Source: an optimization exercise on an open RTL-to-GDS flow (aim: small area, a short achievable clock period and few clock cycles). Production flows keep margins and buffers that such runs may drop.
Function was checked by simulation only, so behaviour that the tests miss may differ from the original.
The series may have gaps, and a smaller design here may also do less where the tests do not look.

## flow/config.mk

```make
export PLATFORM = sky130hd
export DESIGN_NAME = core_top
export DESIGN_NICKNAME = core_top
export VERILOG_FILES = /design/flow/design.v
export SDC_FILE = /design/flow/constraint.sdc
export NUM_CORES = 8
export LEC_CHECK = 0
export CAP_MARGIN = 20
export CORE_MARGIN = 2
export CORE_UTILIZATION = 40
export SLEW_MARGIN = 20
```

## flow/constraint.sdc

```tcl
create_clock -name core_clock -period 20.0 [get_ports {clk_i}]
set_input_delay 4.0000 -clock core_clock [delete_from_list [all_inputs] [get_ports {clk_i}]]
set_output_delay 4.0000 -clock core_clock [all_outputs]
set_load 0.01 [all_outputs]
```

## flow/design.v

```verilog
`timescale 1ns / 1ps
module alu #(parameter DATA_WIDTH = 32)
(
    input  [DATA_WIDTH-1 : 0] a_i,
    input  [DATA_WIDTH-1 : 0] b_i,              
    input  [ 2 : 0]           operation_sel_i,
    input                     shift_sel_i,      
    output [DATA_WIDTH-1 : 0] alu_result_o
);
wire [DATA_WIDTH-1 : 0] ones;
wire [DATA_WIDTH-1 : 0] result_add, result_sll, result_slt, result_sltu;
wire [DATA_WIDTH-1 : 0] result_xor, result_sr, result_or, result_and;
wire operation_add, operation_sll, operation_slt, operation_sltu;
wire operation_xor, operation_sr, operation_or, operation_and;
assign result_add = a_i + b_i;                                     
assign result_sll = a_i << b_i[4:0];                               
assign result_slt = ($signed(a_i) < $signed(b_i)) ? 1 : 0;         
assign result_sltu = (a_i < b_i) ? 1 : 0;                          
assign result_xor = a_i ^ b_i;                                     
assign result_sr = shift_sel_i? ($signed(a_i) >>> b_i[4:0]) : ($signed(a_i) >> b_i[4:0]);  
assign result_or = a_i | b_i;                                      
assign result_and = a_i & b_i;                                     
assign operation_add  = (operation_sel_i == 3'b000);
assign operation_sll  = (operation_sel_i == 3'b001);
assign operation_slt  = (operation_sel_i == 3'b010);
assign operation_sltu = (operation_sel_i == 3'b011);
assign operation_xor  = (operation_sel_i == 3'b100);
assign operation_sr   = (operation_sel_i == 3'b101);
assign operation_or   = (operation_sel_i == 3'b110);
assign operation_and  = (operation_sel_i == 3'b111);
assign alu_result_o =
       (    {DATA_WIDTH{operation_add }} & result_add  )
       | (  {DATA_WIDTH{operation_sll }} & result_sll  )
       | (  {DATA_WIDTH{operation_slt }} & result_slt  )
       | (  {DATA_WIDTH{operation_sltu}} & result_sltu )
       | (  {DATA_WIDTH{operation_xor }} & result_xor  )
       | (  {DATA_WIDTH{operation_sr  }} & result_sr   )
       | (  {DATA_WIDTH{operation_or  }} & result_or   )
       | (  {DATA_WIDTH{operation_and }} & result_and  );
endmodule  
`timescale 1ns / 1ps
module bcu#(parameter DATA_WIDTH = 32)
(
    input  [DATA_WIDTH-1 : 0] a_i,
    input  [DATA_WIDTH-1 : 0] b_i,
    input  [2 : 0]            operation_sel_i,
    output                    compare_result_o
);
wire signed [DATA_WIDTH-1 : 0] signed_a = a_i;
wire signed [DATA_WIDTH-1 : 0] signed_b = b_i;
wire result_beq  = (a_i == b_i) ? 1 : 0;
wire result_bne  = (a_i != b_i) ? 1 : 0;
wire result_blt  = (signed_a < signed_b) ? 1 : 0;
wire result_bge  = (signed_a >= signed_b) ? 1 : 0;
wire result_bltu = (a_i < b_i) ? 1 : 0;
wire result_bgeu = (a_i >= b_i) ? 1 : 0;
wire operation_beq = (operation_sel_i == 3'b000);
wire operation_bne = (operation_sel_i == 3'b001);
wire operation_blt = (operation_sel_i == 3'b100);
wire operation_bge = (operation_sel_i == 3'b101);
wire operation_bltu = (operation_sel_i == 3'b110);
wire operation_bgeu = (operation_sel_i == 3'b111);
assign compare_result_o =
       (operation_beq & result_beq )
       | (operation_bne & result_bne )
       | (operation_blt & result_blt )
       | (operation_bge & result_bge )
       | (operation_bltu & result_bltu)
       | (operation_bgeu & result_bgeu);
endmodule  
`timescale 1ns / 1ps 
module bpu #( parameter ENTRY_NUM = 24, ADDR_WIDTH = 5, DATA_WIDTH = 32 )
(
    input                       clk_i,
    input                       rst_i,
    input                       stall_i,
    input  [DATA_WIDTH - 1 : 0] pc_IF_i,
    input                       is_cond_branch_i,
    input  [DATA_WIDTH - 1 : 0] pc_EXE_i,
    input                       branch_taken_i,
    input  [DATA_WIDTH-1 : 0]   branch_target_addr_i,
    input  [DATA_WIDTH-1 : 0]   imm_EXE_i,
    input                       cond_branch_misprediction_i,
    output                      cond_branch_hit_o,
    output                      cond_branch_result_o,
    output [DATA_WIDTH-1 : 0]   cond_branch_target_addr_o
);
wire we;
wire [ENTRY_NUM - 1  : 0] addr_hit_IF, addr_hit_EXE;
reg  [ADDR_WIDTH - 1 : 0] read_addr, update_addr;
reg  [ADDR_WIDTH - 1 : 0] write_addr;
reg  [15 : 0] cond_branch_pc_table[ENTRY_NUM - 1 : 0];
reg  [1: 0]               prediction_table[ENTRY_NUM - 1 : 0];
assign we = ~stall_i & is_cond_branch_i & ~|addr_hit_EXE;  
genvar i;
generate
    for (i = 0; i < ENTRY_NUM; i = i + 1)
    begin
        assign addr_hit_IF[i] = (cond_branch_pc_table[i] == pc_IF_i[15:0]);
        assign addr_hit_EXE[i] = (cond_branch_pc_table[i] == pc_EXE_i[15:0]);
    end
endgenerate
always @(posedge clk_i)
begin
    if (rst_i)
    begin
        write_addr <= 0;
    end
    else if (stall_i)
    begin
        write_addr <= write_addr;
    end
    else if (we)
    begin
        write_addr <= (write_addr == (ENTRY_NUM - 1)) ? 0 : write_addr + 1;
    end
end
always @( * )
begin
    case (addr_hit_IF)
        32'h0000_0002: read_addr <= 1 ;
        32'h0000_0004: read_addr <= 2 ;
        32'h0000_0008: read_addr <= 3 ;
        32'h0000_0010: read_addr <= 4 ;
        32'h0000_0020: read_addr <= 5 ;
        32'h0000_0040: read_addr <= 6 ;
        32'h0000_0080: read_addr <= 7 ;
        32'h0000_0100: read_addr <= 8 ;
        32'h0000_0200: read_addr <= 9 ;
        32'h0000_0400: read_addr <= 10;
        32'h0000_0800: read_addr <= 11;
        32'h0000_1000: read_addr <= 12;
        32'h0000_2000: read_addr <= 13;
        32'h0000_4000: read_addr <= 14;
        32'h0000_8000: read_addr <= 15;
        32'h0001_0000: read_addr <= 16;
        32'h0002_0000: read_addr <= 17;
        32'h0004_0000: read_addr <= 18;
        32'h0008_0000: read_addr <= 19;
        32'h0010_0000: read_addr <= 20;
        32'h0020_0000: read_addr <= 21;
        32'h0040_0000: read_addr <= 22;
        32'h0080_0000: read_addr <= 23;
        32'h0100_0000: read_addr <= 24;
        32'h0200_0000: read_addr <= 25;
        32'h0400_0000: read_addr <= 26;
        32'h0800_0000: read_addr <= 27;
        32'h1000_0000: read_addr <= 28;
        32'h2000_0000: read_addr <= 29;
        32'h4000_0000: read_addr <= 30;
        32'h8000_0000: read_addr <= 31;
        default:       read_addr <= 0;   
    endcase
end
always @( * )
begin
    case (addr_hit_EXE)
        32'h0000_0002: update_addr <= 1 ;
        32'h0000_0004: update_addr <= 2 ;
        32'h0000_0008: update_addr <= 3 ;
        32'h0000_0010: update_addr <= 4 ;
        32'h0000_0020: update_addr <= 5 ;
        32'h0000_0040: update_addr <= 6 ;
        32'h0000_0080: update_addr <= 7 ;
        32'h0000_0100: update_addr <= 8 ;
        32'h0000_0200: update_addr <= 9 ;
        32'h0000_0400: update_addr <= 10;
        32'h0000_0800: update_addr <= 11;
        32'h0000_1000: update_addr <= 12;
        32'h0000_2000: update_addr <= 13;
        32'h0000_4000: update_addr <= 14;
        32'h0000_8000: update_addr <= 15;
        32'h0001_0000: update_addr <= 16;
        32'h0002_0000: update_addr <= 17;
        32'h0004_0000: update_addr <= 18;
        32'h0008_0000: update_addr <= 19;
        32'h0010_0000: update_addr <= 20;
        32'h0020_0000: update_addr <= 21;
        32'h0040_0000: update_addr <= 22;
        32'h0080_0000: update_addr <= 23;
        32'h0100_0000: update_addr <= 24;
        32'h0200_0000: update_addr <= 25;
        32'h0400_0000: update_addr <= 26;
        32'h0800_0000: update_addr <= 27;
        32'h1000_0000: update_addr <= 28;
        32'h2000_0000: update_addr <= 29;
        32'h4000_0000: update_addr <= 30;
        32'h8000_0000: update_addr <= 31;
        default:       update_addr <= 0;   
    endcase
end
integer idx;
always @(posedge clk_i)
begin
    if (rst_i)
    begin
        for (idx = 0; idx < ENTRY_NUM; idx = idx + 1)
            cond_branch_pc_table[idx] <= 0;
    end
    else if (stall_i)
    begin
        for (idx = 0; idx < ENTRY_NUM; idx = idx + 1)
            cond_branch_pc_table[idx] <= cond_branch_pc_table[idx];
    end
    else if (we)
    begin
        cond_branch_pc_table[write_addr] <= pc_EXE_i[15:0];
    end
end
always @(posedge clk_i)
begin
    if (rst_i)
    begin
        for (idx = 0; idx < ENTRY_NUM; idx = idx + 1)
            prediction_table[idx] <= 2'b0;
    end
    else if (stall_i)
    begin
        for (idx = 0; idx < ENTRY_NUM; idx = idx + 1)
            prediction_table[idx] <= prediction_table[idx];
    end
    else
    begin
        if (we)
        begin
            prediction_table[write_addr] <= {branch_taken_i, branch_taken_i};
        end
        else if (cond_branch_misprediction_i)
        begin
            case (prediction_table[update_addr])
                2'b00:   
                    if (branch_taken_i)
                        prediction_table[update_addr] <= 2'b01;
                    else
                        prediction_table[update_addr] <= 2'b00;
                2'b01:   
                    if (branch_taken_i)
                        prediction_table[update_addr] <= 2'b11;
                    else
                        prediction_table[update_addr] <= 2'b00;
                2'b10:   
                    if (branch_taken_i)
                        prediction_table[update_addr] <= 2'b11;
                    else
                        prediction_table[update_addr] <= 2'b00;
                2'b11:   
                    if (branch_taken_i)
                        prediction_table[update_addr] <= 2'b11;
                    else
                        prediction_table[update_addr] <= 2'b10;
            endcase
        end
    end
end
reg  [11:0] offset_table [0 : ENTRY_NUM - 1];
always @(posedge clk_i)
begin
    if (we)
        offset_table[write_addr] <= imm_EXE_i[12:1];
end
reg  [11:0] data_out;
integer oi;
always @(*)
begin
    data_out = 12'b0;
    for (oi = 0; oi < ENTRY_NUM; oi = oi + 1)
        if (addr_hit_IF[oi])
            data_out = data_out | offset_table[oi];
end
wire [13:0]  tgt_lo = {1'b0, pc_IF_i[12:0]} + {1'b0, data_out, 1'b0};
wire [18:0] pc_hi  = pc_IF_i[31:13];
wire          off_neg = data_out[11];
wire [18:0] tgt_hi = (tgt_lo[13] & ~off_neg) ? pc_hi + 1'b1 :
                       (~tgt_lo[13] & off_neg) ? pc_hi - 1'b1 : pc_hi;
assign cond_branch_hit_o = ( | addr_hit_IF) & ( | pc_IF_i);
reg pred_sel;
always @(*)
begin
    pred_sel = 1'b0;
    for (oi = 0; oi < ENTRY_NUM; oi = oi + 1)
        if (addr_hit_IF[oi])
            pred_sel = pred_sel | prediction_table[oi][1];
end
assign cond_branch_result_o = pred_sel;
assign cond_branch_target_addr_o = {32{( | addr_hit_IF)}} & {tgt_hi, tgt_lo[12:0]};
endmodule    
`timescale 1ns / 1ps
module distri_ram
#(parameter ENTRY_NUM = 24, ADDR_WIDTH = 5, DATA_WIDTH = 32)
(
    input  clk_i,
    input  we_i,
    input  [DATA_WIDTH - 1: 0] branch_target_addr_i,
    input  [ADDR_WIDTH - 1: 0] write_addr_i,
    input  [ADDR_WIDTH - 1: 0] read_addr_i,
    output [DATA_WIDTH - 1: 0] data_o
);
reg [DATA_WIDTH - 1: 0] history_table [ENTRY_NUM - 1: 0];
assign data_o = history_table[read_addr_i];
always @(posedge clk_i)
begin
    if (we_i)
    begin
        history_table[write_addr_i] <= branch_target_addr_i;
    end
end
endmodule  
`timescale 1ns / 1ps
module uncond_BHT #( parameter ENTRY_NUM = 24, ADDR_WIDTH = 5, DATA_WIDTH = 32 )
(
    input                     clk_i,
    input                     rst_i,
    input                     stall_i,
    input  [DATA_WIDTH-1 : 0] pc_IF_i,
    input                     is_uncond_branch_i,
    input  [DATA_WIDTH-1 : 0] pc_EXE_i,
    input  [DATA_WIDTH-1 : 0] branch_target_addr_i,
    input  [DATA_WIDTH-1 : 0] imm_EXE_i,
    output                    uncond_branch_hit_o,
    output [DATA_WIDTH-1 : 0] uncond_branch_target_addr_o
);
reg  [15 : 0] uncond_branch_pc_table[ENTRY_NUM - 1: 0];
wire                    we;
wire [ENTRY_NUM-1  : 0] addr_hit_IF;
wire [ENTRY_NUM-1  : 0] addr_hit_EXE;
reg  [ADDR_WIDTH-1 : 0] read_addr;
reg  [ADDR_WIDTH-1 : 0] write_addr;
assign we = is_uncond_branch_i & ~|addr_hit_EXE;
genvar i;
generate
    for (i = 0; i < ENTRY_NUM; i = i + 1)
    begin
        assign addr_hit_IF[i] = (uncond_branch_pc_table[i] == pc_IF_i[15:0]);
        assign addr_hit_EXE[i] = (uncond_branch_pc_table[i] == pc_EXE_i[15:0]);
    end
endgenerate
always @( * )
begin
    case (addr_hit_IF)
        32'h0000_0002: read_addr <= 1 ;
        32'h0000_0004: read_addr <= 2 ;
        32'h0000_0008: read_addr <= 3 ;
        32'h0000_0010: read_addr <= 4 ;
        32'h0000_0020: read_addr <= 5 ;
        32'h0000_0040: read_addr <= 6 ;
        32'h0000_0080: read_addr <= 7 ;
        32'h0000_0100: read_addr <= 8 ;
        32'h0000_0200: read_addr <= 9 ;
        32'h0000_0400: read_addr <= 10;
        32'h0000_0800: read_addr <= 11;
        32'h0000_1000: read_addr <= 12;
        32'h0000_2000: read_addr <= 13;
        32'h0000_4000: read_addr <= 14;
        32'h0000_8000: read_addr <= 15;
        32'h0001_0000: read_addr <= 16;
        32'h0002_0000: read_addr <= 17;
        32'h0004_0000: read_addr <= 18;
        32'h0008_0000: read_addr <= 19;
        32'h0010_0000: read_addr <= 20;
        32'h0020_0000: read_addr <= 21;
        32'h0040_0000: read_addr <= 22;
        32'h0080_0000: read_addr <= 23;
        32'h0100_0000: read_addr <= 24;
        32'h0200_0000: read_addr <= 25;
        32'h0400_0000: read_addr <= 26;
        32'h0800_0000: read_addr <= 27;
        32'h1000_0000: read_addr <= 28;
        32'h2000_0000: read_addr <= 29;
        32'h4000_0000: read_addr <= 30;
        32'h8000_0000: read_addr <= 31;
        default:       read_addr <= 0;   
    endcase
end
always @(posedge clk_i)
begin
    if (rst_i)
    begin
        write_addr <= 0;
    end
    else if (stall_i)
    begin
        write_addr <= write_addr;
    end
    else if (we)
    begin
        write_addr <= (write_addr == (ENTRY_NUM - 1)) ? 0 : write_addr + 1;
    end
end
integer idx;
always @(posedge clk_i)
begin
    if (rst_i)
    begin
        for (idx = 0; idx < ENTRY_NUM; idx = idx + 1)
            uncond_branch_pc_table[idx] <= 0;
    end
    else if (stall_i)
    begin
        for (idx = 0; idx < ENTRY_NUM; idx = idx + 1)
            uncond_branch_pc_table[idx] <= uncond_branch_pc_table[idx];
    end
    else if (we)
    begin
        uncond_branch_pc_table[write_addr] <= pc_EXE_i[15:0];
    end
end
reg  [19:0] offset_table [0 : ENTRY_NUM - 1];
always @(posedge clk_i)
begin
    if (we)
        offset_table[write_addr] <= imm_EXE_i[20:1];
end
reg  [19:0] data_o;
integer oi;
always @(*)
begin
    data_o = 20'b0;
    for (oi = 0; oi < ENTRY_NUM; oi = oi + 1)
        if (addr_hit_IF[oi])
            data_o = data_o | offset_table[oi];
end
wire [21:0]  tgt_lo = {1'b0, pc_IF_i[20:0]} + {1'b0, data_o, 1'b0};
wire [10:0] pc_hi  = pc_IF_i[31:21];
wire          off_neg = data_o[19];
wire [10:0] tgt_hi = (tgt_lo[21] & ~off_neg) ? pc_hi + 1'b1 :
                       (~tgt_lo[21] & off_neg) ? pc_hi - 1'b1 : pc_hi;
assign uncond_branch_hit_o = ( | addr_hit_IF) & ( | pc_IF_i);
assign uncond_branch_target_addr_o = {32{( | addr_hit_IF)}} & {tgt_hi, tgt_lo[20:0]};
endmodule  
`timescale 1ns / 1ps 
module csr_file #(parameter HART_ID = 0, ADDR_WIDTH = 32, DATA_WIDTH = 32)
(
    input  wire                    clk_i,
    input  wire                    rst_i,
    input wire                     stall_i,
    input  wire [11: 0]            csr_rd_addr_i,
    output wire [DATA_WIDTH-1 : 0] csr_data_o,
    input  wire                    csr_we_i,
    input  wire [11: 0]            csr_we_addr_i,
    input  wire [DATA_WIDTH-1 : 0] csr_we_data_i,
    output wire                    irq_taken_o,
    output wire [ADDR_WIDTH-1 : 0] PC_handler_o,
    input  wire [ADDR_WIDTH-1 : 0] nxt_unwb_PC_i,
    input  wire                    sys_jump_i,
    input  wire [ 1: 0]            sys_jump_csr_addr_i,
    output wire                    sys_jump_o,
    output wire [DATA_WIDTH-1 : 0] sys_jump_csr_data_o,
    output wire [ 1: 0]            privilege_lvl_o,
    output wire                    tvm_o,
    output wire                    mmu_enable_o,
    output wire [ 1: 0]            ld_st_privilege_lvl_o,
    output wire [21: 0]            root_ppn_o,
    output wire [ 8: 0]            asid_o,
    output wire                    mxr_o,
    output wire                    sum_o,
    input wire                     exp_vld_i,
    input wire                     exp_isinterrupt_i,
    input wire [ 3: 0]             exp_cause_i,
    input wire [31: 0]             exp_tval_i,
    output wire [ 3: 0]            mstatus_ie_o,  
    output wire [31: 0]            mie_o,
    input  wire [31: 0]            mip_update_i
);
reg  [DATA_WIDTH-1 : 0] mstatus_r;
reg  [DATA_WIDTH-1 : 0] mie_r;
reg  [DATA_WIDTH-1 : 0] mip_r;
reg  [DATA_WIDTH-1 : 0] mtvec_r;
reg  [DATA_WIDTH-1 : 0] mscratch_r;
reg  [DATA_WIDTH-1 : 0] mepc_r;
reg  [DATA_WIDTH-1 : 0] mcause_r, mcause_d;
reg  [DATA_WIDTH-1 : 0] mtval_r;   
reg  [DATA_WIDTH-1 : 0] medeleg_r;   
reg  [DATA_WIDTH-1 : 0] mideleg_r;   
reg  [63           : 0] mcycle_r;
wire [DATA_WIDTH-1 : 0] mvendorid = 0;   
wire [DATA_WIDTH-1 : 0] marchid   = 0;
wire [DATA_WIDTH-1 : 0] mimpid    = 0;
wire [DATA_WIDTH-1 : 0] mhartid   = HART_ID;
wire [DATA_WIDTH-1 : 0] sstatus;
wire [DATA_WIDTH-1 : 0] sip;
wire [DATA_WIDTH-1 : 0] sie;
reg  [DATA_WIDTH-1 : 0] satp_r;
reg  [DATA_WIDTH-1 : 0] stvec_r;
reg  [DATA_WIDTH-1 : 0] sscratch_r;
reg  [DATA_WIDTH-1 : 0] sepc_r;
reg  [DATA_WIDTH-1 : 0] scause_r, scause_d;
reg  [DATA_WIDTH-1 : 0] stval_r;   
reg  [DATA_WIDTH-1 : 0] sedeleg_r;   
reg  [DATA_WIDTH-1 : 0] sideleg_r;   
reg  [63           : 0] cycle_r;
reg  [1            : 0] privilege_lvl_r;
wire [DATA_WIDTH-1 : 0] mtvec_base;
wire [DATA_WIDTH-1 : 0] stvec_base;
wire is_mret = (sys_jump_csr_addr_i == 2'b11);
wire is_sret = (sys_jump_csr_addr_i == 2'b01);
wire is_uret = (sys_jump_csr_addr_i == 2'b00);  
reg  [DATA_WIDTH-1 : 0] csr_data;
reg          trap_to_M;
reg          irq_taken;
reg  [31: 0] PC_handler;
reg stall_delay;
always@(posedge clk_i)
begin
    stall_delay <= stall_i;
end
always @(posedge clk_i)
begin
    if (rst_i)
    begin
        mstatus_r <= {19'b0, 2'b11, 7'b0, 1'b1, 3'b0}; 
    end
    else if(stall_delay)
    begin
        mstatus_r <= mstatus_r;
    end
    else if (irq_taken)
    begin
        if(trap_to_M)
        begin
            mstatus_r <= {mstatus_r[31:13], privilege_lvl_r, mstatus_r[10:8], mstatus_r[3], mstatus_r[6:4], 1'b0, mstatus_r[2:0]}; 
        end
        else
        begin
            mstatus_r <= {mstatus_r[31:9], privilege_lvl_r[0], mstatus_r[7:6], mstatus_r[1], mstatus_r[4:2], 1'b0, mstatus_r[0]}; 
        end
    end
    else if (sys_jump_i)
    begin
        if(is_mret)
        begin
            mstatus_r <= {mstatus_r[31:8], 1'b1, mstatus_r[6:4], mstatus_r[7], mstatus_r[2:0]}; 
        end
        else if(is_sret)
        begin
            mstatus_r <= {mstatus_r[31:6], 1'b1,mstatus_r[4:2], mstatus_r[5],mstatus_r[0]}; 
        end
    end
    else if (csr_we_i)
    begin
        if(csr_we_addr_i == 12'h300)
        begin
            mstatus_r <= csr_we_data_i;
        end
        else if(csr_we_addr_i == 12'h100)
        begin
            mstatus_r <= {csr_we_data_i[31], mstatus_r[30:20], csr_we_data_i[19:18], mstatus_r[17], csr_we_data_i[16:13], mstatus_r[12:9], csr_we_data_i[8], mstatus_r[7:6], csr_we_data_i[5:4], mstatus_r[3:2], csr_we_data_i[1:0]};
        end
    end
end
always @(posedge clk_i)
begin
    if (rst_i)
    begin
        mie_r <= 32'b0;
    end
    else if (csr_we_i && csr_we_addr_i == 12'h304)
    begin
        mie_r <= csr_we_data_i;
    end
end
always @(posedge clk_i)
begin
    if (rst_i)
    begin
        mip_r <= 32'b0;
    end
    else if (csr_we_i && csr_we_addr_i == 12'h304)
    begin
        mip_r <= {22'b0, csr_we_data_i[9:8], 2'b0, csr_we_data_i[5:4], 2'b0, csr_we_data_i[1:0]};
    end
    else
    begin
        mip_r <= mip_update_i;
    end
end
assign mtvec_base = {mtvec_r[DATA_WIDTH-1 : 2], 2'b00};
always @(posedge clk_i)
begin
    if (rst_i)
    begin
        mtvec_r <= 32'h0;  
    end
    else if (csr_we_i && csr_we_addr_i == 12'h305)
    begin
        mtvec_r <= csr_we_data_i;
    end
end
always @(posedge clk_i)
begin
    if (rst_i)
    begin
        mscratch_r <= 32'b0;
    end
    else if (csr_we_i && csr_we_addr_i == 12'h340)
    begin
        mscratch_r <= csr_we_data_i;
    end
end
always @(posedge clk_i)
begin
    if (rst_i)
    begin
        mepc_r <= 32'b0;
    end
    else if (irq_taken && trap_to_M)
    begin
        mepc_r <= nxt_unwb_PC_i;
    end
    else if (csr_we_i && csr_we_addr_i == 12'h341)
    begin
        mepc_r <= csr_we_data_i;
    end
end
always @(posedge clk_i)
begin
    if (rst_i)
    begin
        mcause_r <= 32'b0;
    end
    else if (irq_taken)
    begin
        mcause_r <= mcause_d;
    end
    else if (csr_we_i && csr_we_addr_i == 12'h342)
    begin
        mcause_r <= csr_we_data_i;
    end
end
always @(*)
begin
    mcause_d = mcause_r;
    if(irq_taken && trap_to_M)
    begin
        mcause_d = {exp_isinterrupt_i, 27'b0, exp_cause_i};     
    end
end
always @(posedge clk_i)
begin
    if (rst_i)
    begin
        mtval_r <= 32'b0;
    end
    else if(exp_vld_i && !exp_isinterrupt_i && trap_to_M)
    begin
        if( (exp_cause_i >= 'd0  && exp_cause_i <= 'd1)  ||
            (exp_cause_i >= 'd4  && exp_cause_i <= 'd7)  ||
            (exp_cause_i >= 'd12 && exp_cause_i <= 'd13) ||
            (exp_cause_i == 'd15))
        begin
            mtval_r <= exp_tval_i;
        end
    end
    else if (csr_we_i && csr_we_addr_i == 12'h343)
    begin
        mtval_r <= csr_we_data_i;
    end
end
always @(posedge clk_i)
begin
    if (rst_i)
    begin
        medeleg_r <= 32'b0;
    end
    else if (csr_we_i && csr_we_addr_i == 12'h302)
    begin
        medeleg_r <= csr_we_data_i;
    end
end
always @(posedge clk_i)
begin
    if (rst_i)
    begin
        mideleg_r <= 32'b0;
    end
    else if (csr_we_i && csr_we_addr_i == 12'h303)
    begin
        mideleg_r <= csr_we_data_i;
    end
end
always @(posedge clk_i)
begin
    if (rst_i)
    begin
        mcycle_r    <= 64'b0;
    end
    else if (csr_we_i)
    begin
        case (csr_we_addr_i)
            12'hB00 :
                mcycle_r[31 : 0] <= csr_we_data_i;
            12'hB80 :
                mcycle_r[63: 32] <= csr_we_data_i;
            12'hC00 :
                mcycle_r[31 : 0] <= csr_we_data_i;
            12'hC00 :
                mcycle_r[63: 32] <= csr_we_data_i;
        endcase
    end
    else
    begin
        mcycle_r <= mcycle_r + 1;
    end
end
assign sstatus = {mstatus_r[31], 11'b0, mstatus_r[19:18], 1'b0, mstatus_r[16:13], 4'b0, mstatus_r[ 8], 2'b0, mstatus_r[ 5: 4], 2'b0, mstatus_r[ 1: 0]};
assign sip = {20'b0, mip_r[9:8], 2'b0, mip_r[5:4], 2'b0, mip_r[1:0]};
assign sie = {20'b0, mie_r[9:8], 2'b0, mie_r[5:4], 2'b0, mie_r[1:0]};
always @(posedge clk_i)
begin
    if (rst_i)
    begin
        satp_r <= 32'b0;
    end
    else if (csr_we_i && csr_we_addr_i == 12'h180)
    begin
        satp_r <= csr_we_data_i;
    end
end
assign stvec_base = {stvec_r[DATA_WIDTH-1 : 2], 2'b00};
always @(posedge clk_i)
begin
    if (rst_i)
    begin
        stvec_r <= 32'h0;  
    end
    else if (csr_we_i && csr_we_addr_i == 12'h105)
    begin
        stvec_r <= csr_we_data_i;
    end
end
always @(posedge clk_i)
begin
    if (rst_i)
    begin
        sscratch_r <= 32'b0;
    end
    else if (csr_we_i && csr_we_addr_i == 12'h140)
    begin
        sscratch_r <= csr_we_data_i;
    end
end
always @(posedge clk_i)
begin
    if (rst_i)
    begin
        sepc_r <= 32'b0;
    end
    else if (irq_taken && !trap_to_M)
    begin
        sepc_r <= nxt_unwb_PC_i;
    end
    else if (csr_we_i && csr_we_addr_i == 12'h141)
    begin
        sepc_r <= csr_we_data_i;
    end
end
always @(posedge clk_i)
begin
    if (rst_i)
    begin
        scause_r <= 32'b0;
    end
    else if (irq_taken)
    begin
        scause_r <= scause_d;
    end
    else if (csr_we_i && csr_we_addr_i == 12'h142)
    begin
        scause_r <= csr_we_data_i;
    end
end
always @(*)
begin
    scause_d = scause_r;
    if(irq_taken && !trap_to_M)
    begin
        scause_d = {exp_isinterrupt_i, 27'b0, exp_cause_i};
    end
end
always @(posedge clk_i)
begin
    if (rst_i)
    begin
        stval_r <= 32'b0;
    end
    else if(exp_vld_i && !exp_isinterrupt_i && !trap_to_M)
    begin
        if( (exp_cause_i >= 'd0  && exp_cause_i <= 'd1)  ||
            (exp_cause_i >= 'd4  && exp_cause_i <= 'd7)  ||
            (exp_cause_i >= 'd12 && exp_cause_i <= 'd13) ||
            (exp_cause_i == 'd15))
        begin
            stval_r <= exp_tval_i;
        end
    end
    else if (csr_we_i && csr_we_addr_i == 12'h143)
    begin
        stval_r <= csr_we_data_i;
    end
end
always @(posedge clk_i)
begin
    if (rst_i)
    begin
        sedeleg_r <= 32'b0;
    end
    else if (csr_we_i && csr_we_addr_i == 12'h102)
    begin
        sedeleg_r <= csr_we_data_i;
    end
end
always @(posedge clk_i)
begin
    if (rst_i)
    begin
        sideleg_r <= 32'b0;
    end
    else if (csr_we_i && csr_we_addr_i == 12'h103)
    begin
        sideleg_r <= csr_we_data_i;
    end
end
always @(posedge clk_i)
begin
    if (rst_i)
    begin
        cycle_r <= 64'b0;
    end
    else
    begin
        cycle_r <= cycle_r + 1;
    end
end
always @( * )
begin
    case (csr_rd_addr_i)
        12'h300:
            csr_data = mstatus_r;
        12'h304:
            csr_data = mie_r;
        12'h344:
            csr_data = mip_r;
        12'h305:
            csr_data = mtvec_r;
        12'h340:
            csr_data = mscratch_r;
        12'h341:
            csr_data = mepc_r;
        12'h342:
            csr_data = mcause_r;
        12'h343:       
            csr_data = mtval_r;
        12'hB00:
            csr_data = mcycle_r[31 : 0];
        12'hB80:
            csr_data = mcycle_r[63: 32];
        12'hF11:
            csr_data = mvendorid;
        12'hF12:
            csr_data = marchid;
        12'hF13:
            csr_data = mimpid;
        12'hF14:
            csr_data = mhartid;
        12'h302:
            csr_data = medeleg_r;
        12'h303:
            csr_data = mideleg_r;
        12'h100:
            csr_data = sstatus;
        12'h304:
            csr_data = sie;
        12'h144:
            csr_data = sip;
        12'h180:
            csr_data = satp_r;
        12'h105:
            csr_data = stvec_r;
        12'h140:
            csr_data = sscratch_r;
        12'h141:
            csr_data = sepc_r;
        12'h142:
            csr_data = scause_r;
        12'h143:
            csr_data = stval_r;
        12'h102:
            csr_data = sedeleg_r;
        12'h103:
            csr_data = sideleg_r;
        12'hC00:                        
            csr_data = mcycle_r[31 : 0];   
        12'hC00:                       
            csr_data = mcycle_r[63: 32];   
        default :
            csr_data = 0;
    endcase
end
always@(*) begin
    irq_taken         = 0;
    trap_to_M         = 1;
    if(exp_vld_i)
    begin
        irq_taken = 1;
        if(exp_isinterrupt_i)
        begin
            trap_to_M = (privilege_lvl_r == 2'b11)?1:~mideleg_r[exp_cause_i];
        end
        else
        begin
            trap_to_M = (privilege_lvl_r == 2'b11)?1:~medeleg_r[exp_cause_i];
        end
    end
end
always@(*)
begin
    if(trap_to_M)
    begin
        if(mtvec_r[1: 0] == 2'b00 || !mcause_d[31])
        begin
            PC_handler = mtvec_base;
        end
        else
        begin
            PC_handler = mtvec_base + (mcause_d[30: 0] << 2);
        end
    end
    else
    begin
        if(mtvec_r[1: 0] == 2'b00)
        begin
            PC_handler = stvec_base;
        end
        else
        begin
            PC_handler = stvec_base + (scause_d[30: 0] << 2);
        end
    end
end
always @(posedge clk_i)
begin
    if (rst_i)
    begin 
        privilege_lvl_r <= 2'b11; 
    end
    else
    begin
        if(is_mret)
        begin
            privilege_lvl_r <= mstatus_r[12:11];  
        end
        else if(is_sret)
        begin
            privilege_lvl_r <= {1'b0, mstatus_r[8]};  
        end
        else if(irq_taken)
        begin
            privilege_lvl_r <= (trap_to_M)?2'b11:2'b01;
        end
    end
end
assign csr_data_o          = csr_data;
assign sys_jump_o          = sys_jump_i;
assign sys_jump_csr_data_o = is_mret ? mepc_r :
                             is_sret ? sepc_r :
                             32'b0;
assign irq_taken_o  = irq_taken;
assign PC_handler_o = PC_handler;
assign privilege_lvl_o       = privilege_lvl_r;
assign tvm_o                 = mstatus_r[20]; 
assign mmu_enable_o          = satp_r[31] && privilege_lvl_r != 2'b11; 
assign root_ppn_o            = satp_r[21: 0];
assign asid_o                = satp_r[30:22];
assign ld_st_privilege_lvl_o = (mstatus_r[17])? mstatus_r[12:11] : privilege_lvl_r; 
assign mxr_o                 = mstatus_r[19];
assign sum_o                 = mstatus_r[18];
assign mie_o                 = mie_r;
assign mstatus_ie_o          = mstatus_r[3:0];
endmodule    
`timescale 1ns / 1ps
module decode #(parameter DATA_WIDTH = 32)
(
    input                     clk_i,
    input                     rst_i,
    input                     stall_i,
    input                     flush_i,
    input [DATA_WIDTH-1 : 0]  pc_i,
    input                     pc_vld_i,
    input [DATA_WIDTH-1 : 0]  instruction_i,
    input                     instr_valid_i,
    input                     cond_branch_hit_ID_i,
    input                     cond_branch_result_ID_i,
    input                     uncond_branch_hit_ID_i,
    input  [DATA_WIDTH-1 : 0] rs1_data_i,
    input  [DATA_WIDTH-1 : 0] rs2_data_i,
    output [4: 0]             rs1_addr_o,
    output [4: 0]             rs2_addr_o,
    output                    illegal_instr_o,
    output reg [DATA_WIDTH-1 : 0] pc_o,
    output reg [DATA_WIDTH-1 : 0] imm_o,
    output reg [1: 0]             inputA_sel_o,
    output reg [1: 0]             inputB_sel_o,
    output reg [2: 0]             operation_sel_o,
    output reg                    mem_load_ext_sel_o,
    output reg                    alu_muldiv_sel_o,
    output reg                    shift_sel_o,
    output reg                    is_branch_o,
    output reg                    is_jal_o,
    output reg                    is_jalr_o,
    output reg                    cond_branch_hit_EXE_o,
    output reg                    cond_branch_result_EXE_o,
    output reg                    uncond_branch_hit_EXE_o,
    output reg                    is_csr_instr_o,
    output reg [4: 0]             csr_imm_o,
    output reg                    instr_pc_valid_o,
    output wire [11: 0]            csr_addr_o,
    input  wire [DATA_WIDTH-1 : 0] csr_data_i,
    output reg                    regfile_we_o,
    output reg [2: 0]             regfile_input_sel_o,
    output reg                    mem_we_o,
    output reg                    mem_re_o,
    output reg [1: 0]             mem_input_sel_o,
    output reg [4: 0]             rd_addr_o,
    output reg [4: 0]             rs1_addr2fwd_o,
    output reg [4: 0]             rs2_addr2fwd_o,
    output reg [DATA_WIDTH-1 : 0] rs1_data2fwd_o,
    output reg [DATA_WIDTH-1 : 0] rs2_data2fwd_o,
    output reg [11 :0]            csr_addr2fwd_o,
    output reg [DATA_WIDTH-1 : 0] csr_data2fwd_o,
    input  wire                    tvm_i,
    input  wire [ 1: 0]            privilege_lvl_i,
    output reg                     sys_jump_o,
    output reg  [ 1: 0]            sys_jump_csr_addr_o,
    output reg                     sfence_o,
    output reg                     sfence_type_o, 
    input  wire                    exp_vld_i,
    input  wire [ 3: 0]            exp_cause_i,
    input  wire [31: 0]            exp_tval_i,
    output reg                     exp_vld_o,
    output reg  [ 3: 0]            exp_cause_o,
    output reg  [31: 0]            exp_tval_o,
    input  wire [ 4: 0]            ex_mem_rd_i,
    input  wire [11: 0]            ex_mem_csr_addr_i,
    output reg                     fwd_m1_rs1_o,
    output reg                     fwd_m1_rs2_o,
    output reg                     fwd_m2_rs1_o,
    output reg                     fwd_m2_rs2_o,
    output reg                     fwd_m1_csr_o,
    output reg                     fwd_m2_csr_o,
    output wire                    is_csr_id_o
);
wire [DATA_WIDTH-1 : 0] imm;
wire [4: 0]             rd_addr;
wire                    mem_we;
wire                    mem_re;
wire                    regfile_we;
reg  [1: 0]             inputA_sel;
reg  [1: 0]             inputB_sel;
reg  [2: 0]             regfile_input_sel;
wire [2: 0]             operation_sel;
wire [1: 0]             mem_input_sel;
wire                    mem_load_ext_sel;  
wire                    alu_muldiv_sel;    
wire                    shift_sel;         
wire                    is_branch;
wire                    is_jal;
wire                    is_jalr;
wire                    is_csr_instr;
wire [4: 0]             csr_imm;
wire [DATA_WIDTH-1 : 0] rv32_instr = instruction_i;
wire [ 6 : 0]           opcode = rv32_instr[6: 0];
wire [ 4 : 0]           rv32_shamt = rv32_instr[24: 20];
wire [ 2 : 0]           rv32_funct3 = rv32_instr[14: 12];
wire [ 6 : 0]           rv32_funct7 = rv32_instr[DATA_WIDTH-1 : 25];
wire [DATA_WIDTH-1 : 0] immI, immS, immB, immU, immJ;
assign immI = { {21{rv32_instr[31]}}, rv32_instr[30: 25],
                 rv32_instr[24: 21], rv32_instr[20] };
assign immS = { {21{rv32_instr[31]}}, rv32_instr[30: 25], rv32_instr[11: 7] };
assign immB = { {20{rv32_instr[31]}}, rv32_instr[7],
                 rv32_instr[30: 25], rv32_instr[11: 8], 1'b0 };
assign immU = { rv32_instr[31: 12], 12'b0 };
assign immJ = { {12{rv32_instr[31]}}, rv32_instr[19: 12],
                rv32_instr[20], rv32_instr[30: 25], rv32_instr[24: 21], 1'b0 };
wire opcode_1_0_11 = (opcode[1: 0] == 2'b11);  
wire opcode_4_2_000 = (opcode[4: 2] == 3'b000);
wire opcode_4_2_001 = (opcode[4: 2] == 3'b001);
wire opcode_4_2_010 = (opcode[4: 2] == 3'b010);
wire opcode_4_2_011 = (opcode[4: 2] == 3'b011);
wire opcode_4_2_100 = (opcode[4: 2] == 3'b100);
wire opcode_4_2_101 = (opcode[4: 2] == 3'b101);
wire opcode_4_2_110 = (opcode[4: 2] == 3'b110);
wire opcode_4_2_111 = (opcode[4: 2] == 3'b111);
wire opcode_6_5_00 = (opcode[6: 5] == 2'b00);
wire opcode_6_5_01 = (opcode[6: 5] == 2'b01);
wire opcode_6_5_10 = (opcode[6: 5] == 2'b10);
wire opcode_6_5_11 = (opcode[6: 5] == 2'b11);
wire rv32_funct3_000 = (rv32_funct3 == 3'b000);
wire rv32_funct3_001 = (rv32_funct3 == 3'b001);
wire rv32_funct3_010 = (rv32_funct3 == 3'b010);
wire rv32_funct3_011 = (rv32_funct3 == 3'b011);
wire rv32_funct3_100 = (rv32_funct3 == 3'b100);
wire rv32_funct3_101 = (rv32_funct3 == 3'b101);
wire rv32_funct3_110 = (rv32_funct3 == 3'b110);
wire rv32_funct3_111 = (rv32_funct3 == 3'b111);
wire rv32_funct7_0000000 = (rv32_funct7 == 7'b0000000);
wire rv32_funct7_0100000 = (rv32_funct7 == 7'b0100000);
wire rv32_funct7_0000001 = (rv32_funct7 == 7'b0000001);
wire rv32_funct7_0000101 = (rv32_funct7 == 7'b0000101);
wire rv32_funct7_0001001 = (rv32_funct7 == 7'b0001001);
wire rv32_funct7_0001101 = (rv32_funct7 == 7'b0001101);
wire rv32_funct7_0010101 = (rv32_funct7 == 7'b0010101);
wire rv32_funct7_0100001 = (rv32_funct7 == 7'b0100001);
wire rv32_funct7_0010001 = (rv32_funct7 == 7'b0010001);
wire rv32_funct7_0101101 = (rv32_funct7 == 7'b0101101);
wire rv32_funct7_1111111 = (rv32_funct7 == 7'b1111111);
wire rv32_funct7_0000100 = (rv32_funct7 == 7'b0000100);
wire rv32_funct7_0001000 = (rv32_funct7 == 7'b0001000);
wire rv32_funct7_0001100 = (rv32_funct7 == 7'b0001100);
wire rv32_funct7_0101100 = (rv32_funct7 == 7'b0101100);
wire rv32_funct7_0010000 = (rv32_funct7 == 7'b0010000);
wire rv32_funct7_0010100 = (rv32_funct7 == 7'b0010100);
wire rv32_funct7_1100000 = (rv32_funct7 == 7'b1100000);
wire rv32_funct7_1110000 = (rv32_funct7 == 7'b1110000);
wire rv32_funct7_1010000 = (rv32_funct7 == 7'b1010000);
wire rv32_funct7_1101000 = (rv32_funct7 == 7'b1101000);
wire rv32_funct7_1111000 = (rv32_funct7 == 7'b1111000);
wire rv32_funct7_1010001 = (rv32_funct7 == 7'b1010001);
wire rv32_funct7_1110001 = (rv32_funct7 == 7'b1110001);
wire rv32_funct7_1100001 = (rv32_funct7 == 7'b1100001);
wire rv32_funct7_1101001 = (rv32_funct7 == 7'b1101001);
wire rv32_op = opcode_6_5_01 & opcode_4_2_100;       
wire rv32_op_imm = opcode_6_5_00 & opcode_4_2_100;   
wire rv32_jal = opcode_6_5_11 & opcode_4_2_011;      
wire rv32_jalr = opcode_6_5_11 & opcode_4_2_001;     
wire rv32_load = opcode_6_5_00 & opcode_4_2_000 & opcode_1_0_11;     
wire rv32_store = opcode_6_5_01 & opcode_4_2_000 & opcode_1_0_11;    
wire rv32_branch = opcode_6_5_11 & opcode_4_2_000;   
wire rv32_lui = opcode_6_5_01 & opcode_4_2_101;      
wire rv32_auipc = opcode_6_5_00 & opcode_4_2_101;    
wire rv32_miscmem = opcode_6_5_00 & opcode_4_2_011;  
wire rv32_system = opcode_6_5_11 & opcode_4_2_100;   
wire rv32_amo = opcode_6_5_01 & opcode_4_2_011;      
wire rv32m = rv32_op & rv32_funct7_0000001;   
wire rv32_imm_seli = rv32_op_imm | rv32_jalr | rv32_load;
wire rv32_imm_sels = rv32_store;
wire rv32_imm_selb = rv32_branch;
wire rv32_imm_selu = rv32_lui | rv32_auipc;
wire rv32_imm_selj = rv32_jal;
wire rv32_sub = rv32_op & rv32_funct3_000 & rv32_funct7_0100000;
wire rv32_beq = rv32_branch & rv32_funct3_000;
wire rv32_bne = rv32_branch & rv32_funct3_001;
wire rv32_blt = rv32_branch & rv32_funct3_100;
wire rv32_bgt = rv32_branch & rv32_funct3_101;
wire rv32_bltu = rv32_branch & rv32_funct3_110;
wire rv32_bgtu = rv32_branch & rv32_funct3_111;
wire rv32_fence = rv32_miscmem & rv32_funct3_000;
wire rv32_fence_i = rv32_miscmem & rv32_funct3_001;
wire rv32_csrrw = rv32_system & rv32_funct3_001;
wire rv32_csrrs = rv32_system & rv32_funct3_010;
wire rv32_csrrc = rv32_system & rv32_funct3_011;
wire rv32_csrrwi = rv32_system & rv32_funct3_101;
wire rv32_csrrsi = rv32_system & rv32_funct3_110;
wire rv32_csrrci = rv32_system & rv32_funct3_111;
wire rv32_csr = rv32_system & (~rv32_funct3_000);
wire rv32_sys_op = rv32_system & rv32_funct3_000;
wire rv32_ecall = rv32_sys_op & (rv32_instr[31: 20] == 12'b0000_0000_0000);
wire rv32_ebreak = rv32_sys_op & (rv32_instr[31: 20] == 12'b0000_0000_0001);
wire rv32_mret = rv32_sys_op & (rv32_instr[31: 20] == 12'b0011_0000_0010);
wire rv32_sret = rv32_sys_op & (rv32_instr[31: 20] == 12'b0001_0000_0010);
wire rv32_lb = rv32_load & rv32_funct3_000;
wire rv32_lh = rv32_load & rv32_funct3_001;
wire rv32_lw = rv32_load & rv32_funct3_010;
wire rv32_lbu = rv32_load & rv32_funct3_100;
wire rv32_lhu = rv32_load & rv32_funct3_101;
wire rv32_sb = rv32_store & rv32_funct3_000;
wire rv32_sh = rv32_store & rv32_funct3_001;
wire rv32_sw = rv32_store & rv32_funct3_010;
wire rv32_sfence_vma = rv32_funct7_0001001 && rv32_funct3_000 && opcode_6_5_11 && opcode_4_2_100 && opcode_1_0_11;
wire rv32_sfence_type = (rs1_addr_o != 0);
wire         exp_vld   = rv32_ecall;
wire [ 3: 0] exp_cause = (privilege_lvl_i == 2'b11)?'d11:
                         (privilege_lvl_i == 2'b01)?'d9 :'d8;
wire [31: 0] exp_tval  = 0;
assign imm =
       ({32{rv32_imm_seli}} & immI)
       | ({32{rv32_imm_sels}} & immS)
       | ({32{rv32_imm_selb}} & immB)
       | ({32{rv32_imm_selu}} & immU)
       | ({32{rv32_imm_selj}} & immJ)
       ;
assign regfile_we = rv32_lui | rv32_auipc | rv32_load | rv32_op_imm |
                    rv32_op | rv32_csr | rv32_amo | rv32_jal | rv32_jalr;
assign mem_re = rv32_load | rv32_amo;  
assign mem_we = rv32_store;
assign is_jal = rv32_jal;
assign is_jalr = rv32_jalr;
assign is_branch = rv32_branch;
assign rd_addr = rv32_instr[11: 7];
assign rs1_addr_o = rv32_instr[19: 15];
assign rs2_addr_o = rv32_instr[24: 20];
assign csr_addr_o = rv32_instr[31: 20];
assign mem_input_sel = rv32_funct3[1: 0];          
assign mem_load_ext_sel = rv32_funct3[2];          
assign alu_muldiv_sel = rv32m;                     
assign operation_sel = (rv32_lui | rv32_auipc) ?   
       3'b000 : rv32_funct3;                       
assign shift_sel = rv32_funct7_0100000;            
assign is_csr_instr = rv32_csr;
assign is_csr_id_o = rv32_csr;
assign csr_imm = rv32_instr[19: 15];
always @(*)
begin
    if (rv32_auipc | rv32_jal | rv32_branch)
        inputA_sel = 1;  
    else if (rv32_lui | rv32_store)
        inputA_sel = 0;  
    else
        inputA_sel = 2;  
end
always @(*)
begin
    if (rv32_sub)
        inputB_sel = 2;  
    else if (rv32_store | rv32_op | rv32_amo)
        inputB_sel = 1;  
    else
        inputB_sel = 0;  
end
always @(*)
begin
    if (rv32_lb | rv32_lbu)
        regfile_input_sel = 0;  
    else if (rv32_lh | rv32_lhu)
        regfile_input_sel = 1;  
    else if (rv32_lw)
        regfile_input_sel = 2;  
    else if (is_jal | is_jalr)
        regfile_input_sel = 3;  
    else if (rv32_csr)
        regfile_input_sel = 5;  
    else
        regfile_input_sel = 4;  
end
wire         sys_jump          = rv32_mret | rv32_sret;  
wire [ 1: 0] sys_jump_csr_addr = ( {2{rv32_mret}} & 2'b11) |
                                 ( {2{rv32_sret}} & 2'b01) ;
assign illegal_instr_o =      
       rv32_fence
       | rv32_fence_i
       | rv32_ebreak;
wire fwd_m1_rs1 = (rs1_addr_o == rd_addr_o) & (|rd_addr_o);
wire fwd_m1_rs2 = (rs2_addr_o == rd_addr_o) & (|rd_addr_o);
wire fwd_m2_rs1 = (rs1_addr_o == ex_mem_rd_i) & (|ex_mem_rd_i);
wire fwd_m2_rs2 = (rs2_addr_o == ex_mem_rd_i) & (|ex_mem_rd_i);
wire fwd_m1_csr = (csr_addr_o == csr_addr2fwd_o);
wire fwd_m2_csr = (csr_addr_o == ex_mem_csr_addr_i);
always @(posedge clk_i)
begin
    if (rst_i)
    begin
        pc_o <= 0;
        rs1_data2fwd_o <= 0;
        rs2_data2fwd_o <= 0;
        imm_o <= 0;
        inputA_sel_o <= 2;
        inputB_sel_o <= 0;
        operation_sel_o <= 0;
        mem_load_ext_sel_o  <= 0;
        mem_input_sel_o <= 0;
        shift_sel_o <= 0;
        csr_imm_o <= 0;
        exp_cause_o <= 0;
        exp_tval_o <= 0;
        csr_data2fwd_o <= 0;
    end
    else if (!stall_i)
    begin
        pc_o <= pc_i;
        rs1_data2fwd_o <= rs1_data_i;
        rs2_data2fwd_o <= rs2_data_i;
        imm_o <= imm;
        inputA_sel_o <= inputA_sel;
        inputB_sel_o <= inputB_sel;
        operation_sel_o <= operation_sel;
        mem_load_ext_sel_o <= mem_load_ext_sel;
        mem_input_sel_o <= mem_input_sel;
        shift_sel_o <= shift_sel;
        csr_imm_o <= csr_imm;
        exp_cause_o <= exp_vld ? exp_cause : exp_cause_i;
        exp_tval_o <= exp_vld ? exp_tval : exp_tval_i;
        csr_data2fwd_o <= csr_data_i;
    end
end
always @(posedge clk_i)
begin
    if (rst_i || (!stall_i && (flush_i || exp_vld)))
    begin  
        alu_muldiv_sel_o <= 0;
        is_branch_o <= 0;
        is_jal_o <= 0;
        is_jalr_o <= 0;
        regfile_we_o <= 1;
        regfile_input_sel_o <= 4;
        mem_we_o <= 0;
        mem_re_o <= 0;
        rd_addr_o <= 0;
        rs1_addr2fwd_o <= 0;
        rs2_addr2fwd_o <= 0;
        is_csr_instr_o <= 0;
        instr_pc_valid_o <= !rst_i && !flush_i;
        cond_branch_hit_EXE_o <= 0;
        cond_branch_result_EXE_o <= 0;
        uncond_branch_hit_EXE_o <= 0;
        sfence_o <= 0;
        sfence_type_o <= 0;
        sys_jump_o <= 0;
        sys_jump_csr_addr_o <= 0;
        exp_vld_o   <= !rst_i && !flush_i;
        csr_addr2fwd_o <= 0;
        fwd_m1_rs1_o <= 0;
        fwd_m1_rs2_o <= 0;
        fwd_m2_rs1_o <= 0;
        fwd_m2_rs2_o <= 0;
        fwd_m1_csr_o <= 0;
        fwd_m2_csr_o <= 0;
    end
    else if (!stall_i)
    begin
        alu_muldiv_sel_o <= alu_muldiv_sel;
        is_branch_o <= is_branch;
        is_jal_o <= is_jal;
        is_jalr_o <= is_jalr;
        regfile_we_o <= regfile_we;
        regfile_input_sel_o <= regfile_input_sel;
        mem_we_o <= mem_we;
        mem_re_o <= mem_re;
        rd_addr_o <= rd_addr;
        rs1_addr2fwd_o <= rs1_addr_o;
        rs2_addr2fwd_o <= rs2_addr_o;
        is_csr_instr_o <= is_csr_instr;
        instr_pc_valid_o <= pc_vld_i;
        cond_branch_hit_EXE_o <= cond_branch_hit_ID_i;
        cond_branch_result_EXE_o <= cond_branch_result_ID_i;
        uncond_branch_hit_EXE_o <= uncond_branch_hit_ID_i;
        sfence_o <= rv32_sfence_vma;
        sfence_type_o <= rv32_sfence_type;
        sys_jump_o <= sys_jump;
        sys_jump_csr_addr_o <= sys_jump_csr_addr;
        exp_vld_o   <= exp_vld_i;
        csr_addr2fwd_o <= csr_addr_o;
        fwd_m1_rs1_o <= fwd_m1_rs1;
        fwd_m1_rs2_o <= fwd_m1_rs2;
        fwd_m2_rs1_o <= fwd_m2_rs1;
        fwd_m2_rs2_o <= fwd_m2_rs2;
        fwd_m1_csr_o <= fwd_m1_csr;
        fwd_m2_csr_o <= fwd_m2_csr;
    end
end
endmodule    
`timescale 1ns / 1ps
module execute #(parameter DATA_WIDTH = 32)
(
    input  wire                    clk_i,
    input  wire                    rst_i,
    input  wire                    flush_i,
    input  wire [DATA_WIDTH-1 : 0] pc_i,
    input  wire                    stall_i,
    input  wire                    operand_wait_i,
    input  wire [DATA_WIDTH-1 : 0] imm_i,
    input  wire [ 1: 0]            inputA_sel_i,
    input  wire [ 1: 0]            inputB_sel_i,
    input  wire [ 2: 0]            operation_sel_i,
    input  wire                    alu_muldiv_sel_i,
    input  wire                    shift_sel_i,
    input  wire                    is_branch_i,
    input  wire                    is_jal_i,
    input  wire                    is_jalr_i,
    input  wire                    cond_branch_hit_EXE_i,
    input  wire                    cond_branch_result_EXE_i,
    input  wire                    regfile_we_i,
    input  wire [2: 0]             regfile_input_sel_i,
    input  wire                    mem_we_i,
    input  wire                    mem_re_i,
    input  wire [1: 0]             mem_input_sel_i,
    input  wire                    mem_load_ext_sel_i,
    input  wire [4: 0]             rd_addr_i,
    input  wire [4: 0]             csr_imm_i,
    input  wire                    csr_we_i,
    input  wire [11: 0]            csr_we_addr_i,
    input  wire [DATA_WIDTH-1 : 0] rs1_data_i,
    input  wire [DATA_WIDTH-1 : 0] rs2_data_i,
    input  wire [DATA_WIDTH-1 : 0] csr_data_i,
    output wire [DATA_WIDTH-1 : 0] pc_o,
    output wire [DATA_WIDTH-1 : 0] branch_target_addr_o,
    output wire                    branch_taken_o,
    output wire                    cond_branch_misprediction_o,
    output wire                    stall_from_exe_o,
    output reg                     mem_we_o,
    output reg                     mem_re_o,
    output reg  [DATA_WIDTH-1 : 0] rs2_data_o,
    output reg  [DATA_WIDTH-1 : 0] mem_addr_o,
    output reg  [DATA_WIDTH-1 : 0] st_data_o,
    output reg  [3: 0]             st_be_o,
    output reg                     st_misalign_o,
    output reg  [1: 0]             mem_input_sel_o,
    output reg  [2: 0]             regfile_input_sel_o,
    output reg                     regfile_we_o,
    output reg  [4: 0]             rd_addr_o,
    output reg  [DATA_WIDTH-1 : 0] p_data_o,
    output reg                     csr_we_o,
    output reg  [11: 0]            csr_we_addr_o,
    output reg  [DATA_WIDTH-1 : 0] csr_we_data_o,
    output reg                     mem_load_ext_sel_o,
    input  wire                    sys_jump_i,
    input  wire [ 1: 0]            sys_jump_csr_addr_i,
    output reg                     sys_jump_o,
    output reg  [ 1: 0]            sys_jump_csr_addr_o,
    input  wire                    sfence_i,
    output reg                     sfence_o,
    input  wire                    sfence_type_i,
    output reg                     sfence_type_o, 
    output reg [DATA_WIDTH-1 : 0]  rs1_data_o,
    input  wire                    exp_vld_i,
    input  wire [ 3: 0]            exp_cause_i,
    input  wire [31: 0]            exp_tval_i,
    input  wire                    instruction_pc_vld_i,
    output reg                     exp_vld_o,
    output reg  [ 3: 0]            exp_cause_o,
    output reg  [31: 0]            exp_tval_o,
    output reg  [31: 0]            instruction_pc_o,
    output reg                     instruction_pc_vld_o
);
reg  [DATA_WIDTH-1 : 0]           inputA, inputB;
wire [DATA_WIDTH-1 : 0]           alu_result;
wire [DATA_WIDTH-1 : 0]           muldiv_result;
wire                              compare_result, stall_from_muldiv, muldiv_ready;
wire [DATA_WIDTH-1 : 0]           result;
wire [DATA_WIDTH-1 : 0]           mem_addr;
always @(*)
begin
    case (inputA_sel_i)
        3'd0: inputA = 0;
        3'd1: inputA = pc_i;
        3'd2: inputA = rs1_data_i;
        default: inputA = 0;
    endcase
end
always @(*)
begin
    case (inputB_sel_i)
        3'd0: inputB = imm_i;
        3'd1: inputB = rs2_data_i;
        3'd2: inputB = ~rs2_data_i + 1'b1;
        default: inputB = 0;
    endcase
end
wire [2: 0] alu_operation = (is_branch_i | is_jal_i | is_jalr_i)? 3'b000 : operation_sel_i;
wire [2: 0] muldiv_operation = operation_sel_i;
wire muldiv_req = alu_muldiv_sel_i & !muldiv_ready & !operand_wait_i;
wire [2: 0] branch_operation = operation_sel_i;
alu ALU(
    .a_i(inputA),
    .b_i(inputB),
    .operation_sel_i(alu_operation),
    .shift_sel_i(shift_sel_i),
    .alu_result_o(alu_result)
);
muldiv MulDiv(
    .clk_i(clk_i),
    .rst_i(rst_i),
    .stall_i(stall_i),
    .a_i(inputA),
    .b_i(inputB),
    .req_i(muldiv_req),
    .operation_sel_i(muldiv_operation),
    .muldiv_result_o(muldiv_result),
    .ready_o(muldiv_ready)
);
bcu BCU(
    .a_i(rs1_data_i),
    .b_i(rs2_data_i),
    .operation_sel_i(branch_operation),
    .compare_result_o(compare_result)
);
assign mem_addr = rs1_data_i + imm_i;          
assign branch_target_addr_o = alu_result;  
assign pc_o = pc_i + 'd4;                    
assign branch_taken_o = (is_branch_i & compare_result) | is_jal_i | is_jalr_i;
assign cond_branch_misprediction_o = cond_branch_hit_EXE_i &
                                    (cond_branch_result_EXE_i ^ branch_taken_o);
assign result = alu_muldiv_sel_i ? muldiv_result : alu_result;
assign stall_from_exe_o = alu_muldiv_sel_i & !muldiv_ready;
wire [DATA_WIDTH-1 : 0] csr_inputA = csr_data_i;
wire [DATA_WIDTH-1 : 0] csr_inputB = operation_sel_i[2] ? {27'b0, csr_imm_i} : rs1_data_i;
reg  [DATA_WIDTH-1 : 0] csr_update_data;
always @( * )
begin
    case (operation_sel_i[1: 0])
        2'b01:
            csr_update_data = csr_inputB;
        2'b10:
            csr_update_data = csr_inputA | csr_inputB;
        2'b11:
            csr_update_data = csr_inputA & ~csr_inputB;
        default:
            csr_update_data = csr_inputA;
    endcase
end
reg [DATA_WIDTH-1 : 0] st_data;
reg [3: 0] st_be;
reg st_misalign;
always @(*)
begin
    case (mem_addr[1:0])
        2'b00:
        begin
            case (mem_input_sel_i)
                2'b00:
                begin    
                    st_data = {24'b0, rs2_data_i[7: 0]};
                    st_be = 4'b0001;
                    st_misalign = 0;
                end
                2'b01:
                begin    
                    st_data = {16'b0, rs2_data_i[15: 0]};
                    st_be = 4'b0011;
                    st_misalign = 0;
                end
                2'b10:
                begin    
                    st_data = rs2_data_i;
                    st_be = 4'b1111;
                    st_misalign = 0;
                end
                default:
                begin
                    st_data = 0;
                    st_be = 4'b0000;
                    st_misalign = 1;
                end
            endcase
        end
        2'b01:
        begin
            case (mem_input_sel_i)
                2'b00:
                begin    
                    st_data = {16'b0, rs2_data_i[7: 0], 8'b0};
                    st_be = 4'b0010;
                    st_misalign = 0;
                end
                default:
                begin
                    st_data = 0;
                    st_be = 4'b0000;
                    st_misalign = 1;
                end
            endcase
        end
        2'b10:
        begin
            case (mem_input_sel_i)
                2'b00:
                begin
                    st_data = {8'b0, rs2_data_i[7: 0], 16'b0};
                    st_be = 4'b0100;
                    st_misalign = 0;
                end
                2'b01:
                begin
                    st_data = {rs2_data_i[15: 0], 16'b0};
                    st_be = 4'b1100;
                    st_misalign = 0;
                end
                default:
                begin
                    st_data = 0;
                    st_be = 4'b0000;
                    st_misalign = 1;
                end
            endcase
        end
        2'b11:
        begin
            case (mem_input_sel_i)
                2'b00:
                begin
                    st_data = {rs2_data_i[7: 0], 24'b0};
                    st_be = 4'b1000;
                    st_misalign = 0;
                end
                default:
                begin
                    st_data = 0;
                    st_be = 4'b0000;
                    st_misalign = 1;
                end
            endcase
        end
        default:
        begin
            st_data = 0;
            st_be = 4'b0000;
            st_misalign = 0;
        end
    endcase
end
always @(posedge clk_i)
begin
    if (rst_i)
    begin
        mem_we_o            <= 0;
        mem_re_o            <= 0;
        rs2_data_o          <= 0;
        mem_addr_o          <= 0;
        st_data_o           <= 0;
        st_be_o             <= 4'b0001;
        st_misalign_o       <= 0;
        mem_input_sel_o     <= 0;
        mem_load_ext_sel_o  <= 0;
        regfile_input_sel_o <= 0;
        regfile_we_o        <= 0;
        rd_addr_o           <= 0;
        sys_jump_o          <= 0;
        sys_jump_csr_addr_o <= 0;
        exp_vld_o           <= 0;
        exp_cause_o         <= 0;
        exp_tval_o          <= 0;
        instruction_pc_o    <= 0;
        instruction_pc_vld_o<= 0;
        csr_we_o            <= 0;
        csr_we_addr_o       <= 0;
        csr_we_data_o       <= 0;
        sfence_o            <= 0;
        sfence_type_o       <= 0;
        rs1_data_o          <= 0;
    end
    else if (stall_i)
    begin
        mem_we_o            <= mem_we_o;
        mem_re_o            <= mem_re_o;
        rs2_data_o          <= rs2_data_o;
        mem_addr_o          <= mem_addr_o;
        st_data_o           <= st_data_o;
        st_be_o             <= st_be_o;
        st_misalign_o       <= st_misalign_o;
        mem_input_sel_o     <= mem_input_sel_o;
        mem_load_ext_sel_o  <= mem_load_ext_sel_o;
        regfile_input_sel_o <= regfile_input_sel_o;
        regfile_we_o        <= regfile_we_o;
        rd_addr_o           <= rd_addr_o;
        sys_jump_o          <= sys_jump_o;
        sys_jump_csr_addr_o <= sys_jump_csr_addr_o;
        exp_vld_o           <= exp_vld_o;
        exp_cause_o         <= exp_cause_o;
        exp_tval_o          <= exp_tval_o;
        instruction_pc_o    <= instruction_pc_o;
        instruction_pc_vld_o<= instruction_pc_vld_o;
        csr_we_o            <= csr_we_o;
        csr_we_addr_o       <= csr_we_addr_o;
        csr_we_data_o       <= csr_we_data_o;
        sfence_o            <= sfence_o;
        sfence_type_o       <= sfence_type_o;
        rs1_data_o          <= rs1_data_o;
    end
    else if(flush_i)
    begin
        mem_we_o            <= 0;
        mem_re_o            <= 0;
        rs2_data_o          <= 0;
        mem_addr_o          <= 0;
        st_data_o           <= 0;
        st_be_o             <= 4'b0001;
        st_misalign_o       <= 0;
        mem_input_sel_o     <= 0;
        mem_load_ext_sel_o  <= 0;
        regfile_input_sel_o <= 0;
        regfile_we_o        <= 0;
        rd_addr_o           <= 0;
        sys_jump_o          <= 0;
        sys_jump_csr_addr_o <= 0;
        exp_vld_o           <= 0;
        exp_cause_o         <= 0;
        exp_tval_o          <= 0;
        instruction_pc_o    <= 0;
        instruction_pc_vld_o<= 0;
        csr_we_o            <= 0;
        csr_we_addr_o       <= 0;
        csr_we_data_o       <= 0;
        sfence_o            <= 0;
        sfence_type_o       <= 0;
        rs1_data_o          <= 0;
    end
    else
    begin
        mem_we_o            <= mem_we_i ;
        mem_re_o            <= mem_re_i;
        rs2_data_o          <= rs2_data_i;
        mem_addr_o          <= mem_addr;
        st_data_o           <= st_data;
        st_be_o             <= st_be;
        st_misalign_o       <= st_misalign;
        mem_input_sel_o     <= mem_input_sel_i;
        mem_load_ext_sel_o  <= mem_load_ext_sel_i;
        regfile_input_sel_o <= regfile_input_sel_i;
        regfile_we_o        <= regfile_we_i;
        rd_addr_o           <= rd_addr_i;
        sys_jump_o          <= sys_jump_i;
        sys_jump_csr_addr_o <= sys_jump_csr_addr_i;
        exp_vld_o           <= exp_vld_i;
        exp_cause_o         <= exp_cause_i;
        exp_tval_o          <= exp_tval_i;
        instruction_pc_o    <= pc_i;
        instruction_pc_vld_o<= instruction_pc_vld_i;
        csr_we_o            <= csr_we_i;
        csr_we_addr_o       <= csr_we_addr_i;
        csr_we_data_o       <= csr_update_data;
        sfence_o            <= sfence_i;
        sfence_type_o       <= sfence_type_i;
        rs1_data_o          <= rs1_data_i;
    end
end
always @(posedge clk_i)
begin
    if (rst_i)
    begin
        p_data_o <= 0;   
    end
    else if (stall_i)
    begin
        p_data_o <= p_data_o;
    end
    else
    begin
        case (regfile_input_sel_i)
            3'b011: p_data_o <= pc_o;
            3'b100: p_data_o <= result;
            3'b101: p_data_o <= csr_data_i;
            default: p_data_o <= 0;
        endcase
    end
end
endmodule    
`timescale 1ns / 1ps
module fetch #( parameter DATA_WIDTH = 32 )
(
    input                         clk_i,
    input                         rst_i,
    input                         stall_i,
    input                         flush_i,
    input  [DATA_WIDTH-1 : 0]     instruction_i,
    input  [DATA_WIDTH-1 : 0]     pc_i,
    input                         cond_branch_hit_IF_i,
    input                         cond_branch_result_IF_i,
    input                         uncond_branch_hit_IF_i,
    output reg [DATA_WIDTH-1 : 0] instruction_o,    
    output reg [DATA_WIDTH-1 : 0] pc_o,
    output reg                    pc_vld_o,
    output reg                    instr_valid_o,
    output reg                    cond_branch_hit_ID_o,
    output reg                    cond_branch_result_ID_o,
    output reg                    uncond_branch_hit_ID_o,
    input  wire                    exp_from_mmu_vld_i,
    input  wire [ 3: 0]            exp_from_mmu_cause_i,
    input  wire [31: 0]            exp_from_mmu_tval_i,
    output reg                     exp_vld_o,
    output reg  [ 3: 0]            exp_cause_o,
    output reg  [31: 0]            exp_tval_o
);
reg [DATA_WIDTH-1 : 0] instruction_tcm;
reg [DATA_WIDTH-1 : 0] instruction_dram;
reg stall_delay;
reg flush_delay;
reg [31: 0] instruction_delay;
reg [DATA_WIDTH-1 : 0] instruction_r;
reg                    instr_nop;
always @(posedge clk_i)
begin
    if (!stall_i)
        instruction_r <= instruction_i;
end
always @(posedge clk_i)
begin
    if (rst_i)
        instr_nop <= 1'b1;
    else if (!stall_i)
        instr_nop <= flush_i;
end
always @(*)
    instruction_o = instr_nop ? 32'h00000013 : instruction_r;
always @(posedge clk_i)
begin
    if (rst_i)
    begin
        pc_o <= 32'h00000000;
        exp_cause_o <= 0;
        exp_tval_o <= 0;
    end
    else if (!stall_i)
    begin
        pc_o <= pc_i;
        exp_cause_o <= exp_from_mmu_cause_i;
        exp_tval_o <= exp_from_mmu_tval_i;
    end
end
always @(posedge clk_i)
begin
    if (rst_i)
    begin
        pc_vld_o <= 0;
        instr_valid_o <= 0;
        cond_branch_hit_ID_o <= 0;
        cond_branch_result_ID_o <= 0;
        uncond_branch_hit_ID_o <= 0;
        exp_vld_o <= 0;
    end
    else if (stall_i)
    begin
        pc_vld_o <= pc_vld_o;
        instr_valid_o <= instr_valid_o;
        cond_branch_hit_ID_o <= cond_branch_hit_ID_o;
        cond_branch_result_ID_o <= cond_branch_result_ID_o;
        uncond_branch_hit_ID_o <= uncond_branch_hit_ID_o;
        exp_vld_o <= exp_vld_o;
    end
    else if (flush_i)
    begin
        pc_vld_o <= 0;
        instr_valid_o <= 0;
        cond_branch_hit_ID_o <= 0;
        cond_branch_result_ID_o <= 0;
        uncond_branch_hit_ID_o <= 0;
        exp_vld_o <= 0;
    end
    else if(exp_from_mmu_vld_i)
    begin
        pc_vld_o <= 1;
        instr_valid_o <= 0;  
        cond_branch_hit_ID_o <= 0;
        cond_branch_result_ID_o <= 0;
        uncond_branch_hit_ID_o <= 0;
        exp_vld_o <= exp_from_mmu_vld_i;
    end
    else
    begin
        pc_vld_o <= 1;
        instr_valid_o <= 1;  
        cond_branch_hit_ID_o <= cond_branch_hit_IF_i;
        cond_branch_result_ID_o <= cond_branch_result_IF_i;
        uncond_branch_hit_ID_o <= uncond_branch_hit_IF_i;
        exp_vld_o <= exp_from_mmu_vld_i;
    end
end
endmodule
`timescale 1ns / 1ps
module forwarding_unit #( parameter DATA_WIDTH = 32 )
(
    input wire  [ 4: 0]            rs1_addr_i,
    input wire  [ 4: 0]            rs2_addr_i,
    input wire  [11: 0]            csr_addr_i,
    input wire  [DATA_WIDTH-1 : 0] rs1_data_i,
    input wire  [DATA_WIDTH-1 : 0] rs2_data_i,
    input wire  [DATA_WIDTH-1 : 0] csr_data_i,
    input wire  [4: 0]             rd_addr_EXE_MEM_i,
    input wire                     regfile_we_EXE_MEM_i,
    input wire  [2: 0]             regfile_input_sel_EXE_MEM_i,
    input wire  [DATA_WIDTH-1 : 0] p_data_EXE_MEM_i,
    input wire  [11: 0]            csr_addr_EXE_MEM_i,
    input wire                     csr_we_EXE_MEM_i,
    input wire  [DATA_WIDTH-1 : 0] csr_data_EXE_MEM_i,
    input wire  [4: 0]             rd_addr_MEM_WB_i,
    input wire                     regfile_we_MEM_WB_i,
    input wire  [DATA_WIDTH-1 : 0] rd_data_MEM_WB_i,
    input wire  [11: 0]            csr_addr_MEM_WB_i,
    input wire                     csr_we_MEM_WB_i,
    input wire  [DATA_WIDTH-1 : 0] csr_data_MEM_WB_i,
    input wire                     fwd_m1_rs1_i,
    input wire                     fwd_m1_rs2_i,
    input wire                     fwd_m2_rs1_i,
    input wire                     fwd_m2_rs2_i,
    input wire                     fwd_m1_csr_i,
    input wire                     fwd_m2_csr_i,
    output wire [DATA_WIDTH-1 : 0] rs1_fwd_o,
    output wire [DATA_WIDTH-1 : 0] rs2_fwd_o,
    output wire [DATA_WIDTH-1 : 0] csr_fwd_o
);
wire is_rs1_rd_EXE_MEM_same, is_rs2_rd_EXE_MEM_same, is_csr_addr_EXE_MEM_same;
wire is_rs1_rd_MEM_WB_same, is_rs2_rd_MEM_WB_same, is_csr_addr_MEM_WB_same;
wire is_rd_EXE_MEM_not_zero, is_rd_MEM_WB_not_zero;
wire rs1_EXE_MEM_fwd, rs2_EXE_MEM_fwd, csr_EXE_MEM_fwd;
wire rs1_MEM_WB_fwd, rs2_MEM_WB_fwd, csr_MEM_WB_fwd;
wire [DATA_WIDTH-1 : 0] correct_rs1_data, correct_rs2_data, correct_csr_data;
wire [DATA_WIDTH-1 : 0] correct_fwd_src2;
wire [DATA_WIDTH-1 : 0] correct_fwd_src1;
assign is_rs1_rd_EXE_MEM_same = (rs1_addr_i == rd_addr_EXE_MEM_i);
assign is_rs2_rd_EXE_MEM_same = (rs2_addr_i == rd_addr_EXE_MEM_i);
assign is_csr_addr_EXE_MEM_same = (csr_addr_i == csr_addr_EXE_MEM_i);
assign is_rs1_rd_MEM_WB_same = (rs1_addr_i == rd_addr_MEM_WB_i);
assign is_rs2_rd_MEM_WB_same = (rs2_addr_i == rd_addr_MEM_WB_i);
assign is_csr_addr_MEM_WB_same = (csr_addr_i == csr_addr_MEM_WB_i);
assign is_rd_EXE_MEM_not_zero = ( | rd_addr_EXE_MEM_i);
assign is_rd_MEM_WB_not_zero = ( | rd_addr_MEM_WB_i);
assign rs1_EXE_MEM_fwd = regfile_we_EXE_MEM_i & fwd_m1_rs1_i;
assign rs2_EXE_MEM_fwd = regfile_we_EXE_MEM_i & fwd_m1_rs2_i;
assign csr_EXE_MEM_fwd = csr_we_EXE_MEM_i & fwd_m1_csr_i;
assign rs1_MEM_WB_fwd = regfile_we_MEM_WB_i & fwd_m2_rs1_i;
assign rs2_MEM_WB_fwd = regfile_we_MEM_WB_i & fwd_m2_rs2_i;
assign csr_MEM_WB_fwd = csr_we_MEM_WB_i & fwd_m2_csr_i;
assign correct_fwd_src2 = rd_data_MEM_WB_i;
assign correct_fwd_src1 = p_data_EXE_MEM_i;     
assign correct_rs1_data =
       rs1_EXE_MEM_fwd ? correct_fwd_src1
       : rs1_MEM_WB_fwd ? correct_fwd_src2
       : rs1_data_i;
assign correct_rs2_data =
       rs2_EXE_MEM_fwd ? correct_fwd_src1
       : rs2_MEM_WB_fwd ? correct_fwd_src2
       : rs2_data_i;
assign correct_csr_data =
       csr_EXE_MEM_fwd ? csr_data_EXE_MEM_i
       : csr_MEM_WB_fwd ? csr_data_MEM_WB_i
       : csr_data_i;
assign rs1_fwd_o = correct_rs1_data;
assign rs2_fwd_o = correct_rs2_data;
assign csr_fwd_o = correct_csr_data;
endmodule    
`timescale 1ns / 1ps
module memory_access #( parameter DATA_WIDTH = 32 )
(
    input  wire                     clk_i,
    input  wire                     rst_i,
    input  wire                    stall_i,
    input  wire                    flush_i,
    output wire                     stall_for_data_fetch_o,
    input  wire                     blocking_i,
    input  wire                     fwd_m2_any_i,
    output wire [DATA_WIDTH-1 : 0]  wb_rd_data_o,
    output wire                     operand_wait_o,
    input  wire [DATA_WIDTH-1 : 0]  unaligned_data_i,        
    input  wire [31: 0]             mem_addr_i,
    input  wire [1 : 0]             mem_input_sel_i,
    input  wire                     exe_we_i,
    input  wire                     exe_re_i,
    input  wire [DATA_WIDTH-1 : 0]  st_data_i,
    input  wire [3 : 0]             st_be_i,
    input  wire                     st_misalign_i,
    output wire [DATA_WIDTH-1 : 0]   data_o,            
    output wire [3: 0]               byte_write_sel_o,
    output wire                      req_vld_o,    
    output wire [DATA_WIDTH-1 : 0]   req_vaddr_o,       
    output wire                      req_rw_o,     
    input  wire                     d_rtrn_vld_i,
    input  wire [DATA_WIDTH-1 : 0]  d_rtrn_data_i,
    input  wire                     sys_jump_i,
    input  wire [ 1: 0]             sys_jump_csr_addr_i,
    output wire                     sys_jump_o,
    output wire [ 1: 0]             sys_jump_csr_addr_o,  
    input  wire                     exp_vld_i,
    input  wire [3 : 0]             exp_cause_i,
    input  wire [31: 0]             exp_tval_i,
    input  wire [31: 0]             instruction_pc_i,
    input  wire                     instruction_pc_vld_i,
    input  wire                     exp_from_mmu_vld_i,
    input  wire [3 : 0]             exp_from_mmu_cause_i,
    input  wire [31: 0]             exp_from_mmu_tval_i,
    output wire                     exp_vld_o,
    output wire                     exp_isinterrupt_o,
    output wire [3 : 0]             exp_cause_o,
    output wire [31: 0]             exp_tval_o,
    output wire [31: 0]             instruction_pc_o,
    output wire                     instruction_pc_vld_o,
    input  wire                    regfile_we_i,
    input  wire [4 : 0]            rd_addr_i,
    input  wire [2 : 0]            regfile_input_sel_i,
    input  wire                    mem_load_ext_sel_i,
    input  wire [1 : 0]            mem_addr_alignment_i,
    input  wire [DATA_WIDTH-1 : 0] p_data_i,
    input  wire                    csr_we_i,
    input  wire [11: 0]            csr_we_addr_i,
    input  wire [DATA_WIDTH-1 : 0] csr_we_data_i,
    input  wire                    sfence_i,
    input  wire                    sfence_type_i,  
    input  wire [DATA_WIDTH-1 : 0] rs1_data_i,  
    input  wire [DATA_WIDTH-1 : 0] rs2_data_i,
    output wire                    sfence_o,
    output wire                    sfence_type_o,  
    output wire [DATA_WIDTH-1 : 0] rs1_data_o,  
    output wire [DATA_WIDTH-1 : 0] rs2_data_o,
    output wire [2: 0]             regfile_input_sel_o,
    output wire                    regfile_we_o,
    output wire [4: 0]             rd_addr_o,
    output wire                    mem_load_ext_sel_o,
    output wire [1: 0]             mem_addr_alignment_o,
    output wire [DATA_WIDTH-1 : 0] p_data_o,
    output wire                    csr_we_o,
    output wire [31: 0]            csr_we_addr_o,
    output wire [31: 0]            csr_we_data_o,
    output wire [DATA_WIDTH-1 : 0] mem_data_o,
    output wire [31: 0]            mip_update_o,
    input  wire                    m_ext_irq_i,  
    input  wire                    m_tmr_irq_i,  
    input  wire                    m_sft_irq_i,  
    input  wire                    s_ext_irq_i,  
    input  wire                    s_tmr_irq_i,  
    input  wire                    s_sft_irq_i,  
    input  wire                    u_ext_irq_i,  
    input  wire                    u_tmr_irq_i,  
    input  wire                    u_sft_irq_i,  
    input  wire [ 3: 0]            mstatus_ie_i,  
    input  wire [31: 0]            mie_i
);
localparam d_IDLE = 0, d_WAIT = 1;
reg                     dS, dS_nxt;
reg  [DATA_WIDTH-1 : 0] data;            
reg  [3: 0]             byte_write_sel;
reg          memory_alignment_exception;
reg          exp_vld;
reg          exp_isinterrupt;
reg  [3 : 0] exp_cause;
reg  [31: 0] exp_tval;
reg                     req_done;
reg                     buffer_exp_vld;
reg [3 : 0]             buffer_exp_cause;
reg [31: 0]             buffer_exp_tval;
reg [DATA_WIDTH-1 : 0]  buffer_data;
reg                     busy_r;        
reg                     issued_r;      
reg                     ans_r;         
reg                     ld_pending_r;  
reg [2: 0]             regfile_input_sel_r;
reg                    regfile_we_r;
reg [4: 0]             rd_addr_r;
reg                    mem_load_ext_sel_r;
reg [1: 0]             mem_addr_alignment_r;
reg [DATA_WIDTH-1 : 0] p_data_r;
reg                    exp_vld_r;
reg [ 3: 0]            exp_cause_r;
reg [31: 0]            exp_tval_r;
reg                    sys_jump_r;
reg [ 1: 0]            sys_jump_csr_addr_r;
reg [31: 0]            instruction_pc_r;
reg                    instruction_pc_vld_r;
reg                    csr_we_r;
reg [31: 0]            csr_we_addr_r;
reg [31: 0]            csr_we_data_r;
reg [DATA_WIDTH-1 : 0] mem_data_r;
reg [31: 0]            mip_update_r;
reg                    exp_isinterrupt_r;
always @(posedge clk_i)
begin
    if (rst_i)
        dS <= d_IDLE;
    else
        dS <= dS_nxt;
end
always @(*)
begin
    case (dS)
        d_IDLE:
            if (blocking_i && (exe_re_i || exe_we_i) && !memory_alignment_exception && !flush_i && !req_done)
                dS_nxt = d_WAIT;
            else
                dS_nxt = d_IDLE;
        d_WAIT:
            if (d_rtrn_vld_i || exp_from_mmu_vld_i)
                dS_nxt = d_IDLE;
            else
                dS_nxt = d_WAIT;
    endcase
end
always@(posedge clk_i)
begin
    if(rst_i)
    begin
        req_done         <= 'd0;
        buffer_exp_vld   <= 'd0;
        buffer_exp_cause <= 'd0;
        buffer_exp_tval  <= 'd0;
        buffer_data      <= 'd0;
    end
    else if(!blocking_i && issued_r && d_rtrn_vld_i)
    begin
        buffer_data      <= d_rtrn_data_i;
    end
    else if(dS == d_WAIT && (d_rtrn_vld_i || exp_from_mmu_vld_i) && stall_i && !stall_for_data_fetch_o)
    begin
        req_done         <= 'd1;
        buffer_exp_vld   <= exp_from_mmu_vld_i;
        buffer_exp_cause <= exp_from_mmu_cause_i;
        buffer_exp_tval  <= exp_from_mmu_tval_i;
        buffer_data      <= d_rtrn_data_i;
    end
    else if(stall_i)
    begin
        req_done         <= req_done;
        buffer_exp_vld   <= buffer_exp_vld;
        buffer_exp_cause <= buffer_exp_cause;
        buffer_exp_tval  <= buffer_exp_tval;
        buffer_data      <= buffer_data;
    end
    else
    begin
        req_done         <= 'd0;
        buffer_exp_vld   <= 'd0;
        buffer_exp_cause <= 'd0;
        buffer_exp_tval  <= 'd0;
        buffer_data      <= 'd0;
    end
end
always@(*)
begin
    if(m_ext_irq_i && mstatus_ie_i[3] && mie_i[11])
    begin
        exp_vld         = 1'b1;
        exp_isinterrupt = 1'b1;
        exp_cause       = 'd11;
        exp_tval        = 'd0;
    end
    else if(m_tmr_irq_i && mstatus_ie_i[3] && mie_i[7])
    begin
        exp_vld         = 1'b1;
        exp_isinterrupt = 1'b1;
        exp_cause       = 'd7;
        exp_tval        = 'd0;
    end
    else if(m_sft_irq_i && mstatus_ie_i[3] && mie_i[3])
    begin
        exp_vld         = 1'b1;
        exp_isinterrupt = 1'b1;
        exp_cause       = 'd3;
        exp_tval        = 'd0;
    end
    else if(s_ext_irq_i && mstatus_ie_i[1] && mie_i[9])
    begin
        exp_vld         = 1'b1;
        exp_isinterrupt = 1'b1;
        exp_cause       = 'd9;
        exp_tval        = 'd0;
    end
    else if(s_tmr_irq_i && mstatus_ie_i[1] && mie_i[5])
    begin
        exp_vld         = 1'b1;
        exp_isinterrupt = 1'b1;
        exp_cause       = 'd5;
        exp_tval        = 'd0;
    end
    else if(s_sft_irq_i && mstatus_ie_i[1] && mie_i[1])
    begin
        exp_vld         = 1'b1;
        exp_isinterrupt = 1'b1;
        exp_cause       = 'd1;
        exp_tval        = 'd0;
    end
     else if(u_ext_irq_i && mstatus_ie_i[0] && mie_i[8])
    begin
        exp_vld         = 1'b1;
        exp_isinterrupt = 1'b1;
        exp_cause       = 'd8;
        exp_tval        = 'd0;
    end
    else if(u_tmr_irq_i && mstatus_ie_i[0] && mie_i[4])
    begin
        exp_vld         = 1'b1;
        exp_isinterrupt = 1'b1;
        exp_cause       = 'd4;
        exp_tval        = 'd0;
    end
    else if(u_sft_irq_i && mstatus_ie_i[0] && mie_i[0])
    begin
        exp_vld         = 1'b1;
        exp_isinterrupt = 1'b1;
        exp_cause       = 'd0;
        exp_tval        = 'd0;
    end
    else if(memory_alignment_exception && (exe_we_i || exe_re_i))
    begin
        exp_vld         = 1'b1;
        exp_isinterrupt = 1'b0;
        exp_cause       = 'd11;
        exp_tval        = 'd0;
    end
    else if(exp_from_mmu_vld_i)
    begin
        exp_vld         = 1'b1;
        exp_isinterrupt = 1'b0;
        exp_cause       = exp_from_mmu_cause_i;
        exp_tval        = exp_from_mmu_tval_i;
    end
    else if(req_done)
    begin
        exp_vld         = buffer_exp_vld;
        exp_isinterrupt = 1'b0;
        exp_cause       = buffer_exp_cause;
        exp_tval        = buffer_exp_tval;
    end
    else
    begin
        exp_vld         = exp_vld_i;
        exp_isinterrupt = 1'b0;
        exp_cause       = exp_cause_i;
        exp_tval        = instruction_pc_i;    
    end
end
always @(*)
begin
    data = st_data_i;
    byte_write_sel = st_be_i;
    memory_alignment_exception = st_misalign_i;
end
wire memop_b     = !blocking_i && (exe_re_i || exe_we_i) && !memory_alignment_exception && !flush_i;
wire issue_b     = memop_b && !busy_r && !issued_r;
wire stall_mem_b = memop_b && !issued_r && busy_r;
wire stall_wb_b  = ld_pending_r && !d_rtrn_vld_i;
wire stall_fwd_b = ld_pending_r && regfile_we_r && fwd_m2_any_i;
wire have_data_b = ans_r || (issued_r && d_rtrn_vld_i);
wire [DATA_WIDTH-1 : 0] raw_b = ans_r ? buffer_data : d_rtrn_data_i;
wire needs_data  = (regfile_input_sel_i == 3'd0) || (regfile_input_sel_i == 3'd1) || (regfile_input_sel_i == 3'd2);
always @(posedge clk_i)
begin
    if (rst_i)
        busy_r <= 1'b0;
    else if (issue_b)
        busy_r <= 1'b1;
    else if (d_rtrn_vld_i)
        busy_r <= 1'b0;
end
always @(posedge clk_i)
begin
    if (rst_i || !stall_i)
        issued_r <= 1'b0;
    else if (issue_b)
        issued_r <= 1'b1;
end
always @(posedge clk_i)
begin
    if (rst_i || !stall_i)
        ans_r <= 1'b0;
    else if (issued_r && d_rtrn_vld_i)
        ans_r <= 1'b1;
end
function [DATA_WIDTH-1 : 0] load_align;
    input [DATA_WIDTH-1 : 0] raw;
    input [1 : 0]            ofs;
    input [2 : 0]            sel;
    input                    uns;
    reg   [DATA_WIDTH-1 : 0] al;
    begin
        case (ofs)
            2'b00:   al = raw;
            2'b01:   al = {raw[7: 0], raw[31: 8]};
            2'b10:   al = {raw[15: 0], raw[31: 16]};
            default: al = {raw[23: 0], raw[31: 24]};
        endcase
        case (sel)
            3'b000:  load_align = uns ? {24'b0, al[7 : 0]} : {{24{al[7]}}, al[7 : 0]};
            3'b001:  load_align = uns ? {16'b0, al[15 : 0]} : {{16{al[15]}}, al[15 : 0]};
            default: load_align = al;
        endcase
    end
endfunction
wire [DATA_WIDTH-1 : 0] wb_load_data = load_align(d_rtrn_data_i, mem_addr_alignment_r,
                                                  regfile_input_sel_r, mem_load_ext_sel_r);
assign wb_rd_data_o = ld_pending_r ? wb_load_data : p_data_r;
assign operand_wait_o = stall_fwd_b;
wire [DATA_WIDTH-1 : 0] load_raw = blocking_i ? ((req_done)?buffer_data:d_rtrn_data_i) : raw_b;
reg  [DATA_WIDTH-1 : 0] load_aligned, wb_data;
always @(*)
begin
    case (mem_addr_alignment_i)
        2'b00:   load_aligned = load_raw;
        2'b01:   load_aligned = {load_raw[7: 0], load_raw[31: 8]};
        2'b10:   load_aligned = {load_raw[15: 0], load_raw[31: 16]};
        default: load_aligned = {load_raw[23: 0], load_raw[31: 24]};
    endcase
end
always @(*)
begin
    case (regfile_input_sel_i)
        3'b000:  wb_data = mem_load_ext_sel_i ?
                          {24'b0, load_aligned[7 : 0]} :
                          {{24{load_aligned[7]}}, load_aligned[7 : 0]};
        3'b001:  wb_data = mem_load_ext_sel_i ?
                          {16'b0, load_aligned[15 : 0]} :
                          {{16{load_aligned[15]}}, load_aligned[15 : 0]};
        3'b010:  wb_data = load_aligned;
        default: wb_data = p_data_i;
    endcase
end
always @(posedge clk_i)
begin
    if (rst_i)
    begin
        regfile_we_r         <= 0;
        rd_addr_r            <= 0;
        regfile_input_sel_r  <= 4;
        mem_load_ext_sel_r   <= 0;
        mem_addr_alignment_r <= 0;
        p_data_r             <= 0;
        csr_we_r             <= 0;
        csr_we_addr_r        <= 0;
        csr_we_data_r        <= 0;
        sys_jump_r           <= 0;
        sys_jump_csr_addr_r  <= 0;
        exp_vld_r            <= 0;
        exp_cause_r          <= 0;
        exp_tval_r           <= 0;
        instruction_pc_r     <= 0;
        instruction_pc_vld_r <= 0;
        mem_data_r           <= 32'b0;
        exp_isinterrupt_r    <= 0;
    end
    else if (stall_i)
    begin
        regfile_we_r         <= regfile_we_r;
        rd_addr_r            <= rd_addr_r;
        regfile_input_sel_r  <= regfile_input_sel_r;
        mem_load_ext_sel_r   <= mem_load_ext_sel_r;
        mem_addr_alignment_r <= mem_addr_alignment_r;
        p_data_r             <= (ld_pending_r && d_rtrn_vld_i) ? wb_load_data : p_data_r;
        csr_we_r             <= csr_we_r;
        csr_we_addr_r        <= csr_we_addr_r;
        csr_we_data_r        <= csr_we_data_r;
        sys_jump_r           <= sys_jump_r;
        sys_jump_csr_addr_r  <= sys_jump_csr_addr_r;
        exp_vld_r            <= exp_vld_r;
        exp_cause_r          <= exp_cause_r;
        exp_tval_r           <= exp_tval_r;
        instruction_pc_r     <= instruction_pc_r;
        instruction_pc_vld_r <= instruction_pc_vld_r;
        mem_data_r           <= mem_data_r;
        exp_isinterrupt_r    <= exp_isinterrupt_r;
    end
    else if(flush_i)
    begin
        regfile_we_r         <= 0;
        rd_addr_r            <= 0;
        regfile_input_sel_r  <= 4;
        mem_load_ext_sel_r   <= 0;
        mem_addr_alignment_r <= 0;
        p_data_r             <= 0;
        csr_we_r             <= 0;
        csr_we_addr_r        <= 0;
        csr_we_data_r        <= 0;
        sys_jump_r           <= 0;
        sys_jump_csr_addr_r  <= 0;
        exp_vld_r            <= 0;
        exp_cause_r          <= 0;
        exp_tval_r           <= 0;
        instruction_pc_r     <= 0;
        instruction_pc_vld_r <= 0;
        mem_data_r           <= 32'b0;
        exp_isinterrupt_r    <= 0;
    end
    else if(exp_vld)
    begin
        regfile_we_r         <= 0;
        rd_addr_r            <= 0;
        regfile_input_sel_r  <= 4;
        mem_load_ext_sel_r   <= 0;
        mem_addr_alignment_r <= 0;
        p_data_r             <= 0;
        csr_we_r             <= 0;
        csr_we_addr_r        <= 0;
        csr_we_data_r        <= 0;
        sys_jump_r           <= 0;
        sys_jump_csr_addr_r  <= 0;
        exp_vld_r            <= exp_vld;
        exp_cause_r          <= exp_cause;
        exp_tval_r           <= exp_tval;
        instruction_pc_r     <= instruction_pc_i;
        instruction_pc_vld_r <= instruction_pc_vld_i;
        mem_data_r           <= 32'b0;
        exp_isinterrupt_r    <= exp_isinterrupt;
    end
    else
    begin
        regfile_we_r         <= regfile_we_i;
        rd_addr_r            <= rd_addr_i;
        regfile_input_sel_r  <= regfile_input_sel_i;
        mem_load_ext_sel_r   <= mem_load_ext_sel_i;
        mem_addr_alignment_r <= mem_addr_alignment_i;
        p_data_r             <= wb_data;
        csr_we_r             <= csr_we_i;
        csr_we_addr_r        <= csr_we_addr_i;
        csr_we_data_r        <= csr_we_data_i;
        sys_jump_r           <= sys_jump_i;
        sys_jump_csr_addr_r  <= sys_jump_csr_addr_i;
        exp_vld_r            <= exp_vld;
        exp_cause_r          <= exp_cause;
        exp_tval_r           <= exp_tval;
        instruction_pc_r     <= instruction_pc_i;
        instruction_pc_vld_r <= instruction_pc_vld_i;
        mem_data_r           <= (req_done)?buffer_data:d_rtrn_data_i;
        exp_isinterrupt_r    <= exp_isinterrupt;
    end
end
always @(posedge clk_i)
begin
    if (rst_i)
        ld_pending_r <= 1'b0;
    else if (stall_i)
        ld_pending_r <= ld_pending_r && !d_rtrn_vld_i;
    else
        ld_pending_r <= memop_b && needs_data && !have_data_b && !exp_vld;
end
always@(posedge clk_i)
begin
    if(rst_i)
    begin
        mip_update_r <= 0;
    end
    else
    begin
        mip_update_r <= {20'b0, {m_ext_irq_i, 1'b0, s_ext_irq_i, u_ext_irq_i}, 
                                {m_tmr_irq_i, 1'b0, s_tmr_irq_i, u_tmr_irq_i}, 
                                {m_sft_irq_i, 1'b0, s_sft_irq_i, u_sft_irq_i}} & mie_i;
    end
end
assign req_vld_o              = blocking_i ? ((dS == d_IDLE) && ((exe_re_i || exe_we_i) && !memory_alignment_exception && !flush_i && !req_done))
                                           : issue_b;
assign req_vaddr_o            = mem_addr_i;
assign req_rw_o               = exe_we_i;
assign data_o                 = data;
assign byte_write_sel_o       = byte_write_sel;
assign stall_for_data_fetch_o = blocking_i ? (dS_nxt == d_WAIT) : (stall_mem_b | stall_wb_b | stall_fwd_b);
assign regfile_input_sel_o  = regfile_input_sel_r;
assign regfile_we_o         = regfile_we_r;
assign rd_addr_o            = rd_addr_r;
assign mem_load_ext_sel_o   = mem_load_ext_sel_r;
assign mem_addr_alignment_o = mem_addr_alignment_r;
assign p_data_o             = p_data_r;
assign exp_vld_o            = exp_vld_r;
assign exp_cause_o          = exp_cause_r;
assign exp_tval_o           = exp_tval_r;
assign sys_jump_o           = sys_jump_r;
assign sys_jump_csr_addr_o  = sys_jump_csr_addr_r;
assign instruction_pc_o     = instruction_pc_r;
assign instruction_pc_vld_o = instruction_pc_vld_r;
assign csr_we_o             = csr_we_r;
assign csr_we_addr_o        = csr_we_addr_r;
assign csr_we_data_o        = csr_we_data_r;
assign mem_data_o           = mem_data_r;
assign mip_update_o         = mip_update_r;
assign exp_isinterrupt_o    = exp_isinterrupt_r;
assign sfence_o             = sfence_i;
assign sfence_type_o        = sfence_type_i;
assign rs1_data_o           = rs1_data_i;
assign rs2_data_o           = rs2_data_i;
endmodule    
`timescale 1 ns / 1 ps
module tlb # (
    parameter TLB_ENTRIES = 4
)(
    input wire          clk_i,
    input wire          rst_i,
    input wire          flush_i,
    input  wire         flush_type_i,
    input  wire [31: 0] fulsh_vaddr_i,
    input  wire [31: 0] fulsh_asid_i,
    input wire          enable_i,
    input wire [ 8: 0]  asid_i,
    input wire          update_vld_i,
    input wire [19: 0]  update_tag_i,
    input wire [31: 0]  update_content_i,
    input wire          update_content_is_4MB_i,
    input  wire [31: 0] vaddr_i,
    output wire         hit_o,
    output wire [31: 0] paddr_o,
    output wire [31: 0] content_o
);
integer i;
genvar  g;
reg  [ 9: 0] tag_vpn_1_r      [0 : TLB_ENTRIES - 1];
reg  [ 9: 0] tag_vpn_0_r      [0 : TLB_ENTRIES - 1];
reg  [31: 0] content_r        [0 : TLB_ENTRIES - 1];
wire [11: 0] content_ppn_1    [0 : TLB_ENTRIES - 1];
wire [ 9: 0] content_ppn_0    [0 : TLB_ENTRIES - 1];
wire [ 1: 0] content_rsw      [0 : TLB_ENTRIES - 1];
wire         content_D        [0 : TLB_ENTRIES - 1];
wire         content_A        [0 : TLB_ENTRIES - 1];
wire         content_G        [0 : TLB_ENTRIES - 1];
wire         content_U        [0 : TLB_ENTRIES - 1];
wire         content_X        [0 : TLB_ENTRIES - 1];
wire         content_W        [0 : TLB_ENTRIES - 1];
wire         content_R        [0 : TLB_ENTRIES - 1];
wire         content_V        [0 : TLB_ENTRIES - 1];        
reg          content_is_4MB_r [0 : TLB_ENTRIES - 1];
reg          content_valid_r  [0 : TLB_ENTRIES - 1];
reg [ 8: 0]  content_asid_r   [0 : TLB_ENTRIES - 1];
wire [ 9: 0] vaddr_i_vpn_1;
wire [ 9: 0] vaddr_i_vpn_0;
reg [0 : TLB_ENTRIES - 1] tlb_sel;
reg [33: 0]               tlb_paddr [0 : TLB_ENTRIES - 1];
localparam IW = (TLB_ENTRIES > 1) ? $clog2(TLB_ENTRIES) : 1;
reg [IW - 1 : 0] FIFO_cnt_r;
assign vaddr_i_vpn_1 = vaddr_i[31:22];
assign vaddr_i_vpn_0 = vaddr_i[21:12];
always@(*) begin
    for(i = 0; i < TLB_ENTRIES; i = i + 1) begin
        if(content_valid_r[i] && (tag_vpn_1_r[i] == vaddr_i_vpn_1)) begin
            if(content_is_4MB_r[i]) begin
                tlb_sel[i]   = 'b1;
                tlb_paddr[i] = {content_ppn_1[i], vaddr_i[21:0]};
            end else begin
                if(tag_vpn_0_r[i] == vaddr_i_vpn_0) begin
                    tlb_sel[i]   = 'b1;
                    tlb_paddr[i] = {content_ppn_1[i], content_ppn_0[i], vaddr_i[11:0]};
                end else begin
                    tlb_sel[i]   = 'b0;
                    tlb_paddr[i] = 'd0;
                end
            end    
        end else begin
            tlb_sel[i]   = 'b0;
            tlb_paddr[i] = 'd0;
        end
    end
end
always@(posedge clk_i) begin
    if(rst_i) begin
        for(i = 0; i < TLB_ENTRIES; i = i +1) begin
            content_valid_r[i]    <= 'b0;
        end
    end else if(flush_i) begin
        for(i = 0; i < TLB_ENTRIES; i = i +1) begin
            if(flush_type_i) begin
                if((content_is_4MB_r[i] && fulsh_vaddr_i[31:22] == {tag_vpn_1_r[i]}) || (fulsh_vaddr_i[31:12] == {tag_vpn_1_r[i],tag_vpn_0_r[i]})) begin
                    if(!fulsh_asid_i) begin
                        content_valid_r[i]    <= (content_asid_r[i] == fulsh_asid_i[8:0])?content_G[i]:content_valid_r[i];
                    end else begin
                        content_valid_r[i]    <= 0;
                    end
                end
            end else begin
                if(!fulsh_asid_i) begin
                    content_valid_r[i]    <= (content_asid_r[i] == fulsh_asid_i[8:0])?content_G[i]:content_valid_r[i];
                end else begin
                    content_valid_r[i]    <= 0;
                end
            end
        end
    end else if(update_vld_i) begin
        content_valid_r[FIFO_cnt_r] <= 'b1;
    end
end
always@(posedge clk_i) begin
    if(update_vld_i) begin
        content_asid_r[FIFO_cnt_r] <= asid_i;
    end
end
always@(posedge clk_i) begin
    if(update_vld_i) begin
        content_r[FIFO_cnt_r] <= update_content_i;
    end
end
generate
    for(g = 0; g < TLB_ENTRIES ; g = g + 1) 
    begin : content_gen
        assign content_ppn_1[g] = content_r[g][31:20];
        assign content_ppn_0[g] = content_r[g][19:10];
        assign content_rsw[g]   = content_r[g][ 9: 8];
        assign content_D[g]     = content_r[g][7];
        assign content_A[g]     = content_r[g][6];
        assign content_G[g]     = content_r[g][5];
        assign content_U[g]     = content_r[g][4];
        assign content_X[g]     = content_r[g][3];
        assign content_W[g]     = content_r[g][2];
        assign content_R[g]     = content_r[g][1];
        assign content_V[g]     = content_r[g][0];
    end
endgenerate
always@(posedge clk_i) begin
    if(update_vld_i) begin
        content_is_4MB_r[FIFO_cnt_r] <= update_content_is_4MB_i;
    end
end
always@(posedge clk_i) begin
    if(rst_i) begin
        for(i = 0; i < TLB_ENTRIES; i = i +1) begin
            tag_vpn_1_r[i] <= 'd0;
            tag_vpn_0_r[i] <= 'd0;
        end
    end else if(update_vld_i) begin
        tag_vpn_1_r[FIFO_cnt_r] <= update_tag_i[19:10];
        tag_vpn_0_r[FIFO_cnt_r] <= update_tag_i[ 9: 0];
    end
end
always @(posedge clk_i) begin
    if (rst_i) begin
        FIFO_cnt_r <= 'd0;
    end else if (update_vld_i) begin
        FIFO_cnt_r <= (FIFO_cnt_r == TLB_ENTRIES - 1) ? 'd0 : FIFO_cnt_r + 'd1;
    end
end
assign hit_o = (|tlb_sel);
generate
    for(g = 0; g < TLB_ENTRIES ; g = g + 1) 
    begin : paddr_o_gen
        wire [33:0] paddr_temp;
        if(g == 0)
            assign paddr_temp = {(34){tlb_sel[g]}} & tlb_paddr[g];
        else
            assign paddr_temp = paddr_o_gen[g-1].paddr_temp | ( {(34){tlb_sel[g]}} & tlb_paddr[g] );
    end
    assign paddr_o = paddr_o_gen[TLB_ENTRIES-1].paddr_temp[31:0];
endgenerate
generate
    for(g = 0; g < TLB_ENTRIES ; g = g + 1) 
    begin : content_o_gen
        wire [31:0] content_temp;
        if(g == 0)
            assign content_temp = {(32){tlb_sel[g]}} & content_r[g];
        else
            assign content_temp = content_o_gen[g-1].content_temp | ( {(32){tlb_sel[g]}} & content_r[g] );
    end
    assign content_o = content_o_gen[TLB_ENTRIES-1].content_temp;
endgenerate
endmodule
`timescale 1 ns / 1 ps
module ptw (
    input  wire         clk_i,
    input  wire         rst_i,
    input  wire         flush_i,
    input  wire         itlb_miss_i,
    input  wire [31: 0] i_vaddr_i,
    output wire         itlb_update_vld_o,
    output wire [31: 0] itlb_update_content_o,
    output wire         itlb_update_content_is_4MB_o,
    input  wire         dtlb_miss_i,
    input  wire [31: 0] d_vaddr_i,
    output wire         dtlb_update_vld_o,
    output wire [31: 0] dtlb_update_content_o,
    output wire         dtlb_update_content_is_4MB_o,
    output wire         req_vld_o,          
    output wire         req_rw_o,           
    output wire [3 : 0] req_byte_enable_o,  
    output wire [31: 0] req_addr_o,         
    input  wire         rtrn_vld_i,        
    input  wire [31: 0] rtrn_data_i,       
    input  wire [21: 0] root_ppn_i,
    input  wire [ 8: 0] asid_i,
    input  wire [ 1: 0] privilege_lvl_i,
    output wire         i_exp_vld_o,
    output wire         d_exp_vld_o
);
parameter [1:0] Idle    = 0,
                Look_up = 1,
                Update  = 2;
reg [ 1: 0] S, S_nxt;
reg         work_for_itlb_r;
reg [33: 0] req_addr_r;
reg         pte_lvl_r;
wire [ 9 : 0] d_vaddr_i_vpn_1, d_vaddr_i_vpn_0;
wire [ 9 : 0] i_vaddr_i_vpn_1, i_vaddr_i_vpn_0;
wire [11: 0] rtrn_data_ppn_1;
wire [ 9: 0] rtrn_data_ppn_0;
wire [ 1: 0] rtrn_data_rsw;
wire         rtrn_data_D;
wire         rtrn_data_A;
wire         rtrn_data_G;
wire         rtrn_data_U;
wire         rtrn_data_X;
wire         rtrn_data_W;
wire         rtrn_data_R;
wire         rtrn_data_V;
reg  [31: 0] rtrn_data_r;
reg          content_is_4MB_r;
reg         exception_vld;
assign i_vaddr_i_vpn_1 = i_vaddr_i[31:22];
assign i_vaddr_i_vpn_0 = i_vaddr_i[21:12];
assign d_vaddr_i_vpn_1 = d_vaddr_i[31:22];
assign d_vaddr_i_vpn_0 = d_vaddr_i[21:12];
assign rtrn_data_ppn_1      = rtrn_data_i[31:20];
assign rtrn_data_ppn_0      = rtrn_data_i[19:10];
assign rtrn_data_rsw        = rtrn_data_i[ 9: 8];
assign rtrn_data_D          = rtrn_data_i[7];
assign rtrn_data_A          = rtrn_data_i[6];
assign rtrn_data_G          = rtrn_data_i[5];
assign rtrn_data_U          = rtrn_data_i[4];
assign rtrn_data_X          = rtrn_data_i[3];
assign rtrn_data_W          = rtrn_data_i[2];
assign rtrn_data_R          = rtrn_data_i[1];
assign rtrn_data_V          = rtrn_data_i[0];
assign req_vld_o         = (S == Look_up);
assign req_rw_o          = 'b0;  
assign req_byte_enable_o = 'b1111;
assign req_addr_o        = req_addr_r[31:0];
always@(posedge clk_i) begin
    if(rst_i) begin
        S <= 'd0;
    end else begin
        S <= S_nxt;
    end
end
always @(*) begin
    case(S)
        Idle:
            if(itlb_miss_i || dtlb_miss_i) begin
                S_nxt = Look_up;
            end else begin
                S_nxt = Idle;
            end
        Look_up:
            if(rtrn_vld_i) begin
                if(!rtrn_data_V || 
                    (rtrn_data_W && !rtrn_data_R)) begin
                        S_nxt = Idle;
                end else begin
                    if(rtrn_data_X || rtrn_data_R) begin
                        S_nxt = Update;
                    end else begin
                        if(!pte_lvl_r) begin
                            S_nxt = Look_up;
                        end else begin
                            S_nxt = Idle;
                        end 
                    end
                end
            end else begin
                S_nxt = Look_up;
            end 
        Update:
            S_nxt = Idle;
        default:
            S_nxt = Idle;
    endcase
end
always@(posedge clk_i) begin
    if(S == Idle) begin
        if(itlb_miss_i) begin
            work_for_itlb_r <= 1'b1;  
        end else begin
            work_for_itlb_r <= 1'b0;  
        end
    end
end
always@(posedge clk_i) begin
    if(S == Idle) begin
        if(itlb_miss_i) begin
            req_addr_r <= {root_ppn_i, i_vaddr_i_vpn_1, 2'b0};  
        end else begin
            req_addr_r <= {root_ppn_i, d_vaddr_i_vpn_1, 2'b0};  
        end
    end else if(S == Look_up) begin
        if(rtrn_vld_i) begin
            if(rtrn_data_V
            && !(rtrn_data_W && !rtrn_data_R)  
            && !(rtrn_data_X || rtrn_data_R)  
            && (!pte_lvl_r)) begin  
                if(work_for_itlb_r)
                    req_addr_r <= {rtrn_data_i[31:10], i_vaddr_i_vpn_0, 2'b0};
                else
                    req_addr_r <= {rtrn_data_i[31:10], d_vaddr_i_vpn_0, 2'b0};
            end
        end
    end
end
always@(posedge clk_i) begin
    if(rtrn_vld_i) begin
        if(rtrn_data_V 
        && !(rtrn_data_W && !rtrn_data_R) 
        && (rtrn_data_X || rtrn_data_R)) begin  
            if(!pte_lvl_r) begin
                content_is_4MB_r <= 1'b1;
            end else begin
                content_is_4MB_r <= 1'b0;
            end
        end
    end
end
always@(posedge clk_i) begin
    rtrn_data_r <= rtrn_data_i;
end
always@(posedge clk_i) begin
    if(S == Idle) begin
        pte_lvl_r <= 'b0;
    end else if(S == Look_up && rtrn_vld_i) begin
        pte_lvl_r <= 'b1;
    end
end
assign itlb_update_vld_o     = (S == Update) && work_for_itlb_r;
assign itlb_update_content_o        = rtrn_data_r;
assign itlb_update_content_is_4MB_o = content_is_4MB_r;
assign dtlb_update_vld_o     = (S == Update) && ~work_for_itlb_r;
assign dtlb_update_content_o        = rtrn_data_r;
assign dtlb_update_content_is_4MB_o = content_is_4MB_r;
assign i_exp_vld_o   = exception_vld & work_for_itlb_r;
assign d_exp_vld_o   = exception_vld & (~work_for_itlb_r);
always@(posedge clk_i) begin
    if(rst_i) begin
        exception_vld <= 0;
    end else if(S == Look_up) begin
        if(rtrn_vld_i) begin
            if(~rtrn_data_V || 
                (rtrn_data_W && ~rtrn_data_R)) begin
                    exception_vld <= 1;
            end else begin
                if(rtrn_data_X || rtrn_data_R) begin
                    exception_vld <= 0;
                end else begin
                    if(!pte_lvl_r) begin
                        exception_vld <= 0;
                    end else begin
                        exception_vld <= 1;
                    end 
                end
            end
        end
    end else begin
        exception_vld <= 0;
    end
end
endmodule
`timescale 1 ns / 1 ps
module mmu_arb #(
) (
    input  wire         clk_i,
    input  wire         rst_i,
    input  wire         flush_i,
    input  wire         d_req_vld_i,          
    input  wire [31: 0] d_req_paddr_i,        
    input  wire [31: 0] d_req_data_i,
    input  wire         d_req_rw_i,           
    input  wire [ 3: 0] d_req_byte_enable_i,
    output wire         d_rtrn_vld_o,
    output wire [31: 0] d_rtrn_data_o,
    input  wire         ptw_req_vld_i,          
    input  wire [31: 0] ptw_req_paddr_i,        
    input  wire [31: 0] ptw_req_data_i,
    input  wire         ptw_req_rw_i,           
    input  wire [ 3: 0] ptw_req_byte_enable_i,
    output wire         ptw_rtrn_vld_o,
    output wire [31: 0] ptw_rtrn_data_o,
    output wire         d_req_vld_o,          
    output wire         d_strobe_o,
    output wire [31: 0] d_req_paddr_o,        
    output wire [31: 0] d_req_data_o,
    output wire         d_req_rw_o,           
    output wire [ 3: 0] d_req_byte_enable_o,
    input  wire         d_rtrn_vld_i,
    input  wire [31: 0] d_rtrn_data_i
);
    wire [ 1: 0] req_masked;
    wire [ 1: 0] mask_higher_pri_reqs;
    wire [ 1: 0] grant_masked;
    wire [ 1: 0] unmask_higher_pri_reqs;
    wire [ 1: 0] grant_unmasked;
    wire         no_req_masked;
    wire [ 1: 0] grant;  
    reg  [ 1: 0] pointer_reg, pointer_update_reg;
    reg          wait_for_dcache;
    assign req_masked = {ptw_req_vld_i, d_req_vld_i} & pointer_reg;
    assign mask_higher_pri_reqs[1] = mask_higher_pri_reqs[0] | req_masked[0];
    assign mask_higher_pri_reqs[0] = 1'b0;
    assign grant_masked[ 1: 0] = req_masked[ 1: 0] & ~mask_higher_pri_reqs[ 1: 0];
    assign unmask_higher_pri_reqs[1] = unmask_higher_pri_reqs[0] | d_req_vld_i;
    assign unmask_higher_pri_reqs[0] = 1'b0;
    assign grant_unmasked[ 1: 0] = {ptw_req_vld_i, d_req_vld_i} & ~unmask_higher_pri_reqs[ 1: 0];
    assign no_req_masked = ~(|req_masked);
    assign grant = ({2{no_req_masked}} & grant_unmasked) | grant_masked;
    always @ (posedge clk_i) begin
        if (rst_i) begin
            pointer_update_reg <= 2'b11;
        end else begin
            if (|req_masked) begin  
                pointer_update_reg <= mask_higher_pri_reqs;
            end else begin
                if (d_req_vld_i || ptw_req_vld_i) begin  
                    pointer_update_reg <= unmask_higher_pri_reqs;
                end else begin
                    pointer_update_reg <= pointer_update_reg ;
                end
            end
        end
    end
    always @ (posedge clk_i) begin
        if(rst_i) begin
            pointer_reg <= 2'b11;
        end else begin
            if(d_rtrn_vld_i) begin
                pointer_reg <= pointer_update_reg;
            end
        end 
    end
    reg [31: 0] req_paddr;
    always@(posedge clk_i) begin
        if(rst_i) begin
            req_paddr <= 0;
        end else if(grant[0]) begin
            req_paddr <= d_req_paddr_i;
        end else if(grant[1]) begin
            req_paddr <= ptw_req_paddr_i;
        end
    end 
    reg [31: 0] req_data;
    always@(posedge clk_i) begin
        if(rst_i) begin
            req_data <= 0;
        end else if(grant[0]) begin
            req_data <= d_req_data_i;
        end else if(grant[1]) begin
            req_data <= ptw_req_data_i;
        end
    end 
    reg req_rw;
    always@(posedge clk_i) begin
        if(rst_i) begin
            req_rw <= 0;
        end else if(grant[0]) begin
            req_rw <= d_req_rw_i;
        end else if(grant[1]) begin
            req_rw <= ptw_req_rw_i;
        end
    end 
    reg [3:0] req_byte_enable;
    always@(posedge clk_i) begin
        if(rst_i) begin
            req_byte_enable <= 0;
        end else if(grant[0]) begin
            req_byte_enable <= d_req_byte_enable_i;
        end else if(grant[1]) begin
            req_byte_enable <= ptw_req_byte_enable_i;
        end
    end 
    reg [1:0] req_vld;
    always@(posedge clk_i) begin
        if(rst_i) begin
            req_vld <= 2'b00;
        end else if(d_rtrn_vld_i) begin
            req_vld <= 2'b00;
        end else if(grant[0]) begin
            req_vld <= 2'b01;
        end else if(grant[1]) begin
            req_vld <= 2'b10;
        end else begin
            req_vld <= 2'b00;
        end
    end
    assign d_req_vld_o         = (grant[0] & ~req_vld[0])         |  (grant[1] & ~ req_vld[1]);     
    assign d_req_paddr_o       = (grant[0])?d_req_paddr_i         :((grant[1])?ptw_req_paddr_i:req_paddr);  
    assign d_req_data_o        = (grant[0])?d_req_data_i          :((grant[1])?ptw_req_data_i:req_data);
    assign d_req_rw_o          = (grant[0])?d_req_rw_i            :((grant[1])?ptw_req_rw_i:req_rw);       
    assign d_req_byte_enable_o = (grant[0])?d_req_byte_enable_i   :((grant[1])?ptw_req_byte_enable_i:req_byte_enable);
    assign d_rtrn_vld_o        = pointer_update_reg[1]       & d_rtrn_vld_i;
    assign d_rtrn_data_o       = {32{pointer_update_reg[1]}} & d_rtrn_data_i;
    assign ptw_rtrn_vld_o      = ~pointer_update_reg[1]       & d_rtrn_vld_i;
    assign ptw_rtrn_data_o     = {32{~pointer_update_reg[1]}} & d_rtrn_data_i;
endmodule
`timescale 1 ns / 1 ps
module mmu #(
    parameter INSTR_TLB_ENTRIES     = 4,
    parameter DATA_TLB_ENTRIES      = 4,
    parameter ASID_WIDTH            = 9
) (
    input  wire         clk_i,
    input  wire         rst_i,
    input  wire         flush_i,
    input  wire         flush_type_i,
    input  wire [31: 0] fulsh_vaddr_i,
    input  wire [31: 0] fulsh_asid_i,
    input  wire         enable_i,
    input  wire [21: 0] root_ppn_i,
    input  wire [ 8: 0] asid_i,
    input  wire [ 1: 0] privilege_lvl_i,
    input  wire [ 1: 0] ld_st_privilege_lvl_i,
    input  wire         mxr_i,
    input  wire         sum_i,
    input  wire         i_req_vld_i,          
    input  wire [31: 0] i_req_vaddr_i,        
    output wire         i_req_vld_o,          
    output wire [31: 0] i_req_paddr_o,         
    input  wire         d_req_vld_i,          
    input  wire [31: 0] d_req_vaddr_i,        
    input  wire [31: 0] d_req_data_i,
    input  wire         d_req_rw_i,           
    input  wire [ 3: 0] d_req_byte_enable_i,
    output wire         d_req_vld_o,
    output wire [31: 0] d_req_paddr_o,
    output wire [31: 0] d_req_data_o,
    output wire         d_req_rw_o,           
    output wire [ 3: 0] d_req_byte_enable_o,
    input  wire         i_rtrn_vld_i,
    input  wire [31: 0] i_rtrn_data_i,
    output wire         i_rtrn_vld_o,
    output wire [31: 0] i_rtrn_data_o,
    output wire [31: 0] i_rtrn_vaddr_o,
    input  wire         d_rtrn_vld_i,
    input  wire [31: 0] d_rtrn_data_i,
    output wire         d_rtrn_vld_o,
    output wire [31: 0] d_rtrn_data_o,
    output wire         i_exp_vld_o,
    output wire [ 3: 0] i_exp_cause_o,
    output wire [31: 0] i_exp_tval_o,
    output wire         d_exp_vld_o,
    output wire [ 3: 0] d_exp_cause_o,
    output wire [31: 0] d_exp_tval_o
);
    reg          itlb_req_vld_r;
    reg  [31: 0] itlb_paddr_r;
    reg  [31: 0] itlb_vaddr_r;
    reg          itlb_content_U_r;
    reg          itlb_content_R_r;
    reg          itlb_content_X_r;
    reg          pmp_i_exp_vld;
    reg  [ 3: 0] i_exp_cause;
    reg  [31: 0] i_exp_tval;
    wire         hit_itlb;
    wire [31: 0] paddr_itlb;
    wire [31: 0] itlb_content;
    reg          dtlb_req_vld_r;
    reg  [31: 0] dtlb_paddr_r;
    reg          dtlb_content_U_r;
    reg          dtlb_content_R_r;
    reg          dtlb_content_W_r;
    reg          dtlb_content_D_r;
    reg          dtlb_content_X_r;
    reg          pmp_d_exp_vld;
    reg  [ 3: 0] d_exp_cause;
    reg  [31: 0] d_exp_tval;
    wire         hit_dtlb;
    wire [31: 0] paddr_dtlb;        
    wire [31: 0] dtlb_content;
    wire         itlb_miss_vld = (enable_i && !hit_itlb && i_req_vld_i);
    wire         update_vld_ptw2itlb;
    wire [31: 0] update_content_ptw2itlb;
    wire         update_content_is_4MB_ptw2itlb;
    wire         dtlb_miss_vld = (enable_i && !hit_dtlb && d_req_vld_i);
    wire         update_vld_ptw2dtlb;
    wire [31: 0] update_content_ptw2dtlb;
    wire         update_content_is_4MB_ptw2dtlb;
    wire         req_vld_d2arb;   
    wire [31: 0] req_paddr_d2arb;
    wire [31: 0] req_data_d2arb;
    wire         req_rw_d2arb;
    wire [ 3: 0] req_byte_enable_d2arb;
    wire         req_vld_ptw2arb;
    wire         req_rw_ptw2arb;
    wire [ 3: 0] req_byte_enable_ptw2arb;
    wire [31: 0] req_addr_ptw2arb;
    wire         rtrn_vld_arb2ptw;
    wire         ptw_i_exp_vld;
    wire         ptw_d_exp_vld;
    wire [31: 0] rtrn_data_arb2ptw;
    always@(posedge clk_i) begin
        if(rst_i) begin
            itlb_req_vld_r   <= 0;
            itlb_paddr_r     <= 0;
            itlb_vaddr_r     <= 0;
            itlb_content_U_r <= 0;
            itlb_content_R_r <= 0;
            itlb_content_X_r <= 0;
        end if(enable_i && hit_itlb && i_req_vld_i && !flush_i) begin
            itlb_req_vld_r   <= 1;
            itlb_paddr_r     <= paddr_itlb;
            itlb_vaddr_r     <= i_req_vaddr_i;
            itlb_content_U_r <= itlb_content[4];
            itlb_content_R_r <= itlb_content[1];
            itlb_content_X_r <= itlb_content[3];
        end else if(i_req_vld_o || i_exp_vld_o) begin
            itlb_req_vld_r   <= 0;
            itlb_paddr_r     <= 0;
            itlb_vaddr_r     <= 0;
            itlb_content_U_r <= 0;
            itlb_content_R_r <= 0;
            itlb_content_X_r <= 0;
        end
    end
    always@(*) begin
        if(itlb_req_vld_r && 
            ((!itlb_content_X_r && !itlb_content_R_r)  || 
             (privilege_lvl_i == 'd0 && !itlb_content_U_r) || 
             (privilege_lvl_i == 'd1 &&  itlb_content_U_r)) ) begin
            pmp_i_exp_vld   = 1'b1;
        end else begin
            pmp_i_exp_vld   = 1'b0;
        end
    end
    always@(*) begin
        i_exp_cause = 'd12;
        i_exp_tval  = i_req_vaddr_i;
    end
    reg update_dtlb_done;
    always@(posedge clk_i) begin
        if(rst_i) begin
            update_dtlb_done <= 0;
        end else begin
            update_dtlb_done <= update_vld_ptw2dtlb;
        end
    end
    always@(posedge clk_i) begin
        if(rst_i) begin
            dtlb_req_vld_r   <= 0;
            dtlb_paddr_r     <= 0;
            dtlb_content_U_r <= 0;
            dtlb_content_R_r <= 0;
            dtlb_content_W_r <= 0;
            dtlb_content_D_r <= 0;
            dtlb_content_X_r <= 0;
        end if(enable_i && hit_dtlb && (d_req_vld_i || update_dtlb_done)) begin
            dtlb_req_vld_r   <= 1;
            dtlb_paddr_r     <= paddr_dtlb;
            dtlb_content_U_r <= dtlb_content[4];
            dtlb_content_R_r <= dtlb_content[1];
            dtlb_content_W_r <= dtlb_content[2];
            dtlb_content_D_r <= dtlb_content[7];
            dtlb_content_X_r <= dtlb_content[3];
        end else if(d_rtrn_vld_o || d_exp_vld_o) begin
            dtlb_req_vld_r   <= 0;
            dtlb_paddr_r     <= 0;
            dtlb_content_U_r <= 0;
            dtlb_content_R_r <= 0;
            dtlb_content_W_r <= 0;
            dtlb_content_D_r <= 0;
            dtlb_content_X_r <= 0;
        end
    end
    always@(*) begin
        if(dtlb_req_vld_r && 
            ((!mxr_i && !dtlb_content_R_r) ||
             (mxr_i  && !dtlb_content_R_r && !dtlb_content_X_r) ||
             (d_req_rw_i && (!dtlb_content_W_r || !dtlb_content_D_r)) ||
             (              ld_st_privilege_lvl_i == 0   && !dtlb_content_U_r) || 
             (sum_i == 0 && ld_st_privilege_lvl_i == 'd1 && dtlb_content_U_r)) ) begin
                pmp_d_exp_vld   = 1'b1;
        end else begin
            pmp_d_exp_vld   = 1'b0;
        end
    end
    always@(*) begin
        d_exp_tval = d_req_vaddr_i;
        if(d_req_rw_i) begin
            d_exp_cause = 'd15;
        end else begin
            d_exp_cause = 'd13;
        end
    end
    assign req_vld_d2arb           = (enable_i)?(!d_exp_vld_o && dtlb_req_vld_r):d_req_vld_i;
    assign req_paddr_d2arb         = (enable_i)?dtlb_paddr_r                    :d_req_vaddr_i;
    assign req_data_d2arb          = d_req_data_i;
    assign req_rw_d2arb            = d_req_rw_i;
    assign req_byte_enable_d2arb   = d_req_byte_enable_i;
    assign i_req_vld_o   = (enable_i)?(!i_exp_vld_o && itlb_req_vld_r):i_req_vld_i;
    assign i_req_paddr_o = (enable_i)?itlb_paddr_r                    :i_req_vaddr_i;
    assign i_rtrn_vld_o   = i_req_vld_o;
    assign i_rtrn_data_o  = i_rtrn_data_i;
    assign i_rtrn_vaddr_o = (enable_i && !ptw_i_exp_vld)?itlb_vaddr_r                    :i_req_vaddr_i;
    assign i_exp_vld_o   = pmp_i_exp_vld || ptw_i_exp_vld;
    assign i_exp_cause_o = i_exp_cause;
    assign i_exp_tval_o  = i_exp_tval; 
    assign d_exp_vld_o   = pmp_d_exp_vld || ptw_d_exp_vld;
    assign d_exp_cause_o = d_exp_cause;
    assign d_exp_tval_o  = d_exp_tval; 
    tlb #(
        .TLB_ENTRIES(1)
    ) itlb (
        .clk_i(clk_i),
        .rst_i(rst_i),
        .flush_i(flush_i),
        .flush_type_i(flush_type_i),
        .fulsh_vaddr_i(fulsh_vaddr_i),
        .fulsh_asid_i(fulsh_asid_i),
        .enable_i(enable_i),
        .asid_i(asid_i),
        .update_vld_i(update_vld_ptw2itlb),
        .update_tag_i(i_req_vaddr_i[31:12]),
        .update_content_i(update_content_ptw2itlb),
        .update_content_is_4MB_i(update_content_is_4MB_ptw2itlb),
        .vaddr_i(i_req_vaddr_i),
        .hit_o(hit_itlb),
        .paddr_o(paddr_itlb),
        .content_o(itlb_content)
    );
    tlb #(
        .TLB_ENTRIES(1)
    ) dtlb (
        .clk_i(clk_i),
        .rst_i(rst_i),
        .flush_i(flush_i),
        .flush_type_i(flush_type_i),
        .fulsh_vaddr_i(fulsh_vaddr_i),
        .fulsh_asid_i(fulsh_asid_i),
        .enable_i(enable_i),
        .asid_i(asid_i),
        .update_vld_i(update_vld_ptw2dtlb),
        .update_tag_i(d_req_vaddr_i[31:12]),
        .update_content_i(update_content_ptw2dtlb),
        .update_content_is_4MB_i(update_content_is_4MB_ptw2dtlb),
        .vaddr_i(d_req_vaddr_i),
        .hit_o(hit_dtlb),
        .paddr_o(paddr_dtlb),
        .content_o(dtlb_content)
    );
    ptw #(
    ) Ptw (
        .clk_i(clk_i),
        .rst_i(rst_i),
        .flush_i(flush_i),
        .itlb_miss_i(itlb_miss_vld),
        .i_vaddr_i(i_req_vaddr_i),
        .itlb_update_vld_o(update_vld_ptw2itlb),
        .itlb_update_content_o(update_content_ptw2itlb),
        .itlb_update_content_is_4MB_o(update_content_is_4MB_ptw2itlb),
        .dtlb_miss_i(dtlb_miss_vld),
        .d_vaddr_i(d_req_vaddr_i),
        .dtlb_update_vld_o(update_vld_ptw2dtlb),
        .dtlb_update_content_o(update_content_ptw2dtlb),
        .dtlb_update_content_is_4MB_o(update_content_is_4MB_ptw2dtlb),
        .req_vld_o(req_vld_ptw2arb),        
        .req_addr_o(req_addr_ptw2arb),      
        .req_rw_o(req_rw_ptw2arb),          
        .req_byte_enable_o(req_byte_enable_ptw2arb),
        .rtrn_vld_i(rtrn_vld_arb2ptw),
        .rtrn_data_i(rtrn_data_arb2ptw),
        .root_ppn_i(root_ppn_i),
        .asid_i(asid_i),
        .privilege_lvl_i(privilege_lvl_i),
        .i_exp_vld_o(ptw_i_exp_vld),
        .d_exp_vld_o(ptw_d_exp_vld)
    );
    wire         arb_req_vld;
    wire [31: 0] arb_req_paddr;
    wire [31: 0] arb_req_data;
    wire         arb_req_rw;
    wire [ 3: 0] arb_req_byte_enable;
    reg          arb_req_vld_q;
    reg  [31: 0] arb_req_paddr_q;
    reg  [31: 0] arb_req_data_q;
    reg          arb_req_rw_q;
    reg  [ 3: 0] arb_req_byte_enable_q;
    always @(posedge clk_i) begin
        if (rst_i) begin
            arb_req_vld_q <= 1'b0;
        end else begin
            arb_req_vld_q <= arb_req_vld & enable_i;
        end
        arb_req_paddr_q       <= arb_req_paddr;
        arb_req_data_q        <= arb_req_data;
        arb_req_rw_q          <= arb_req_rw;
        arb_req_byte_enable_q <= arb_req_byte_enable;
    end
    assign d_req_vld_o         = (enable_i ? arb_req_vld_q : d_req_vld_i) & !rst_i;
    assign d_req_paddr_o       = enable_i ? arb_req_paddr_q       : d_req_vaddr_i;
    assign d_req_data_o        = d_req_data_i;
    assign d_req_rw_o          = enable_i ? arb_req_rw_q          : d_req_rw_i;
    assign d_req_byte_enable_o = enable_i ? arb_req_byte_enable_q : d_req_byte_enable_i;
    mmu_arb #(
    ) MMU_arb (
        .clk_i(clk_i),
        .rst_i(rst_i),
        .flush_i(flush_i),
        .d_req_vld_i(req_vld_d2arb),   
        .d_req_paddr_i(req_paddr_d2arb),    
        .d_req_data_i(req_data_d2arb),
        .d_req_rw_i(req_rw_d2arb),       
        .d_req_byte_enable_i(req_byte_enable_d2arb),
        .d_rtrn_vld_o(d_rtrn_vld_o),
        .d_rtrn_data_o(d_rtrn_data_o),
        .ptw_req_vld_i(req_vld_ptw2arb),    
        .ptw_req_paddr_i(req_addr_ptw2arb),    
        .ptw_req_data_i('d0),
        .ptw_req_rw_i(req_rw_ptw2arb),      
        .ptw_req_byte_enable_i(req_byte_enable_ptw2arb),
        .ptw_rtrn_vld_o(rtrn_vld_arb2ptw),
        .ptw_rtrn_data_o(rtrn_data_arb2ptw),
        .d_req_vld_o(arb_req_vld),
        .d_req_paddr_o(arb_req_paddr),
        .d_req_data_o(arb_req_data),
        .d_req_rw_o(arb_req_rw),
        .d_req_byte_enable_o(arb_req_byte_enable),
        .d_rtrn_vld_i(d_rtrn_vld_i),
        .d_rtrn_data_i(d_rtrn_data_i)
    );
endmodule
`timescale 1ns / 1ps
module muldiv#(parameter DATA_WIDTH = 32)
(
    input                         clk_i,
    input                         rst_i,
    input                         stall_i,
    input  [DATA_WIDTH-1 : 0]     a_i,
    input  [DATA_WIDTH-1 : 0]     b_i,
    input                         req_i,
    input  [ 2 : 0]               operation_sel_i,
    output reg [DATA_WIDTH-1 : 0] muldiv_result_o,
    output reg                    ready_o
);
localparam S_IDLE  = 2'b00,
           S_CALC  = 2'b01,
           S_SETUP = 2'b10,
           S_DONE  = 2'b11;
reg [1 : 0] S;
wire op_div    = operation_sel_i[2];
wire signed_a  = (operation_sel_i == 3'b001) | (operation_sel_i == 3'b010) |
                 (operation_sel_i == 3'b100) | (operation_sel_i == 3'b110);
wire signed_b  = (operation_sel_i == 3'b001) |
                 (operation_sel_i == 3'b100) | (operation_sel_i == 3'b110);
wire neg_a     = a_i[31] & signed_a;
wire neg_b     = b_i[31] & signed_b;
wire a_zero    = (a_i == 32'b0);
wire b_zero    = (b_i == 32'b0);
wire [31:0] abs_a = neg_a ? (~a_i + 32'd1) : a_i;
wire [31:0] abs_b = neg_b ? (~b_i + 32'd1) : b_i;
reg  [2:0]  op_r;
reg         neg_a_r, neg_b_r;
reg  [32:0] X;
reg  [31:0] Y;
reg  [32:0] Z;
reg  [3:0]  cnt;               
wire [39:0] pp   = Z[31:0] * Y[7:0];
wire [39:0] msum = {8'b0, X[31:0]} + pp;
function [5:0] clz32;
    input [31:0] v;
    integer k;
    begin
        clz32 = 6'd32;
        for (k = 0; k < 32; k = k + 1)
            if (v[k]) clz32 = 6'd31 - k;
    end
endfunction
wire [5:0]  clz_a   = clz32(X[31:0]);
wire [5:0]  clz_b   = clz32(Z[31:0]);
wire        a_lt_b  = (X[31:0] < Z[31:0]);
wire [4:0]  sh      = clz_b[4:0] - clz_a[4:0];    
wire [4:0]  sh_even = sh | 5'd1;
wire [32:0] d_init  = {1'b0, Z[31:0]} << (sh + {4'b0, ~sh[0]});
reg  [33:0] T;
wire [34:0] t_d  = {2'b0, X} - {2'b0, Z};
wire [34:0] t_t  = {2'b0, X} - {1'b0, T};
wire [34:0] t_h  = {2'b0, X} - {3'b0, Z[32:1]};
wire        q1   = ~t_d[34];
wire        q2   = q1 ? ~t_t[34] : ~t_h[34];
wire [32:0] r2   = q1 ? (q2 ? t_t[32:0] : t_d[32:0]) : (q2 ? t_h[32:0] : X);
wire [33:0] ub3    = {2'b0, Z[31:0]} + {1'b0, Z[31:0], 1'b0};
wire [33:0] t_init = ub3 << (sh + {4'b0, ~sh[0]} - 5'd1);
always @(posedge clk_i)
begin
    if (rst_i)
        S <= S_IDLE;
    else
        S <= S_nxt;
end
always @(posedge clk_i)
begin
    case (S)
        S_IDLE:
            if (req_i) begin
                op_r    <= operation_sel_i;
                neg_a_r <= neg_a & ~b_zero;
                neg_b_r <= neg_b & ~b_zero;
                cnt     <= 4'd3;
                if (a_zero | b_zero) begin
                    X <= {1'b0, (b_zero & op_div) ? a_i : 32'b0};
                    Y <= (b_zero & op_div) ? 32'hFFFF_FFFF : 32'b0;
                end else if (op_div) begin
                    X <= {1'b0, abs_a};
                    Y <= 32'b0;
                    Z <= {1'b0, abs_b};
                end else begin
                    X <= 33'b0;
                    Y <= abs_b;
                    Z <= {1'b0, abs_a};
                end
            end
        S_SETUP: begin
            Z   <= d_init;
            T   <= t_init;
            cnt <= sh_even[4:1];
        end
        S_CALC: begin
            cnt <= cnt - 4'd1;
            if (op_r[2]) begin
                X <= r2;
                Z <= {2'b0, Z[32:2]};
                T <= {2'b0, T[33:2]};
                Y <= {Y[29:0], q1, q2};
            end else begin
                X <= {1'b0, msum[39:8]};
                Y <= {msum[7:0], Y[31:8]};
            end
        end
        default: ;
    endcase
end
wire        y_zero = (Y == 32'b0);
wire [31:0] x_neg  = ~X[31:0] + {31'b0, (op_r[2] | y_zero)};
wire [31:0] y_neg  = ~Y + 32'd1;
wire        neg_ab = neg_a_r ^ neg_b_r;
always @(*)
begin
    case (op_r)
        3'b000:         muldiv_result_o = Y;
        3'b001, 3'b010,
        3'b011:         muldiv_result_o = neg_ab ? x_neg : X[31:0];
        3'b100, 3'b101: muldiv_result_o = neg_ab ? y_neg : Y;
        default:        muldiv_result_o = neg_a_r ? x_neg : X[31:0];
    endcase
end
reg [1:0] S_nxt;
always @(*)
begin
    S_nxt = S;
    case (S)
        S_IDLE:  if (req_i) S_nxt = (a_zero | b_zero) ? S_DONE : (op_div ? S_SETUP : S_CALC);
        S_SETUP: S_nxt = a_lt_b ? S_DONE : S_CALC;
        S_CALC:  if (cnt == 4'd0) S_nxt = S_DONE;
        S_DONE:  if (!stall_i) S_nxt = S_IDLE;
    endcase
end
always @(posedge clk_i)
begin
    if (rst_i)
        ready_o <= 0;
    else
        ready_o <= (S == S_DONE) | (S_nxt == S_DONE) | (ready_o & stall_i & (S == S_IDLE));
end
endmodule    
`timescale 1ns / 1ps
module pipeline_control(
    input [4: 0] rs1_addr_i,
    input [4: 0] rs2_addr_i,
    input        illegal_instr_i,
    input [4: 0] rd_addr_DEC_EXE_i,
    input        is_load_instr_DEC_EXE_i,
    input        cond_branch_hit_EXE_i,
    input        uncond_branch_hit_EXE_i,
    input        branch_taken_i,
    input        cond_branch_misprediction_i,
    input        sys_jump_i,
    output       flush2fet_o,
    output       flush2dec_o,
    output       flush2exe_o,
    output       flush2mem_o,
    output       stall_from_hazard_o,
    input wire                    sfence_i,
    input wire                    sfence_type_i,  
    input wire [31: 0]            rs1_data_i,  
    input wire [31: 0]            rs2_data_i,
    output wire                    tlb_fulsh_o,
    output wire                    tlb_flush_type_o,
    output wire [31: 0]            tlb_fulsh_vaddr_o,
    output wire [31: 0]            tlb_fulsh_asid_o
);
wire is_rs1_rd_DEC_EXE_same;
wire is_rs2_rd_DEC_EXE_same;
wire is_load_use;
wire branch_flush;
assign is_rs1_rd_DEC_EXE_same = (rs1_addr_i == rd_addr_DEC_EXE_i);
assign is_rs2_rd_DEC_EXE_same = (rs2_addr_i == rd_addr_DEC_EXE_i);
assign is_load_use = (is_rs1_rd_DEC_EXE_same | is_rs2_rd_DEC_EXE_same) & is_load_instr_DEC_EXE_i;
assign branch_flush = (branch_taken_i & !uncond_branch_hit_EXE_i & !cond_branch_hit_EXE_i) | cond_branch_misprediction_i;
assign flush2fet_o = branch_flush | sys_jump_i | sfence_i;
assign flush2dec_o = branch_flush | is_load_use | illegal_instr_i | sys_jump_i | sfence_i;
assign flush2exe_o = sys_jump_i | sfence_i;
assign flush2mem_o = sys_jump_i;
assign stall_from_hazard_o = is_load_use;
assign tlb_fulsh_o       = sfence_i;
assign tlb_flush_type_o  = sfence_type_i;
assign tlb_fulsh_vaddr_o = rs1_data_i;
assign tlb_fulsh_asid_o  = rs2_data_i;
endmodule    
`timescale 1ns / 1ps 
module program_counter #( parameter ADDR_WIDTH = 32, DATA_WIDTH = 32 )
(
    input                     clk_i,
    input                     rst_i,
    input  [ADDR_WIDTH-1 : 0] init_pc_addr_i,
    input                     irq_taken_i,
    input  [ADDR_WIDTH-1 : 0] PC_handler_i,
    input                     stall_i,
    input                     cond_branch_hit_IF_i,
    input                     cond_branch_result_IF_i,
    input  [ADDR_WIDTH-1 : 0] cond_branch_target_addr_i,
    input                     uncond_branch_hit_IF_i,
    input  [ADDR_WIDTH-1 : 0] uncond_branch_target_addr_i,
    input                     sys_jump_i,
    input  [ADDR_WIDTH-1 : 0] sys_jump_csr_data_i,
    input                     cond_branch_hit_EXE_i,
    input                     cond_branch_result_EXE_i,
    input                     uncond_branch_hit_EXE_i,
    input                     cond_branch_misprediction_i,
    input                     branch_taken_i,
    input  [ADDR_WIDTH-1 : 0] branch_target_addr_i,
    input  [ADDR_WIDTH-1 : 0] branch_restore_addr_i,   
    output [ADDR_WIDTH-1 : 0] pc_o,
    input wire         sfence_i,
    input wire [31: 0] dec_pc2exe_i
);
reg  [ADDR_WIDTH-1 : 0] pc_r;
wire                    rv32 = 1;
wire [ 2 : 0]           pc_offset = rv32 ? 4 : 2;
wire [ADDR_WIDTH-1 : 0] pc_increment;
assign pc_increment = pc_r + pc_offset;
reg irq_taken_hold;
reg [31: 0] PC_handler_hold;
always@(posedge clk_i)
begin
    if(rst_i)
    begin
        irq_taken_hold <= 0;
        PC_handler_hold <= 0;
    end
    else if (stall_i)
    begin
        if(!irq_taken_hold)
        begin
            irq_taken_hold <= irq_taken_i;
            PC_handler_hold <= PC_handler_i;
        end
        else
        begin
            irq_taken_hold <= irq_taken_hold;
            PC_handler_hold <= PC_handler_hold;
        end
    end
    else
    begin
        irq_taken_hold <= 0;
        PC_handler_hold <= 0;
    end
end
always @(posedge clk_i)
begin
    if (rst_i)
        pc_r <= init_pc_addr_i;
    else if (stall_i)
        pc_r <= pc_r;
    else if(irq_taken_hold)
        pc_r <= PC_handler_hold;
    else if (irq_taken_i)
        pc_r <= PC_handler_i;
    else if(sfence_i)
        pc_r <= dec_pc2exe_i;
    else
        if (branch_taken_i & !uncond_branch_hit_EXE_i & !cond_branch_hit_EXE_i)
            pc_r <= branch_target_addr_i;
        else if (cond_branch_misprediction_i)
            pc_r <= cond_branch_result_EXE_i ? branch_restore_addr_i : branch_target_addr_i;
        else if (sys_jump_i)
            pc_r <= sys_jump_csr_data_i;
        else if (uncond_branch_hit_IF_i)
            pc_r <= uncond_branch_target_addr_i;
        else if (cond_branch_hit_IF_i & cond_branch_result_IF_i)
            pc_r <= cond_branch_target_addr_i;
        else
            pc_r <= pc_increment;
end
assign pc_o = pc_r;
endmodule    
`timescale 1ns / 1ps
module regfile #( parameter stack_pointer_addr = 32'h0000_4000, DATA_WIDTH = 32 )
(
    input                       clk_i,
    input                       rst_i,
    input  [4: 0]               rs1_addr_i,
    input  [4: 0]               rs2_addr_i,
    input                       regfile_we_i,
    input  [4: 0]               rd_addr_i,
    input  [DATA_WIDTH - 1 : 0] rd_data_i,
    output [DATA_WIDTH - 1 : 0] rs1_data_o,
    output [DATA_WIDTH - 1 : 0] rs2_data_o
);
wire we = regfile_we_i & ( | rd_addr_i);  
reg  [31 : 0] rf [1 : 31];
wire [31 : 0] wd_zero = rst_i ? 32'b0 : rd_data_i;
wire [31 : 0] wd_sp   = rst_i ? stack_pointer_addr : rd_data_i;
wire [31 : 0] rf_rs1 = (rs1_addr_i == 5'd0) ? 32'b0 : rf[rs1_addr_i];
wire [31 : 0] rf_rs2 = (rs2_addr_i == 5'd0) ? 32'b0 : rf[rs2_addr_i];
assign rs1_data_o = (we & (rs1_addr_i == rd_addr_i)) ? rd_data_i : rf_rs1;
assign rs2_data_o = (we & (rs2_addr_i == rd_addr_i)) ? rd_data_i : rf_rs2;
genvar g;
generate
    for (g = 1; g < 32; g = g + 1)
    begin : regs
        always @(posedge clk_i)
        begin
            if (rst_i | (we & (rd_addr_i == g)))
                rf[g] <= (g == 1 || g == 2) ? wd_sp : wd_zero;
        end
    end
endgenerate
endmodule    
`timescale 1ns / 1ps
module writeback #( parameter DATA_WIDTH = 32 )
(
    input  wire                    clk_i,
    input  wire                    rst_i,
    output wire                    csr_we_o,
    output wire [11: 0]            csr_we_addr_o,
    output wire [DATA_WIDTH-1 : 0] csr_we_data_o,
    output wire                    rd_we_o,
    output wire [4 : 0]            rd_addr_o,
    output wire [DATA_WIDTH-1 : 0] rd_data_o,
    input  wire                    sys_jump_i,
    input  wire [ 1: 0]            sys_jump_csr_addr_i,
    output wire                    sys_jump_o,
    output wire [ 1: 0]            sys_jump_csr_addr_o,
    input  wire                    exp_vld_i,
    input  wire                    exp_isinterrupt_i,
    input  wire [3 : 0]            exp_cause_i,
    input  wire [31: 0]            exp_tval_i,
    input  wire [31: 0]            instruction_pc_i,
    input  wire                    instruction_pc_vld_i,
    output wire                    exp_vld_o,
    output wire                    exp_isinterrupt_o,
    output wire [3 : 0]            exp_cause_o,
    output wire [31: 0]            exp_tval_o,
    output wire [31: 0]            instruction_pc_o,
    output wire                    instruction_pc_vld_o,
    output wire [31: 0]            mip_update_o,
    input wire [2: 0]              regfile_input_sel_i,
    input  wire                    regfile_we_i,
    input  wire [4: 0]             rd_addr_i,
    input  wire                    mem_load_ext_sel_i,
    input  wire [1: 0]             mem_addr_alignment_i,
    input  wire [DATA_WIDTH-1 : 0] p_data_i,
    input  wire                    csr_we_i,
    input  wire [31: 0]            csr_we_addr_i,
    input  wire [31: 0]            csr_we_data_i,
    input  wire [DATA_WIDTH-1 : 0] mem_data_i,
    input  wire [31: 0]            mip_update_i
);
reg [31 : 0] aligned_data, rd_data;
always @(*)
begin
    case (mem_addr_alignment_i)
        2'b00:   aligned_data = mem_data_i;
        2'b01:   aligned_data = {mem_data_i[7: 0], mem_data_i[31: 8]};
        2'b10:   aligned_data = {mem_data_i[15: 0], mem_data_i[31: 16]};
        2'b11:   aligned_data = {mem_data_i[23: 0], mem_data_i[31: 24]};
        default: aligned_data = mem_data_i;
    endcase
end
always @(*)
begin
    rd_data = p_data_i;
end
assign rd_we_o              = regfile_we_i;
assign rd_addr_o            = rd_addr_i;
assign rd_data_o            = rd_data;
assign sys_jump_o           = sys_jump_i;
assign sys_jump_csr_addr_o  = sys_jump_csr_addr_i;
assign csr_we_o             = csr_we_i;
assign csr_we_addr_o        = csr_we_addr_i;
assign csr_we_data_o        = csr_we_data_i;
assign exp_vld_o            = exp_vld_i;
assign exp_cause_o          = exp_cause_i;
assign exp_tval_o           = exp_tval_i;
assign instruction_pc_o     = instruction_pc_i;
assign instruction_pc_vld_o = instruction_pc_vld_i;
assign mip_update_o         = mip_update_i;
assign exp_isinterrupt_o    = exp_isinterrupt_i;
endmodule  
`timescale 1ns / 1ps
module core_top #(
    parameter ADDR_WIDTH        = 32,
    parameter DATA_WIDTH        = 32,
    parameter HART_ID           = 0,
    parameter COND_ENTRY_NUM    = 8,
    parameter COND_DATA_WIDTH   = 32,
    parameter UNCOND_ENTRY_NUM  = 8,
    parameter UNCOND_DATA_WIDTH = 32
)
(
    input                       clk_i,
    input                       rst_i,
    input                       stall_i,
    input  [ADDR_WIDTH-1 : 0]   init_pc_addr_i,
    input  [DATA_WIDTH-1 : 0]   instruction_i,
    input                       instruction_ready_i,
    output [ADDR_WIDTH-1 : 0]   instruction_addr_o,
    output                      instruction_req_o,
    input  [DATA_WIDTH-1 : 0]   data_read_i,
    input                       data_ready_i,
    output [DATA_WIDTH-1 : 0]   data_write_o,
    output [ADDR_WIDTH-1 : 0]   data_addr_o,
    output                      data_rw_o,       
    output [DATA_WIDTH/8-1 : 0] data_byte_enable_o,
    output                      data_req_o,
    input                       ext_irq_i,
    input                       tmr_irq_i,
    input                       sft_irq_i
);
wire                    sys_jump;
wire [11 : 0]           sys_jump_csr_addr;
wire [DATA_WIDTH-1 : 0] sys_jump_csr_data;
wire flush2fet, flush2dec;
wire flush2exe, flush2mem_wb;
wire pc_vld_fet2dec;
wire stall_from_hazard;
wire [DATA_WIDTH-1 : 0] rs1_fwd, rs2_fwd;
wire fwd_m1_rs1, fwd_m1_rs2, fwd_m2_rs1, fwd_m2_rs2, fwd_m1_csr, fwd_m2_csr;
wire [ADDR_WIDTH-1 : 0] pc;
wire [DATA_WIDTH-1 : 0] fet_instr2dec, fet_pc2dec;
wire                    fet_valid2dec;
wire [DATA_WIDTH-1 : 0] rs1_data2dec, rs2_data2dec;
wire [ 4 : 0]           dec_rs1_addr, dec_rs2_addr;
wire                    dec_illegal_instr;
wire [DATA_WIDTH-1 : 0] dec_pc2exe, dec_imm2exe,
                        dec_rs1_data2fwd, dec_rs2_data2fwd;
wire                    dec_regfile_we2exe, dec_we2exe, dec_re2exe,
                        dec_load_ext_sel2exe, instruction_pc_vld_dec2exe;
wire [ 4 : 0]           dec_rd_addr2exe, dec_rs1_addr2fwd, dec_rs2_addr2fwd,
                        dec_csr_imm2csr;
wire [ 1 : 0]           dec_inA_sel2exe, dec_inB_sel2exe, dec_input_sel2exe;
wire [ 2 : 0]           dec_regfile_sel2exe, dec_operation_sel2exe;
wire [11 : 0]           dec_csr_addr2csr;
wire                    alu_muldiv_sel2exe, shift_sel2exe, is_branch2exe,
                        is_jal2exe, is_jalr2exe;
wire                    exe_branch_taken;
wire                    stall_from_exe;
wire [DATA_WIDTH-1 : 0] exe_pc2pc, exe_branch_target_addr;
wire                    exe_we, exe_re;
wire                    exe_regfile_we2mem_wb, exe_load_ext_sel2mem_wb;
wire [DATA_WIDTH-1 : 0] exe_rs2_data2mem, exe_addr2mem, exe_p_data;
wire [ 4 : 0]           exe_rd_addr2mem_wb;
wire [ 1 : 0]           exe_input_sel2mem;
wire [ 2 : 0]           exe_regfile_input_sel2mem_wb;
wire [DATA_WIDTH-1 : 0] exe_st_data;
wire [ 3 : 0]           exe_st_be;
wire                    exe_st_misalign;
wire [DATA_WIDTH-1 : 0] data2mem_wb;
wire [ 3 : 0]           byte_write_sel;
wire                    memory_alignment_exception;
wire [DATA_WIDTH-1 : 0] rd_data2wb;
wire                    rd_we2wb;
wire [ 4 : 0]           rd_addr2wb;
localparam COND_ADDR_WIDTH   = $clog2(COND_ENTRY_NUM),
           UNCOND_ADDR_WIDTH = $clog2(UNCOND_ENTRY_NUM);
wire                    cond_branch_hit_IF, cond_branch_hit_ID,
                        cond_branch_hit_EXE,
                        cond_branch_result_IF, cond_branch_result_ID,
                        cond_branch_result_EXE,
                        uncond_branch_hit_IF, uncond_branch_hit_ID,
                        uncond_branch_hit_EXE,
                        cond_branch_misprediction;
wire [DATA_WIDTH-1 : 0] cond_branch_target_addr, uncond_branch_target_addr;
wire irq_taken;
wire [DATA_WIDTH-1 : 0] PC_handler;
wire [ 1: 0] priv_lvl;
wire [11: 0]            csr_addr_dec2fwd;
wire [DATA_WIDTH-1 : 0] csr_data_dec2fwd;
wire [DATA_WIDTH-1 : 0] csr_fwd;
wire [3 : 0] mstatus_ie_csr2mem;
wire [31: 0] mie_csr2mem;
wire         mmu_enable_csr2mmu;
wire [21: 0] root_ppn_csr2mmu;
wire [ 8: 0] asid_csr2mmu;
wire [ 1: 0] ld_st_privilege_lvl_csr2mmu;
wire         mxr_csr2mmu;
wire         sum_csr2mmu;
wire         i_req_vld_fet2mmu;
wire [31: 0] i_req_vaddr_fet2mmu;
wire         i_rtrn_vld_mmu2fet;
wire [31: 0] i_rtrn_data_mmu2fet;
wire [31: 0] i_rtrn_vaddr_mmu2fet;
wire         i_exp_vld_mmu2fet;
wire [ 3: 0] i_exp_cause_mmu2fet;
wire [31: 0] i_exp_tval_mmu2fet;
wire         d_req_vld_mem2mmu;        
wire [31: 0] d_req_vaddr_mem2mmu;      
wire [31: 0] d_req_data_mem2mmu;
wire         d_req_rw_mem2mmu;         
wire [ 3: 0] d_req_byte_enable_mem2mmu;
wire         d_rtrn_vld_mmu2mem;
wire         d_exp_vld_mmu2mem;
wire [ 3: 0] d_exp_cause_mmu2mem;
wire [31: 0] d_exp_tval_mmu2mem;
wire         exp_vld_fet2dec;
wire [ 3: 0] exp_cause_fet2dec;
wire [31: 0] exp_tval_fet2dec;
wire         csr_we_dec2exe;
wire         sys_jump_dec2exe;
wire [ 1: 0] sys_jump_csr_addr_dec2exe;
wire         exp_vld_dec2exe;
wire [ 3: 0] exp_cause_dec2exe;
wire [31: 0] exp_tval_dec2exe;
wire          sfence_dec2exe;
wire          sfence_type_dec2exe;
wire         sys_jump_exe2mem;
wire [ 1: 0] sys_jump_csr_addr_exe2mem;
wire         exp_vld_exe2mem;
wire [ 3: 0] exp_cause_exe2mem;
wire [31: 0] exp_tval_exe2mem;
wire [31: 0] instruction_pc_exe2mem;
wire         instruction_pc_vld_exe2mem;
wire         csr_we_exe2mem_wb;
wire [31: 0] csr_we_addr_exe2mem_wb;
wire [31: 0] csr_we_data_exe2mem_wb;
wire          sfence_exe2mem;
wire          sfence_type_exe2mem;
wire [31: 0]  rs1_data_exe2mem;
wire         sys_jump_mem2mem_wb;
wire [ 1: 0] sys_jump_csr_addr_mem2mem_wb;
wire [31: 0] d_rtrn_data_mmu2mem_wb;
wire         exp_vld_mem2mem_wb;
wire         exp_isinterrupt_mem2wb;
wire [ 3: 0] exp_cause_mem2mem_wb;
wire [31: 0] exp_tval_mem2mem_wb;
wire [31: 0] instruction_pc_mem2mem_wb;
wire         instruction_pc_vld_mem2wb;
wire         sys_jump_mem_wb2csr;
wire [ 1: 0] sys_jump_csr_addr_mem_wb2csr;
wire         exp_vld_mem_wb2csr;
wire         exp_isinterrupt_wb2csr;
wire [ 3: 0] exp_cause_mem_wb2csr;
wire [31: 0] exp_tval_mem_wb2csr;
wire [31: 0] instruction_pc_mem_wb2csr;
wire         instruction_pc_vld_wb2csr;
wire         csr_we_mem_wb2csr;
wire [31: 0] csr_we_addr_mem_wb2csr;
wire [31: 0] csr_we_data_mem_wb2csr;
wire [31: 0] mip_update_wb2csr;
wire         tvm_csr2dec;
wire [31: 0]  csr_data2dec;
wire          flush2mmu;
wire          flush_type2mmu;
wire [31: 0]  fulsh_vaddr2mmu;
wire [31: 0]  fulsh_asid2mmu;
wire          sfence_mem2cont;
wire          sfence_type_mem2cont;
wire [31: 0]  rs1_data_mem2cont;
wire [31: 0]  rs2_data_mem2cont;
reg rst_q;
always @(posedge clk_i)
    rst_q <= rst_i;
reg mmu_en_r;
always @(posedge clk_i)
    if (rst_q)
        mmu_en_r <= 1'b0;
    else
        mmu_en_r <= mmu_enable_csr2mmu;
localparam i_IDLE = 0, i_NEXT = 1, i_WAIT = 2;
reg[ 1: 0] iS, iS_nxt, dS, dS_nxt;
wire stall_pipeline, stall_for_instr_fetch, stall_for_data_fetch;
wire stall_for_data_mem;
wire [DATA_WIDTH-1 : 0] wb_rd_data;
wire operand_wait;
wire dec_is_csr;
reg  csr_stall_done_r;
wire stall_csr = dec_is_csr & csr_we_mem_wb2csr & (exe_re | exe_we) & !exe_st_misalign
                 & !csr_stall_done_r;
assign stall_for_data_fetch = stall_for_data_mem | stall_csr;
always @(posedge clk_i)
begin
    if (rst_q || !(stall_for_instr_fetch | stall_for_data_fetch | stall_from_exe))
        csr_stall_done_r <= 1'b0;
    else if (stall_csr)
        csr_stall_done_r <= 1'b1;
end
assign stall_for_instr_fetch = (iS_nxt == i_WAIT) || (iS == i_IDLE);
 always @(posedge clk_i)
 begin
     if (rst_q)
         iS <= i_IDLE;
     else
         iS <= iS_nxt;
 end
 always @(*)
 begin
     case (iS)
        i_IDLE:
            iS_nxt = i_NEXT;
        i_NEXT:  
            if (i_rtrn_vld_mmu2fet || i_exp_vld_mmu2fet || flush2mmu)
                iS_nxt = i_NEXT;
            else
                iS_nxt = i_WAIT;
        i_WAIT:
            if (i_rtrn_vld_mmu2fet || i_exp_vld_mmu2fet)
                iS_nxt = i_NEXT;  
            else
                iS_nxt = i_WAIT;
        default:
            iS_nxt = i_IDLE;
     endcase
 end
assign i_req_vld_fet2mmu   = (iS == i_NEXT)||(iS == i_WAIT && !i_exp_vld_mmu2fet);
assign i_req_vaddr_fet2mmu = pc;
pipeline_control Pipeline_Control(
    .rs1_addr_i(dec_rs1_addr),
    .rs2_addr_i(dec_rs2_addr),
    .illegal_instr_i(dec_illegal_instr),
    .rd_addr_DEC_EXE_i(dec_rd_addr2exe),
    .is_load_instr_DEC_EXE_i(dec_re2exe),
    .cond_branch_hit_EXE_i(cond_branch_hit_EXE),
    .uncond_branch_hit_EXE_i(uncond_branch_hit_EXE),
    .branch_taken_i(exe_branch_taken),
    .cond_branch_misprediction_i(cond_branch_misprediction),
    .sys_jump_i(sys_jump),
    .flush2fet_o(flush2fet),
    .flush2dec_o(flush2dec),
    .flush2exe_o(flush2exe),
    .flush2mem_o(flush2mem_wb),
    .stall_from_hazard_o(stall_from_hazard),
    .sfence_i(sfence_mem2cont),
    .sfence_type_i(sfence_type_mem2cont),  
    .rs1_data_i(rs1_data_mem2cont),  
    .rs2_data_i(rs2_data_mem2cont),
    .tlb_fulsh_o(flush2mmu),
    .tlb_flush_type_o(flush_type2mmu),
    .tlb_fulsh_vaddr_o(fulsh_vaddr2mmu),
    .tlb_fulsh_asid_o(fulsh_asid2mmu)
);
forwarding_unit Forwarding_Unit(
    .rs1_addr_i(dec_rs1_addr2fwd),
    .rs2_addr_i(dec_rs2_addr2fwd),
    .csr_addr_i(csr_addr_dec2fwd),
    .rs1_data_i(dec_rs1_data2fwd),
    .rs2_data_i(dec_rs2_data2fwd),
    .csr_data_i(csr_data_dec2fwd),
    .regfile_we_EXE_MEM_i(exe_regfile_we2mem_wb),
    .rd_addr_EXE_MEM_i(exe_rd_addr2mem_wb),
    .regfile_input_sel_EXE_MEM_i(exe_regfile_input_sel2mem_wb),
    .p_data_EXE_MEM_i(exe_p_data),
    .csr_addr_EXE_MEM_i(csr_we_addr_exe2mem_wb),
    .csr_we_EXE_MEM_i(csr_we_exe2mem_wb),
    .csr_data_EXE_MEM_i(csr_we_data_exe2mem_wb),
    .regfile_we_MEM_WB_i(rd_we2wb),
    .rd_addr_MEM_WB_i(rd_addr2wb),
    .rd_data_MEM_WB_i(p_data_mem2wb),
    .csr_addr_MEM_WB_i(csr_we_addr_mem_wb2csr),
    .csr_we_MEM_WB_i(csr_we_mem_wb2csr),
    .csr_data_MEM_WB_i(csr_we_data_mem_wb2csr),
    .fwd_m1_rs1_i(fwd_m1_rs1),
    .fwd_m1_rs2_i(fwd_m1_rs2),
    .fwd_m2_rs1_i(fwd_m2_rs1),
    .fwd_m2_rs2_i(fwd_m2_rs2),
    .fwd_m1_csr_i(fwd_m1_csr),
    .fwd_m2_csr_i(fwd_m2_csr),
    .rs1_fwd_o(rs1_fwd),
    .rs2_fwd_o(rs2_fwd),
    .csr_fwd_o(csr_fwd)
);
bpu #(
    .ENTRY_NUM(COND_ENTRY_NUM),
    .ADDR_WIDTH(COND_ADDR_WIDTH),
    .DATA_WIDTH(COND_DATA_WIDTH)
)
Branch_Prediction_Unit(
    .clk_i(clk_i),
    .rst_i(rst_q),
    .stall_i(stall_for_instr_fetch | stall_for_data_fetch | stall_from_exe),
    .pc_IF_i(pc),
    .is_cond_branch_i(is_branch2exe),
    .pc_EXE_i(dec_pc2exe),
    .branch_taken_i(exe_branch_taken),
    .branch_target_addr_i(exe_branch_target_addr),
    .imm_EXE_i(dec_imm2exe),
    .cond_branch_misprediction_i(cond_branch_misprediction),
    .cond_branch_hit_o(cond_branch_hit_IF),
    .cond_branch_result_o(cond_branch_result_IF),
    .cond_branch_target_addr_o(cond_branch_target_addr)
);
uncond_BHT #(
    .ENTRY_NUM(UNCOND_ENTRY_NUM),
    .ADDR_WIDTH(UNCOND_ADDR_WIDTH),
    .DATA_WIDTH(UNCOND_DATA_WIDTH)
)
JAL_BHT(
    .clk_i(clk_i),
    .rst_i(rst_q),
    .stall_i(stall_for_instr_fetch | stall_for_data_fetch | stall_from_exe),
    .pc_IF_i(pc),
    .is_uncond_branch_i(is_jal2exe),
    .pc_EXE_i(dec_pc2exe),
    .branch_target_addr_i(exe_branch_target_addr),
    .imm_EXE_i(dec_imm2exe),
    .uncond_branch_hit_o(uncond_branch_hit_IF),
    .uncond_branch_target_addr_o(uncond_branch_target_addr)
);
regfile Register_File(
    .clk_i(clk_i),
    .rst_i(rst_q),
    .rs1_addr_i(dec_rs1_addr),
    .rs2_addr_i(dec_rs2_addr),
    .regfile_we_i(rd_we2wb),
    .rd_addr_i(rd_addr2wb),
    .rd_data_i(rd_data2wb),
    .rs1_data_o(rs1_data2dec),
    .rs2_data_o(rs2_data2dec)
);
program_counter Program_Counter(
    .clk_i(clk_i),
    .rst_i(rst_q),
    .init_pc_addr_i(init_pc_addr_i),
    .irq_taken_i(irq_taken),
    .PC_handler_i(PC_handler),
    .stall_i((stall_for_instr_fetch | stall_for_data_fetch | stall_from_exe) || stall_from_hazard),
    .cond_branch_hit_IF_i(cond_branch_hit_IF),
    .cond_branch_result_IF_i(cond_branch_result_IF),
    .cond_branch_target_addr_i(cond_branch_target_addr),
    .uncond_branch_hit_IF_i(uncond_branch_hit_IF),
    .uncond_branch_target_addr_i(uncond_branch_target_addr),
    .sys_jump_i(sys_jump),
    .sys_jump_csr_data_i(sys_jump_csr_data),
    .cond_branch_hit_EXE_i(cond_branch_hit_EXE),
    .cond_branch_result_EXE_i(cond_branch_result_EXE),
    .uncond_branch_hit_EXE_i(uncond_branch_hit_EXE),
    .cond_branch_misprediction_i(cond_branch_misprediction),
    .branch_taken_i(exe_branch_taken),
    .branch_target_addr_i(exe_branch_target_addr),
    .branch_restore_addr_i(exe_pc2pc),
    .pc_o(pc),
    .sfence_i(flush2mmu),
    .dec_pc2exe_i(dec_pc2exe)
);
fetch Fetch(
    .clk_i(clk_i),
    .rst_i(rst_q),
    .stall_i((stall_for_instr_fetch | stall_for_data_fetch | stall_from_exe) || stall_from_hazard),
    .flush_i(flush2fet || irq_taken),
    .cond_branch_hit_IF_i(cond_branch_hit_IF),
    .cond_branch_result_IF_i(cond_branch_result_IF),
    .uncond_branch_hit_IF_i(uncond_branch_hit_IF),
    .instruction_i(i_rtrn_data_mmu2fet),
    .pc_i(i_rtrn_vaddr_mmu2fet),
    .instruction_o(fet_instr2dec),
    .cond_branch_hit_ID_o(cond_branch_hit_ID),
    .cond_branch_result_ID_o(cond_branch_result_ID),
    .uncond_branch_hit_ID_o(uncond_branch_hit_ID),
    .pc_o(fet_pc2dec),
    .instr_valid_o(fet_valid2dec),
    .pc_vld_o(pc_vld_fet2dec),
    .exp_from_mmu_vld_i(i_exp_vld_mmu2fet),
    .exp_from_mmu_cause_i(i_exp_cause_mmu2fet),
    .exp_from_mmu_tval_i(i_exp_tval_mmu2fet),
    .exp_vld_o(exp_vld_fet2dec),
    .exp_cause_o(exp_cause_fet2dec),
    .exp_tval_o(exp_tval_fet2dec)
);
decode Decode(
    .clk_i(clk_i),
    .rst_i(rst_q),
    .stall_i(stall_for_instr_fetch | stall_for_data_fetch | stall_from_exe),
    .flush_i(flush2dec || irq_taken),
    .pc_i(fet_pc2dec),
    .pc_vld_i(pc_vld_fet2dec),
    .instruction_i(fet_instr2dec),
    .instr_valid_i(fet_valid2dec),
    .cond_branch_hit_ID_i(cond_branch_hit_ID),
    .cond_branch_result_ID_i(cond_branch_result_ID),
    .uncond_branch_hit_ID_i(uncond_branch_hit_ID),
    .rs1_data_i(rs1_data2dec),
    .rs2_data_i(rs2_data2dec),
    .rs1_addr_o(dec_rs1_addr),
    .rs2_addr_o(dec_rs2_addr),
    .illegal_instr_o(dec_illegal_instr),
    .pc_o(dec_pc2exe),
    .imm_o(dec_imm2exe),
    .inputA_sel_o(dec_inA_sel2exe),
    .inputB_sel_o(dec_inB_sel2exe),
    .operation_sel_o(dec_operation_sel2exe),
    .alu_muldiv_sel_o(alu_muldiv_sel2exe),
    .shift_sel_o(shift_sel2exe),
    .cond_branch_hit_EXE_o(cond_branch_hit_EXE),
    .cond_branch_result_EXE_o(cond_branch_result_EXE),
    .is_jalr_o(is_jalr2exe),
    .is_csr_instr_o(csr_we_dec2exe),
    .csr_imm_o(dec_csr_imm2csr),
    .instr_pc_valid_o(instruction_pc_vld_dec2exe),
    .is_branch_o(is_branch2exe),
    .is_jal_o(is_jal2exe),
    .csr_addr_o(dec_csr_addr2csr),
    .csr_data_i(csr_data2dec),
    .regfile_we_o(dec_regfile_we2exe),
    .regfile_input_sel_o(dec_regfile_sel2exe),
    .mem_we_o(dec_we2exe),
    .mem_re_o(dec_re2exe),
    .mem_input_sel_o(dec_input_sel2exe),
    .mem_load_ext_sel_o(dec_load_ext_sel2exe),
    .uncond_branch_hit_EXE_o(uncond_branch_hit_EXE),
    .rd_addr_o(dec_rd_addr2exe),
    .rs1_addr2fwd_o(dec_rs1_addr2fwd),
    .rs2_addr2fwd_o(dec_rs2_addr2fwd),
    .rs1_data2fwd_o(dec_rs1_data2fwd),
    .rs2_data2fwd_o(dec_rs2_data2fwd),
    .csr_addr2fwd_o(csr_addr_dec2fwd),
    .csr_data2fwd_o(csr_data_dec2fwd),
    .tvm_i(tvm_csr2dec),
    .privilege_lvl_i(priv_lvl),
    .sys_jump_o(sys_jump_dec2exe),
    .sys_jump_csr_addr_o(sys_jump_csr_addr_dec2exe),
    .sfence_o(sfence_dec2exe),
    .sfence_type_o(sfence_type_dec2exe), 
    .exp_vld_i(exp_vld_fet2dec),
    .exp_cause_i(exp_cause_fet2dec),
    .exp_tval_i(exp_tval_fet2dec),
    .exp_vld_o(exp_vld_dec2exe),
    .exp_cause_o(exp_cause_dec2exe),
    .exp_tval_o(exp_tval_dec2exe),
    .ex_mem_rd_i(exe_rd_addr2mem_wb),
    .ex_mem_csr_addr_i(csr_we_addr_exe2mem_wb[11:0]),
    .fwd_m1_rs1_o(fwd_m1_rs1),
    .fwd_m1_rs2_o(fwd_m1_rs2),
    .fwd_m2_rs1_o(fwd_m2_rs1),
    .fwd_m2_rs2_o(fwd_m2_rs2),
    .fwd_m1_csr_o(fwd_m1_csr),
    .fwd_m2_csr_o(fwd_m2_csr),
    .is_csr_id_o(dec_is_csr)
);
execute Execute(
    .clk_i(clk_i),
    .rst_i(rst_q),
    .flush_i(flush2exe || irq_taken),
    .pc_i(dec_pc2exe),
    .stall_i(stall_for_instr_fetch | stall_for_data_fetch | stall_from_exe),
    .operand_wait_i(operand_wait),
    .imm_i(dec_imm2exe),
    .inputA_sel_i(dec_inA_sel2exe),
    .inputB_sel_i(dec_inB_sel2exe),
    .operation_sel_i(dec_operation_sel2exe),
    .alu_muldiv_sel_i(alu_muldiv_sel2exe),
    .shift_sel_i(shift_sel2exe),
    .is_branch_i(is_branch2exe),
    .is_jal_i(is_jal2exe),
    .is_jalr_i(is_jalr2exe),
    .cond_branch_hit_EXE_i(cond_branch_hit_EXE),
    .cond_branch_result_EXE_i(cond_branch_result_EXE),
    .regfile_we_i(dec_regfile_we2exe),
    .regfile_input_sel_i(dec_regfile_sel2exe),
    .mem_we_i(dec_we2exe),
    .mem_re_i(dec_re2exe),
    .mem_input_sel_i(dec_input_sel2exe),
    .mem_load_ext_sel_i(dec_load_ext_sel2exe),
    .rd_addr_i(dec_rd_addr2exe),
    .csr_imm_i(dec_csr_imm2csr),
    .csr_we_i(csr_we_dec2exe),
    .csr_we_addr_i(csr_addr_dec2fwd),
    .rs1_data_i(rs1_fwd),
    .rs2_data_i(rs2_fwd),
    .csr_data_i(csr_fwd),
    .pc_o(exe_pc2pc),
    .branch_target_addr_o(exe_branch_target_addr),
    .branch_taken_o(exe_branch_taken),
    .cond_branch_misprediction_o(cond_branch_misprediction),
    .stall_from_exe_o(stall_from_exe),
    .mem_we_o(exe_we),
    .mem_re_o(exe_re),
    .rs2_data_o(exe_rs2_data2mem),
    .mem_addr_o(exe_addr2mem),
    .st_data_o(exe_st_data),
    .st_be_o(exe_st_be),
    .st_misalign_o(exe_st_misalign),
    .mem_input_sel_o(exe_input_sel2mem),
    .regfile_we_o(exe_regfile_we2mem_wb),
    .regfile_input_sel_o(exe_regfile_input_sel2mem_wb),
    .rd_addr_o(exe_rd_addr2mem_wb),
    .p_data_o(exe_p_data),
    .csr_we_o(csr_we_exe2mem_wb),
    .csr_we_addr_o(csr_we_addr_exe2mem_wb),
    .csr_we_data_o(csr_we_data_exe2mem_wb),
    .mem_load_ext_sel_o(exe_load_ext_sel2mem_wb),
    .sys_jump_i(sys_jump_dec2exe),
    .sys_jump_csr_addr_i(sys_jump_csr_addr_dec2exe),
    .sys_jump_o(sys_jump_exe2mem),
    .sys_jump_csr_addr_o(sys_jump_csr_addr_exe2mem),
    .sfence_i(sfence_dec2exe),
    .sfence_o(sfence_exe2mem),
    .sfence_type_i(sfence_type_dec2exe),
    .sfence_type_o(sfence_type_exe2mem), 
    .rs1_data_o(rs1_data_exe2mem),
    .exp_vld_i(exp_vld_dec2exe),
    .exp_cause_i(exp_cause_dec2exe),
    .exp_tval_i(exp_tval_dec2exe),
    .instruction_pc_vld_i(instruction_pc_vld_dec2exe),
    .exp_vld_o(exp_vld_exe2mem),
    .exp_cause_o(exp_cause_exe2mem),
    .exp_tval_o(exp_tval_exe2mem),
    .instruction_pc_o(instruction_pc_exe2mem),
    .instruction_pc_vld_o(instruction_pc_vld_exe2mem)
);
wire                     req_done_mem2wb;        
wire                     buffer_exp_vld_mem2wb;  
wire [3 : 0]             buffer_exp_cause_mem2wb;
wire [31: 0]             buffer_exp_tval_mem2wb; 
wire [DATA_WIDTH-1 : 0]  buffer_data_mem2wb;
wire [2: 0]             regfile_input_sel_mem2wb;
wire                    regfile_we_mem2wb;
wire [4: 0]             rd_addr_mem2wb;
wire                    mem_load_ext_sel_mem2wb;
wire [1: 0]             mem_addr_alignment_mem2wb;
wire [DATA_WIDTH-1 : 0] p_data_mem2wb;
wire                    exp_vld_mem2wb;
wire [ 3: 0]            exp_cause_mem2wb;
wire [31: 0]            exp_tval_mem2wb;
wire                    sys_jump_mem2wb;
wire [ 1: 0]            sys_jump_csr_addr_mem2wb;
wire [31: 0]            instruction_pc_mem2wb;
wire                    csr_we_mem2wb;
wire [31: 0]            csr_we_addr_mem2wb;
wire [31: 0]            csr_we_data_mem2wb;
wire [DATA_WIDTH-1 : 0] mem_data_mem2wb;
wire [31: 0]            mip_update_mem2wb;
memory_access Memory_Access(
    .clk_i(clk_i),
    .rst_i(rst_q),
    .stall_i(stall_for_instr_fetch | stall_for_data_fetch | stall_from_exe),
    .flush_i(flush2mem_wb || irq_taken),
    .stall_for_data_fetch_o(stall_for_data_mem),
    .blocking_i(mmu_en_r),
    .fwd_m2_any_i(fwd_m2_rs1 | fwd_m2_rs2),
    .wb_rd_data_o(wb_rd_data),
    .operand_wait_o(operand_wait),
    .unaligned_data_i(exe_rs2_data2mem),       
    .mem_addr_i(exe_addr2mem),
    .mem_input_sel_i(exe_input_sel2mem),
    .exe_we_i(exe_we),
    .exe_re_i(exe_re),
    .st_data_i(exe_st_data),
    .st_be_i(exe_st_be),
    .st_misalign_i(exe_st_misalign),
    .data_o(d_req_data_mem2mmu),                         
    .byte_write_sel_o(d_req_byte_enable_mem2mmu),
    .req_vld_o(d_req_vld_mem2mmu),    
    .req_vaddr_o(d_req_vaddr_mem2mmu),       
    .req_rw_o(d_req_rw_mem2mmu),     
    .d_rtrn_vld_i(d_rtrn_vld_mmu2mem),
    .d_rtrn_data_i(d_rtrn_data_mmu2mem_wb),
    .sys_jump_i(sys_jump_exe2mem),
    .sys_jump_csr_addr_i(sys_jump_csr_addr_exe2mem),
    .sys_jump_o(sys_jump_mem2mem_wb),
    .sys_jump_csr_addr_o(sys_jump_csr_addr_mem2mem_wb),
    .exp_vld_i(exp_vld_exe2mem),
    .exp_cause_i(exp_cause_exe2mem),
    .exp_tval_i(exp_tval_exe2mem),
    .instruction_pc_i(instruction_pc_exe2mem),
    .instruction_pc_vld_i(instruction_pc_vld_exe2mem),
    .exp_from_mmu_vld_i(d_exp_vld_mmu2mem),
    .exp_from_mmu_cause_i(d_exp_cause_mmu2mem),
    .exp_from_mmu_tval_i(d_exp_tval_mmu2mem),
    .exp_vld_o(exp_vld_mem2mem_wb),
    .exp_isinterrupt_o(exp_isinterrupt_mem2wb),
    .exp_cause_o(exp_cause_mem2mem_wb),
    .exp_tval_o(exp_tval_mem2mem_wb),
    .instruction_pc_o(instruction_pc_mem2mem_wb),
    .instruction_pc_vld_o(instruction_pc_vld_mem2wb),
    .regfile_we_i(exe_regfile_we2mem_wb),
    .rd_addr_i(exe_rd_addr2mem_wb),
    .regfile_input_sel_i(exe_regfile_input_sel2mem_wb),
    .mem_load_ext_sel_i(exe_load_ext_sel2mem_wb),
    .mem_addr_alignment_i(exe_addr2mem[1: 0]),
    .p_data_i(exe_p_data),
    .csr_we_i(csr_we_exe2mem_wb),
    .csr_we_addr_i(csr_we_addr_exe2mem_wb),
    .csr_we_data_i(csr_we_data_exe2mem_wb),
    .sfence_i(sfence_exe2mem),
    .sfence_type_i(sfence_type_exe2mem),  
    .rs1_data_i(rs1_data_exe2mem),  
    .rs2_data_i(exe_rs2_data2mem),
    .sfence_o(sfence_mem2cont),
    .sfence_type_o(sfence_type_mem2cont),  
    .rs1_data_o(rs1_data_mem2cont),  
    .rs2_data_o(rs2_data_mem2cont),
    .regfile_input_sel_o(regfile_input_sel_mem2wb),
    .regfile_we_o(regfile_we_mem2wb),
    .rd_addr_o(rd_addr_mem2wb),
    .mem_load_ext_sel_o(mem_load_ext_sel_mem2wb),
    .mem_addr_alignment_o(mem_addr_alignment_mem2wb),
    .p_data_o(p_data_mem2wb),
    .csr_we_o(csr_we_mem2wb),
    .csr_we_addr_o(csr_we_addr_mem2wb),
    .csr_we_data_o(csr_we_data_mem2wb),
    .mem_data_o(mem_data_mem2wb),
    .mip_update_o(mip_update_mem2wb),
    .m_ext_irq_i(ext_irq_i),  
    .m_tmr_irq_i(tmr_irq_i),  
    .m_sft_irq_i(sft_irq_i),  
    .s_ext_irq_i(),  
    .s_tmr_irq_i(),  
    .s_sft_irq_i(),  
    .u_ext_irq_i(),  
    .u_tmr_irq_i(),  
    .u_sft_irq_i(),  
    .mstatus_ie_i(mstatus_ie_csr2mem),  
    .mie_i(mie_csr2mem)
);
writeback Writeback(
    .clk_i(clk_i),
    .rst_i(rst_q),
    .rd_we_o(rd_we2wb),
    .rd_addr_o(rd_addr2wb),
    .rd_data_o(rd_data2wb),
    .sys_jump_i(sys_jump_mem2mem_wb),
    .sys_jump_csr_addr_i(sys_jump_csr_addr_mem2mem_wb),
    .sys_jump_o(sys_jump_mem_wb2csr),
    .sys_jump_csr_addr_o(sys_jump_csr_addr_mem_wb2csr),  
    .exp_vld_i(exp_vld_mem2mem_wb),
    .exp_isinterrupt_i(exp_isinterrupt_mem2wb),
    .exp_cause_i(exp_cause_mem2mem_wb),
    .exp_tval_i(exp_tval_mem2mem_wb),
    .instruction_pc_i(instruction_pc_mem2mem_wb),
    .instruction_pc_vld_i(instruction_pc_vld_mem2wb),
    .csr_we_o(csr_we_mem_wb2csr),
    .csr_we_addr_o(csr_we_addr_mem_wb2csr),
    .csr_we_data_o(csr_we_data_mem_wb2csr),
    .exp_vld_o(exp_vld_mem_wb2csr),
    .exp_isinterrupt_o(exp_isinterrupt_wb2csr),
    .exp_cause_o(exp_cause_mem_wb2csr),
    .exp_tval_o(exp_tval_mem_wb2csr),
    .instruction_pc_o(instruction_pc_mem_wb2csr),
    .instruction_pc_vld_o(instruction_pc_vld_wb2csr),
    .mip_update_o(mip_update_wb2csr),
    .regfile_input_sel_i(regfile_input_sel_mem2wb),
    .regfile_we_i(regfile_we_mem2wb),
    .rd_addr_i(rd_addr_mem2wb),
    .mem_load_ext_sel_i(mem_load_ext_sel_mem2wb),
    .mem_addr_alignment_i(mem_addr_alignment_mem2wb),
    .p_data_i(wb_rd_data),
    .csr_we_i(csr_we_mem2wb),
    .csr_we_addr_i(csr_we_addr_mem2wb),
    .csr_we_data_i(csr_we_data_mem2wb),
    .mem_data_i(mem_data_mem2wb),
    .mip_update_i(mip_update_mem2wb)
);
reg [31: 0] nxt_unwb_PC;
always@(*) begin
    if(instruction_pc_vld_wb2csr)
        nxt_unwb_PC = instruction_pc_mem_wb2csr;
    else if(instruction_pc_vld_mem2wb)
        nxt_unwb_PC = instruction_pc_mem2mem_wb;
    else if(instruction_pc_vld_exe2mem)
        nxt_unwb_PC = instruction_pc_exe2mem;
    else if(instruction_pc_vld_dec2exe)
        nxt_unwb_PC = dec_pc2exe;
    else if(fet_valid2dec)
        nxt_unwb_PC = fet_pc2dec;
    else
        nxt_unwb_PC = i_rtrn_vaddr_mmu2fet;
end
csr_file #( .HART_ID(HART_ID) )
CSR(
    .clk_i(clk_i),
    .rst_i(rst_q),
    .stall_i(stall_for_instr_fetch | stall_for_data_fetch | stall_from_exe),
    .csr_rd_addr_i(dec_csr_addr2csr),
    .csr_data_o(csr_data2dec),
    .csr_we_i(csr_we_mem_wb2csr),
    .csr_we_addr_i(csr_we_addr_mem_wb2csr),
    .csr_we_data_i(csr_we_data_mem_wb2csr),
    .irq_taken_o(irq_taken),
    .PC_handler_o(PC_handler),
    .nxt_unwb_PC_i(nxt_unwb_PC),
    .sys_jump_i(sys_jump_mem_wb2csr),
    .sys_jump_csr_addr_i(sys_jump_csr_addr_mem_wb2csr),
    .sys_jump_o(sys_jump),
    .sys_jump_csr_data_o(sys_jump_csr_data),
    .privilege_lvl_o(priv_lvl),
    .tvm_o(tvm_csr2dec),
    .mmu_enable_o(mmu_enable_csr2mmu),
    .ld_st_privilege_lvl_o(ld_st_privilege_lvl_csr2mmu),
    .root_ppn_o(root_ppn_csr2mmu),
    .asid_o(asid_csr2mmu),
    .mxr_o(mxr_csr2mmu),
    .sum_o(sum_csr2mmu),
    .exp_vld_i(exp_vld_mem_wb2csr),
    .exp_isinterrupt_i(exp_isinterrupt_wb2csr),
    .exp_cause_i(exp_cause_mem_wb2csr),
    .exp_tval_i(exp_tval_mem_wb2csr),
    .mstatus_ie_o(mstatus_ie_csr2mem),  
    .mie_o(mie_csr2mem),
    .mip_update_i(mip_update_wb2csr)
);
mmu #(
    .INSTR_TLB_ENTRIES(16),
    .DATA_TLB_ENTRIES(16),
    .ASID_WIDTH(1)
) MMU (
    .clk_i(clk_i),
    .rst_i(rst_q),
    .flush_i(flush2mmu),
    .flush_type_i(flush_type2mmu),
    .fulsh_vaddr_i(fulsh_vaddr2mmu),
    .fulsh_asid_i(fulsh_asid2mmu),
    .enable_i(mmu_en_r),
    .root_ppn_i(root_ppn_csr2mmu),
    .asid_i(asid_csr2mmu),
    .privilege_lvl_i(priv_lvl),
    .ld_st_privilege_lvl_i(ld_st_privilege_lvl_csr2mmu),
    .mxr_i(mxr_csr2mmu),
    .sum_i(sum_csr2mmu),
    .i_req_vld_i(i_req_vld_fet2mmu),          
    .i_req_vaddr_i(i_req_vaddr_fet2mmu),      
    .i_req_vld_o(instruction_req_o),            
    .i_req_paddr_o(instruction_addr_o),         
    .d_req_vld_i(d_req_vld_mem2mmu),          
    .d_req_vaddr_i(d_req_vaddr_mem2mmu),        
    .d_req_data_i(d_req_data_mem2mmu),
    .d_req_rw_i(d_req_rw_mem2mmu),           
    .d_req_byte_enable_i(d_req_byte_enable_mem2mmu),
    .d_req_vld_o(data_req_o),
    .d_req_paddr_o(data_addr_o),
    .d_req_data_o(data_write_o),
    .d_req_rw_o(data_rw_o),           
    .d_req_byte_enable_o(data_byte_enable_o),    
    .i_rtrn_vld_i(instruction_ready_i),
    .i_rtrn_data_i(instruction_i),
    .i_rtrn_vld_o(i_rtrn_vld_mmu2fet),
    .i_rtrn_vaddr_o(i_rtrn_vaddr_mmu2fet),
    .i_rtrn_data_o(i_rtrn_data_mmu2fet),
    .d_rtrn_vld_i(data_ready_i),
    .d_rtrn_data_i(data_read_i),
    .d_rtrn_vld_o(d_rtrn_vld_mmu2mem),
    .d_rtrn_data_o(d_rtrn_data_mmu2mem_wb),
    .i_exp_vld_o(i_exp_vld_mmu2fet),
    .i_exp_cause_o(i_exp_cause_mmu2fet),
    .i_exp_tval_o(i_exp_tval_mmu2fet),
    .d_exp_vld_o(d_exp_vld_mmu2mem),
    .d_exp_cause_o(d_exp_cause_mmu2mem),
    .d_exp_tval_o(d_exp_tval_mmu2mem)
);
endmodule  
```

## flow/flow/run.sh

```bash
#!/bin/bash
# Standard ORFS layout (standard.sh, unchanged synthesis) with timing
# repair asked to aim for more setup slack than the 20 ns constraint needs,
# without removing buffers (which can leave max-slew violations), and larger
# clock-tree sink clusters.  make's full output goes to flow.log.
set -euo pipefail
bash standard.sh SETUP_SLACK_MARGIN=15 TNS_END_PERCENT=10 SKIP_BUFFER_REMOVAL=1 CAP_MARGIN=30 SLEW_MARGIN=30 CTS_CLUSTER_SIZE=30 CTS_CLUSTER_DIAMETER=60 finish > flow.log 2>&1
```

## flow/standard.sh

```bash
#!/bin/bash
# synth_recipe.tcl (not shown) runs the flow's synth.tcl, then flattens the netlist and writes it again
# the make line also repeats each setting of config.mk as NAME=value (left out here)
make -C /OpenROAD-flow-scripts/flow DESIGN_CONFIG=/design/flow/config.mk WORK_HOME=/design/flow/orfs CLKGATE_MAP_FILE= SYNTH_SCRIPT=/design/flow/synth_recipe.tcl "${@:-finish}"
```

==> run_1/final_all.png <==
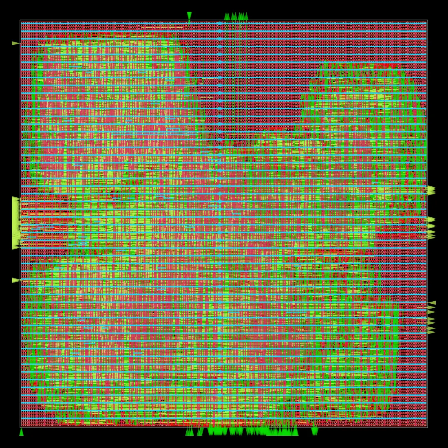
total die area: 512000 µm²
detailed-route wire length: 1100000 µm
final core occ: 0.479
final instance count without filler cells: 29.0k
height of the chip: 716 µm

==> run_1/metal_stack.png <==
Scale: 1 px per µm.
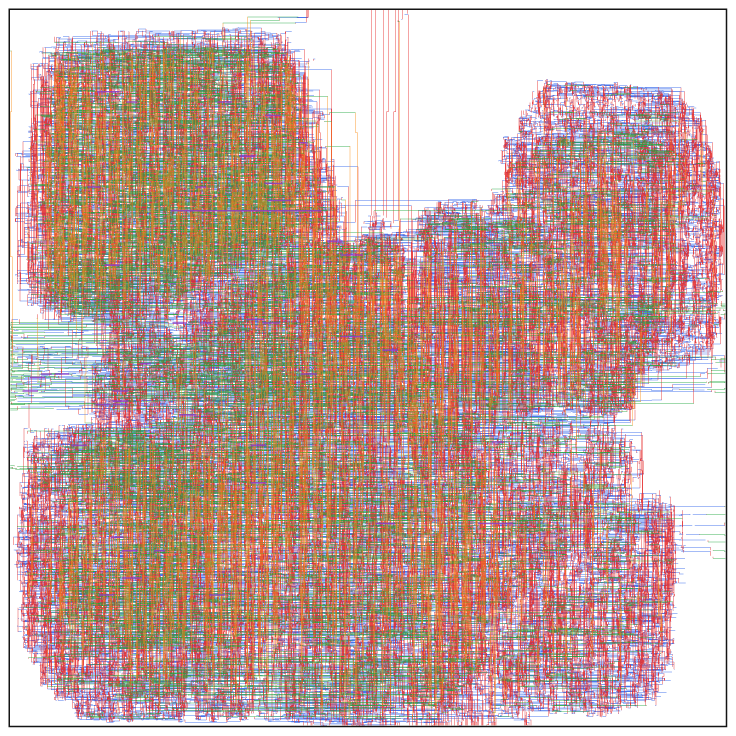
purple -> met5  # wire length 756 µm
blue -> met1  # wire length 392 mm
red -> met2  # wire length 426 mm
orange -> met4  # wire length 102 mm
green -> met3  # wire length 178 mm
number of vias after detailed routing: 199k
Total GRT Usage: 0.409
Routed wire per std cell: 37.9 µm

==> run_1/clock_map.png <==
Scale: 1 px per µm.
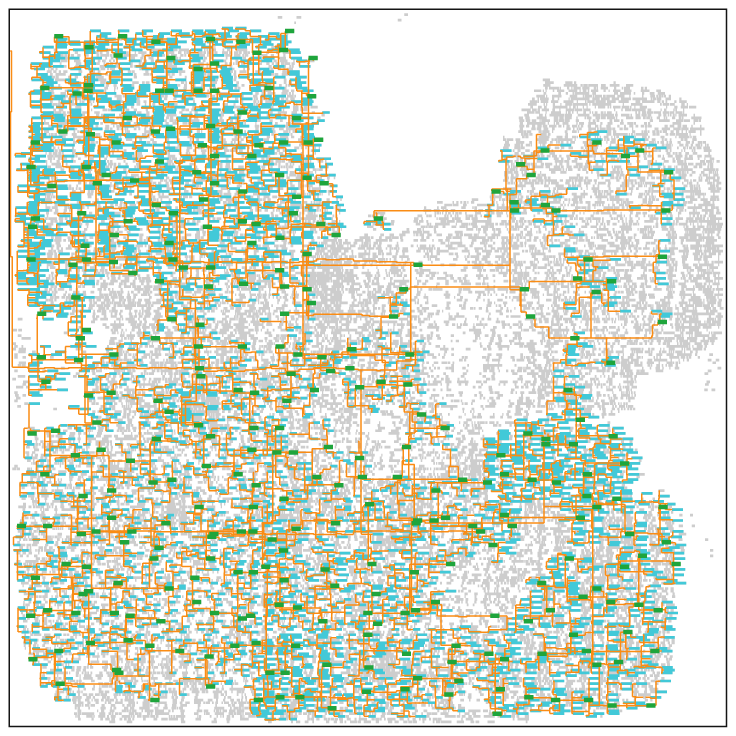
cyan -> flip-flops  # count 3504
orange -> clock wires  # length 46.4 mm
green -> cells driving clock nets  # count 335
flops lie = spread over the die
later-pin clock latency in the skew report: 1.09 ns

==> run_1/zoom.png <==
Region (345, 202) to (370, 227) µm. Cells in grey, sequential cells in the stronger grey; small squares are vias.
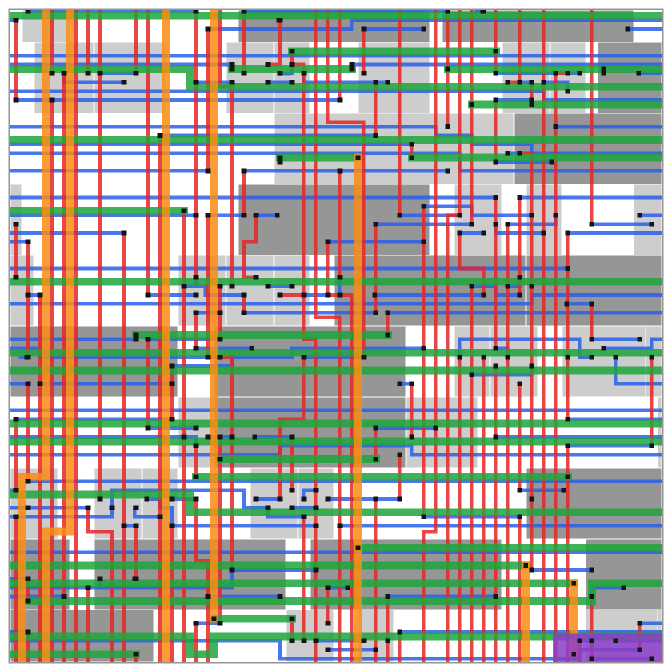
red -> met2
blue -> met1
purple -> met5
orange -> met4
green -> met3
sequential cells in the window = 11
most frequent = dfxtp_1 (11), nand2_1 (10), o21ai_0 (10)
cells with their middle in the window = 39
netlist names of flops here include = Execute.rs1_data_o (7), Execute.mem_addr_o (2)

==> summary.txt, run 1 <==
CTS H-tree lvls=5; count of clock tree sinks=around 3.5k; sort of element at the start of the critical path=register; vias per cell=6.88; unrepaired setup endpoints after global routing=yes; Clock transition at path regs=~0.090 ns; CTS tree=done; cell type with the largest total area after synthesis=edfxtp_1; # Max-Cap Violations=0; combinational family with the most area after synthesis=compound AO/OA/AOI/OAI gates; Port Buffers=approximately 200; fraction of registers with async set/reset=0; clock period minus final worst setup slack=6.65 ns; EDFF count, synth=between 1.5k and 2k; actual slew at the worst max-slew pin=1.27 ns; Post-Syn Area=just over 200000 µm²; routing usage on met3=0.175; area of the multi-input gates=between 100000 and 150000 µm²; number of top-level design ports=207; maximum number of pins on one net before global-route repair=around 200; core area=around 500000 µm²; Fail Reasons=antenna rules; CP Capture Type=output pin; synthesized-area fraction occupied by ao, oa, aoi and oai cells=0.206; flip-flop count of the largest register, all copies and words added=992; status=complete, but fails checks; net count reported at finish=22.7k; worst slew slack as a fraction of its limit=0.149; global-route track usage on met2=0.558; floorplan die width=716 µm; routing layer with the top usage in global route=met2; routability congestion estimate from global placement=approximately 1.0; Detailed Place HPWL=~700000 µm; area taken by flip-flops and latches=between 90000 and 100000 µm²; kind of path behind the tightest hold check=register to register; Net Count, Synth=roughly 22k; setup_tns=0 ns; setup-violating endpoint count in the final report=0; commonest cells after routing, fill and taps aside=nand2_1, edfxtp_1, a21oi_1; number of buffers other than clock buffers in the final layout=around 1.6k; proportion of final cell area spent on non-clock buffers=0.0716; number of warnings issued by yosys=62; synthesized instance count=between 20k and 25k; sequential share of cell area=0.373; post-route ant nets=1; worst endpoint required time=16.00 ns; clock buffer count from CTS=roughly 340; Post-synth top flop=edfxtp_1; Overflow after GRT=0; highest fanout seen on the critical path=3; Regs by FF count=Register_File.rf: 992 flops, JAL_BHT.offset_table: 160 flops; placement row count=around 260; adder and majority gate portion of the synthesized area=0.0518
Testbench counts for the RTL of run 1, summed over its fixed seeds: cycles 48,105.
==> run 1: worst paths after layout <==
| path | startpoint | endpoint | slack (ns) | depth (start not counted) |
|---|---|---|---|---|
| max | CSR.privilege_lvl_r[0]$_SDFFE_PP1P_ | instruction_req_o | 13.35 | 8 |
| min | MMU.Ptw.rtrn_data_r[7]$_DFF_P_ | MMU.dtlb.content_r[0][7]$_DFFE_PP_ | 0.41 | 0 |
| max reg2reg | Execute.MulDiv.X[23]$_DFFE_PP_ | Execute.MulDiv.X[24]$_DFFE_PP_ | 13.41 | 21 |
| min reg2reg | MMU.Ptw.rtrn_data_r[7]$_DFF_P_ | MMU.dtlb.content_r[0][7]$_DFFE_PP_ | 0.41 | 0 |
==> run 1: through the flow <==
step	util	instance area [µm²]	setup slack [ns]	instances	hold WS, ns
2_1_floorplan	-	203000	13.72	21600	0.386
3_3_place_gp	0.424	214000	11.07	27500	0.391
3_5_place_dp	0.424	214000	11.26	27600	0.392
4_1_cts	0.475	240000	13.39	28800	0.410
5_1_grt	0.478	241000	13.34	28900	0.415
6_report	0.479	242000	13.35	29000	0.412
==> run 1: per-layer routing <==
layer | part of all wire | wire length (µm) | vias to the layer above
li1 | - | - | 80600
met1 | 0.36 | 392000 | 96700
met3 | 0.16 | 178000 | 4526
met2 | 0.39 | 426000 | 17300
met5 | 0.00069 | 756 | -
met4 | 0.093 | 102000 | 88
==> run 1: critical path: stages, from the launching register on <==
cell and delay (ns):
dfxtp_4 0.40, xor2_1 0.18, o22ai_1 0.16, a22oi_1 0.09
buf_4 0.17, a21oi_4 0.21, o21ai_2 0.09, buf_6 0.15
buf_6 0.12
==> run 1: repair_timing <==
item | 4_1_cts | 5_1_grt
gates resized for setup | 1646 | 215
pin swaps | 312 | 29
endpoints found under the setup margin | 2936 | 2897
gates cloned | 101 | 32
buffers inserted | 513 | 50
==> run 1: cells in the mapped netlist (223+ instances only) <==
master,instances
and2_1,586
nand4_1,354
a22oi_1,725
clkbuf_1,1456
a21oi_1,1596
xor2_1,375
xnor2_1,730
a211oi_1,458
dfxtp_1,1529
nand3_1,395
a22o_1,442
fa_1,223
nand2_1,2642
nor2_1,1491
o21ai_0,1004
inv_1,584
nor3_1,456
a221oi_1,334
mux2i_1,714
ha_1,483
edfxtp_1,1975
==> run_1/cts_layout.png <==
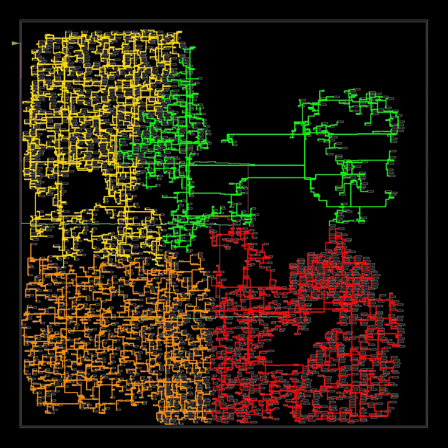

==> run 2, diff against run 1 <==
--- a/flow/flow/run.sh
+++ b/flow/flow/run.sh
@@ -6,2 +6,2 @@
 set -euo pipefail
-bash standard.sh SETUP_SLACK_MARGIN=15 TNS_END_PERCENT=10 SKIP_BUFFER_REMOVAL=1 CAP_MARGIN=30 SLEW_MARGIN=30 CTS_CLUSTER_SIZE=30 CTS_CLUSTER_DIAMETER=60 finish > flow.log 2>&1
+bash standard.sh SETUP_SLACK_MARGIN=15 TNS_END_PERCENT=10 SKIP_BUFFER_REMOVAL=1 CTS_CLUSTER_SIZE=30 CTS_CLUSTER_DIAMETER=60 finish > flow.log 2>&1
==> run_2/cts_layout.png <==
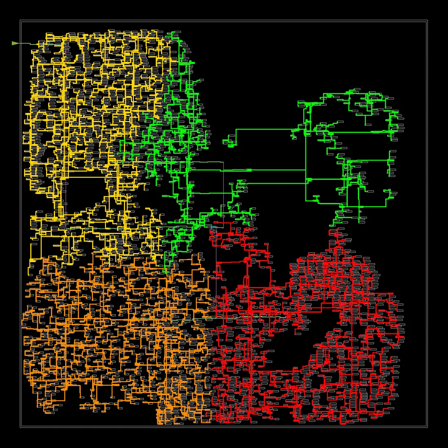
clock buffer count from CTS: 336
count of clock tree sinks: 3504
Clk Tree Root Cell: clkbuf_16
flip-flop and latch count: 3504

==> summary.txt, run 2 <==
Detailed Place HPWL=716000 µm (was 717000 µm); setup-violating endpoint count in the final report=0 (unchanged); Total GRT Usage=0.410 (was 0.409); fraction of final layout cells with drive strength greater than 1=0.160 (was 0.158); setup slack after layout=13.34 ns (was 13.35 ns); synthesized area divided by synthesized cell count=9.37 µm² (unchanged); height of the chip=716 µm (unchanged); Detailed Routing Iterations Pass 1=13 (unchanged); floorplan die width=716 µm (unchanged); number of antenna violations at the first check in global routing=107 (was 121); CTS tree=done (unchanged); maximum operating frequency=150 MHz (about the same); commonest non-fill, non-tap cell in the layout=nand2_1 (unchanged); number of top-level design ports=207 (unchanged); placement row count=261 (unchanged); maximum number of pins on one net before global-route repair=201 (unchanged); net count reported at finish=22.8k (was 22.7k); Worst Hold Path EP=Execute.regfile_we_o$_SDFFE_PP0P_ (was MMU.dtlb.content_r[0][7]$_DFFE_PP_); area taken by flip-flops and latches=90000 µm² (about the same); worst endpoint required time=16.00 ns (about the same); actual slew at the worst max-slew pin=1.37 ns (was 1.27 ns); routability congestion estimate from global placement=1.04 (unchanged); clock period minus final worst setup slack=6.66 ns (was 6.65 ns); initial cell density of the core=0.402 (unchanged); reg2reg setup slack=13.57 ns (was 13.41 ns); Routed wire per std cell=38.0 µm (was 37.9 µm); most frequent cell after synthesis=nand2_1 (unchanged); Clock transition at path regs=0.08 ns (was 0.09 ns); cell type with the largest total area after synthesis=edfxtp_1 (unchanged); Overflow after GRT=0 (unchanged); hold wc startpoint=Decode.regfile_we_o$_SDFFE_PN1P_ (was MMU.Ptw.rtrn_data_r[7]$_DFF_P_); kind of path behind the tightest hold check=register to register (unchanged); Net Count, Synth=22.5k (unchanged); worst slew slack as a fraction of its limit=0.0809 (was 0.149); flip-flop count of the largest register, all copies and words added=992 (unchanged); combinational family with the most area after synthesis=compound AO/OA/AOI/OAI gates (unchanged); Port Buffers=204 (unchanged); fill count=47.0k (about the same); total die area=512000 µm² (unchanged); multiplexer share of the synthesized area=0.0473 (unchanged); synthesized-area fraction occupied by ao, oa, aoi and oai cells=0.206 (unchanged); number of vias after detailed routing=200k (was 199k); Synth top cells by count=nand2_1, edfxtp_1, a21oi_1, dfxtp_1, nor2_1 (unchanged); cell depth of the worst hold path=1 (was 0); CP startpoint=CSR.privilege_lvl_r[0]$_SDFFE_PP1P_ (unchanged); EDFF count, synth=1975 (unchanged); area of the multi-input gates=112000 µm² (was 111000 µm²); adder and majority gate portion of the synthesized area=0.0518 (unchanged); total of hold buffers inserted after clock tree synthesis=0 (unchanged); buffer levels on the longest clock path=4 (unchanged); synthesized instance count=21.6k (unchanged); CTS H-tree lvls=5 (unchanged); Post-Syn Area=203000 µm² (unchanged); number of warnings issued by yosys=62 (unchanged); status=timing/DRC/antenna clean (was complete, but fails checks); wire length of the first global-routing pass=1480000 µm (was 1470000 µm); later-pin clock latency in the skew report=1.09 ns (about the same); cell depth of the worst flop-to-flop path=22 (was 21); register name with the most flops=Register_File.rf (unchanged); setup_tns=0 ns (unchanged); top-area cell type share of the netlist area=0.293 (unchanged); FF+latch count, synth=3504 (unchanged); area share of and/or/nand/nor cells after synthesis=0.159 (unchanged); count of unresolved DRC violations after routing=0 (unchanged); Post-synth top flop=edfxtp_1 (unchanged); highest fanout seen on the critical path=3 (unchanged); core area=505000 µm² (unchanged); worst reg2reg endpoint=Execute.MulDiv.X[24]$_DFFE_PP_ (unchanged); Regs by FF count=Register_File.rf: 992 flops, JAL_BHT.offset_table: 160 flops (unchanged); commonest cells after routing, fill and taps aside=nand2_1, edfxtp_1, a21oi_1 (unchanged); detailed-route wire length=1100000 µm (about the same); startpoint of the most critical register-to-register path=Execute.MulDiv.Y[0]$_DFFE_PP_ (was Execute.MulDiv.X[23]$_DFFE_PP_); final core occ=0.481 (was 0.479); fin. max-slew vios=0 (unchanged); CP Capture Type=output pin (unchanged); unrepaired setup endpoints after global routing=yes (unchanged); post-route clock period utilization=0.333 (was 0.332); number of distinct library cells after synthesis=119 (unchanged); endpoints failing hold=0 (unchanged); vias per cell=6.91 (was 6.88); sort of element at the start of the critical path=register (unchanged); # Max-Cap Violations=0 (unchanged); placement-stage worst setup slack=11.03 ns (was 11.26 ns); fraction of registers with async set/reset=0 (unchanged); post-route ant nets=0 (was 1)
==> run_2/clock_map.png <==
Scale: 1 px per µm.
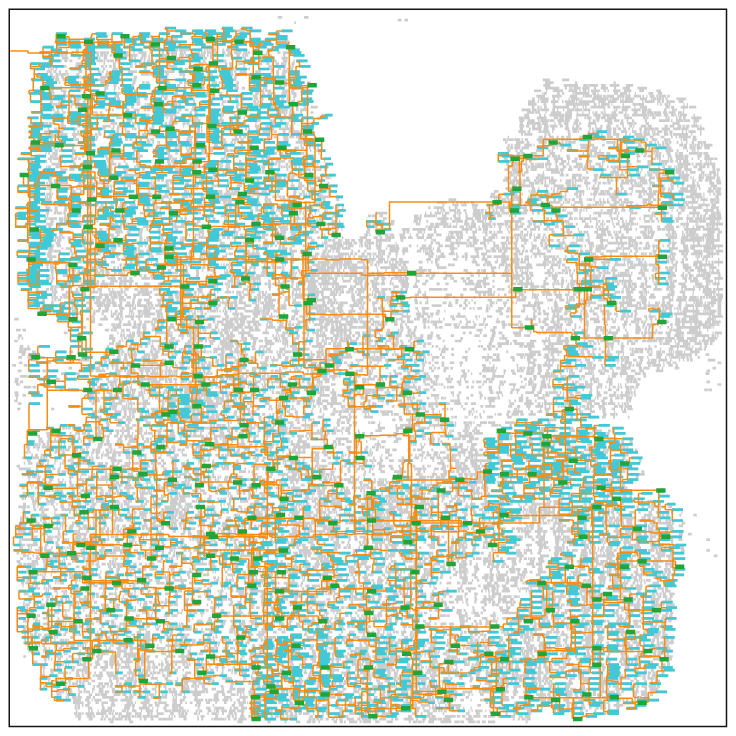
orange -> clock wires  # length 46.6 mm
cyan -> flip-flops  # count 3504
green -> cells driving clock nets  # count 336
routed clock nets = 337
final clock skew: 0.116 ns

-- run 2: area by class of cell --
cell class	count	share of cell area
clock inverter	256	0.0135
antenna	72	0.000742
timing repair inverter	3	0.0000876
tap	6706	0.0346
timing repair buffer	1658	0.0734
sequential	3504	0.371
multi-input combinational	15800	0.461
clock buffer	368	0.0362
inverter	601	0.00985
-- run 2: how the worst max path moves through the flow --
stage | to | cells after the start
after global routing | instruction_req_o | 8
after floorplan | register | 9
after detailed placement | Execute.mem_addr_o[13]$_SDFFE_PP0P_ | 13
after CTS | instruction_req_o | 8
after global placement | Execute.mem_addr_o[13]$_SDFFE_PP0P_ | 13
final | instruction_req_o | 8
-- run 2: worst max-delay path, stage by stage, from the launching register on --
cell,delay [ns]
dfxtp_4,0.45
xor2_1,0.17
o22ai_1,0.10
a22oi_1,0.19
buf_4,0.17
a21oi_4,0.07
o21ai_2,0.16
buf_6,0.17
buf_6,0.11
-- run 2: through the flow --
| step | cells | instance area (µm²) | hold WS (ns) |
|---|---|---|---|
| floorplan | 21600 | 203000 | 0.386 |
| global placement | 27500 | 214000 | 0.391 |
| detailed placement | 27500 | 214000 | 0.392 |
| CTS | 28800 | 241000 | 0.399 |
| global route | 28900 | 243000 | 0.406 |
| finish | 29000 | 243000 | 0.406 |
-- run 2: cell families after synthesis --
| logic type | count (synthesis) |
|---|---|
| compound gates | 6167 |
| xor+xnor | 1105 |
| fa+ha+maj | 706 |
| buf+inv | 2332 |
| flops | 3504 |
| mux | 915 |
| simple gates | 6911 |
-- run 2: repair_timing --
| item | CTS | global route |
|---|---|---|
| gates resized for setup | 1785 | 260 |
| buffers inserted | 547 | 67 |
| pin swaps | 375 | 34 |
| gates cloned | 113 | 35 |
| setup endpoints to repair | 2966 | 2902 |
-- run 2: layer usage --
metal  wire length, µm  global-route usage  vias to the layer above
met5               937             0.00434                        -
met3            177000               0.170                     4543
met2            427000               0.562                    17700
li1                  -                   -                    80800
met1            394000               0.517                    97300
met4            102000               0.290                       71
==> run 3, diff against run 2 <==
--- a/flow/design.v
+++ b/flow/design.v
@@ -1697,3 +1697,3 @@
         mem_re_o            <= mem_re_i;
-        rs2_data_o          <= rs2_data_i;
+        rs2_data_o          <= {31'b0, |rs2_data_i};
         mem_addr_o          <= mem_addr;
@@ -2192,4 +2192,4 @@
         exp_isinterrupt = 1'b0;
-        exp_cause       = buffer_exp_cause;
-        exp_tval        = buffer_exp_tval;
+        exp_cause       = exp_from_mmu_cause_i;    
+        exp_tval        = exp_from_mmu_tval_i;     
     end
--- a/flow/flow/run.sh
+++ b/flow/flow/run.sh
@@ -6,2 +6,2 @@
 set -euo pipefail
-bash standard.sh SETUP_SLACK_MARGIN=15 TNS_END_PERCENT=10 SKIP_BUFFER_REMOVAL=1 CTS_CLUSTER_SIZE=30 CTS_CLUSTER_DIAMETER=60 finish > flow.log 2>&1
+bash standard.sh SETUP_SLACK_MARGIN=14 TNS_END_PERCENT=10 SKIP_BUFFER_REMOVAL=1 CTS_CLUSTER_SIZE=30 CTS_CLUSTER_DIAMETER=60 CORE_UTILIZATION=80 finish > flow.log 2>&1
==> summary.txt, run 3 <==
status=did not finish (was timing/DRC/antenna clean); Stopped at=global routing; first logged error message=[ERROR GRT-0116] Global routing finished with congestion. Check the congestion regions in the DRC Viewer.; Clk Tree Root Cell=clkbuf_16 (unchanged); placement row count=183 (was 261); synthesized instance count=20.9k (was 21.6k); buffer levels on the longest clock path=3 (was 4); floorplan die width=503 µm (was 716 µm); most frequent cell after synthesis=nand2_1 (unchanged); number of warnings issued by yosys=62 (unchanged); initial cell density of the core=0.803 (was 0.402); sequential element share of the synthesized area=0.445 (was 0.444); CTS H-tree lvls=4 (was 5); height of the chip=503 µm (was 716 µm); maximum number of pins on one net before global-route repair=between 200 and 250; number of distinct library cells after synthesis=129 (was 119); total of hold buffers inserted after clock tree synthesis=0 (unchanged); number of top-level design ports=207 (unchanged); clock buffer count from CTS=196 (was 336); fraction of registers with async set/reset=0 (unchanged); routability congestion estimate from global placement=1.23 (was 1.04); Net Count, Synth=21.7k (was 22.5k); Synth top cells by count=nand2_1, edfxtp_1, a21oi_1, dfxtp_1, nor2_1 (unchanged); cell type with the largest total area after synthesis=edfxtp_1 (unchanged); count of clock tree sinks=3440 (was 3504); Detailed Place HPWL=617000 µm (was 716000 µm); FF+latch count, synth=3440 (was 3504); Post-Syn Area=199000 µm² (was 203000 µm²); synthesized area divided by synthesized cell count=9.52 µm² (was 9.37 µm²); EDFF count, synth=1975 (unchanged); Port Buffers=204 (unchanged); top-area cell type share of the netlist area=0.298 (was 0.293); Post-synth top flop=edfxtp_1 (unchanged); cell types occupying the most area after synthesis=edfxtp_1, dfxtp_1, nand2_1, a21oi_1, mux2i_1 (unchanged)
Testbench counts for the RTL of run 3, summed over its fixed seeds: cycles 48,105.
run 3: cell types whose count changed after synthesis, sizes merged, moves of 64 or more:
cell,delta
and3,+90
a22o,+185
a21oi,-120
o21ai,-129
a22oi,-164
a221oi,+86
nand2,-211
dfxtp,-64
run 3: kinds of logic after synthesis:
family	count (synthesis)	share of synthesized area
and+or+nand+nor	6530	0.154
AOI/OAI and AO/OA	5931	0.205
DFF	3440	0.445
buffers and inverters	2270	0.0441
xor gates and xnor gates	1124	0.0494
muxes	931	0.0501
adders and majority gates	705	0.0527
run 3: what timing repair did:
| item | 4_1_cts |
|---|---|
| gates cloned | 35 |
| pin swaps | 29 |
| gates resized for setup | 422 |
| setup buffers | 126 |
| setup endpoints to repair | 2710 |
run 3: through the flow:
stage	hold slack [ns]	utilization	cell area (µm²)	cells	worst slack [ns]
3_5_place_dp	0.397	0.826	205000	23400	9.60
3_3_place_gp	0.388	0.826	205000	23400	9.72
2_1_floorplan	0.386	-	200000	20900	13.26
4_1_cts	0.419	0.869	216000	23900	13.37
run 3: worst max-delay path by stage:
stage	from	end	slack [ns]	cells after the start
3_5_place_dp	data_ready_i	Execute.csr_we_data_o[18]$_SDFFE_PP0P_	9.60	15
3_3_place_gp	data_ready_i	Execute.instruction_pc_vld_o$_SDFFE_PP0P_	9.72	14
4_1_cts	mmu_en_r$_SDFF_PP0_	data_byte_enable_o[3]	13.37	4
2_1_floorplan	data_ready_i	Branch_Prediction_Unit.prediction_table[2][0]$_SDFFCE_PN0P_	13.26	14
==> run 4, diff against run 3 <==
--- a/flow/flow/run.sh
+++ b/flow/flow/run.sh
@@ -6,2 +6,2 @@
 set -euo pipefail
-bash standard.sh SETUP_SLACK_MARGIN=14 TNS_END_PERCENT=10 SKIP_BUFFER_REMOVAL=1 CTS_CLUSTER_SIZE=30 CTS_CLUSTER_DIAMETER=60 CORE_UTILIZATION=80 finish > flow.log 2>&1
+bash standard.sh SETUP_SLACK_MARGIN=14 TNS_END_PERCENT=10 SKIP_BUFFER_REMOVAL=1 CTS_CLUSTER_SIZE=30 CTS_CLUSTER_DIAMETER=60 CORE_UTILIZATION=60 finish > flow.log 2>&1
==> run_4/cts_layout.png <==
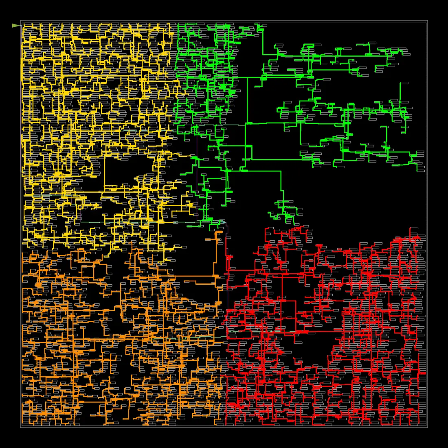
flip-flop and latch count: 3440
clock buffer count from CTS: 279
CTS H-tree lvls: 5
count of clock tree sinks: 3440

==> summary.txt, run 4 <==
net count reported at finish=roughly 22k; Detailed Place HPWL=652000 µm (was 617000 µm); sequential element share of the synthesized area=0.445 (unchanged); area taken by flip-flops and latches=between 80000 and 90000 µm²; post-route clock period utilization=0.329; sequence of cells on the critical path=buf_16 > buf_4 > clkbuf_16 > buf_4 > o21ai_1 > dlygate4sd2_1; routability congestion estimate from global placement=1.09 (was 1.23); highest fanout seen on the critical path=9; Total GRT Usage=0.557; synthesized instance count=20.9k (unchanged); Detailed Routing Iterations Pass 1=17; later-pin clock latency in the skew report=1.09 ns; wire length of the first global-routing pass=between 1000000 and 1500000 µm; routing usage on met3=0.289; cell type with the largest total area after synthesis=edfxtp_1 (unchanged); DP Cell Count=24.5k (was 23.4k); register name with the most flops=Register_File.rf; setup-violating endpoint count in the final report=0; area post-placement=207000 µm² (was 205000 µm²); number of antenna violations at the first check in global routing=110; worst slew slack as a fraction of its limit=-0.00788; fin. max-slew vios=3; Finished Cell Area=226000 µm²; fill count=25.5k; commonest non-fill, non-tap cell in the layout=nand2_1; fraction of final layout cells with drive strength greater than 1=0.129; worst stage delay on the critical path=between 0.3 and 0.4 ns; maximum operating frequency=between 150 and 200 MHz; clock period minus final worst setup slack=roughly 6.6 ns; Met1 Routed Length=~330000 µm; core area=331000 µm²; kind of path behind the tightest hold check=register to register; Synth top cells by count=nand2_1, edfxtp_1, a21oi_1, dfxtp_1, nor2_1 (unchanged); routed wl met2=375000 µm; dominant cell type by count on the critical path=buf_4; CTS tree=done; total of hold buffers inserted after clock tree synthesis=0 (unchanged); FF+latch count, synth=3440 (unchanged); EDFF count, synth=1975 (unchanged); most frequent cell after synthesis=nand2_1 (unchanged); number of top-level design ports=207 (unchanged); endpoints failing hold=0; initial cell density of the core=0.603 (was 0.803); area of the multi-input gates=107000 µm²; synthesized area divided by synthesized cell count=9.52 µm² (unchanged); floorplan die width=580 µm (was 503 µm); number of distinct library cells after synthesis=129 (unchanged); unrepaired setup endpoints after global routing=yes; sort of element at the start of the critical path=register; DR WL met3=190000 µm; number of vias after detailed routing=196k; CP Capture Type=output pin; Clk Tree Root Cell=clkbuf_16 (unchanged); DRC marker count from the first detailed-route iteration=a little over 40k; Regs by FF count=Register_File.rf: 992 flops, JAL_BHT.offset_table: 160 flops; Port Buffers=204 (unchanged); Net Count, Synth=21.7k (unchanged); post-route ant nets=0; buffer levels on the longest clock path=4 (was 3); global-route track usage on met2=0.739; top sig layer=met5; area overhead of the layout relative to synthesis=13.5%; cell at the slowest stage of the critical path=dfxtp_4; maximum number of pins on one net before global-route repair=~210; vias in the first global route=175k; status=complete, but fails checks (was did not finish); met1 demand-to-capacity share in global routing=0.687; final clock skew=approximately 0.14 ns; Post-Syn Area=199000 µm² (unchanged); worst endpoint required time=16.00 ns; setup_tns=0 ns; routing layer with the top usage in global route=met2; commonest cells after routing, fill and taps aside=nand2_1, edfxtp_1, dfxtp_1; top-area cell type share of the netlist area=0.298 (unchanged); Clock transition at path regs=0.10 ns; flip-flop count of the largest register, all copies and words added=992; Post-synth top flop=edfxtp_1 (unchanged); Fail Reasons=capacitance limit, slew limit; fraction of registers with async set/reset=0 (unchanged); vias per cell=roughly 7.7; Routed wire per std cell=approximately 40 µm; Overflow after GRT=0; Worst Setup Path Type=register to output pin; data arrival time of the critical path=2.57 ns; number of warnings issued by yosys=62 (unchanged); actual slew at the worst max-slew pin=roughly 1.5 ns; cell types occupying the most area after synthesis=edfxtp_1, dfxtp_1, nand2_1, a21oi_1, mux2i_1 (unchanged); # Max-Cap Violations=1; count of unresolved DRC violations after routing=0
==> run_4/final_all.png <==
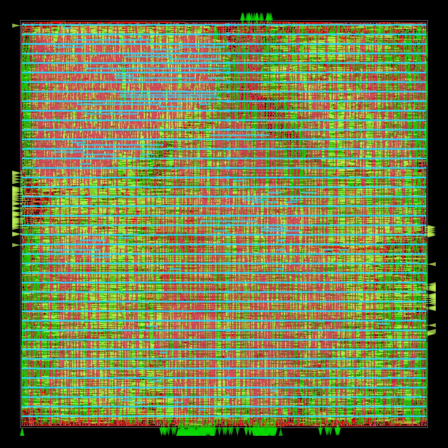
height of the chip: 580 µm
placement row count: 211
final instance count without filler cells: 25.5k
detailed-route wire length: 993000 µm
total die area: 337000 µm²

[run 4: cell counts after synthesis]
No cell type changed its count.
[run 4: per-stage QoR]
step	hold slack, ns	util	setup slack, ns
2_1_floorplan	0.386	-	13.26
5_1_grt	0.417	0.683	13.47
3_5_place_dp	0.393	0.627	10.43
6_report	0.415	0.684	13.43
3_3_place_gp	0.387	0.627	10.45
4_1_cts	0.415	0.671	13.41
[run 4: area by class of cell]
type | count | area share
antenna | 80 | 0.000885
clock buffer | 302 | 0.0324
clock inverter | 210 | 0.0123
inverter | 584 | 0.0102
multi-input combinational | 15200 | 0.472
sequential | 3440 | 0.392
tap | 4366 | 0.0242
timing repair buffer | 1300 | 0.0560
[run 4: worst max-delay path, delay by kind of cell (launching register included)]
family / cells / cell delay (ns)
AO/OA/AOI/OAI: 1 / 0.26
buffers and inverters: 5 / 0.93
flip-flops: 1 / 0.38
[run 4: path summary, 6_finish.rpt]
check                                        to                                      start  depth (start not counted)  slack (ns)
min reg2reg  MMU.dtlb.content_r[0][2]$_DFFE_PP_             MMU.Ptw.rtrn_data_r[2]$_DFF_P_                          0        0.42
max reg2reg  Program_Counter.pc_r[29]$_DFFE_PP_  Memory_Access.exp_cause_r[0]$_SDFFE_PP0P_                         26       13.56
min          MMU.dtlb.content_r[0][2]$_DFFE_PP_             MMU.Ptw.rtrn_data_r[2]$_DFF_P_                          0        0.42
max                      instruction_addr_o[21]                        mmu_en_r$_SDFF_PP0_                          6       13.43
[run 4: cell families (layout without fill, tap and decap cells)]
family / count (synthesis) / in the layout / share of synthesized area
buffers and inverters: 2270 / 2396 / 0.0441
muxes: 931 / 931 / 0.0501
xor gates and xnor gates: 1124 / 1125 / 0.0494
adders and majority gates: 705 / 705 / 0.0527
DFF: 3440 / 3440 / 0.445
AOI/OAI and AO/OA: 5931 / 5931 / 0.205
other: 0 / 80 / 0
and+or+nand+nor: 6530 / 6536 / 0.154
[run 4: repair_timing]
action / in CTS / in global routing
resized for setup: 605 / 463
setup endpoints to repair: 2733 / 1945
gates cloned: 36 / 27
hold endpoints to repair: 0 / 0
pin swaps: 55 / 102
buffers inserted: 149 / 186
==> run_4/zoom.png <==
Region (278, 162) to (303, 187) µm. Cells in grey, sequential cells in the stronger grey; small squares are vias.
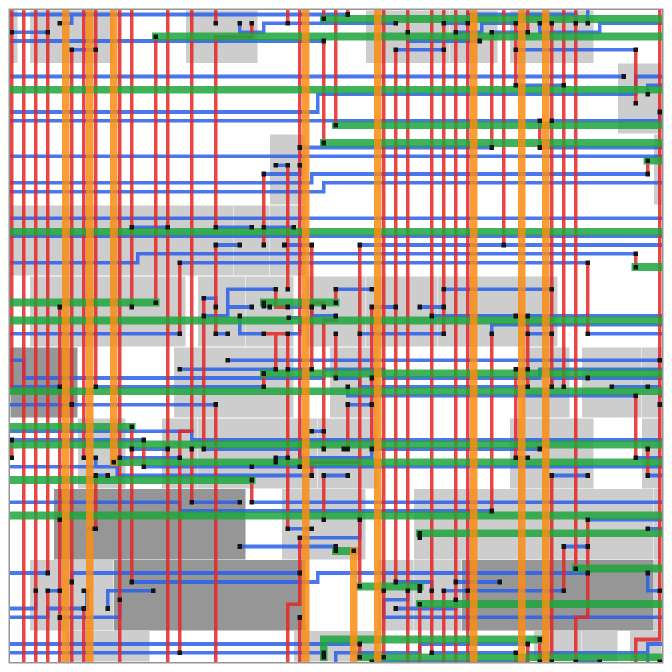

==> run 5, diff against run 4 <==
--- a/flow/flow/run.sh
+++ b/flow/flow/run.sh
@@ -6,2 +6,2 @@
 set -euo pipefail
-bash standard.sh SETUP_SLACK_MARGIN=14 TNS_END_PERCENT=10 SKIP_BUFFER_REMOVAL=1 CTS_CLUSTER_SIZE=30 CTS_CLUSTER_DIAMETER=60 CORE_UTILIZATION=60 finish > flow.log 2>&1
+bash standard.sh SETUP_SLACK_MARGIN=14 TNS_END_PERCENT=10 SKIP_BUFFER_REMOVAL=1 CTS_CLUSTER_SIZE=30 CTS_CLUSTER_DIAMETER=60 CORE_UTILIZATION=55 CAP_MARGIN=30 SLEW_MARGIN=30 finish > flow.log 2>&1
==> run_5/zoom.png <==
Region (290, 169) to (315, 194) µm. Cells in grey, sequential cells in the stronger grey; small squares are vias.
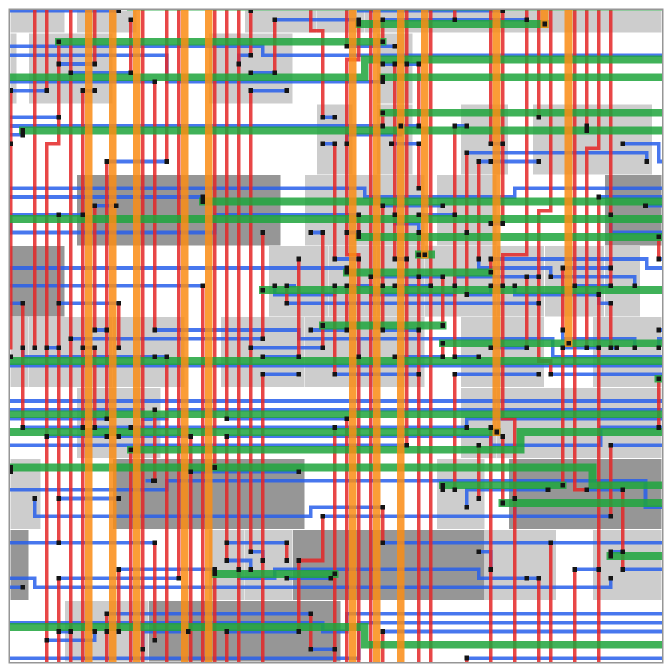
blue -> met1
orange -> met4
red -> met2
green -> met3
cells with their middle in the window = 37
sequential cells in the window = 5
most frequent = o21ai_0 (5), nand2_1 (5), dfxtp_1 (4)
netlist names of flops here include = Execute.mem_addr_o (3), Execute.rs1_data_o (2)

==> summary.txt, run 5 <==
CP endpoint=Register_File.rf[1][2]$_DFFE_PP_ (was instruction_addr_o[21]); setup slack after layout=13.31 ns (was 13.43 ns); CTS tree=done (unchanged); Worst Setup Path Type=primary input to register (was register to output pin); Post-synth top flop=edfxtp_1 (unchanged); fraction of final layout cells with drive strength greater than 1=0.137 (was 0.129); CTS H-tree lvls=5 (unchanged); FF+latch count, synth=3440 (unchanged); number of antenna violations at the first check in global routing=94 (was 110); Clk Tree Root Cell=clkbuf_16 (unchanged); fin. max-slew vios=0 (was 3); Met1 Routed Length=351000 µm (was 326000 µm); post-route clock period utilization=0.335 (was 0.329); cell type with the largest total area after synthesis=edfxtp_1 (unchanged); cell types occupying the most area after synthesis=edfxtp_1, dfxtp_1, nand2_1, a21oi_1, mux2i_1 (unchanged); height of the chip=606 µm (was 580 µm); flip-flop count of the largest register, all copies and words added=992 (unchanged); reg2reg setup slack=13.59 ns (was 13.56 ns); Port Buffers=204 (unchanged); worst slew slack as a fraction of its limit=0.0639 (was -0.00788); most frequent cell after synthesis=nand2_1 (unchanged); vias in the first global route=169k (was 175k); routed wl met2=387000 µm (was 375000 µm); area overhead of the layout relative to synthesis=15.1% (was 13.5%); core area=361000 µm² (was 331000 µm²); cell family contributing the most delay on the critical path=compound AO/OA/AOI/OAI gates (was buffers and inverters); vias per cell=7.37 (was 7.68); Routed wire per std cell=38.5 µm (was 38.9 µm); combinational family with the most area after synthesis=compound AO/OA/AOI/OAI gates (unchanged); stages on the worst setup path=6 (unchanged); initial cell density of the core=0.551 (was 0.603); total die area=367000 µm² (was 337000 µm²); fill count=30.1k (was 25.5k); highest fanout seen on the critical path=31 (was 9); count of unresolved DRC violations after routing=0 (unchanged); top-area cell type share of the netlist area=0.298 (unchanged); synthesized area divided by synthesized cell count=9.52 µm² (unchanged); met1 demand-to-capacity share in global routing=0.664 (was 0.687); clock period minus final worst setup slack=6.69 ns (was 6.57 ns); final clock skew=0.0985 ns (was 0.145 ns); sequence of cells on the critical path=clkdlybuf4s50_1 > inv_1 > o21ai_0 > a31oi_1 > a21oi_2 > and2_2 (was buf_16 > buf_4 > clkbuf_16 > buf_4 > o21ai_1 > dlygate4sd2_1); maximum operating frequency=149 MHz (was 152 MHz); # Max-Cap Violations=0 (was 1); endpoints failing hold=0 (unchanged); hold wc startpoint=MMU.Ptw.rtrn_data_r[7]$_DFF_P_ (was MMU.Ptw.rtrn_data_r[2]$_DFF_P_); cell depth of the worst flop-to-flop path=16 (was 26); register name with the most flops=Register_File.rf (unchanged); EDFF count, synth=1975 (unchanged); commonest non-fill, non-tap cell in the layout=nand2_1 (unchanged); count of clock tree sinks=3440 (unchanged); later-pin clock latency in the skew report=1.04 ns (was 1.09 ns); routability congestion estimate from global placement=1.11 (was 1.09); DRC marker count from the first detailed-route iteration=36.1k (was 40.4k); maximum number of pins on one net before global-route repair=157 (was 206); synthesized instance count=20.9k (unchanged); worst stage delay on the critical path=0.90 ns (was 0.38 ns); post-route ant nets=0 (unchanged); sequential element share of the synthesized area=0.445 (unchanged); wire length of the first global-routing pass=1340000 µm (about the same); unrepaired setup endpoints after global routing=yes (unchanged); clock buffer count from CTS=306 (was 279); Total GRT Usage=0.518 (was 0.557); area share of and/or/nand/nor cells after synthesis=0.154 (unchanged); number of warnings issued by yosys=62 (unchanged); commonest cells after routing, fill and taps aside=nand2_1, edfxtp_1, dfxtp_1 (unchanged); Overflow after GRT=0 (unchanged); Detailed Routing Iterations Pass 1=15 (was 17); buffer levels on the longest clock path=4 (unchanged); setup-violating endpoint count in the final report=0 (unchanged); cell at the slowest stage of the critical path=clkdlybuf4s50_1 (was dfxtp_4); adder and majority gate portion of the synthesized area=0.0527 (unchanged); Net Count, Synth=21.7k (unchanged); synthesized-area fraction occupied by ao, oa, aoi and oai cells=0.205 (unchanged); worst reg2reg endpoint=Execute.MulDiv.X[32]$_SDFFCE_PN0P_ (was Program_Counter.pc_r[29]$_DFFE_PP_); placement row count=221 (was 211); top sig layer=met5 (unchanged); routing usage on met3=0.225 (was 0.289); xor-xnor portion of the synthesized cell area=0.0494 (unchanged); fraction of registers with async set/reset=0 (unchanged); Detailed Place HPWL=662000 µm (was 652000 µm); data arrival time of the critical path=7.38 ns (was 2.57 ns); kind of path behind the tightest hold check=register to register (unchanged); total buffers and inverters traversed by the critical path=2 (was 5); status=timing/DRC/antenna clean (was complete, but fails checks); placement-stage worst setup slack=10.10 ns (was 10.43 ns); worst endpoint required time=20.69 ns (was 16.00 ns); floorplan die width=606 µm (was 580 µm); startpoint of the most critical register-to-register path=Execute.MulDiv.X[0]$_DFFE_PP_ (was Memory_Access.exp_cause_r[0]$_SDFFE_PP0P_); number of vias after detailed routing=192k (was 196k); Synth top cells by count=nand2_1, edfxtp_1, a21oi_1, dfxtp_1, nor2_1 (unchanged); DR WL met3=172000 µm (was 190000 µm); CP Capture Type=register (was output pin); Post-Syn Area=199000 µm² (unchanged); Clock transition at path regs=0.08 ns (was 0.10 ns); multiplexer share of the synthesized area=0.0501 (unchanged); setup_tns=0 ns (unchanged); sort of element at the start of the critical path=primary input (was register); number of distinct library cells after synthesis=129 (unchanged); area taken by flip-flops and latches=88700 µm² (about the same); actual slew at the worst max-slew pin=1.39 ns (was 1.50 ns); routing layer with the top usage in global route=met2 (unchanged); global-route track usage on met2=0.700 (was 0.739); Regs by FF count=Register_File.rf: 992 flops, JAL_BHT.offset_table: 160 flops (unchanged); area of the multi-input gates=107000 µm² (about the same); CP startpoint=data_read_i[2] (was mmu_en_r$_SDFF_PP0_); number of top-level design ports=207 (unchanged); net count reported at finish=21.7k (was 21.6k)
==> run_5/final_all.png <==
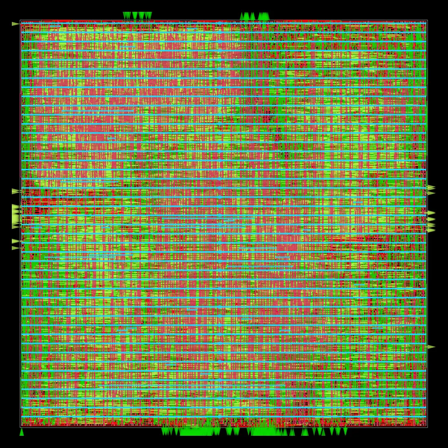
Finished Cell Area: 229000 µm²
detailed-route wire length: 1000000 µm

-- run 5: worst min-delay path by stage --
stage,cells after the start,end,slack (ns)
4_1_cts,0,MMU.dtlb.content_r[0][7]$_DFFE_PP_,0.41
3_3_place_gp,0,MMU.dtlb.content_r[0][2]$_DFFE_PP_,0.39
5_1_grt,0,MMU.dtlb.content_r[0][7]$_DFFE_PP_,0.42
6_report,0,MMU.dtlb.content_r[0][7]$_DFFE_PP_,0.41
2_1_floorplan,0,MMU.dtlb.content_r[0][2]$_DFFE_PP_,0.39
3_5_place_dp,0,MMU.dtlb.content_r[0][7]$_DFFE_PP_,0.40
-- run 5: area by class of cell --
type                       count  area share
antenna                       86    0.000938
timing repair inverter         1   0.0000491
inverter                     584     0.00996
timing repair buffer        1376      0.0610
multi-input combinational  15200       0.466
tap                         4794      0.0261
sequential                  3440       0.387
clock inverter               237      0.0146
clock buffer                 332      0.0343
-- run 5: timing repair --
action / 4_1_cts / 5_1_grt
resized for setup: 487 / 597
endpoints found under the setup margin: 2712 / 2254
cloned: 43 / 30
buffers inserted: 137 / 248
pin swaps: 25 / 158
hold buffers: 0 / 0
-- run 5: cell families (layout without fill, tap and decap cells) --
kind of cell,Yosys count,after routing
mux,931,931
other cells,0,86
buf+inv,2270,2530
flops,3440,3440
xor+xnor,1124,1125
simple gates,6530,6532
compound gates,5931,5931
fa+ha+maj,705,705
-- run 5: through the flow --
| stage | instances | instance area, µm² | hold WS, ns | utilization |
|---|---|---|---|---|
| 2_1_floorplan | 20900 | 200000 | 0.386 | - |
| 3_3_place_gp | 24900 | 208000 | 0.390 | 0.575 |
| 3_5_place_dp | 25000 | 208000 | 0.396 | 0.577 |
| 4_1_cts | 25700 | 224000 | 0.414 | 0.619 |
| 5_1_grt | 26000 | 229000 | 0.417 | 0.634 |
| 6_report | 26100 | 229000 | 0.415 | 0.635 |
==> run_5/metal_stack.png <==
Scale: 1 px per µm.
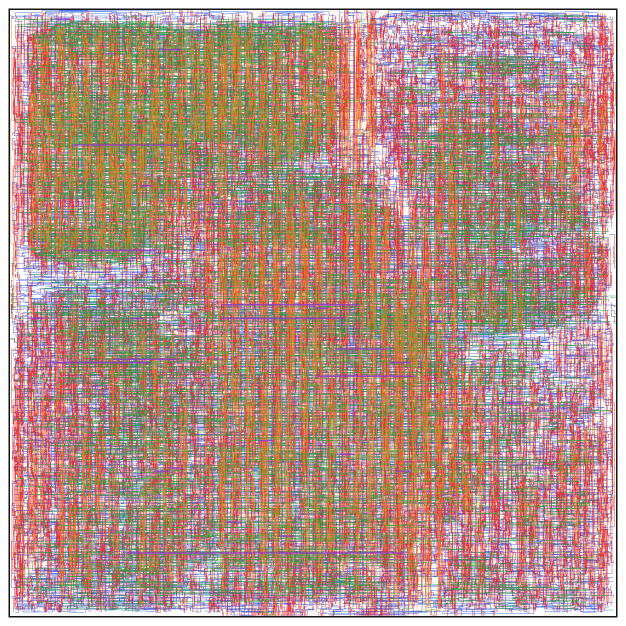

==> run 6, diff against run 5 <==
--- a/flow/flow/run.sh
+++ b/flow/flow/run.sh
@@ -6,2 +6,2 @@
 set -euo pipefail
-bash standard.sh SETUP_SLACK_MARGIN=14 TNS_END_PERCENT=10 SKIP_BUFFER_REMOVAL=1 CTS_CLUSTER_SIZE=30 CTS_CLUSTER_DIAMETER=60 CORE_UTILIZATION=55 CAP_MARGIN=30 SLEW_MARGIN=30 finish > flow.log 2>&1
+bash standard.sh SETUP_SLACK_MARGIN=14 TNS_END_PERCENT=10 SKIP_BUFFER_REMOVAL=1 CTS_CLUSTER_SIZE=30 CTS_CLUSTER_DIAMETER=60 finish > flow.log 2>&1
==> run_6/metal_stack.png <==
Scale: 1 px per µm.
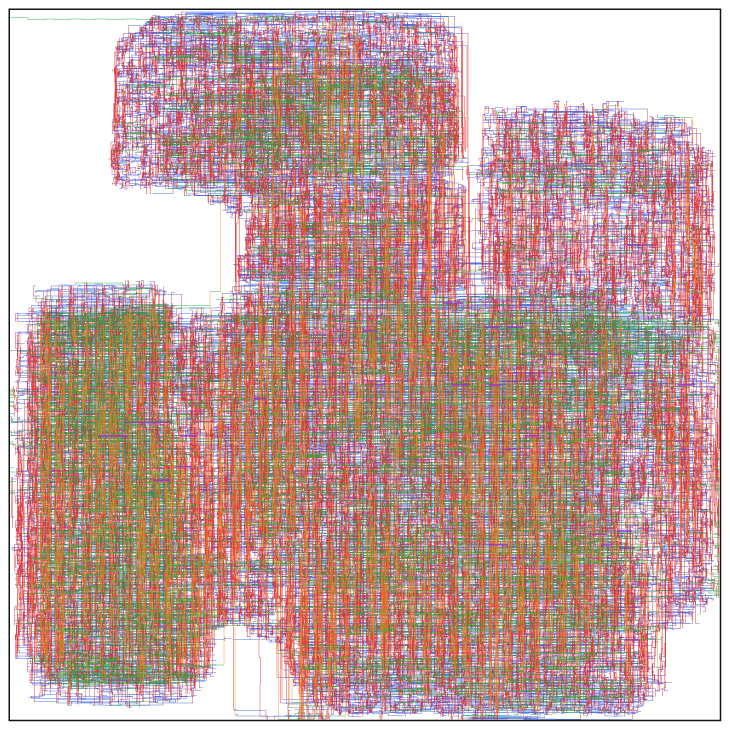
purple -> met5  # wire length 429 µm
blue -> met1  # wire length 388 mm
green -> met3  # wire length 158 mm
red -> met2  # wire length 423 mm
orange -> met4  # wire length 93.2 mm
Total GRT Usage: 0.401
Routed wire per std cell: 38.3 µm

==> summary.txt, run 6 <==
setup-violating endpoint count in the final report=0 (unchanged); count of clock tree sinks=3440 (unchanged); Overflow after GRT=0 (unchanged); sort of element at the start of the critical path=register (was primary input); area overhead of the layout relative to synthesis=14.5% (was 15.1%); xor-xnor portion of the synthesized cell area=0.0494 (unchanged); Post-synth top flop=edfxtp_1 (unchanged); clock period minus final worst setup slack=6.85 ns (was 6.69 ns); Worst Hold Path EP=MMU.dtlb.content_r[0][2]$_DFFE_PP_ (was MMU.dtlb.content_r[0][7]$_DFFE_PP_); combinational family with the most area after synthesis=compound AO/OA/AOI/OAI gates (unchanged); core area=497000 µm² (was 361000 µm²); top-area cell type share of the netlist area=0.298 (unchanged); height of the chip=710 µm (was 606 µm); number of antenna violations at the first check in global routing=96 (was 94); count of unresolved DRC violations after routing=0 (unchanged); reg2reg setup slack=13.23 ns (was 13.59 ns); vias in the first global route=170k (was 169k); final instance count without filler cells=27.8k (was 26.1k); multiplexer share of the synthesized area=0.0501 (unchanged); Worst Setup Path Type=register to output pin (was primary input to register); vias per cell=6.81 (was 7.37); floorplan die width=710 µm (was 606 µm); data arrival time of the critical path=2.85 ns (was 7.38 ns); number of warnings issued by yosys=62 (unchanged); sequential element share of the synthesized area=0.445 (unchanged); flip-flop count of the largest register, all copies and words added=992 (unchanged); worst reg2reg endpoint=Program_Counter.pc_r[22]$_DFFE_PP_ (was Execute.MulDiv.X[32]$_SDFFCE_PN0P_); unrepaired setup endpoints after global routing=yes (unchanged); sequence of cells on the critical path=nor2b_1 > a21o_1 > clkdlybuf4s50_1 (was clkdlybuf4s50_1 > inv_1 > o21ai_0 > a31oi_1 > a21oi_2 > and2_2); worst endpoint required time=16.00 ns (was 20.69 ns); fraction of final layout cells with drive strength greater than 1=0.122 (was 0.137); CTS tree=done (unchanged); later-pin clock latency in the skew report=1.08 ns (was 1.04 ns); buffer levels on the longest clock path=4 (unchanged); CTS H-tree lvls=5 (unchanged); Clock transition at path regs=0.09 ns (was 0.08 ns); synthesized area divided by synthesized cell count=9.52 µm² (unchanged); status=timing/DRC/antenna clean (unchanged); Clk Tree Root Cell=clkbuf_16 (unchanged); Detailed Place HPWL=719000 µm (was 662000 µm); CP Capture Type=output pin (was register); worst stage delay on the critical path=0.87 ns (was 0.90 ns); routability congestion estimate from global placement=1.06 (was 1.11); post-route ant nets=0 (unchanged); fraction of registers with async set/reset=0 (unchanged); EDFF count, synth=1975 (unchanged); maximum operating frequency=146 MHz (was 149 MHz); cell depth of the worst flop-to-flop path=24 (was 16); total buffers and inverters traversed by the critical path=1 (was 2); endpoints failing hold=0 (unchanged); number of top-level design ports=207 (unchanged); synthesized instance count=20.9k (unchanged); detailed-route wire length=1060000 µm (was 1000000 µm); clock buffer count from CTS=332 (was 306); fin. max-slew vios=0 (unchanged); DRC marker count from the first detailed-route iteration=32.8k (was 36.1k); synthesized-area fraction occupied by ao, oa, aoi and oai cells=0.205 (unchanged)
==> run_6/zoom.png <==
Region (342, 200) to (367, 225) µm. Cells in grey, sequential cells in the stronger grey; small squares are vias.
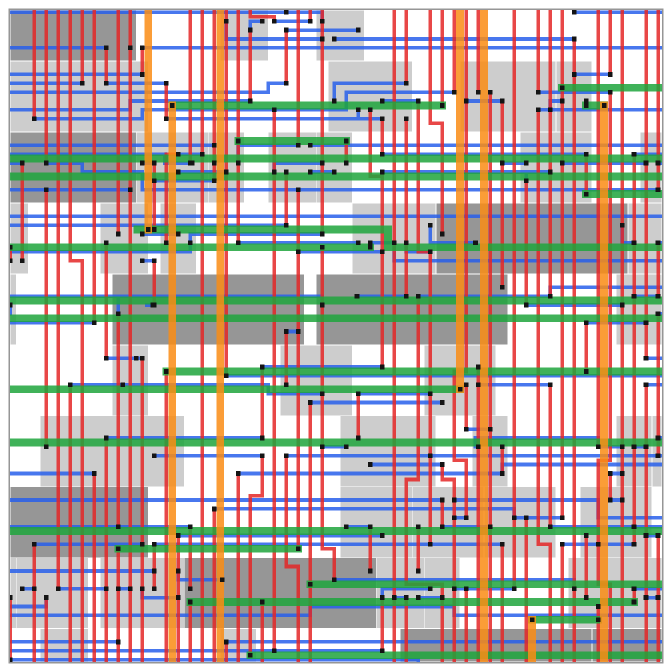
blue -> met1
red -> met2
orange -> met4
green -> met3
netlist names of flops here include = Memory_Access.csr_we_data_r (4), Memory_Access.exp_cause_r (2)
most frequent = dfxtp_1 (7), buf_4 (6), nand2_1 (5)
sequential cells in the window = 7
cells with their middle in the window = 37

==> run 6: cell counts after synthesis <==
Identical to the previous run, type by type.
==> run 6: final cells by class <==
| type | instances | area [µm²] |
|---|---|---|
| Antenna cell | 71 | 178 |
| Multi-Input combinational cell | 15200 | 106000 |
| Timing Repair Buffer | 1154 | 10900 |
| Clock buffer | 360 | 8580 |
| Fill cell | 47200 | 269000 |
| Sequential cell | 3440 | 88700 |
| Clock inverter | 257 | 3390 |
| Tap cell | 6655 | 8330 |
| Inverter | 584 | 2250 |
| Timing Repair inverter | 2 | 17.5 |
==> run 6: worst max path at each step <==
| stage | cells past startpoint | slack, ns | endpoint |
|---|---|---|---|
| global placement | 14 | 10.36 | Execute.rs1_data_o[15]$_SDFFE_PP0P_ |
| CTS | 7 | 13.17 | instruction_req_o |
| floorplan | 14 | 13.26 | Branch_Prediction_Unit.prediction_table[2][0]$_SDFFCE_PN0P_ |
| finish | 3 | 13.15 | data_addr_o[22] |
| global route | 4 | 13.20 | instruction_addr_o[12] |
| detailed placement | 14 | 10.30 | Execute.instruction_pc_o[17]$_SDFFE_PP0P_ |
==> run 6: timing repair <==
| item | in CTS | in global routing |
|---|---|---|
| setup buffers | 112 | 71 |
| resized for setup | 522 | 204 |
| gates cloned | 24 | 13 |
| pin swaps | 62 | 49 |
| hold buffers | 0 | 0 |
| setup endpoints to repair | 2773 | 2145 |
==> run 6: metrics by stage <==
step / utilization / cell area, µm² / setup WS, ns / hold slack, ns
after floorplan: - / 200000 / 13.26 / 0.386
after global placement: 0.424 / 210000 / 10.36 / 0.386
after detailed placement: 0.424 / 211000 / 10.30 / 0.389
after CTS: 0.455 / 226000 / 13.17 / 0.383
after global routing: 0.459 / 228000 / 13.20 / 0.405
final: 0.459 / 228000 / 13.15 / 0.403
==> run 6: metal layers <==
layer | global-route usage | share of wire
met4 | 0.278 | 0.088
met3 | 0.149 | 0.15
met1 | 0.509 | 0.37
met2 | 0.562 | 0.40
met5 | 0.000286 | 0.00040
==> run_6/cts_layout.png <==
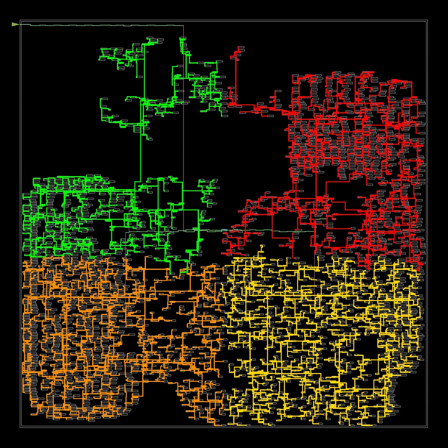

==> run 7, diff against run 6 <==
==> flow/flow/run.sh (replaced) <==
#!/bin/bash
# Standard ORFS layout (standard.sh, unchanged synthesis) with:
#  - timing repair asked to aim for more setup slack than the 20 ns
#    constraint needs (SETUP_SLACK_MARGIN), on the worst 10% of endpoints;
#  - no buffer removal during timing repair (it can leave max-slew faults);
#  - larger clock-tree sink clusters;
#  - a denser core.
# make's full output goes to flow.log in this folder.
set -euo pipefail
bash standard.sh SETUP_SLACK_MARGIN=14 TNS_END_PERCENT=10 SKIP_BUFFER_REMOVAL=1 CTS_CLUSTER_SIZE=30 CTS_CLUSTER_DIAMETER=60 CORE_UTILIZATION=50 finish > flow.log 2>&1
==> run_7/cts_layout.png <==
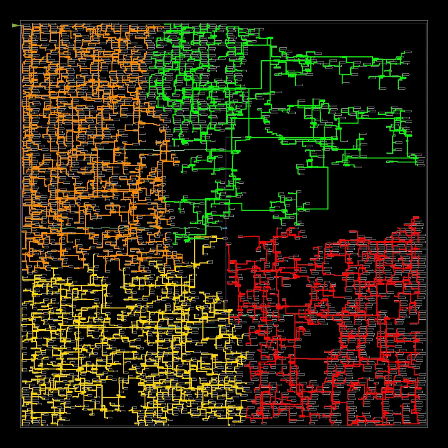
clock buffer count from CTS: 329

==> run_7/clock_map.png <==
Scale: 1 px per µm.
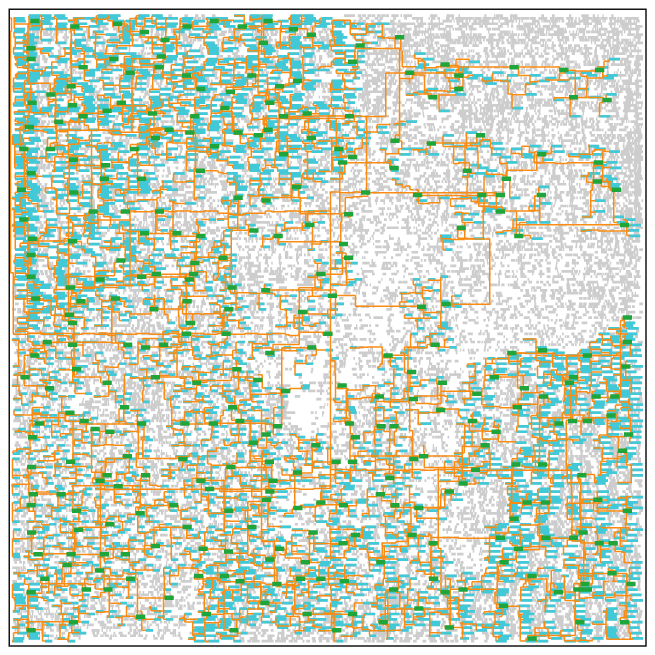
green -> cells driving clock nets  # count 329
orange -> clock wires  # length 45.0 mm
cyan -> flip-flops  # count 3440
routed clock nets = 330
flops lie = spread over the die
later-pin clock latency in the skew report: 1.05 ns
final clock skew: 0.0931 ns

==> summary.txt, run 7 <==
flip-flop count of the largest register, all copies and words added=992 (unchanged); routed wl met2=408000 µm (was 423000 µm); initial cell density of the core=0.503 (was 0.401); net count reported at finish=21.7k (was 21.6k); Synth top cells by count=nand2_1, edfxtp_1, a21oi_1, dfxtp_1, nor2_1 (unchanged); synthesized area divided by synthesized cell count=9.52 µm² (unchanged); cell at the slowest stage of the critical path=edfxtp_1 (was dfxtp_1); Clock transition at path regs=0.08 ns (was 0.09 ns); number of antenna violations at the first check in global routing=98 (was 96); commonest cells after routing, fill and taps aside=nand2_1, edfxtp_1, dfxtp_1 (was nand2_1, edfxtp_1, a21oi_1); worst reg2reg endpoint=Program_Counter.pc_r[18]$_DFFE_PP_ (was Program_Counter.pc_r[22]$_DFFE_PP_); area overhead of the layout relative to synthesis=14.5% (about the same); sort of element at the start of the critical path=register (unchanged); synthesized instance count=20.9k (unchanged); endpoints failing hold=0 (unchanged); post-route clock period utilization=0.334 (was 0.343); setup slack after layout=13.32 ns (was 13.15 ns); Detailed Place HPWL=697000 µm (was 719000 µm); vias in the first global route=169k (was 170k); count of clock tree sinks=3440 (unchanged); Port Buffers=204 (unchanged); sequential element share of the synthesized area=0.445 (unchanged); floorplan die width=635 µm (was 710 µm); buffer levels on the longest clock path=4 (unchanged); maximum number of pins on one net before global-route repair=189 (was 153); # Max-Cap Violations=0 (unchanged); number of top-level design ports=207 (unchanged); Detailed Routing Iterations Pass 1=13 (was 14); total buffers and inverters traversed by the critical path=2 (was 1); fin. max-slew vios=0 (unchanged); cell depth of the worst flop-to-flop path=18 (was 24); CP Capture Type=output pin (unchanged); actual slew at the worst max-slew pin=1.39 ns (was 1.40 ns); status=timing/DRC/antenna clean (unchanged); Post-synth top flop=edfxtp_1 (unchanged); Total GRT Usage=0.489 (was 0.401); CTS H-tree lvls=5 (unchanged); worst endpoint required time=16.00 ns (about the same); detailed-route wire length=1040000 µm (was 1060000 µm); Met1 Routed Length=382000 µm (was 388000 µm); top-area cell type share of the netlist area=0.298 (unchanged); CP startpoint=Program_Counter.pc_r[23]$_DFFE_PP_ (was Execute.mem_addr_o[22]$_SDFFE_PP0P_); met1 demand-to-capacity share in global routing=0.641 (was 0.509); unrepaired setup endpoints after global routing=yes (unchanged); Regs by FF count=Register_File.rf: 992 flops, JAL_BHT.offset_table: 160 flops (unchanged); EDFF count, synth=1975 (unchanged); CP endpoint=instruction_addr_o[23] (was data_addr_o[22]); routing layer with the top usage in global route=met2 (unchanged); most frequent cell after synthesis=nand2_1 (unchanged); worst stage delay on the critical path=0.62 ns (was 0.87 ns); DR WL met3=164000 µm (was 158000 µm); maximum operating frequency=150 MHz (was 146 MHz); global-route track usage on met2=0.670 (was 0.562); height of the chip=635 µm (was 710 µm); clock period minus final worst setup slack=6.68 ns (was 6.85 ns); fraction of registers with async set/reset=0 (unchanged); fraction of final layout cells with drive strength greater than 1=0.130 (was 0.122); number of warnings issued by yosys=62 (unchanged); post-route ant nets=0 (unchanged); wire length of the first global-routing pass=1390000 µm (was 1420000 µm); startpoint of the most critical register-to-register path=Execute.regfile_we_o$_SDFFE_PP0P_ (was Memory_Access.exp_cause_r[0]$_SDFFE_PP0P_); placement-stage worst setup slack=10.37 ns (was 10.30 ns); commonest non-fill, non-tap cell in the layout=nand2_1 (unchanged); cell types occupying the most area after synthesis=edfxtp_1, dfxtp_1, nand2_1, a21oi_1, mux2i_1 (unchanged); Post-Syn Area=199000 µm² (unchanged); Worst Setup Path Type=register to output pin (unchanged); vias per cell=7.21 (was 6.81); data arrival time of the critical path=2.68 ns (was 2.85 ns); hold slack final=0.410 ns (was 0.403 ns); setup_tns=0 ns (unchanged); worst slew slack as a fraction of its limit=0.0649 (was 0.0617)
## run 7: changes by cell type in the layout (fill, tap and decap cells not counted), sizes merged, moves of 3 or more
cell | previous run | this run
inv | 692 | 702
buf | 926 | 1015
dlymetal6s2s | 10 | 16
clkbuf | 376 | 368
bufinv | 14 | 11
clkinvlp | 19 | 25
diode | 71 | 64
dlygate4sd2 | 11 | 18
and2 | 527 | 524
bufbuf | 12 | 25
clkinv | 118 | 111
clkdlybuf4s50 | 178 | 164
## run 7: how the worst min path moves through the flow
stage	from	depth (start not counted)	end
floorplan	MMU.Ptw.rtrn_data_r[2]$_DFF_P_	0	MMU.dtlb.content_r[0][2]$_DFFE_PP_
finish	MMU.Ptw.rtrn_data_r[7]$_DFF_P_	0	MMU.dtlb.content_r[0][7]$_DFFE_PP_
CTS	MMU.Ptw.rtrn_data_r[7]$_DFF_P_	0	MMU.dtlb.content_r[0][7]$_DFFE_PP_
detailed placement	MMU.Ptw.rtrn_data_r[2]$_DFF_P_	0	MMU.dtlb.content_r[0][2]$_DFFE_PP_
global route	MMU.Ptw.rtrn_data_r[7]$_DFF_P_	0	MMU.dtlb.content_r[0][7]$_DFFE_PP_
global placement	MMU.Ptw.rtrn_data_r[7]$_DFF_P_	0	MMU.dtlb.content_r[0][7]$_DFFE_PP_
## run 7: final cells by class
cell class,instances,area [µm²]
Fill cell,34900,168000
Multi-Input combinational cell,15200,106000
Sequential cell,3440,88700
Timing Repair Buffer,1255,12100
Clock buffer,351,8590
Tap cell,5242,6560
Clock inverter,263,3400
Inverter,584,2280
Antenna cell,64,160
Timing Repair inverter,2,17.5
## run 7: repair_timing
action,in CTS,in global routing
gates resized for setup,680,208
setup endpoints to repair,2791,1856
pin swaps,89,61
gates cloned,38,13
setup buffers,190,87
## run 7: cells by family after synthesis
| kind of cell | Yosys count | share of synthesized area |
|---|---|---|
| multiplexers | 931 | 0.0501 |
| buffers and inverters | 2270 | 0.0441 |
| XOR/XNOR | 1124 | 0.0494 |
| adder cells (fa/ha/maj) | 705 | 0.0527 |
| flip-flops | 3440 | 0.445 |
| AO/OA/AOI/OAI | 5931 | 0.205 |
| AND/OR/NAND/NOR | 6530 | 0.154 |
## run 7: metrics by stage
stage	area, µm²	instances
after floorplan	200000	20900
after global placement	209000	25400
after detailed placement	209000	25400
after CTS	226000	26300
after global routing	228000	26400
final	228000	26400

==> notes/layouts.md <==
Pictures saved along the way, in no particular order.

Routed metal, one colour a layer.
Scale: 1 px per µm.
(a)
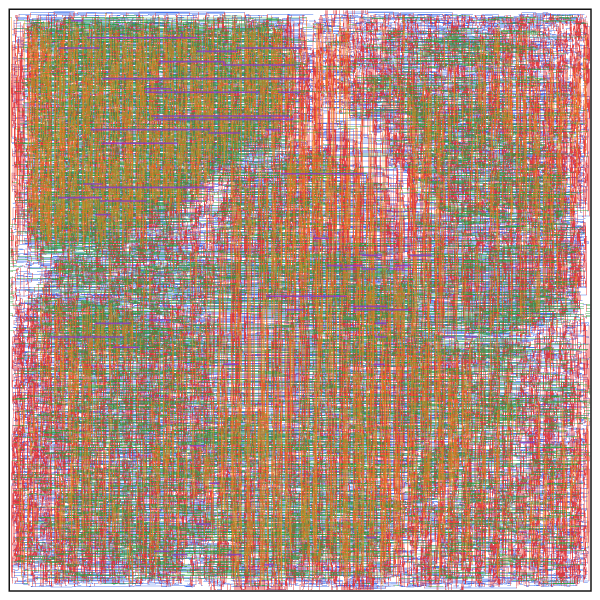
(b)
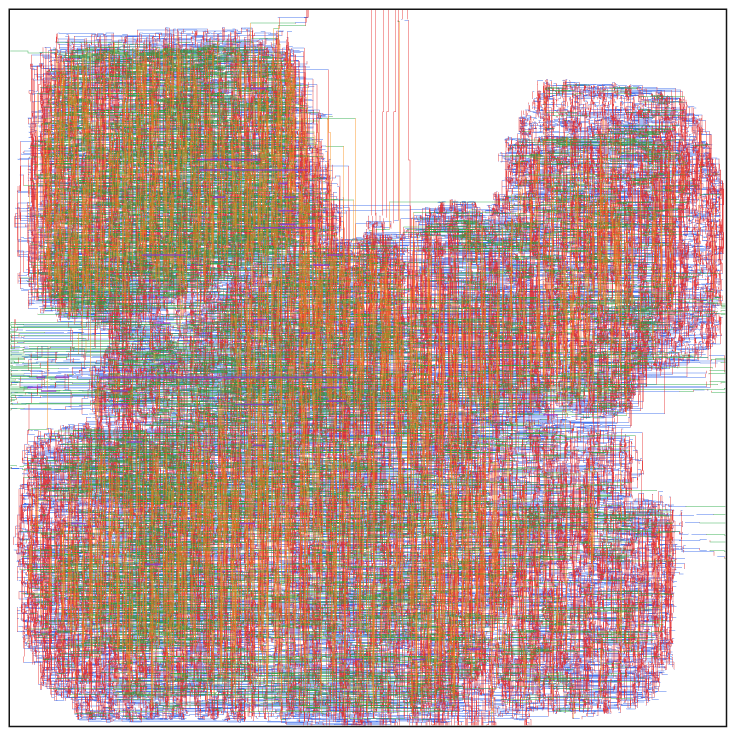
Of these, largest die: (b)
run 2 -> (b)
run 4 -> (a)


==> gallery <==
Final layout.
Plate I
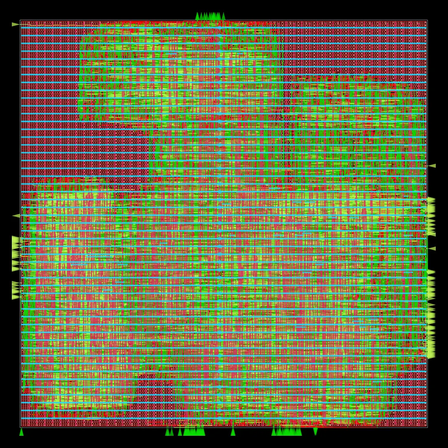
Plate II
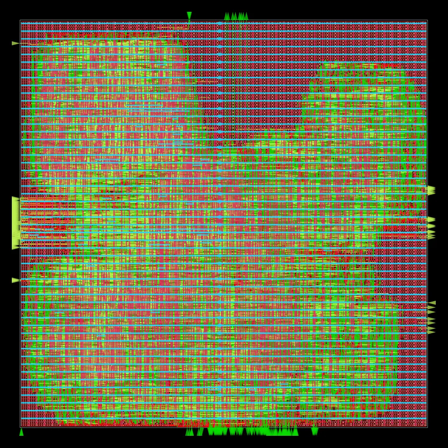
Plate III
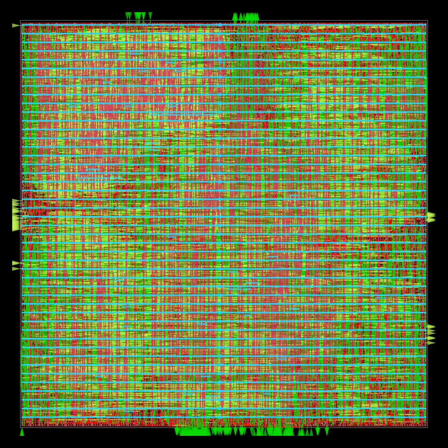
The one with the highest utilization is Plate III.
The one with the smallest die is Plate III.
| picture | from |
|---|---|
| Plate I | run 6 |
| Plate II | run 2 |
| Plate III | run 7 |

what the ideal ports hide:
The results above use ideal ports. As a check the final layouts listed here were re-extracted and re-timed, cells and wires unchanged. Step 1: set_driving_cell puts a clkbuf_16 on clk_i and a buf_2 on each other input, an assumption about the parent block. Step 2 also shifts input and output timing later by t, the mid clock arrival at the registers, as if the neighbouring blocks saw the same clock. Three values: ideal ports, drivers, drivers and shift; two values: the first two.
run	shift t [ns]	setup slack, ns	slew at the worst register clock pin (ns)
run 1	1.144	13.354 / 13.231 / 12.353	0.11 / 0.11
run 2	1.182	13.341 / 13.197 / 12.397	0.11 / 0.11
run 4	1.126	13.429 / 13.311 / 12.443	0.12 / 0.12
run 5	1.105	13.307 / 13.232 / 12.300	0.10 / 0.10
run 6	1.151	13.149 / 13.006 / 12.351	0.11 / 0.11
run 7	1.125	13.316 / 13.197 / 12.288	0.10 / 0.10
For run 7, which loses most, drivers alone change the setup slack by -0.119 ns; drivers and shift together by -1.028 ns.
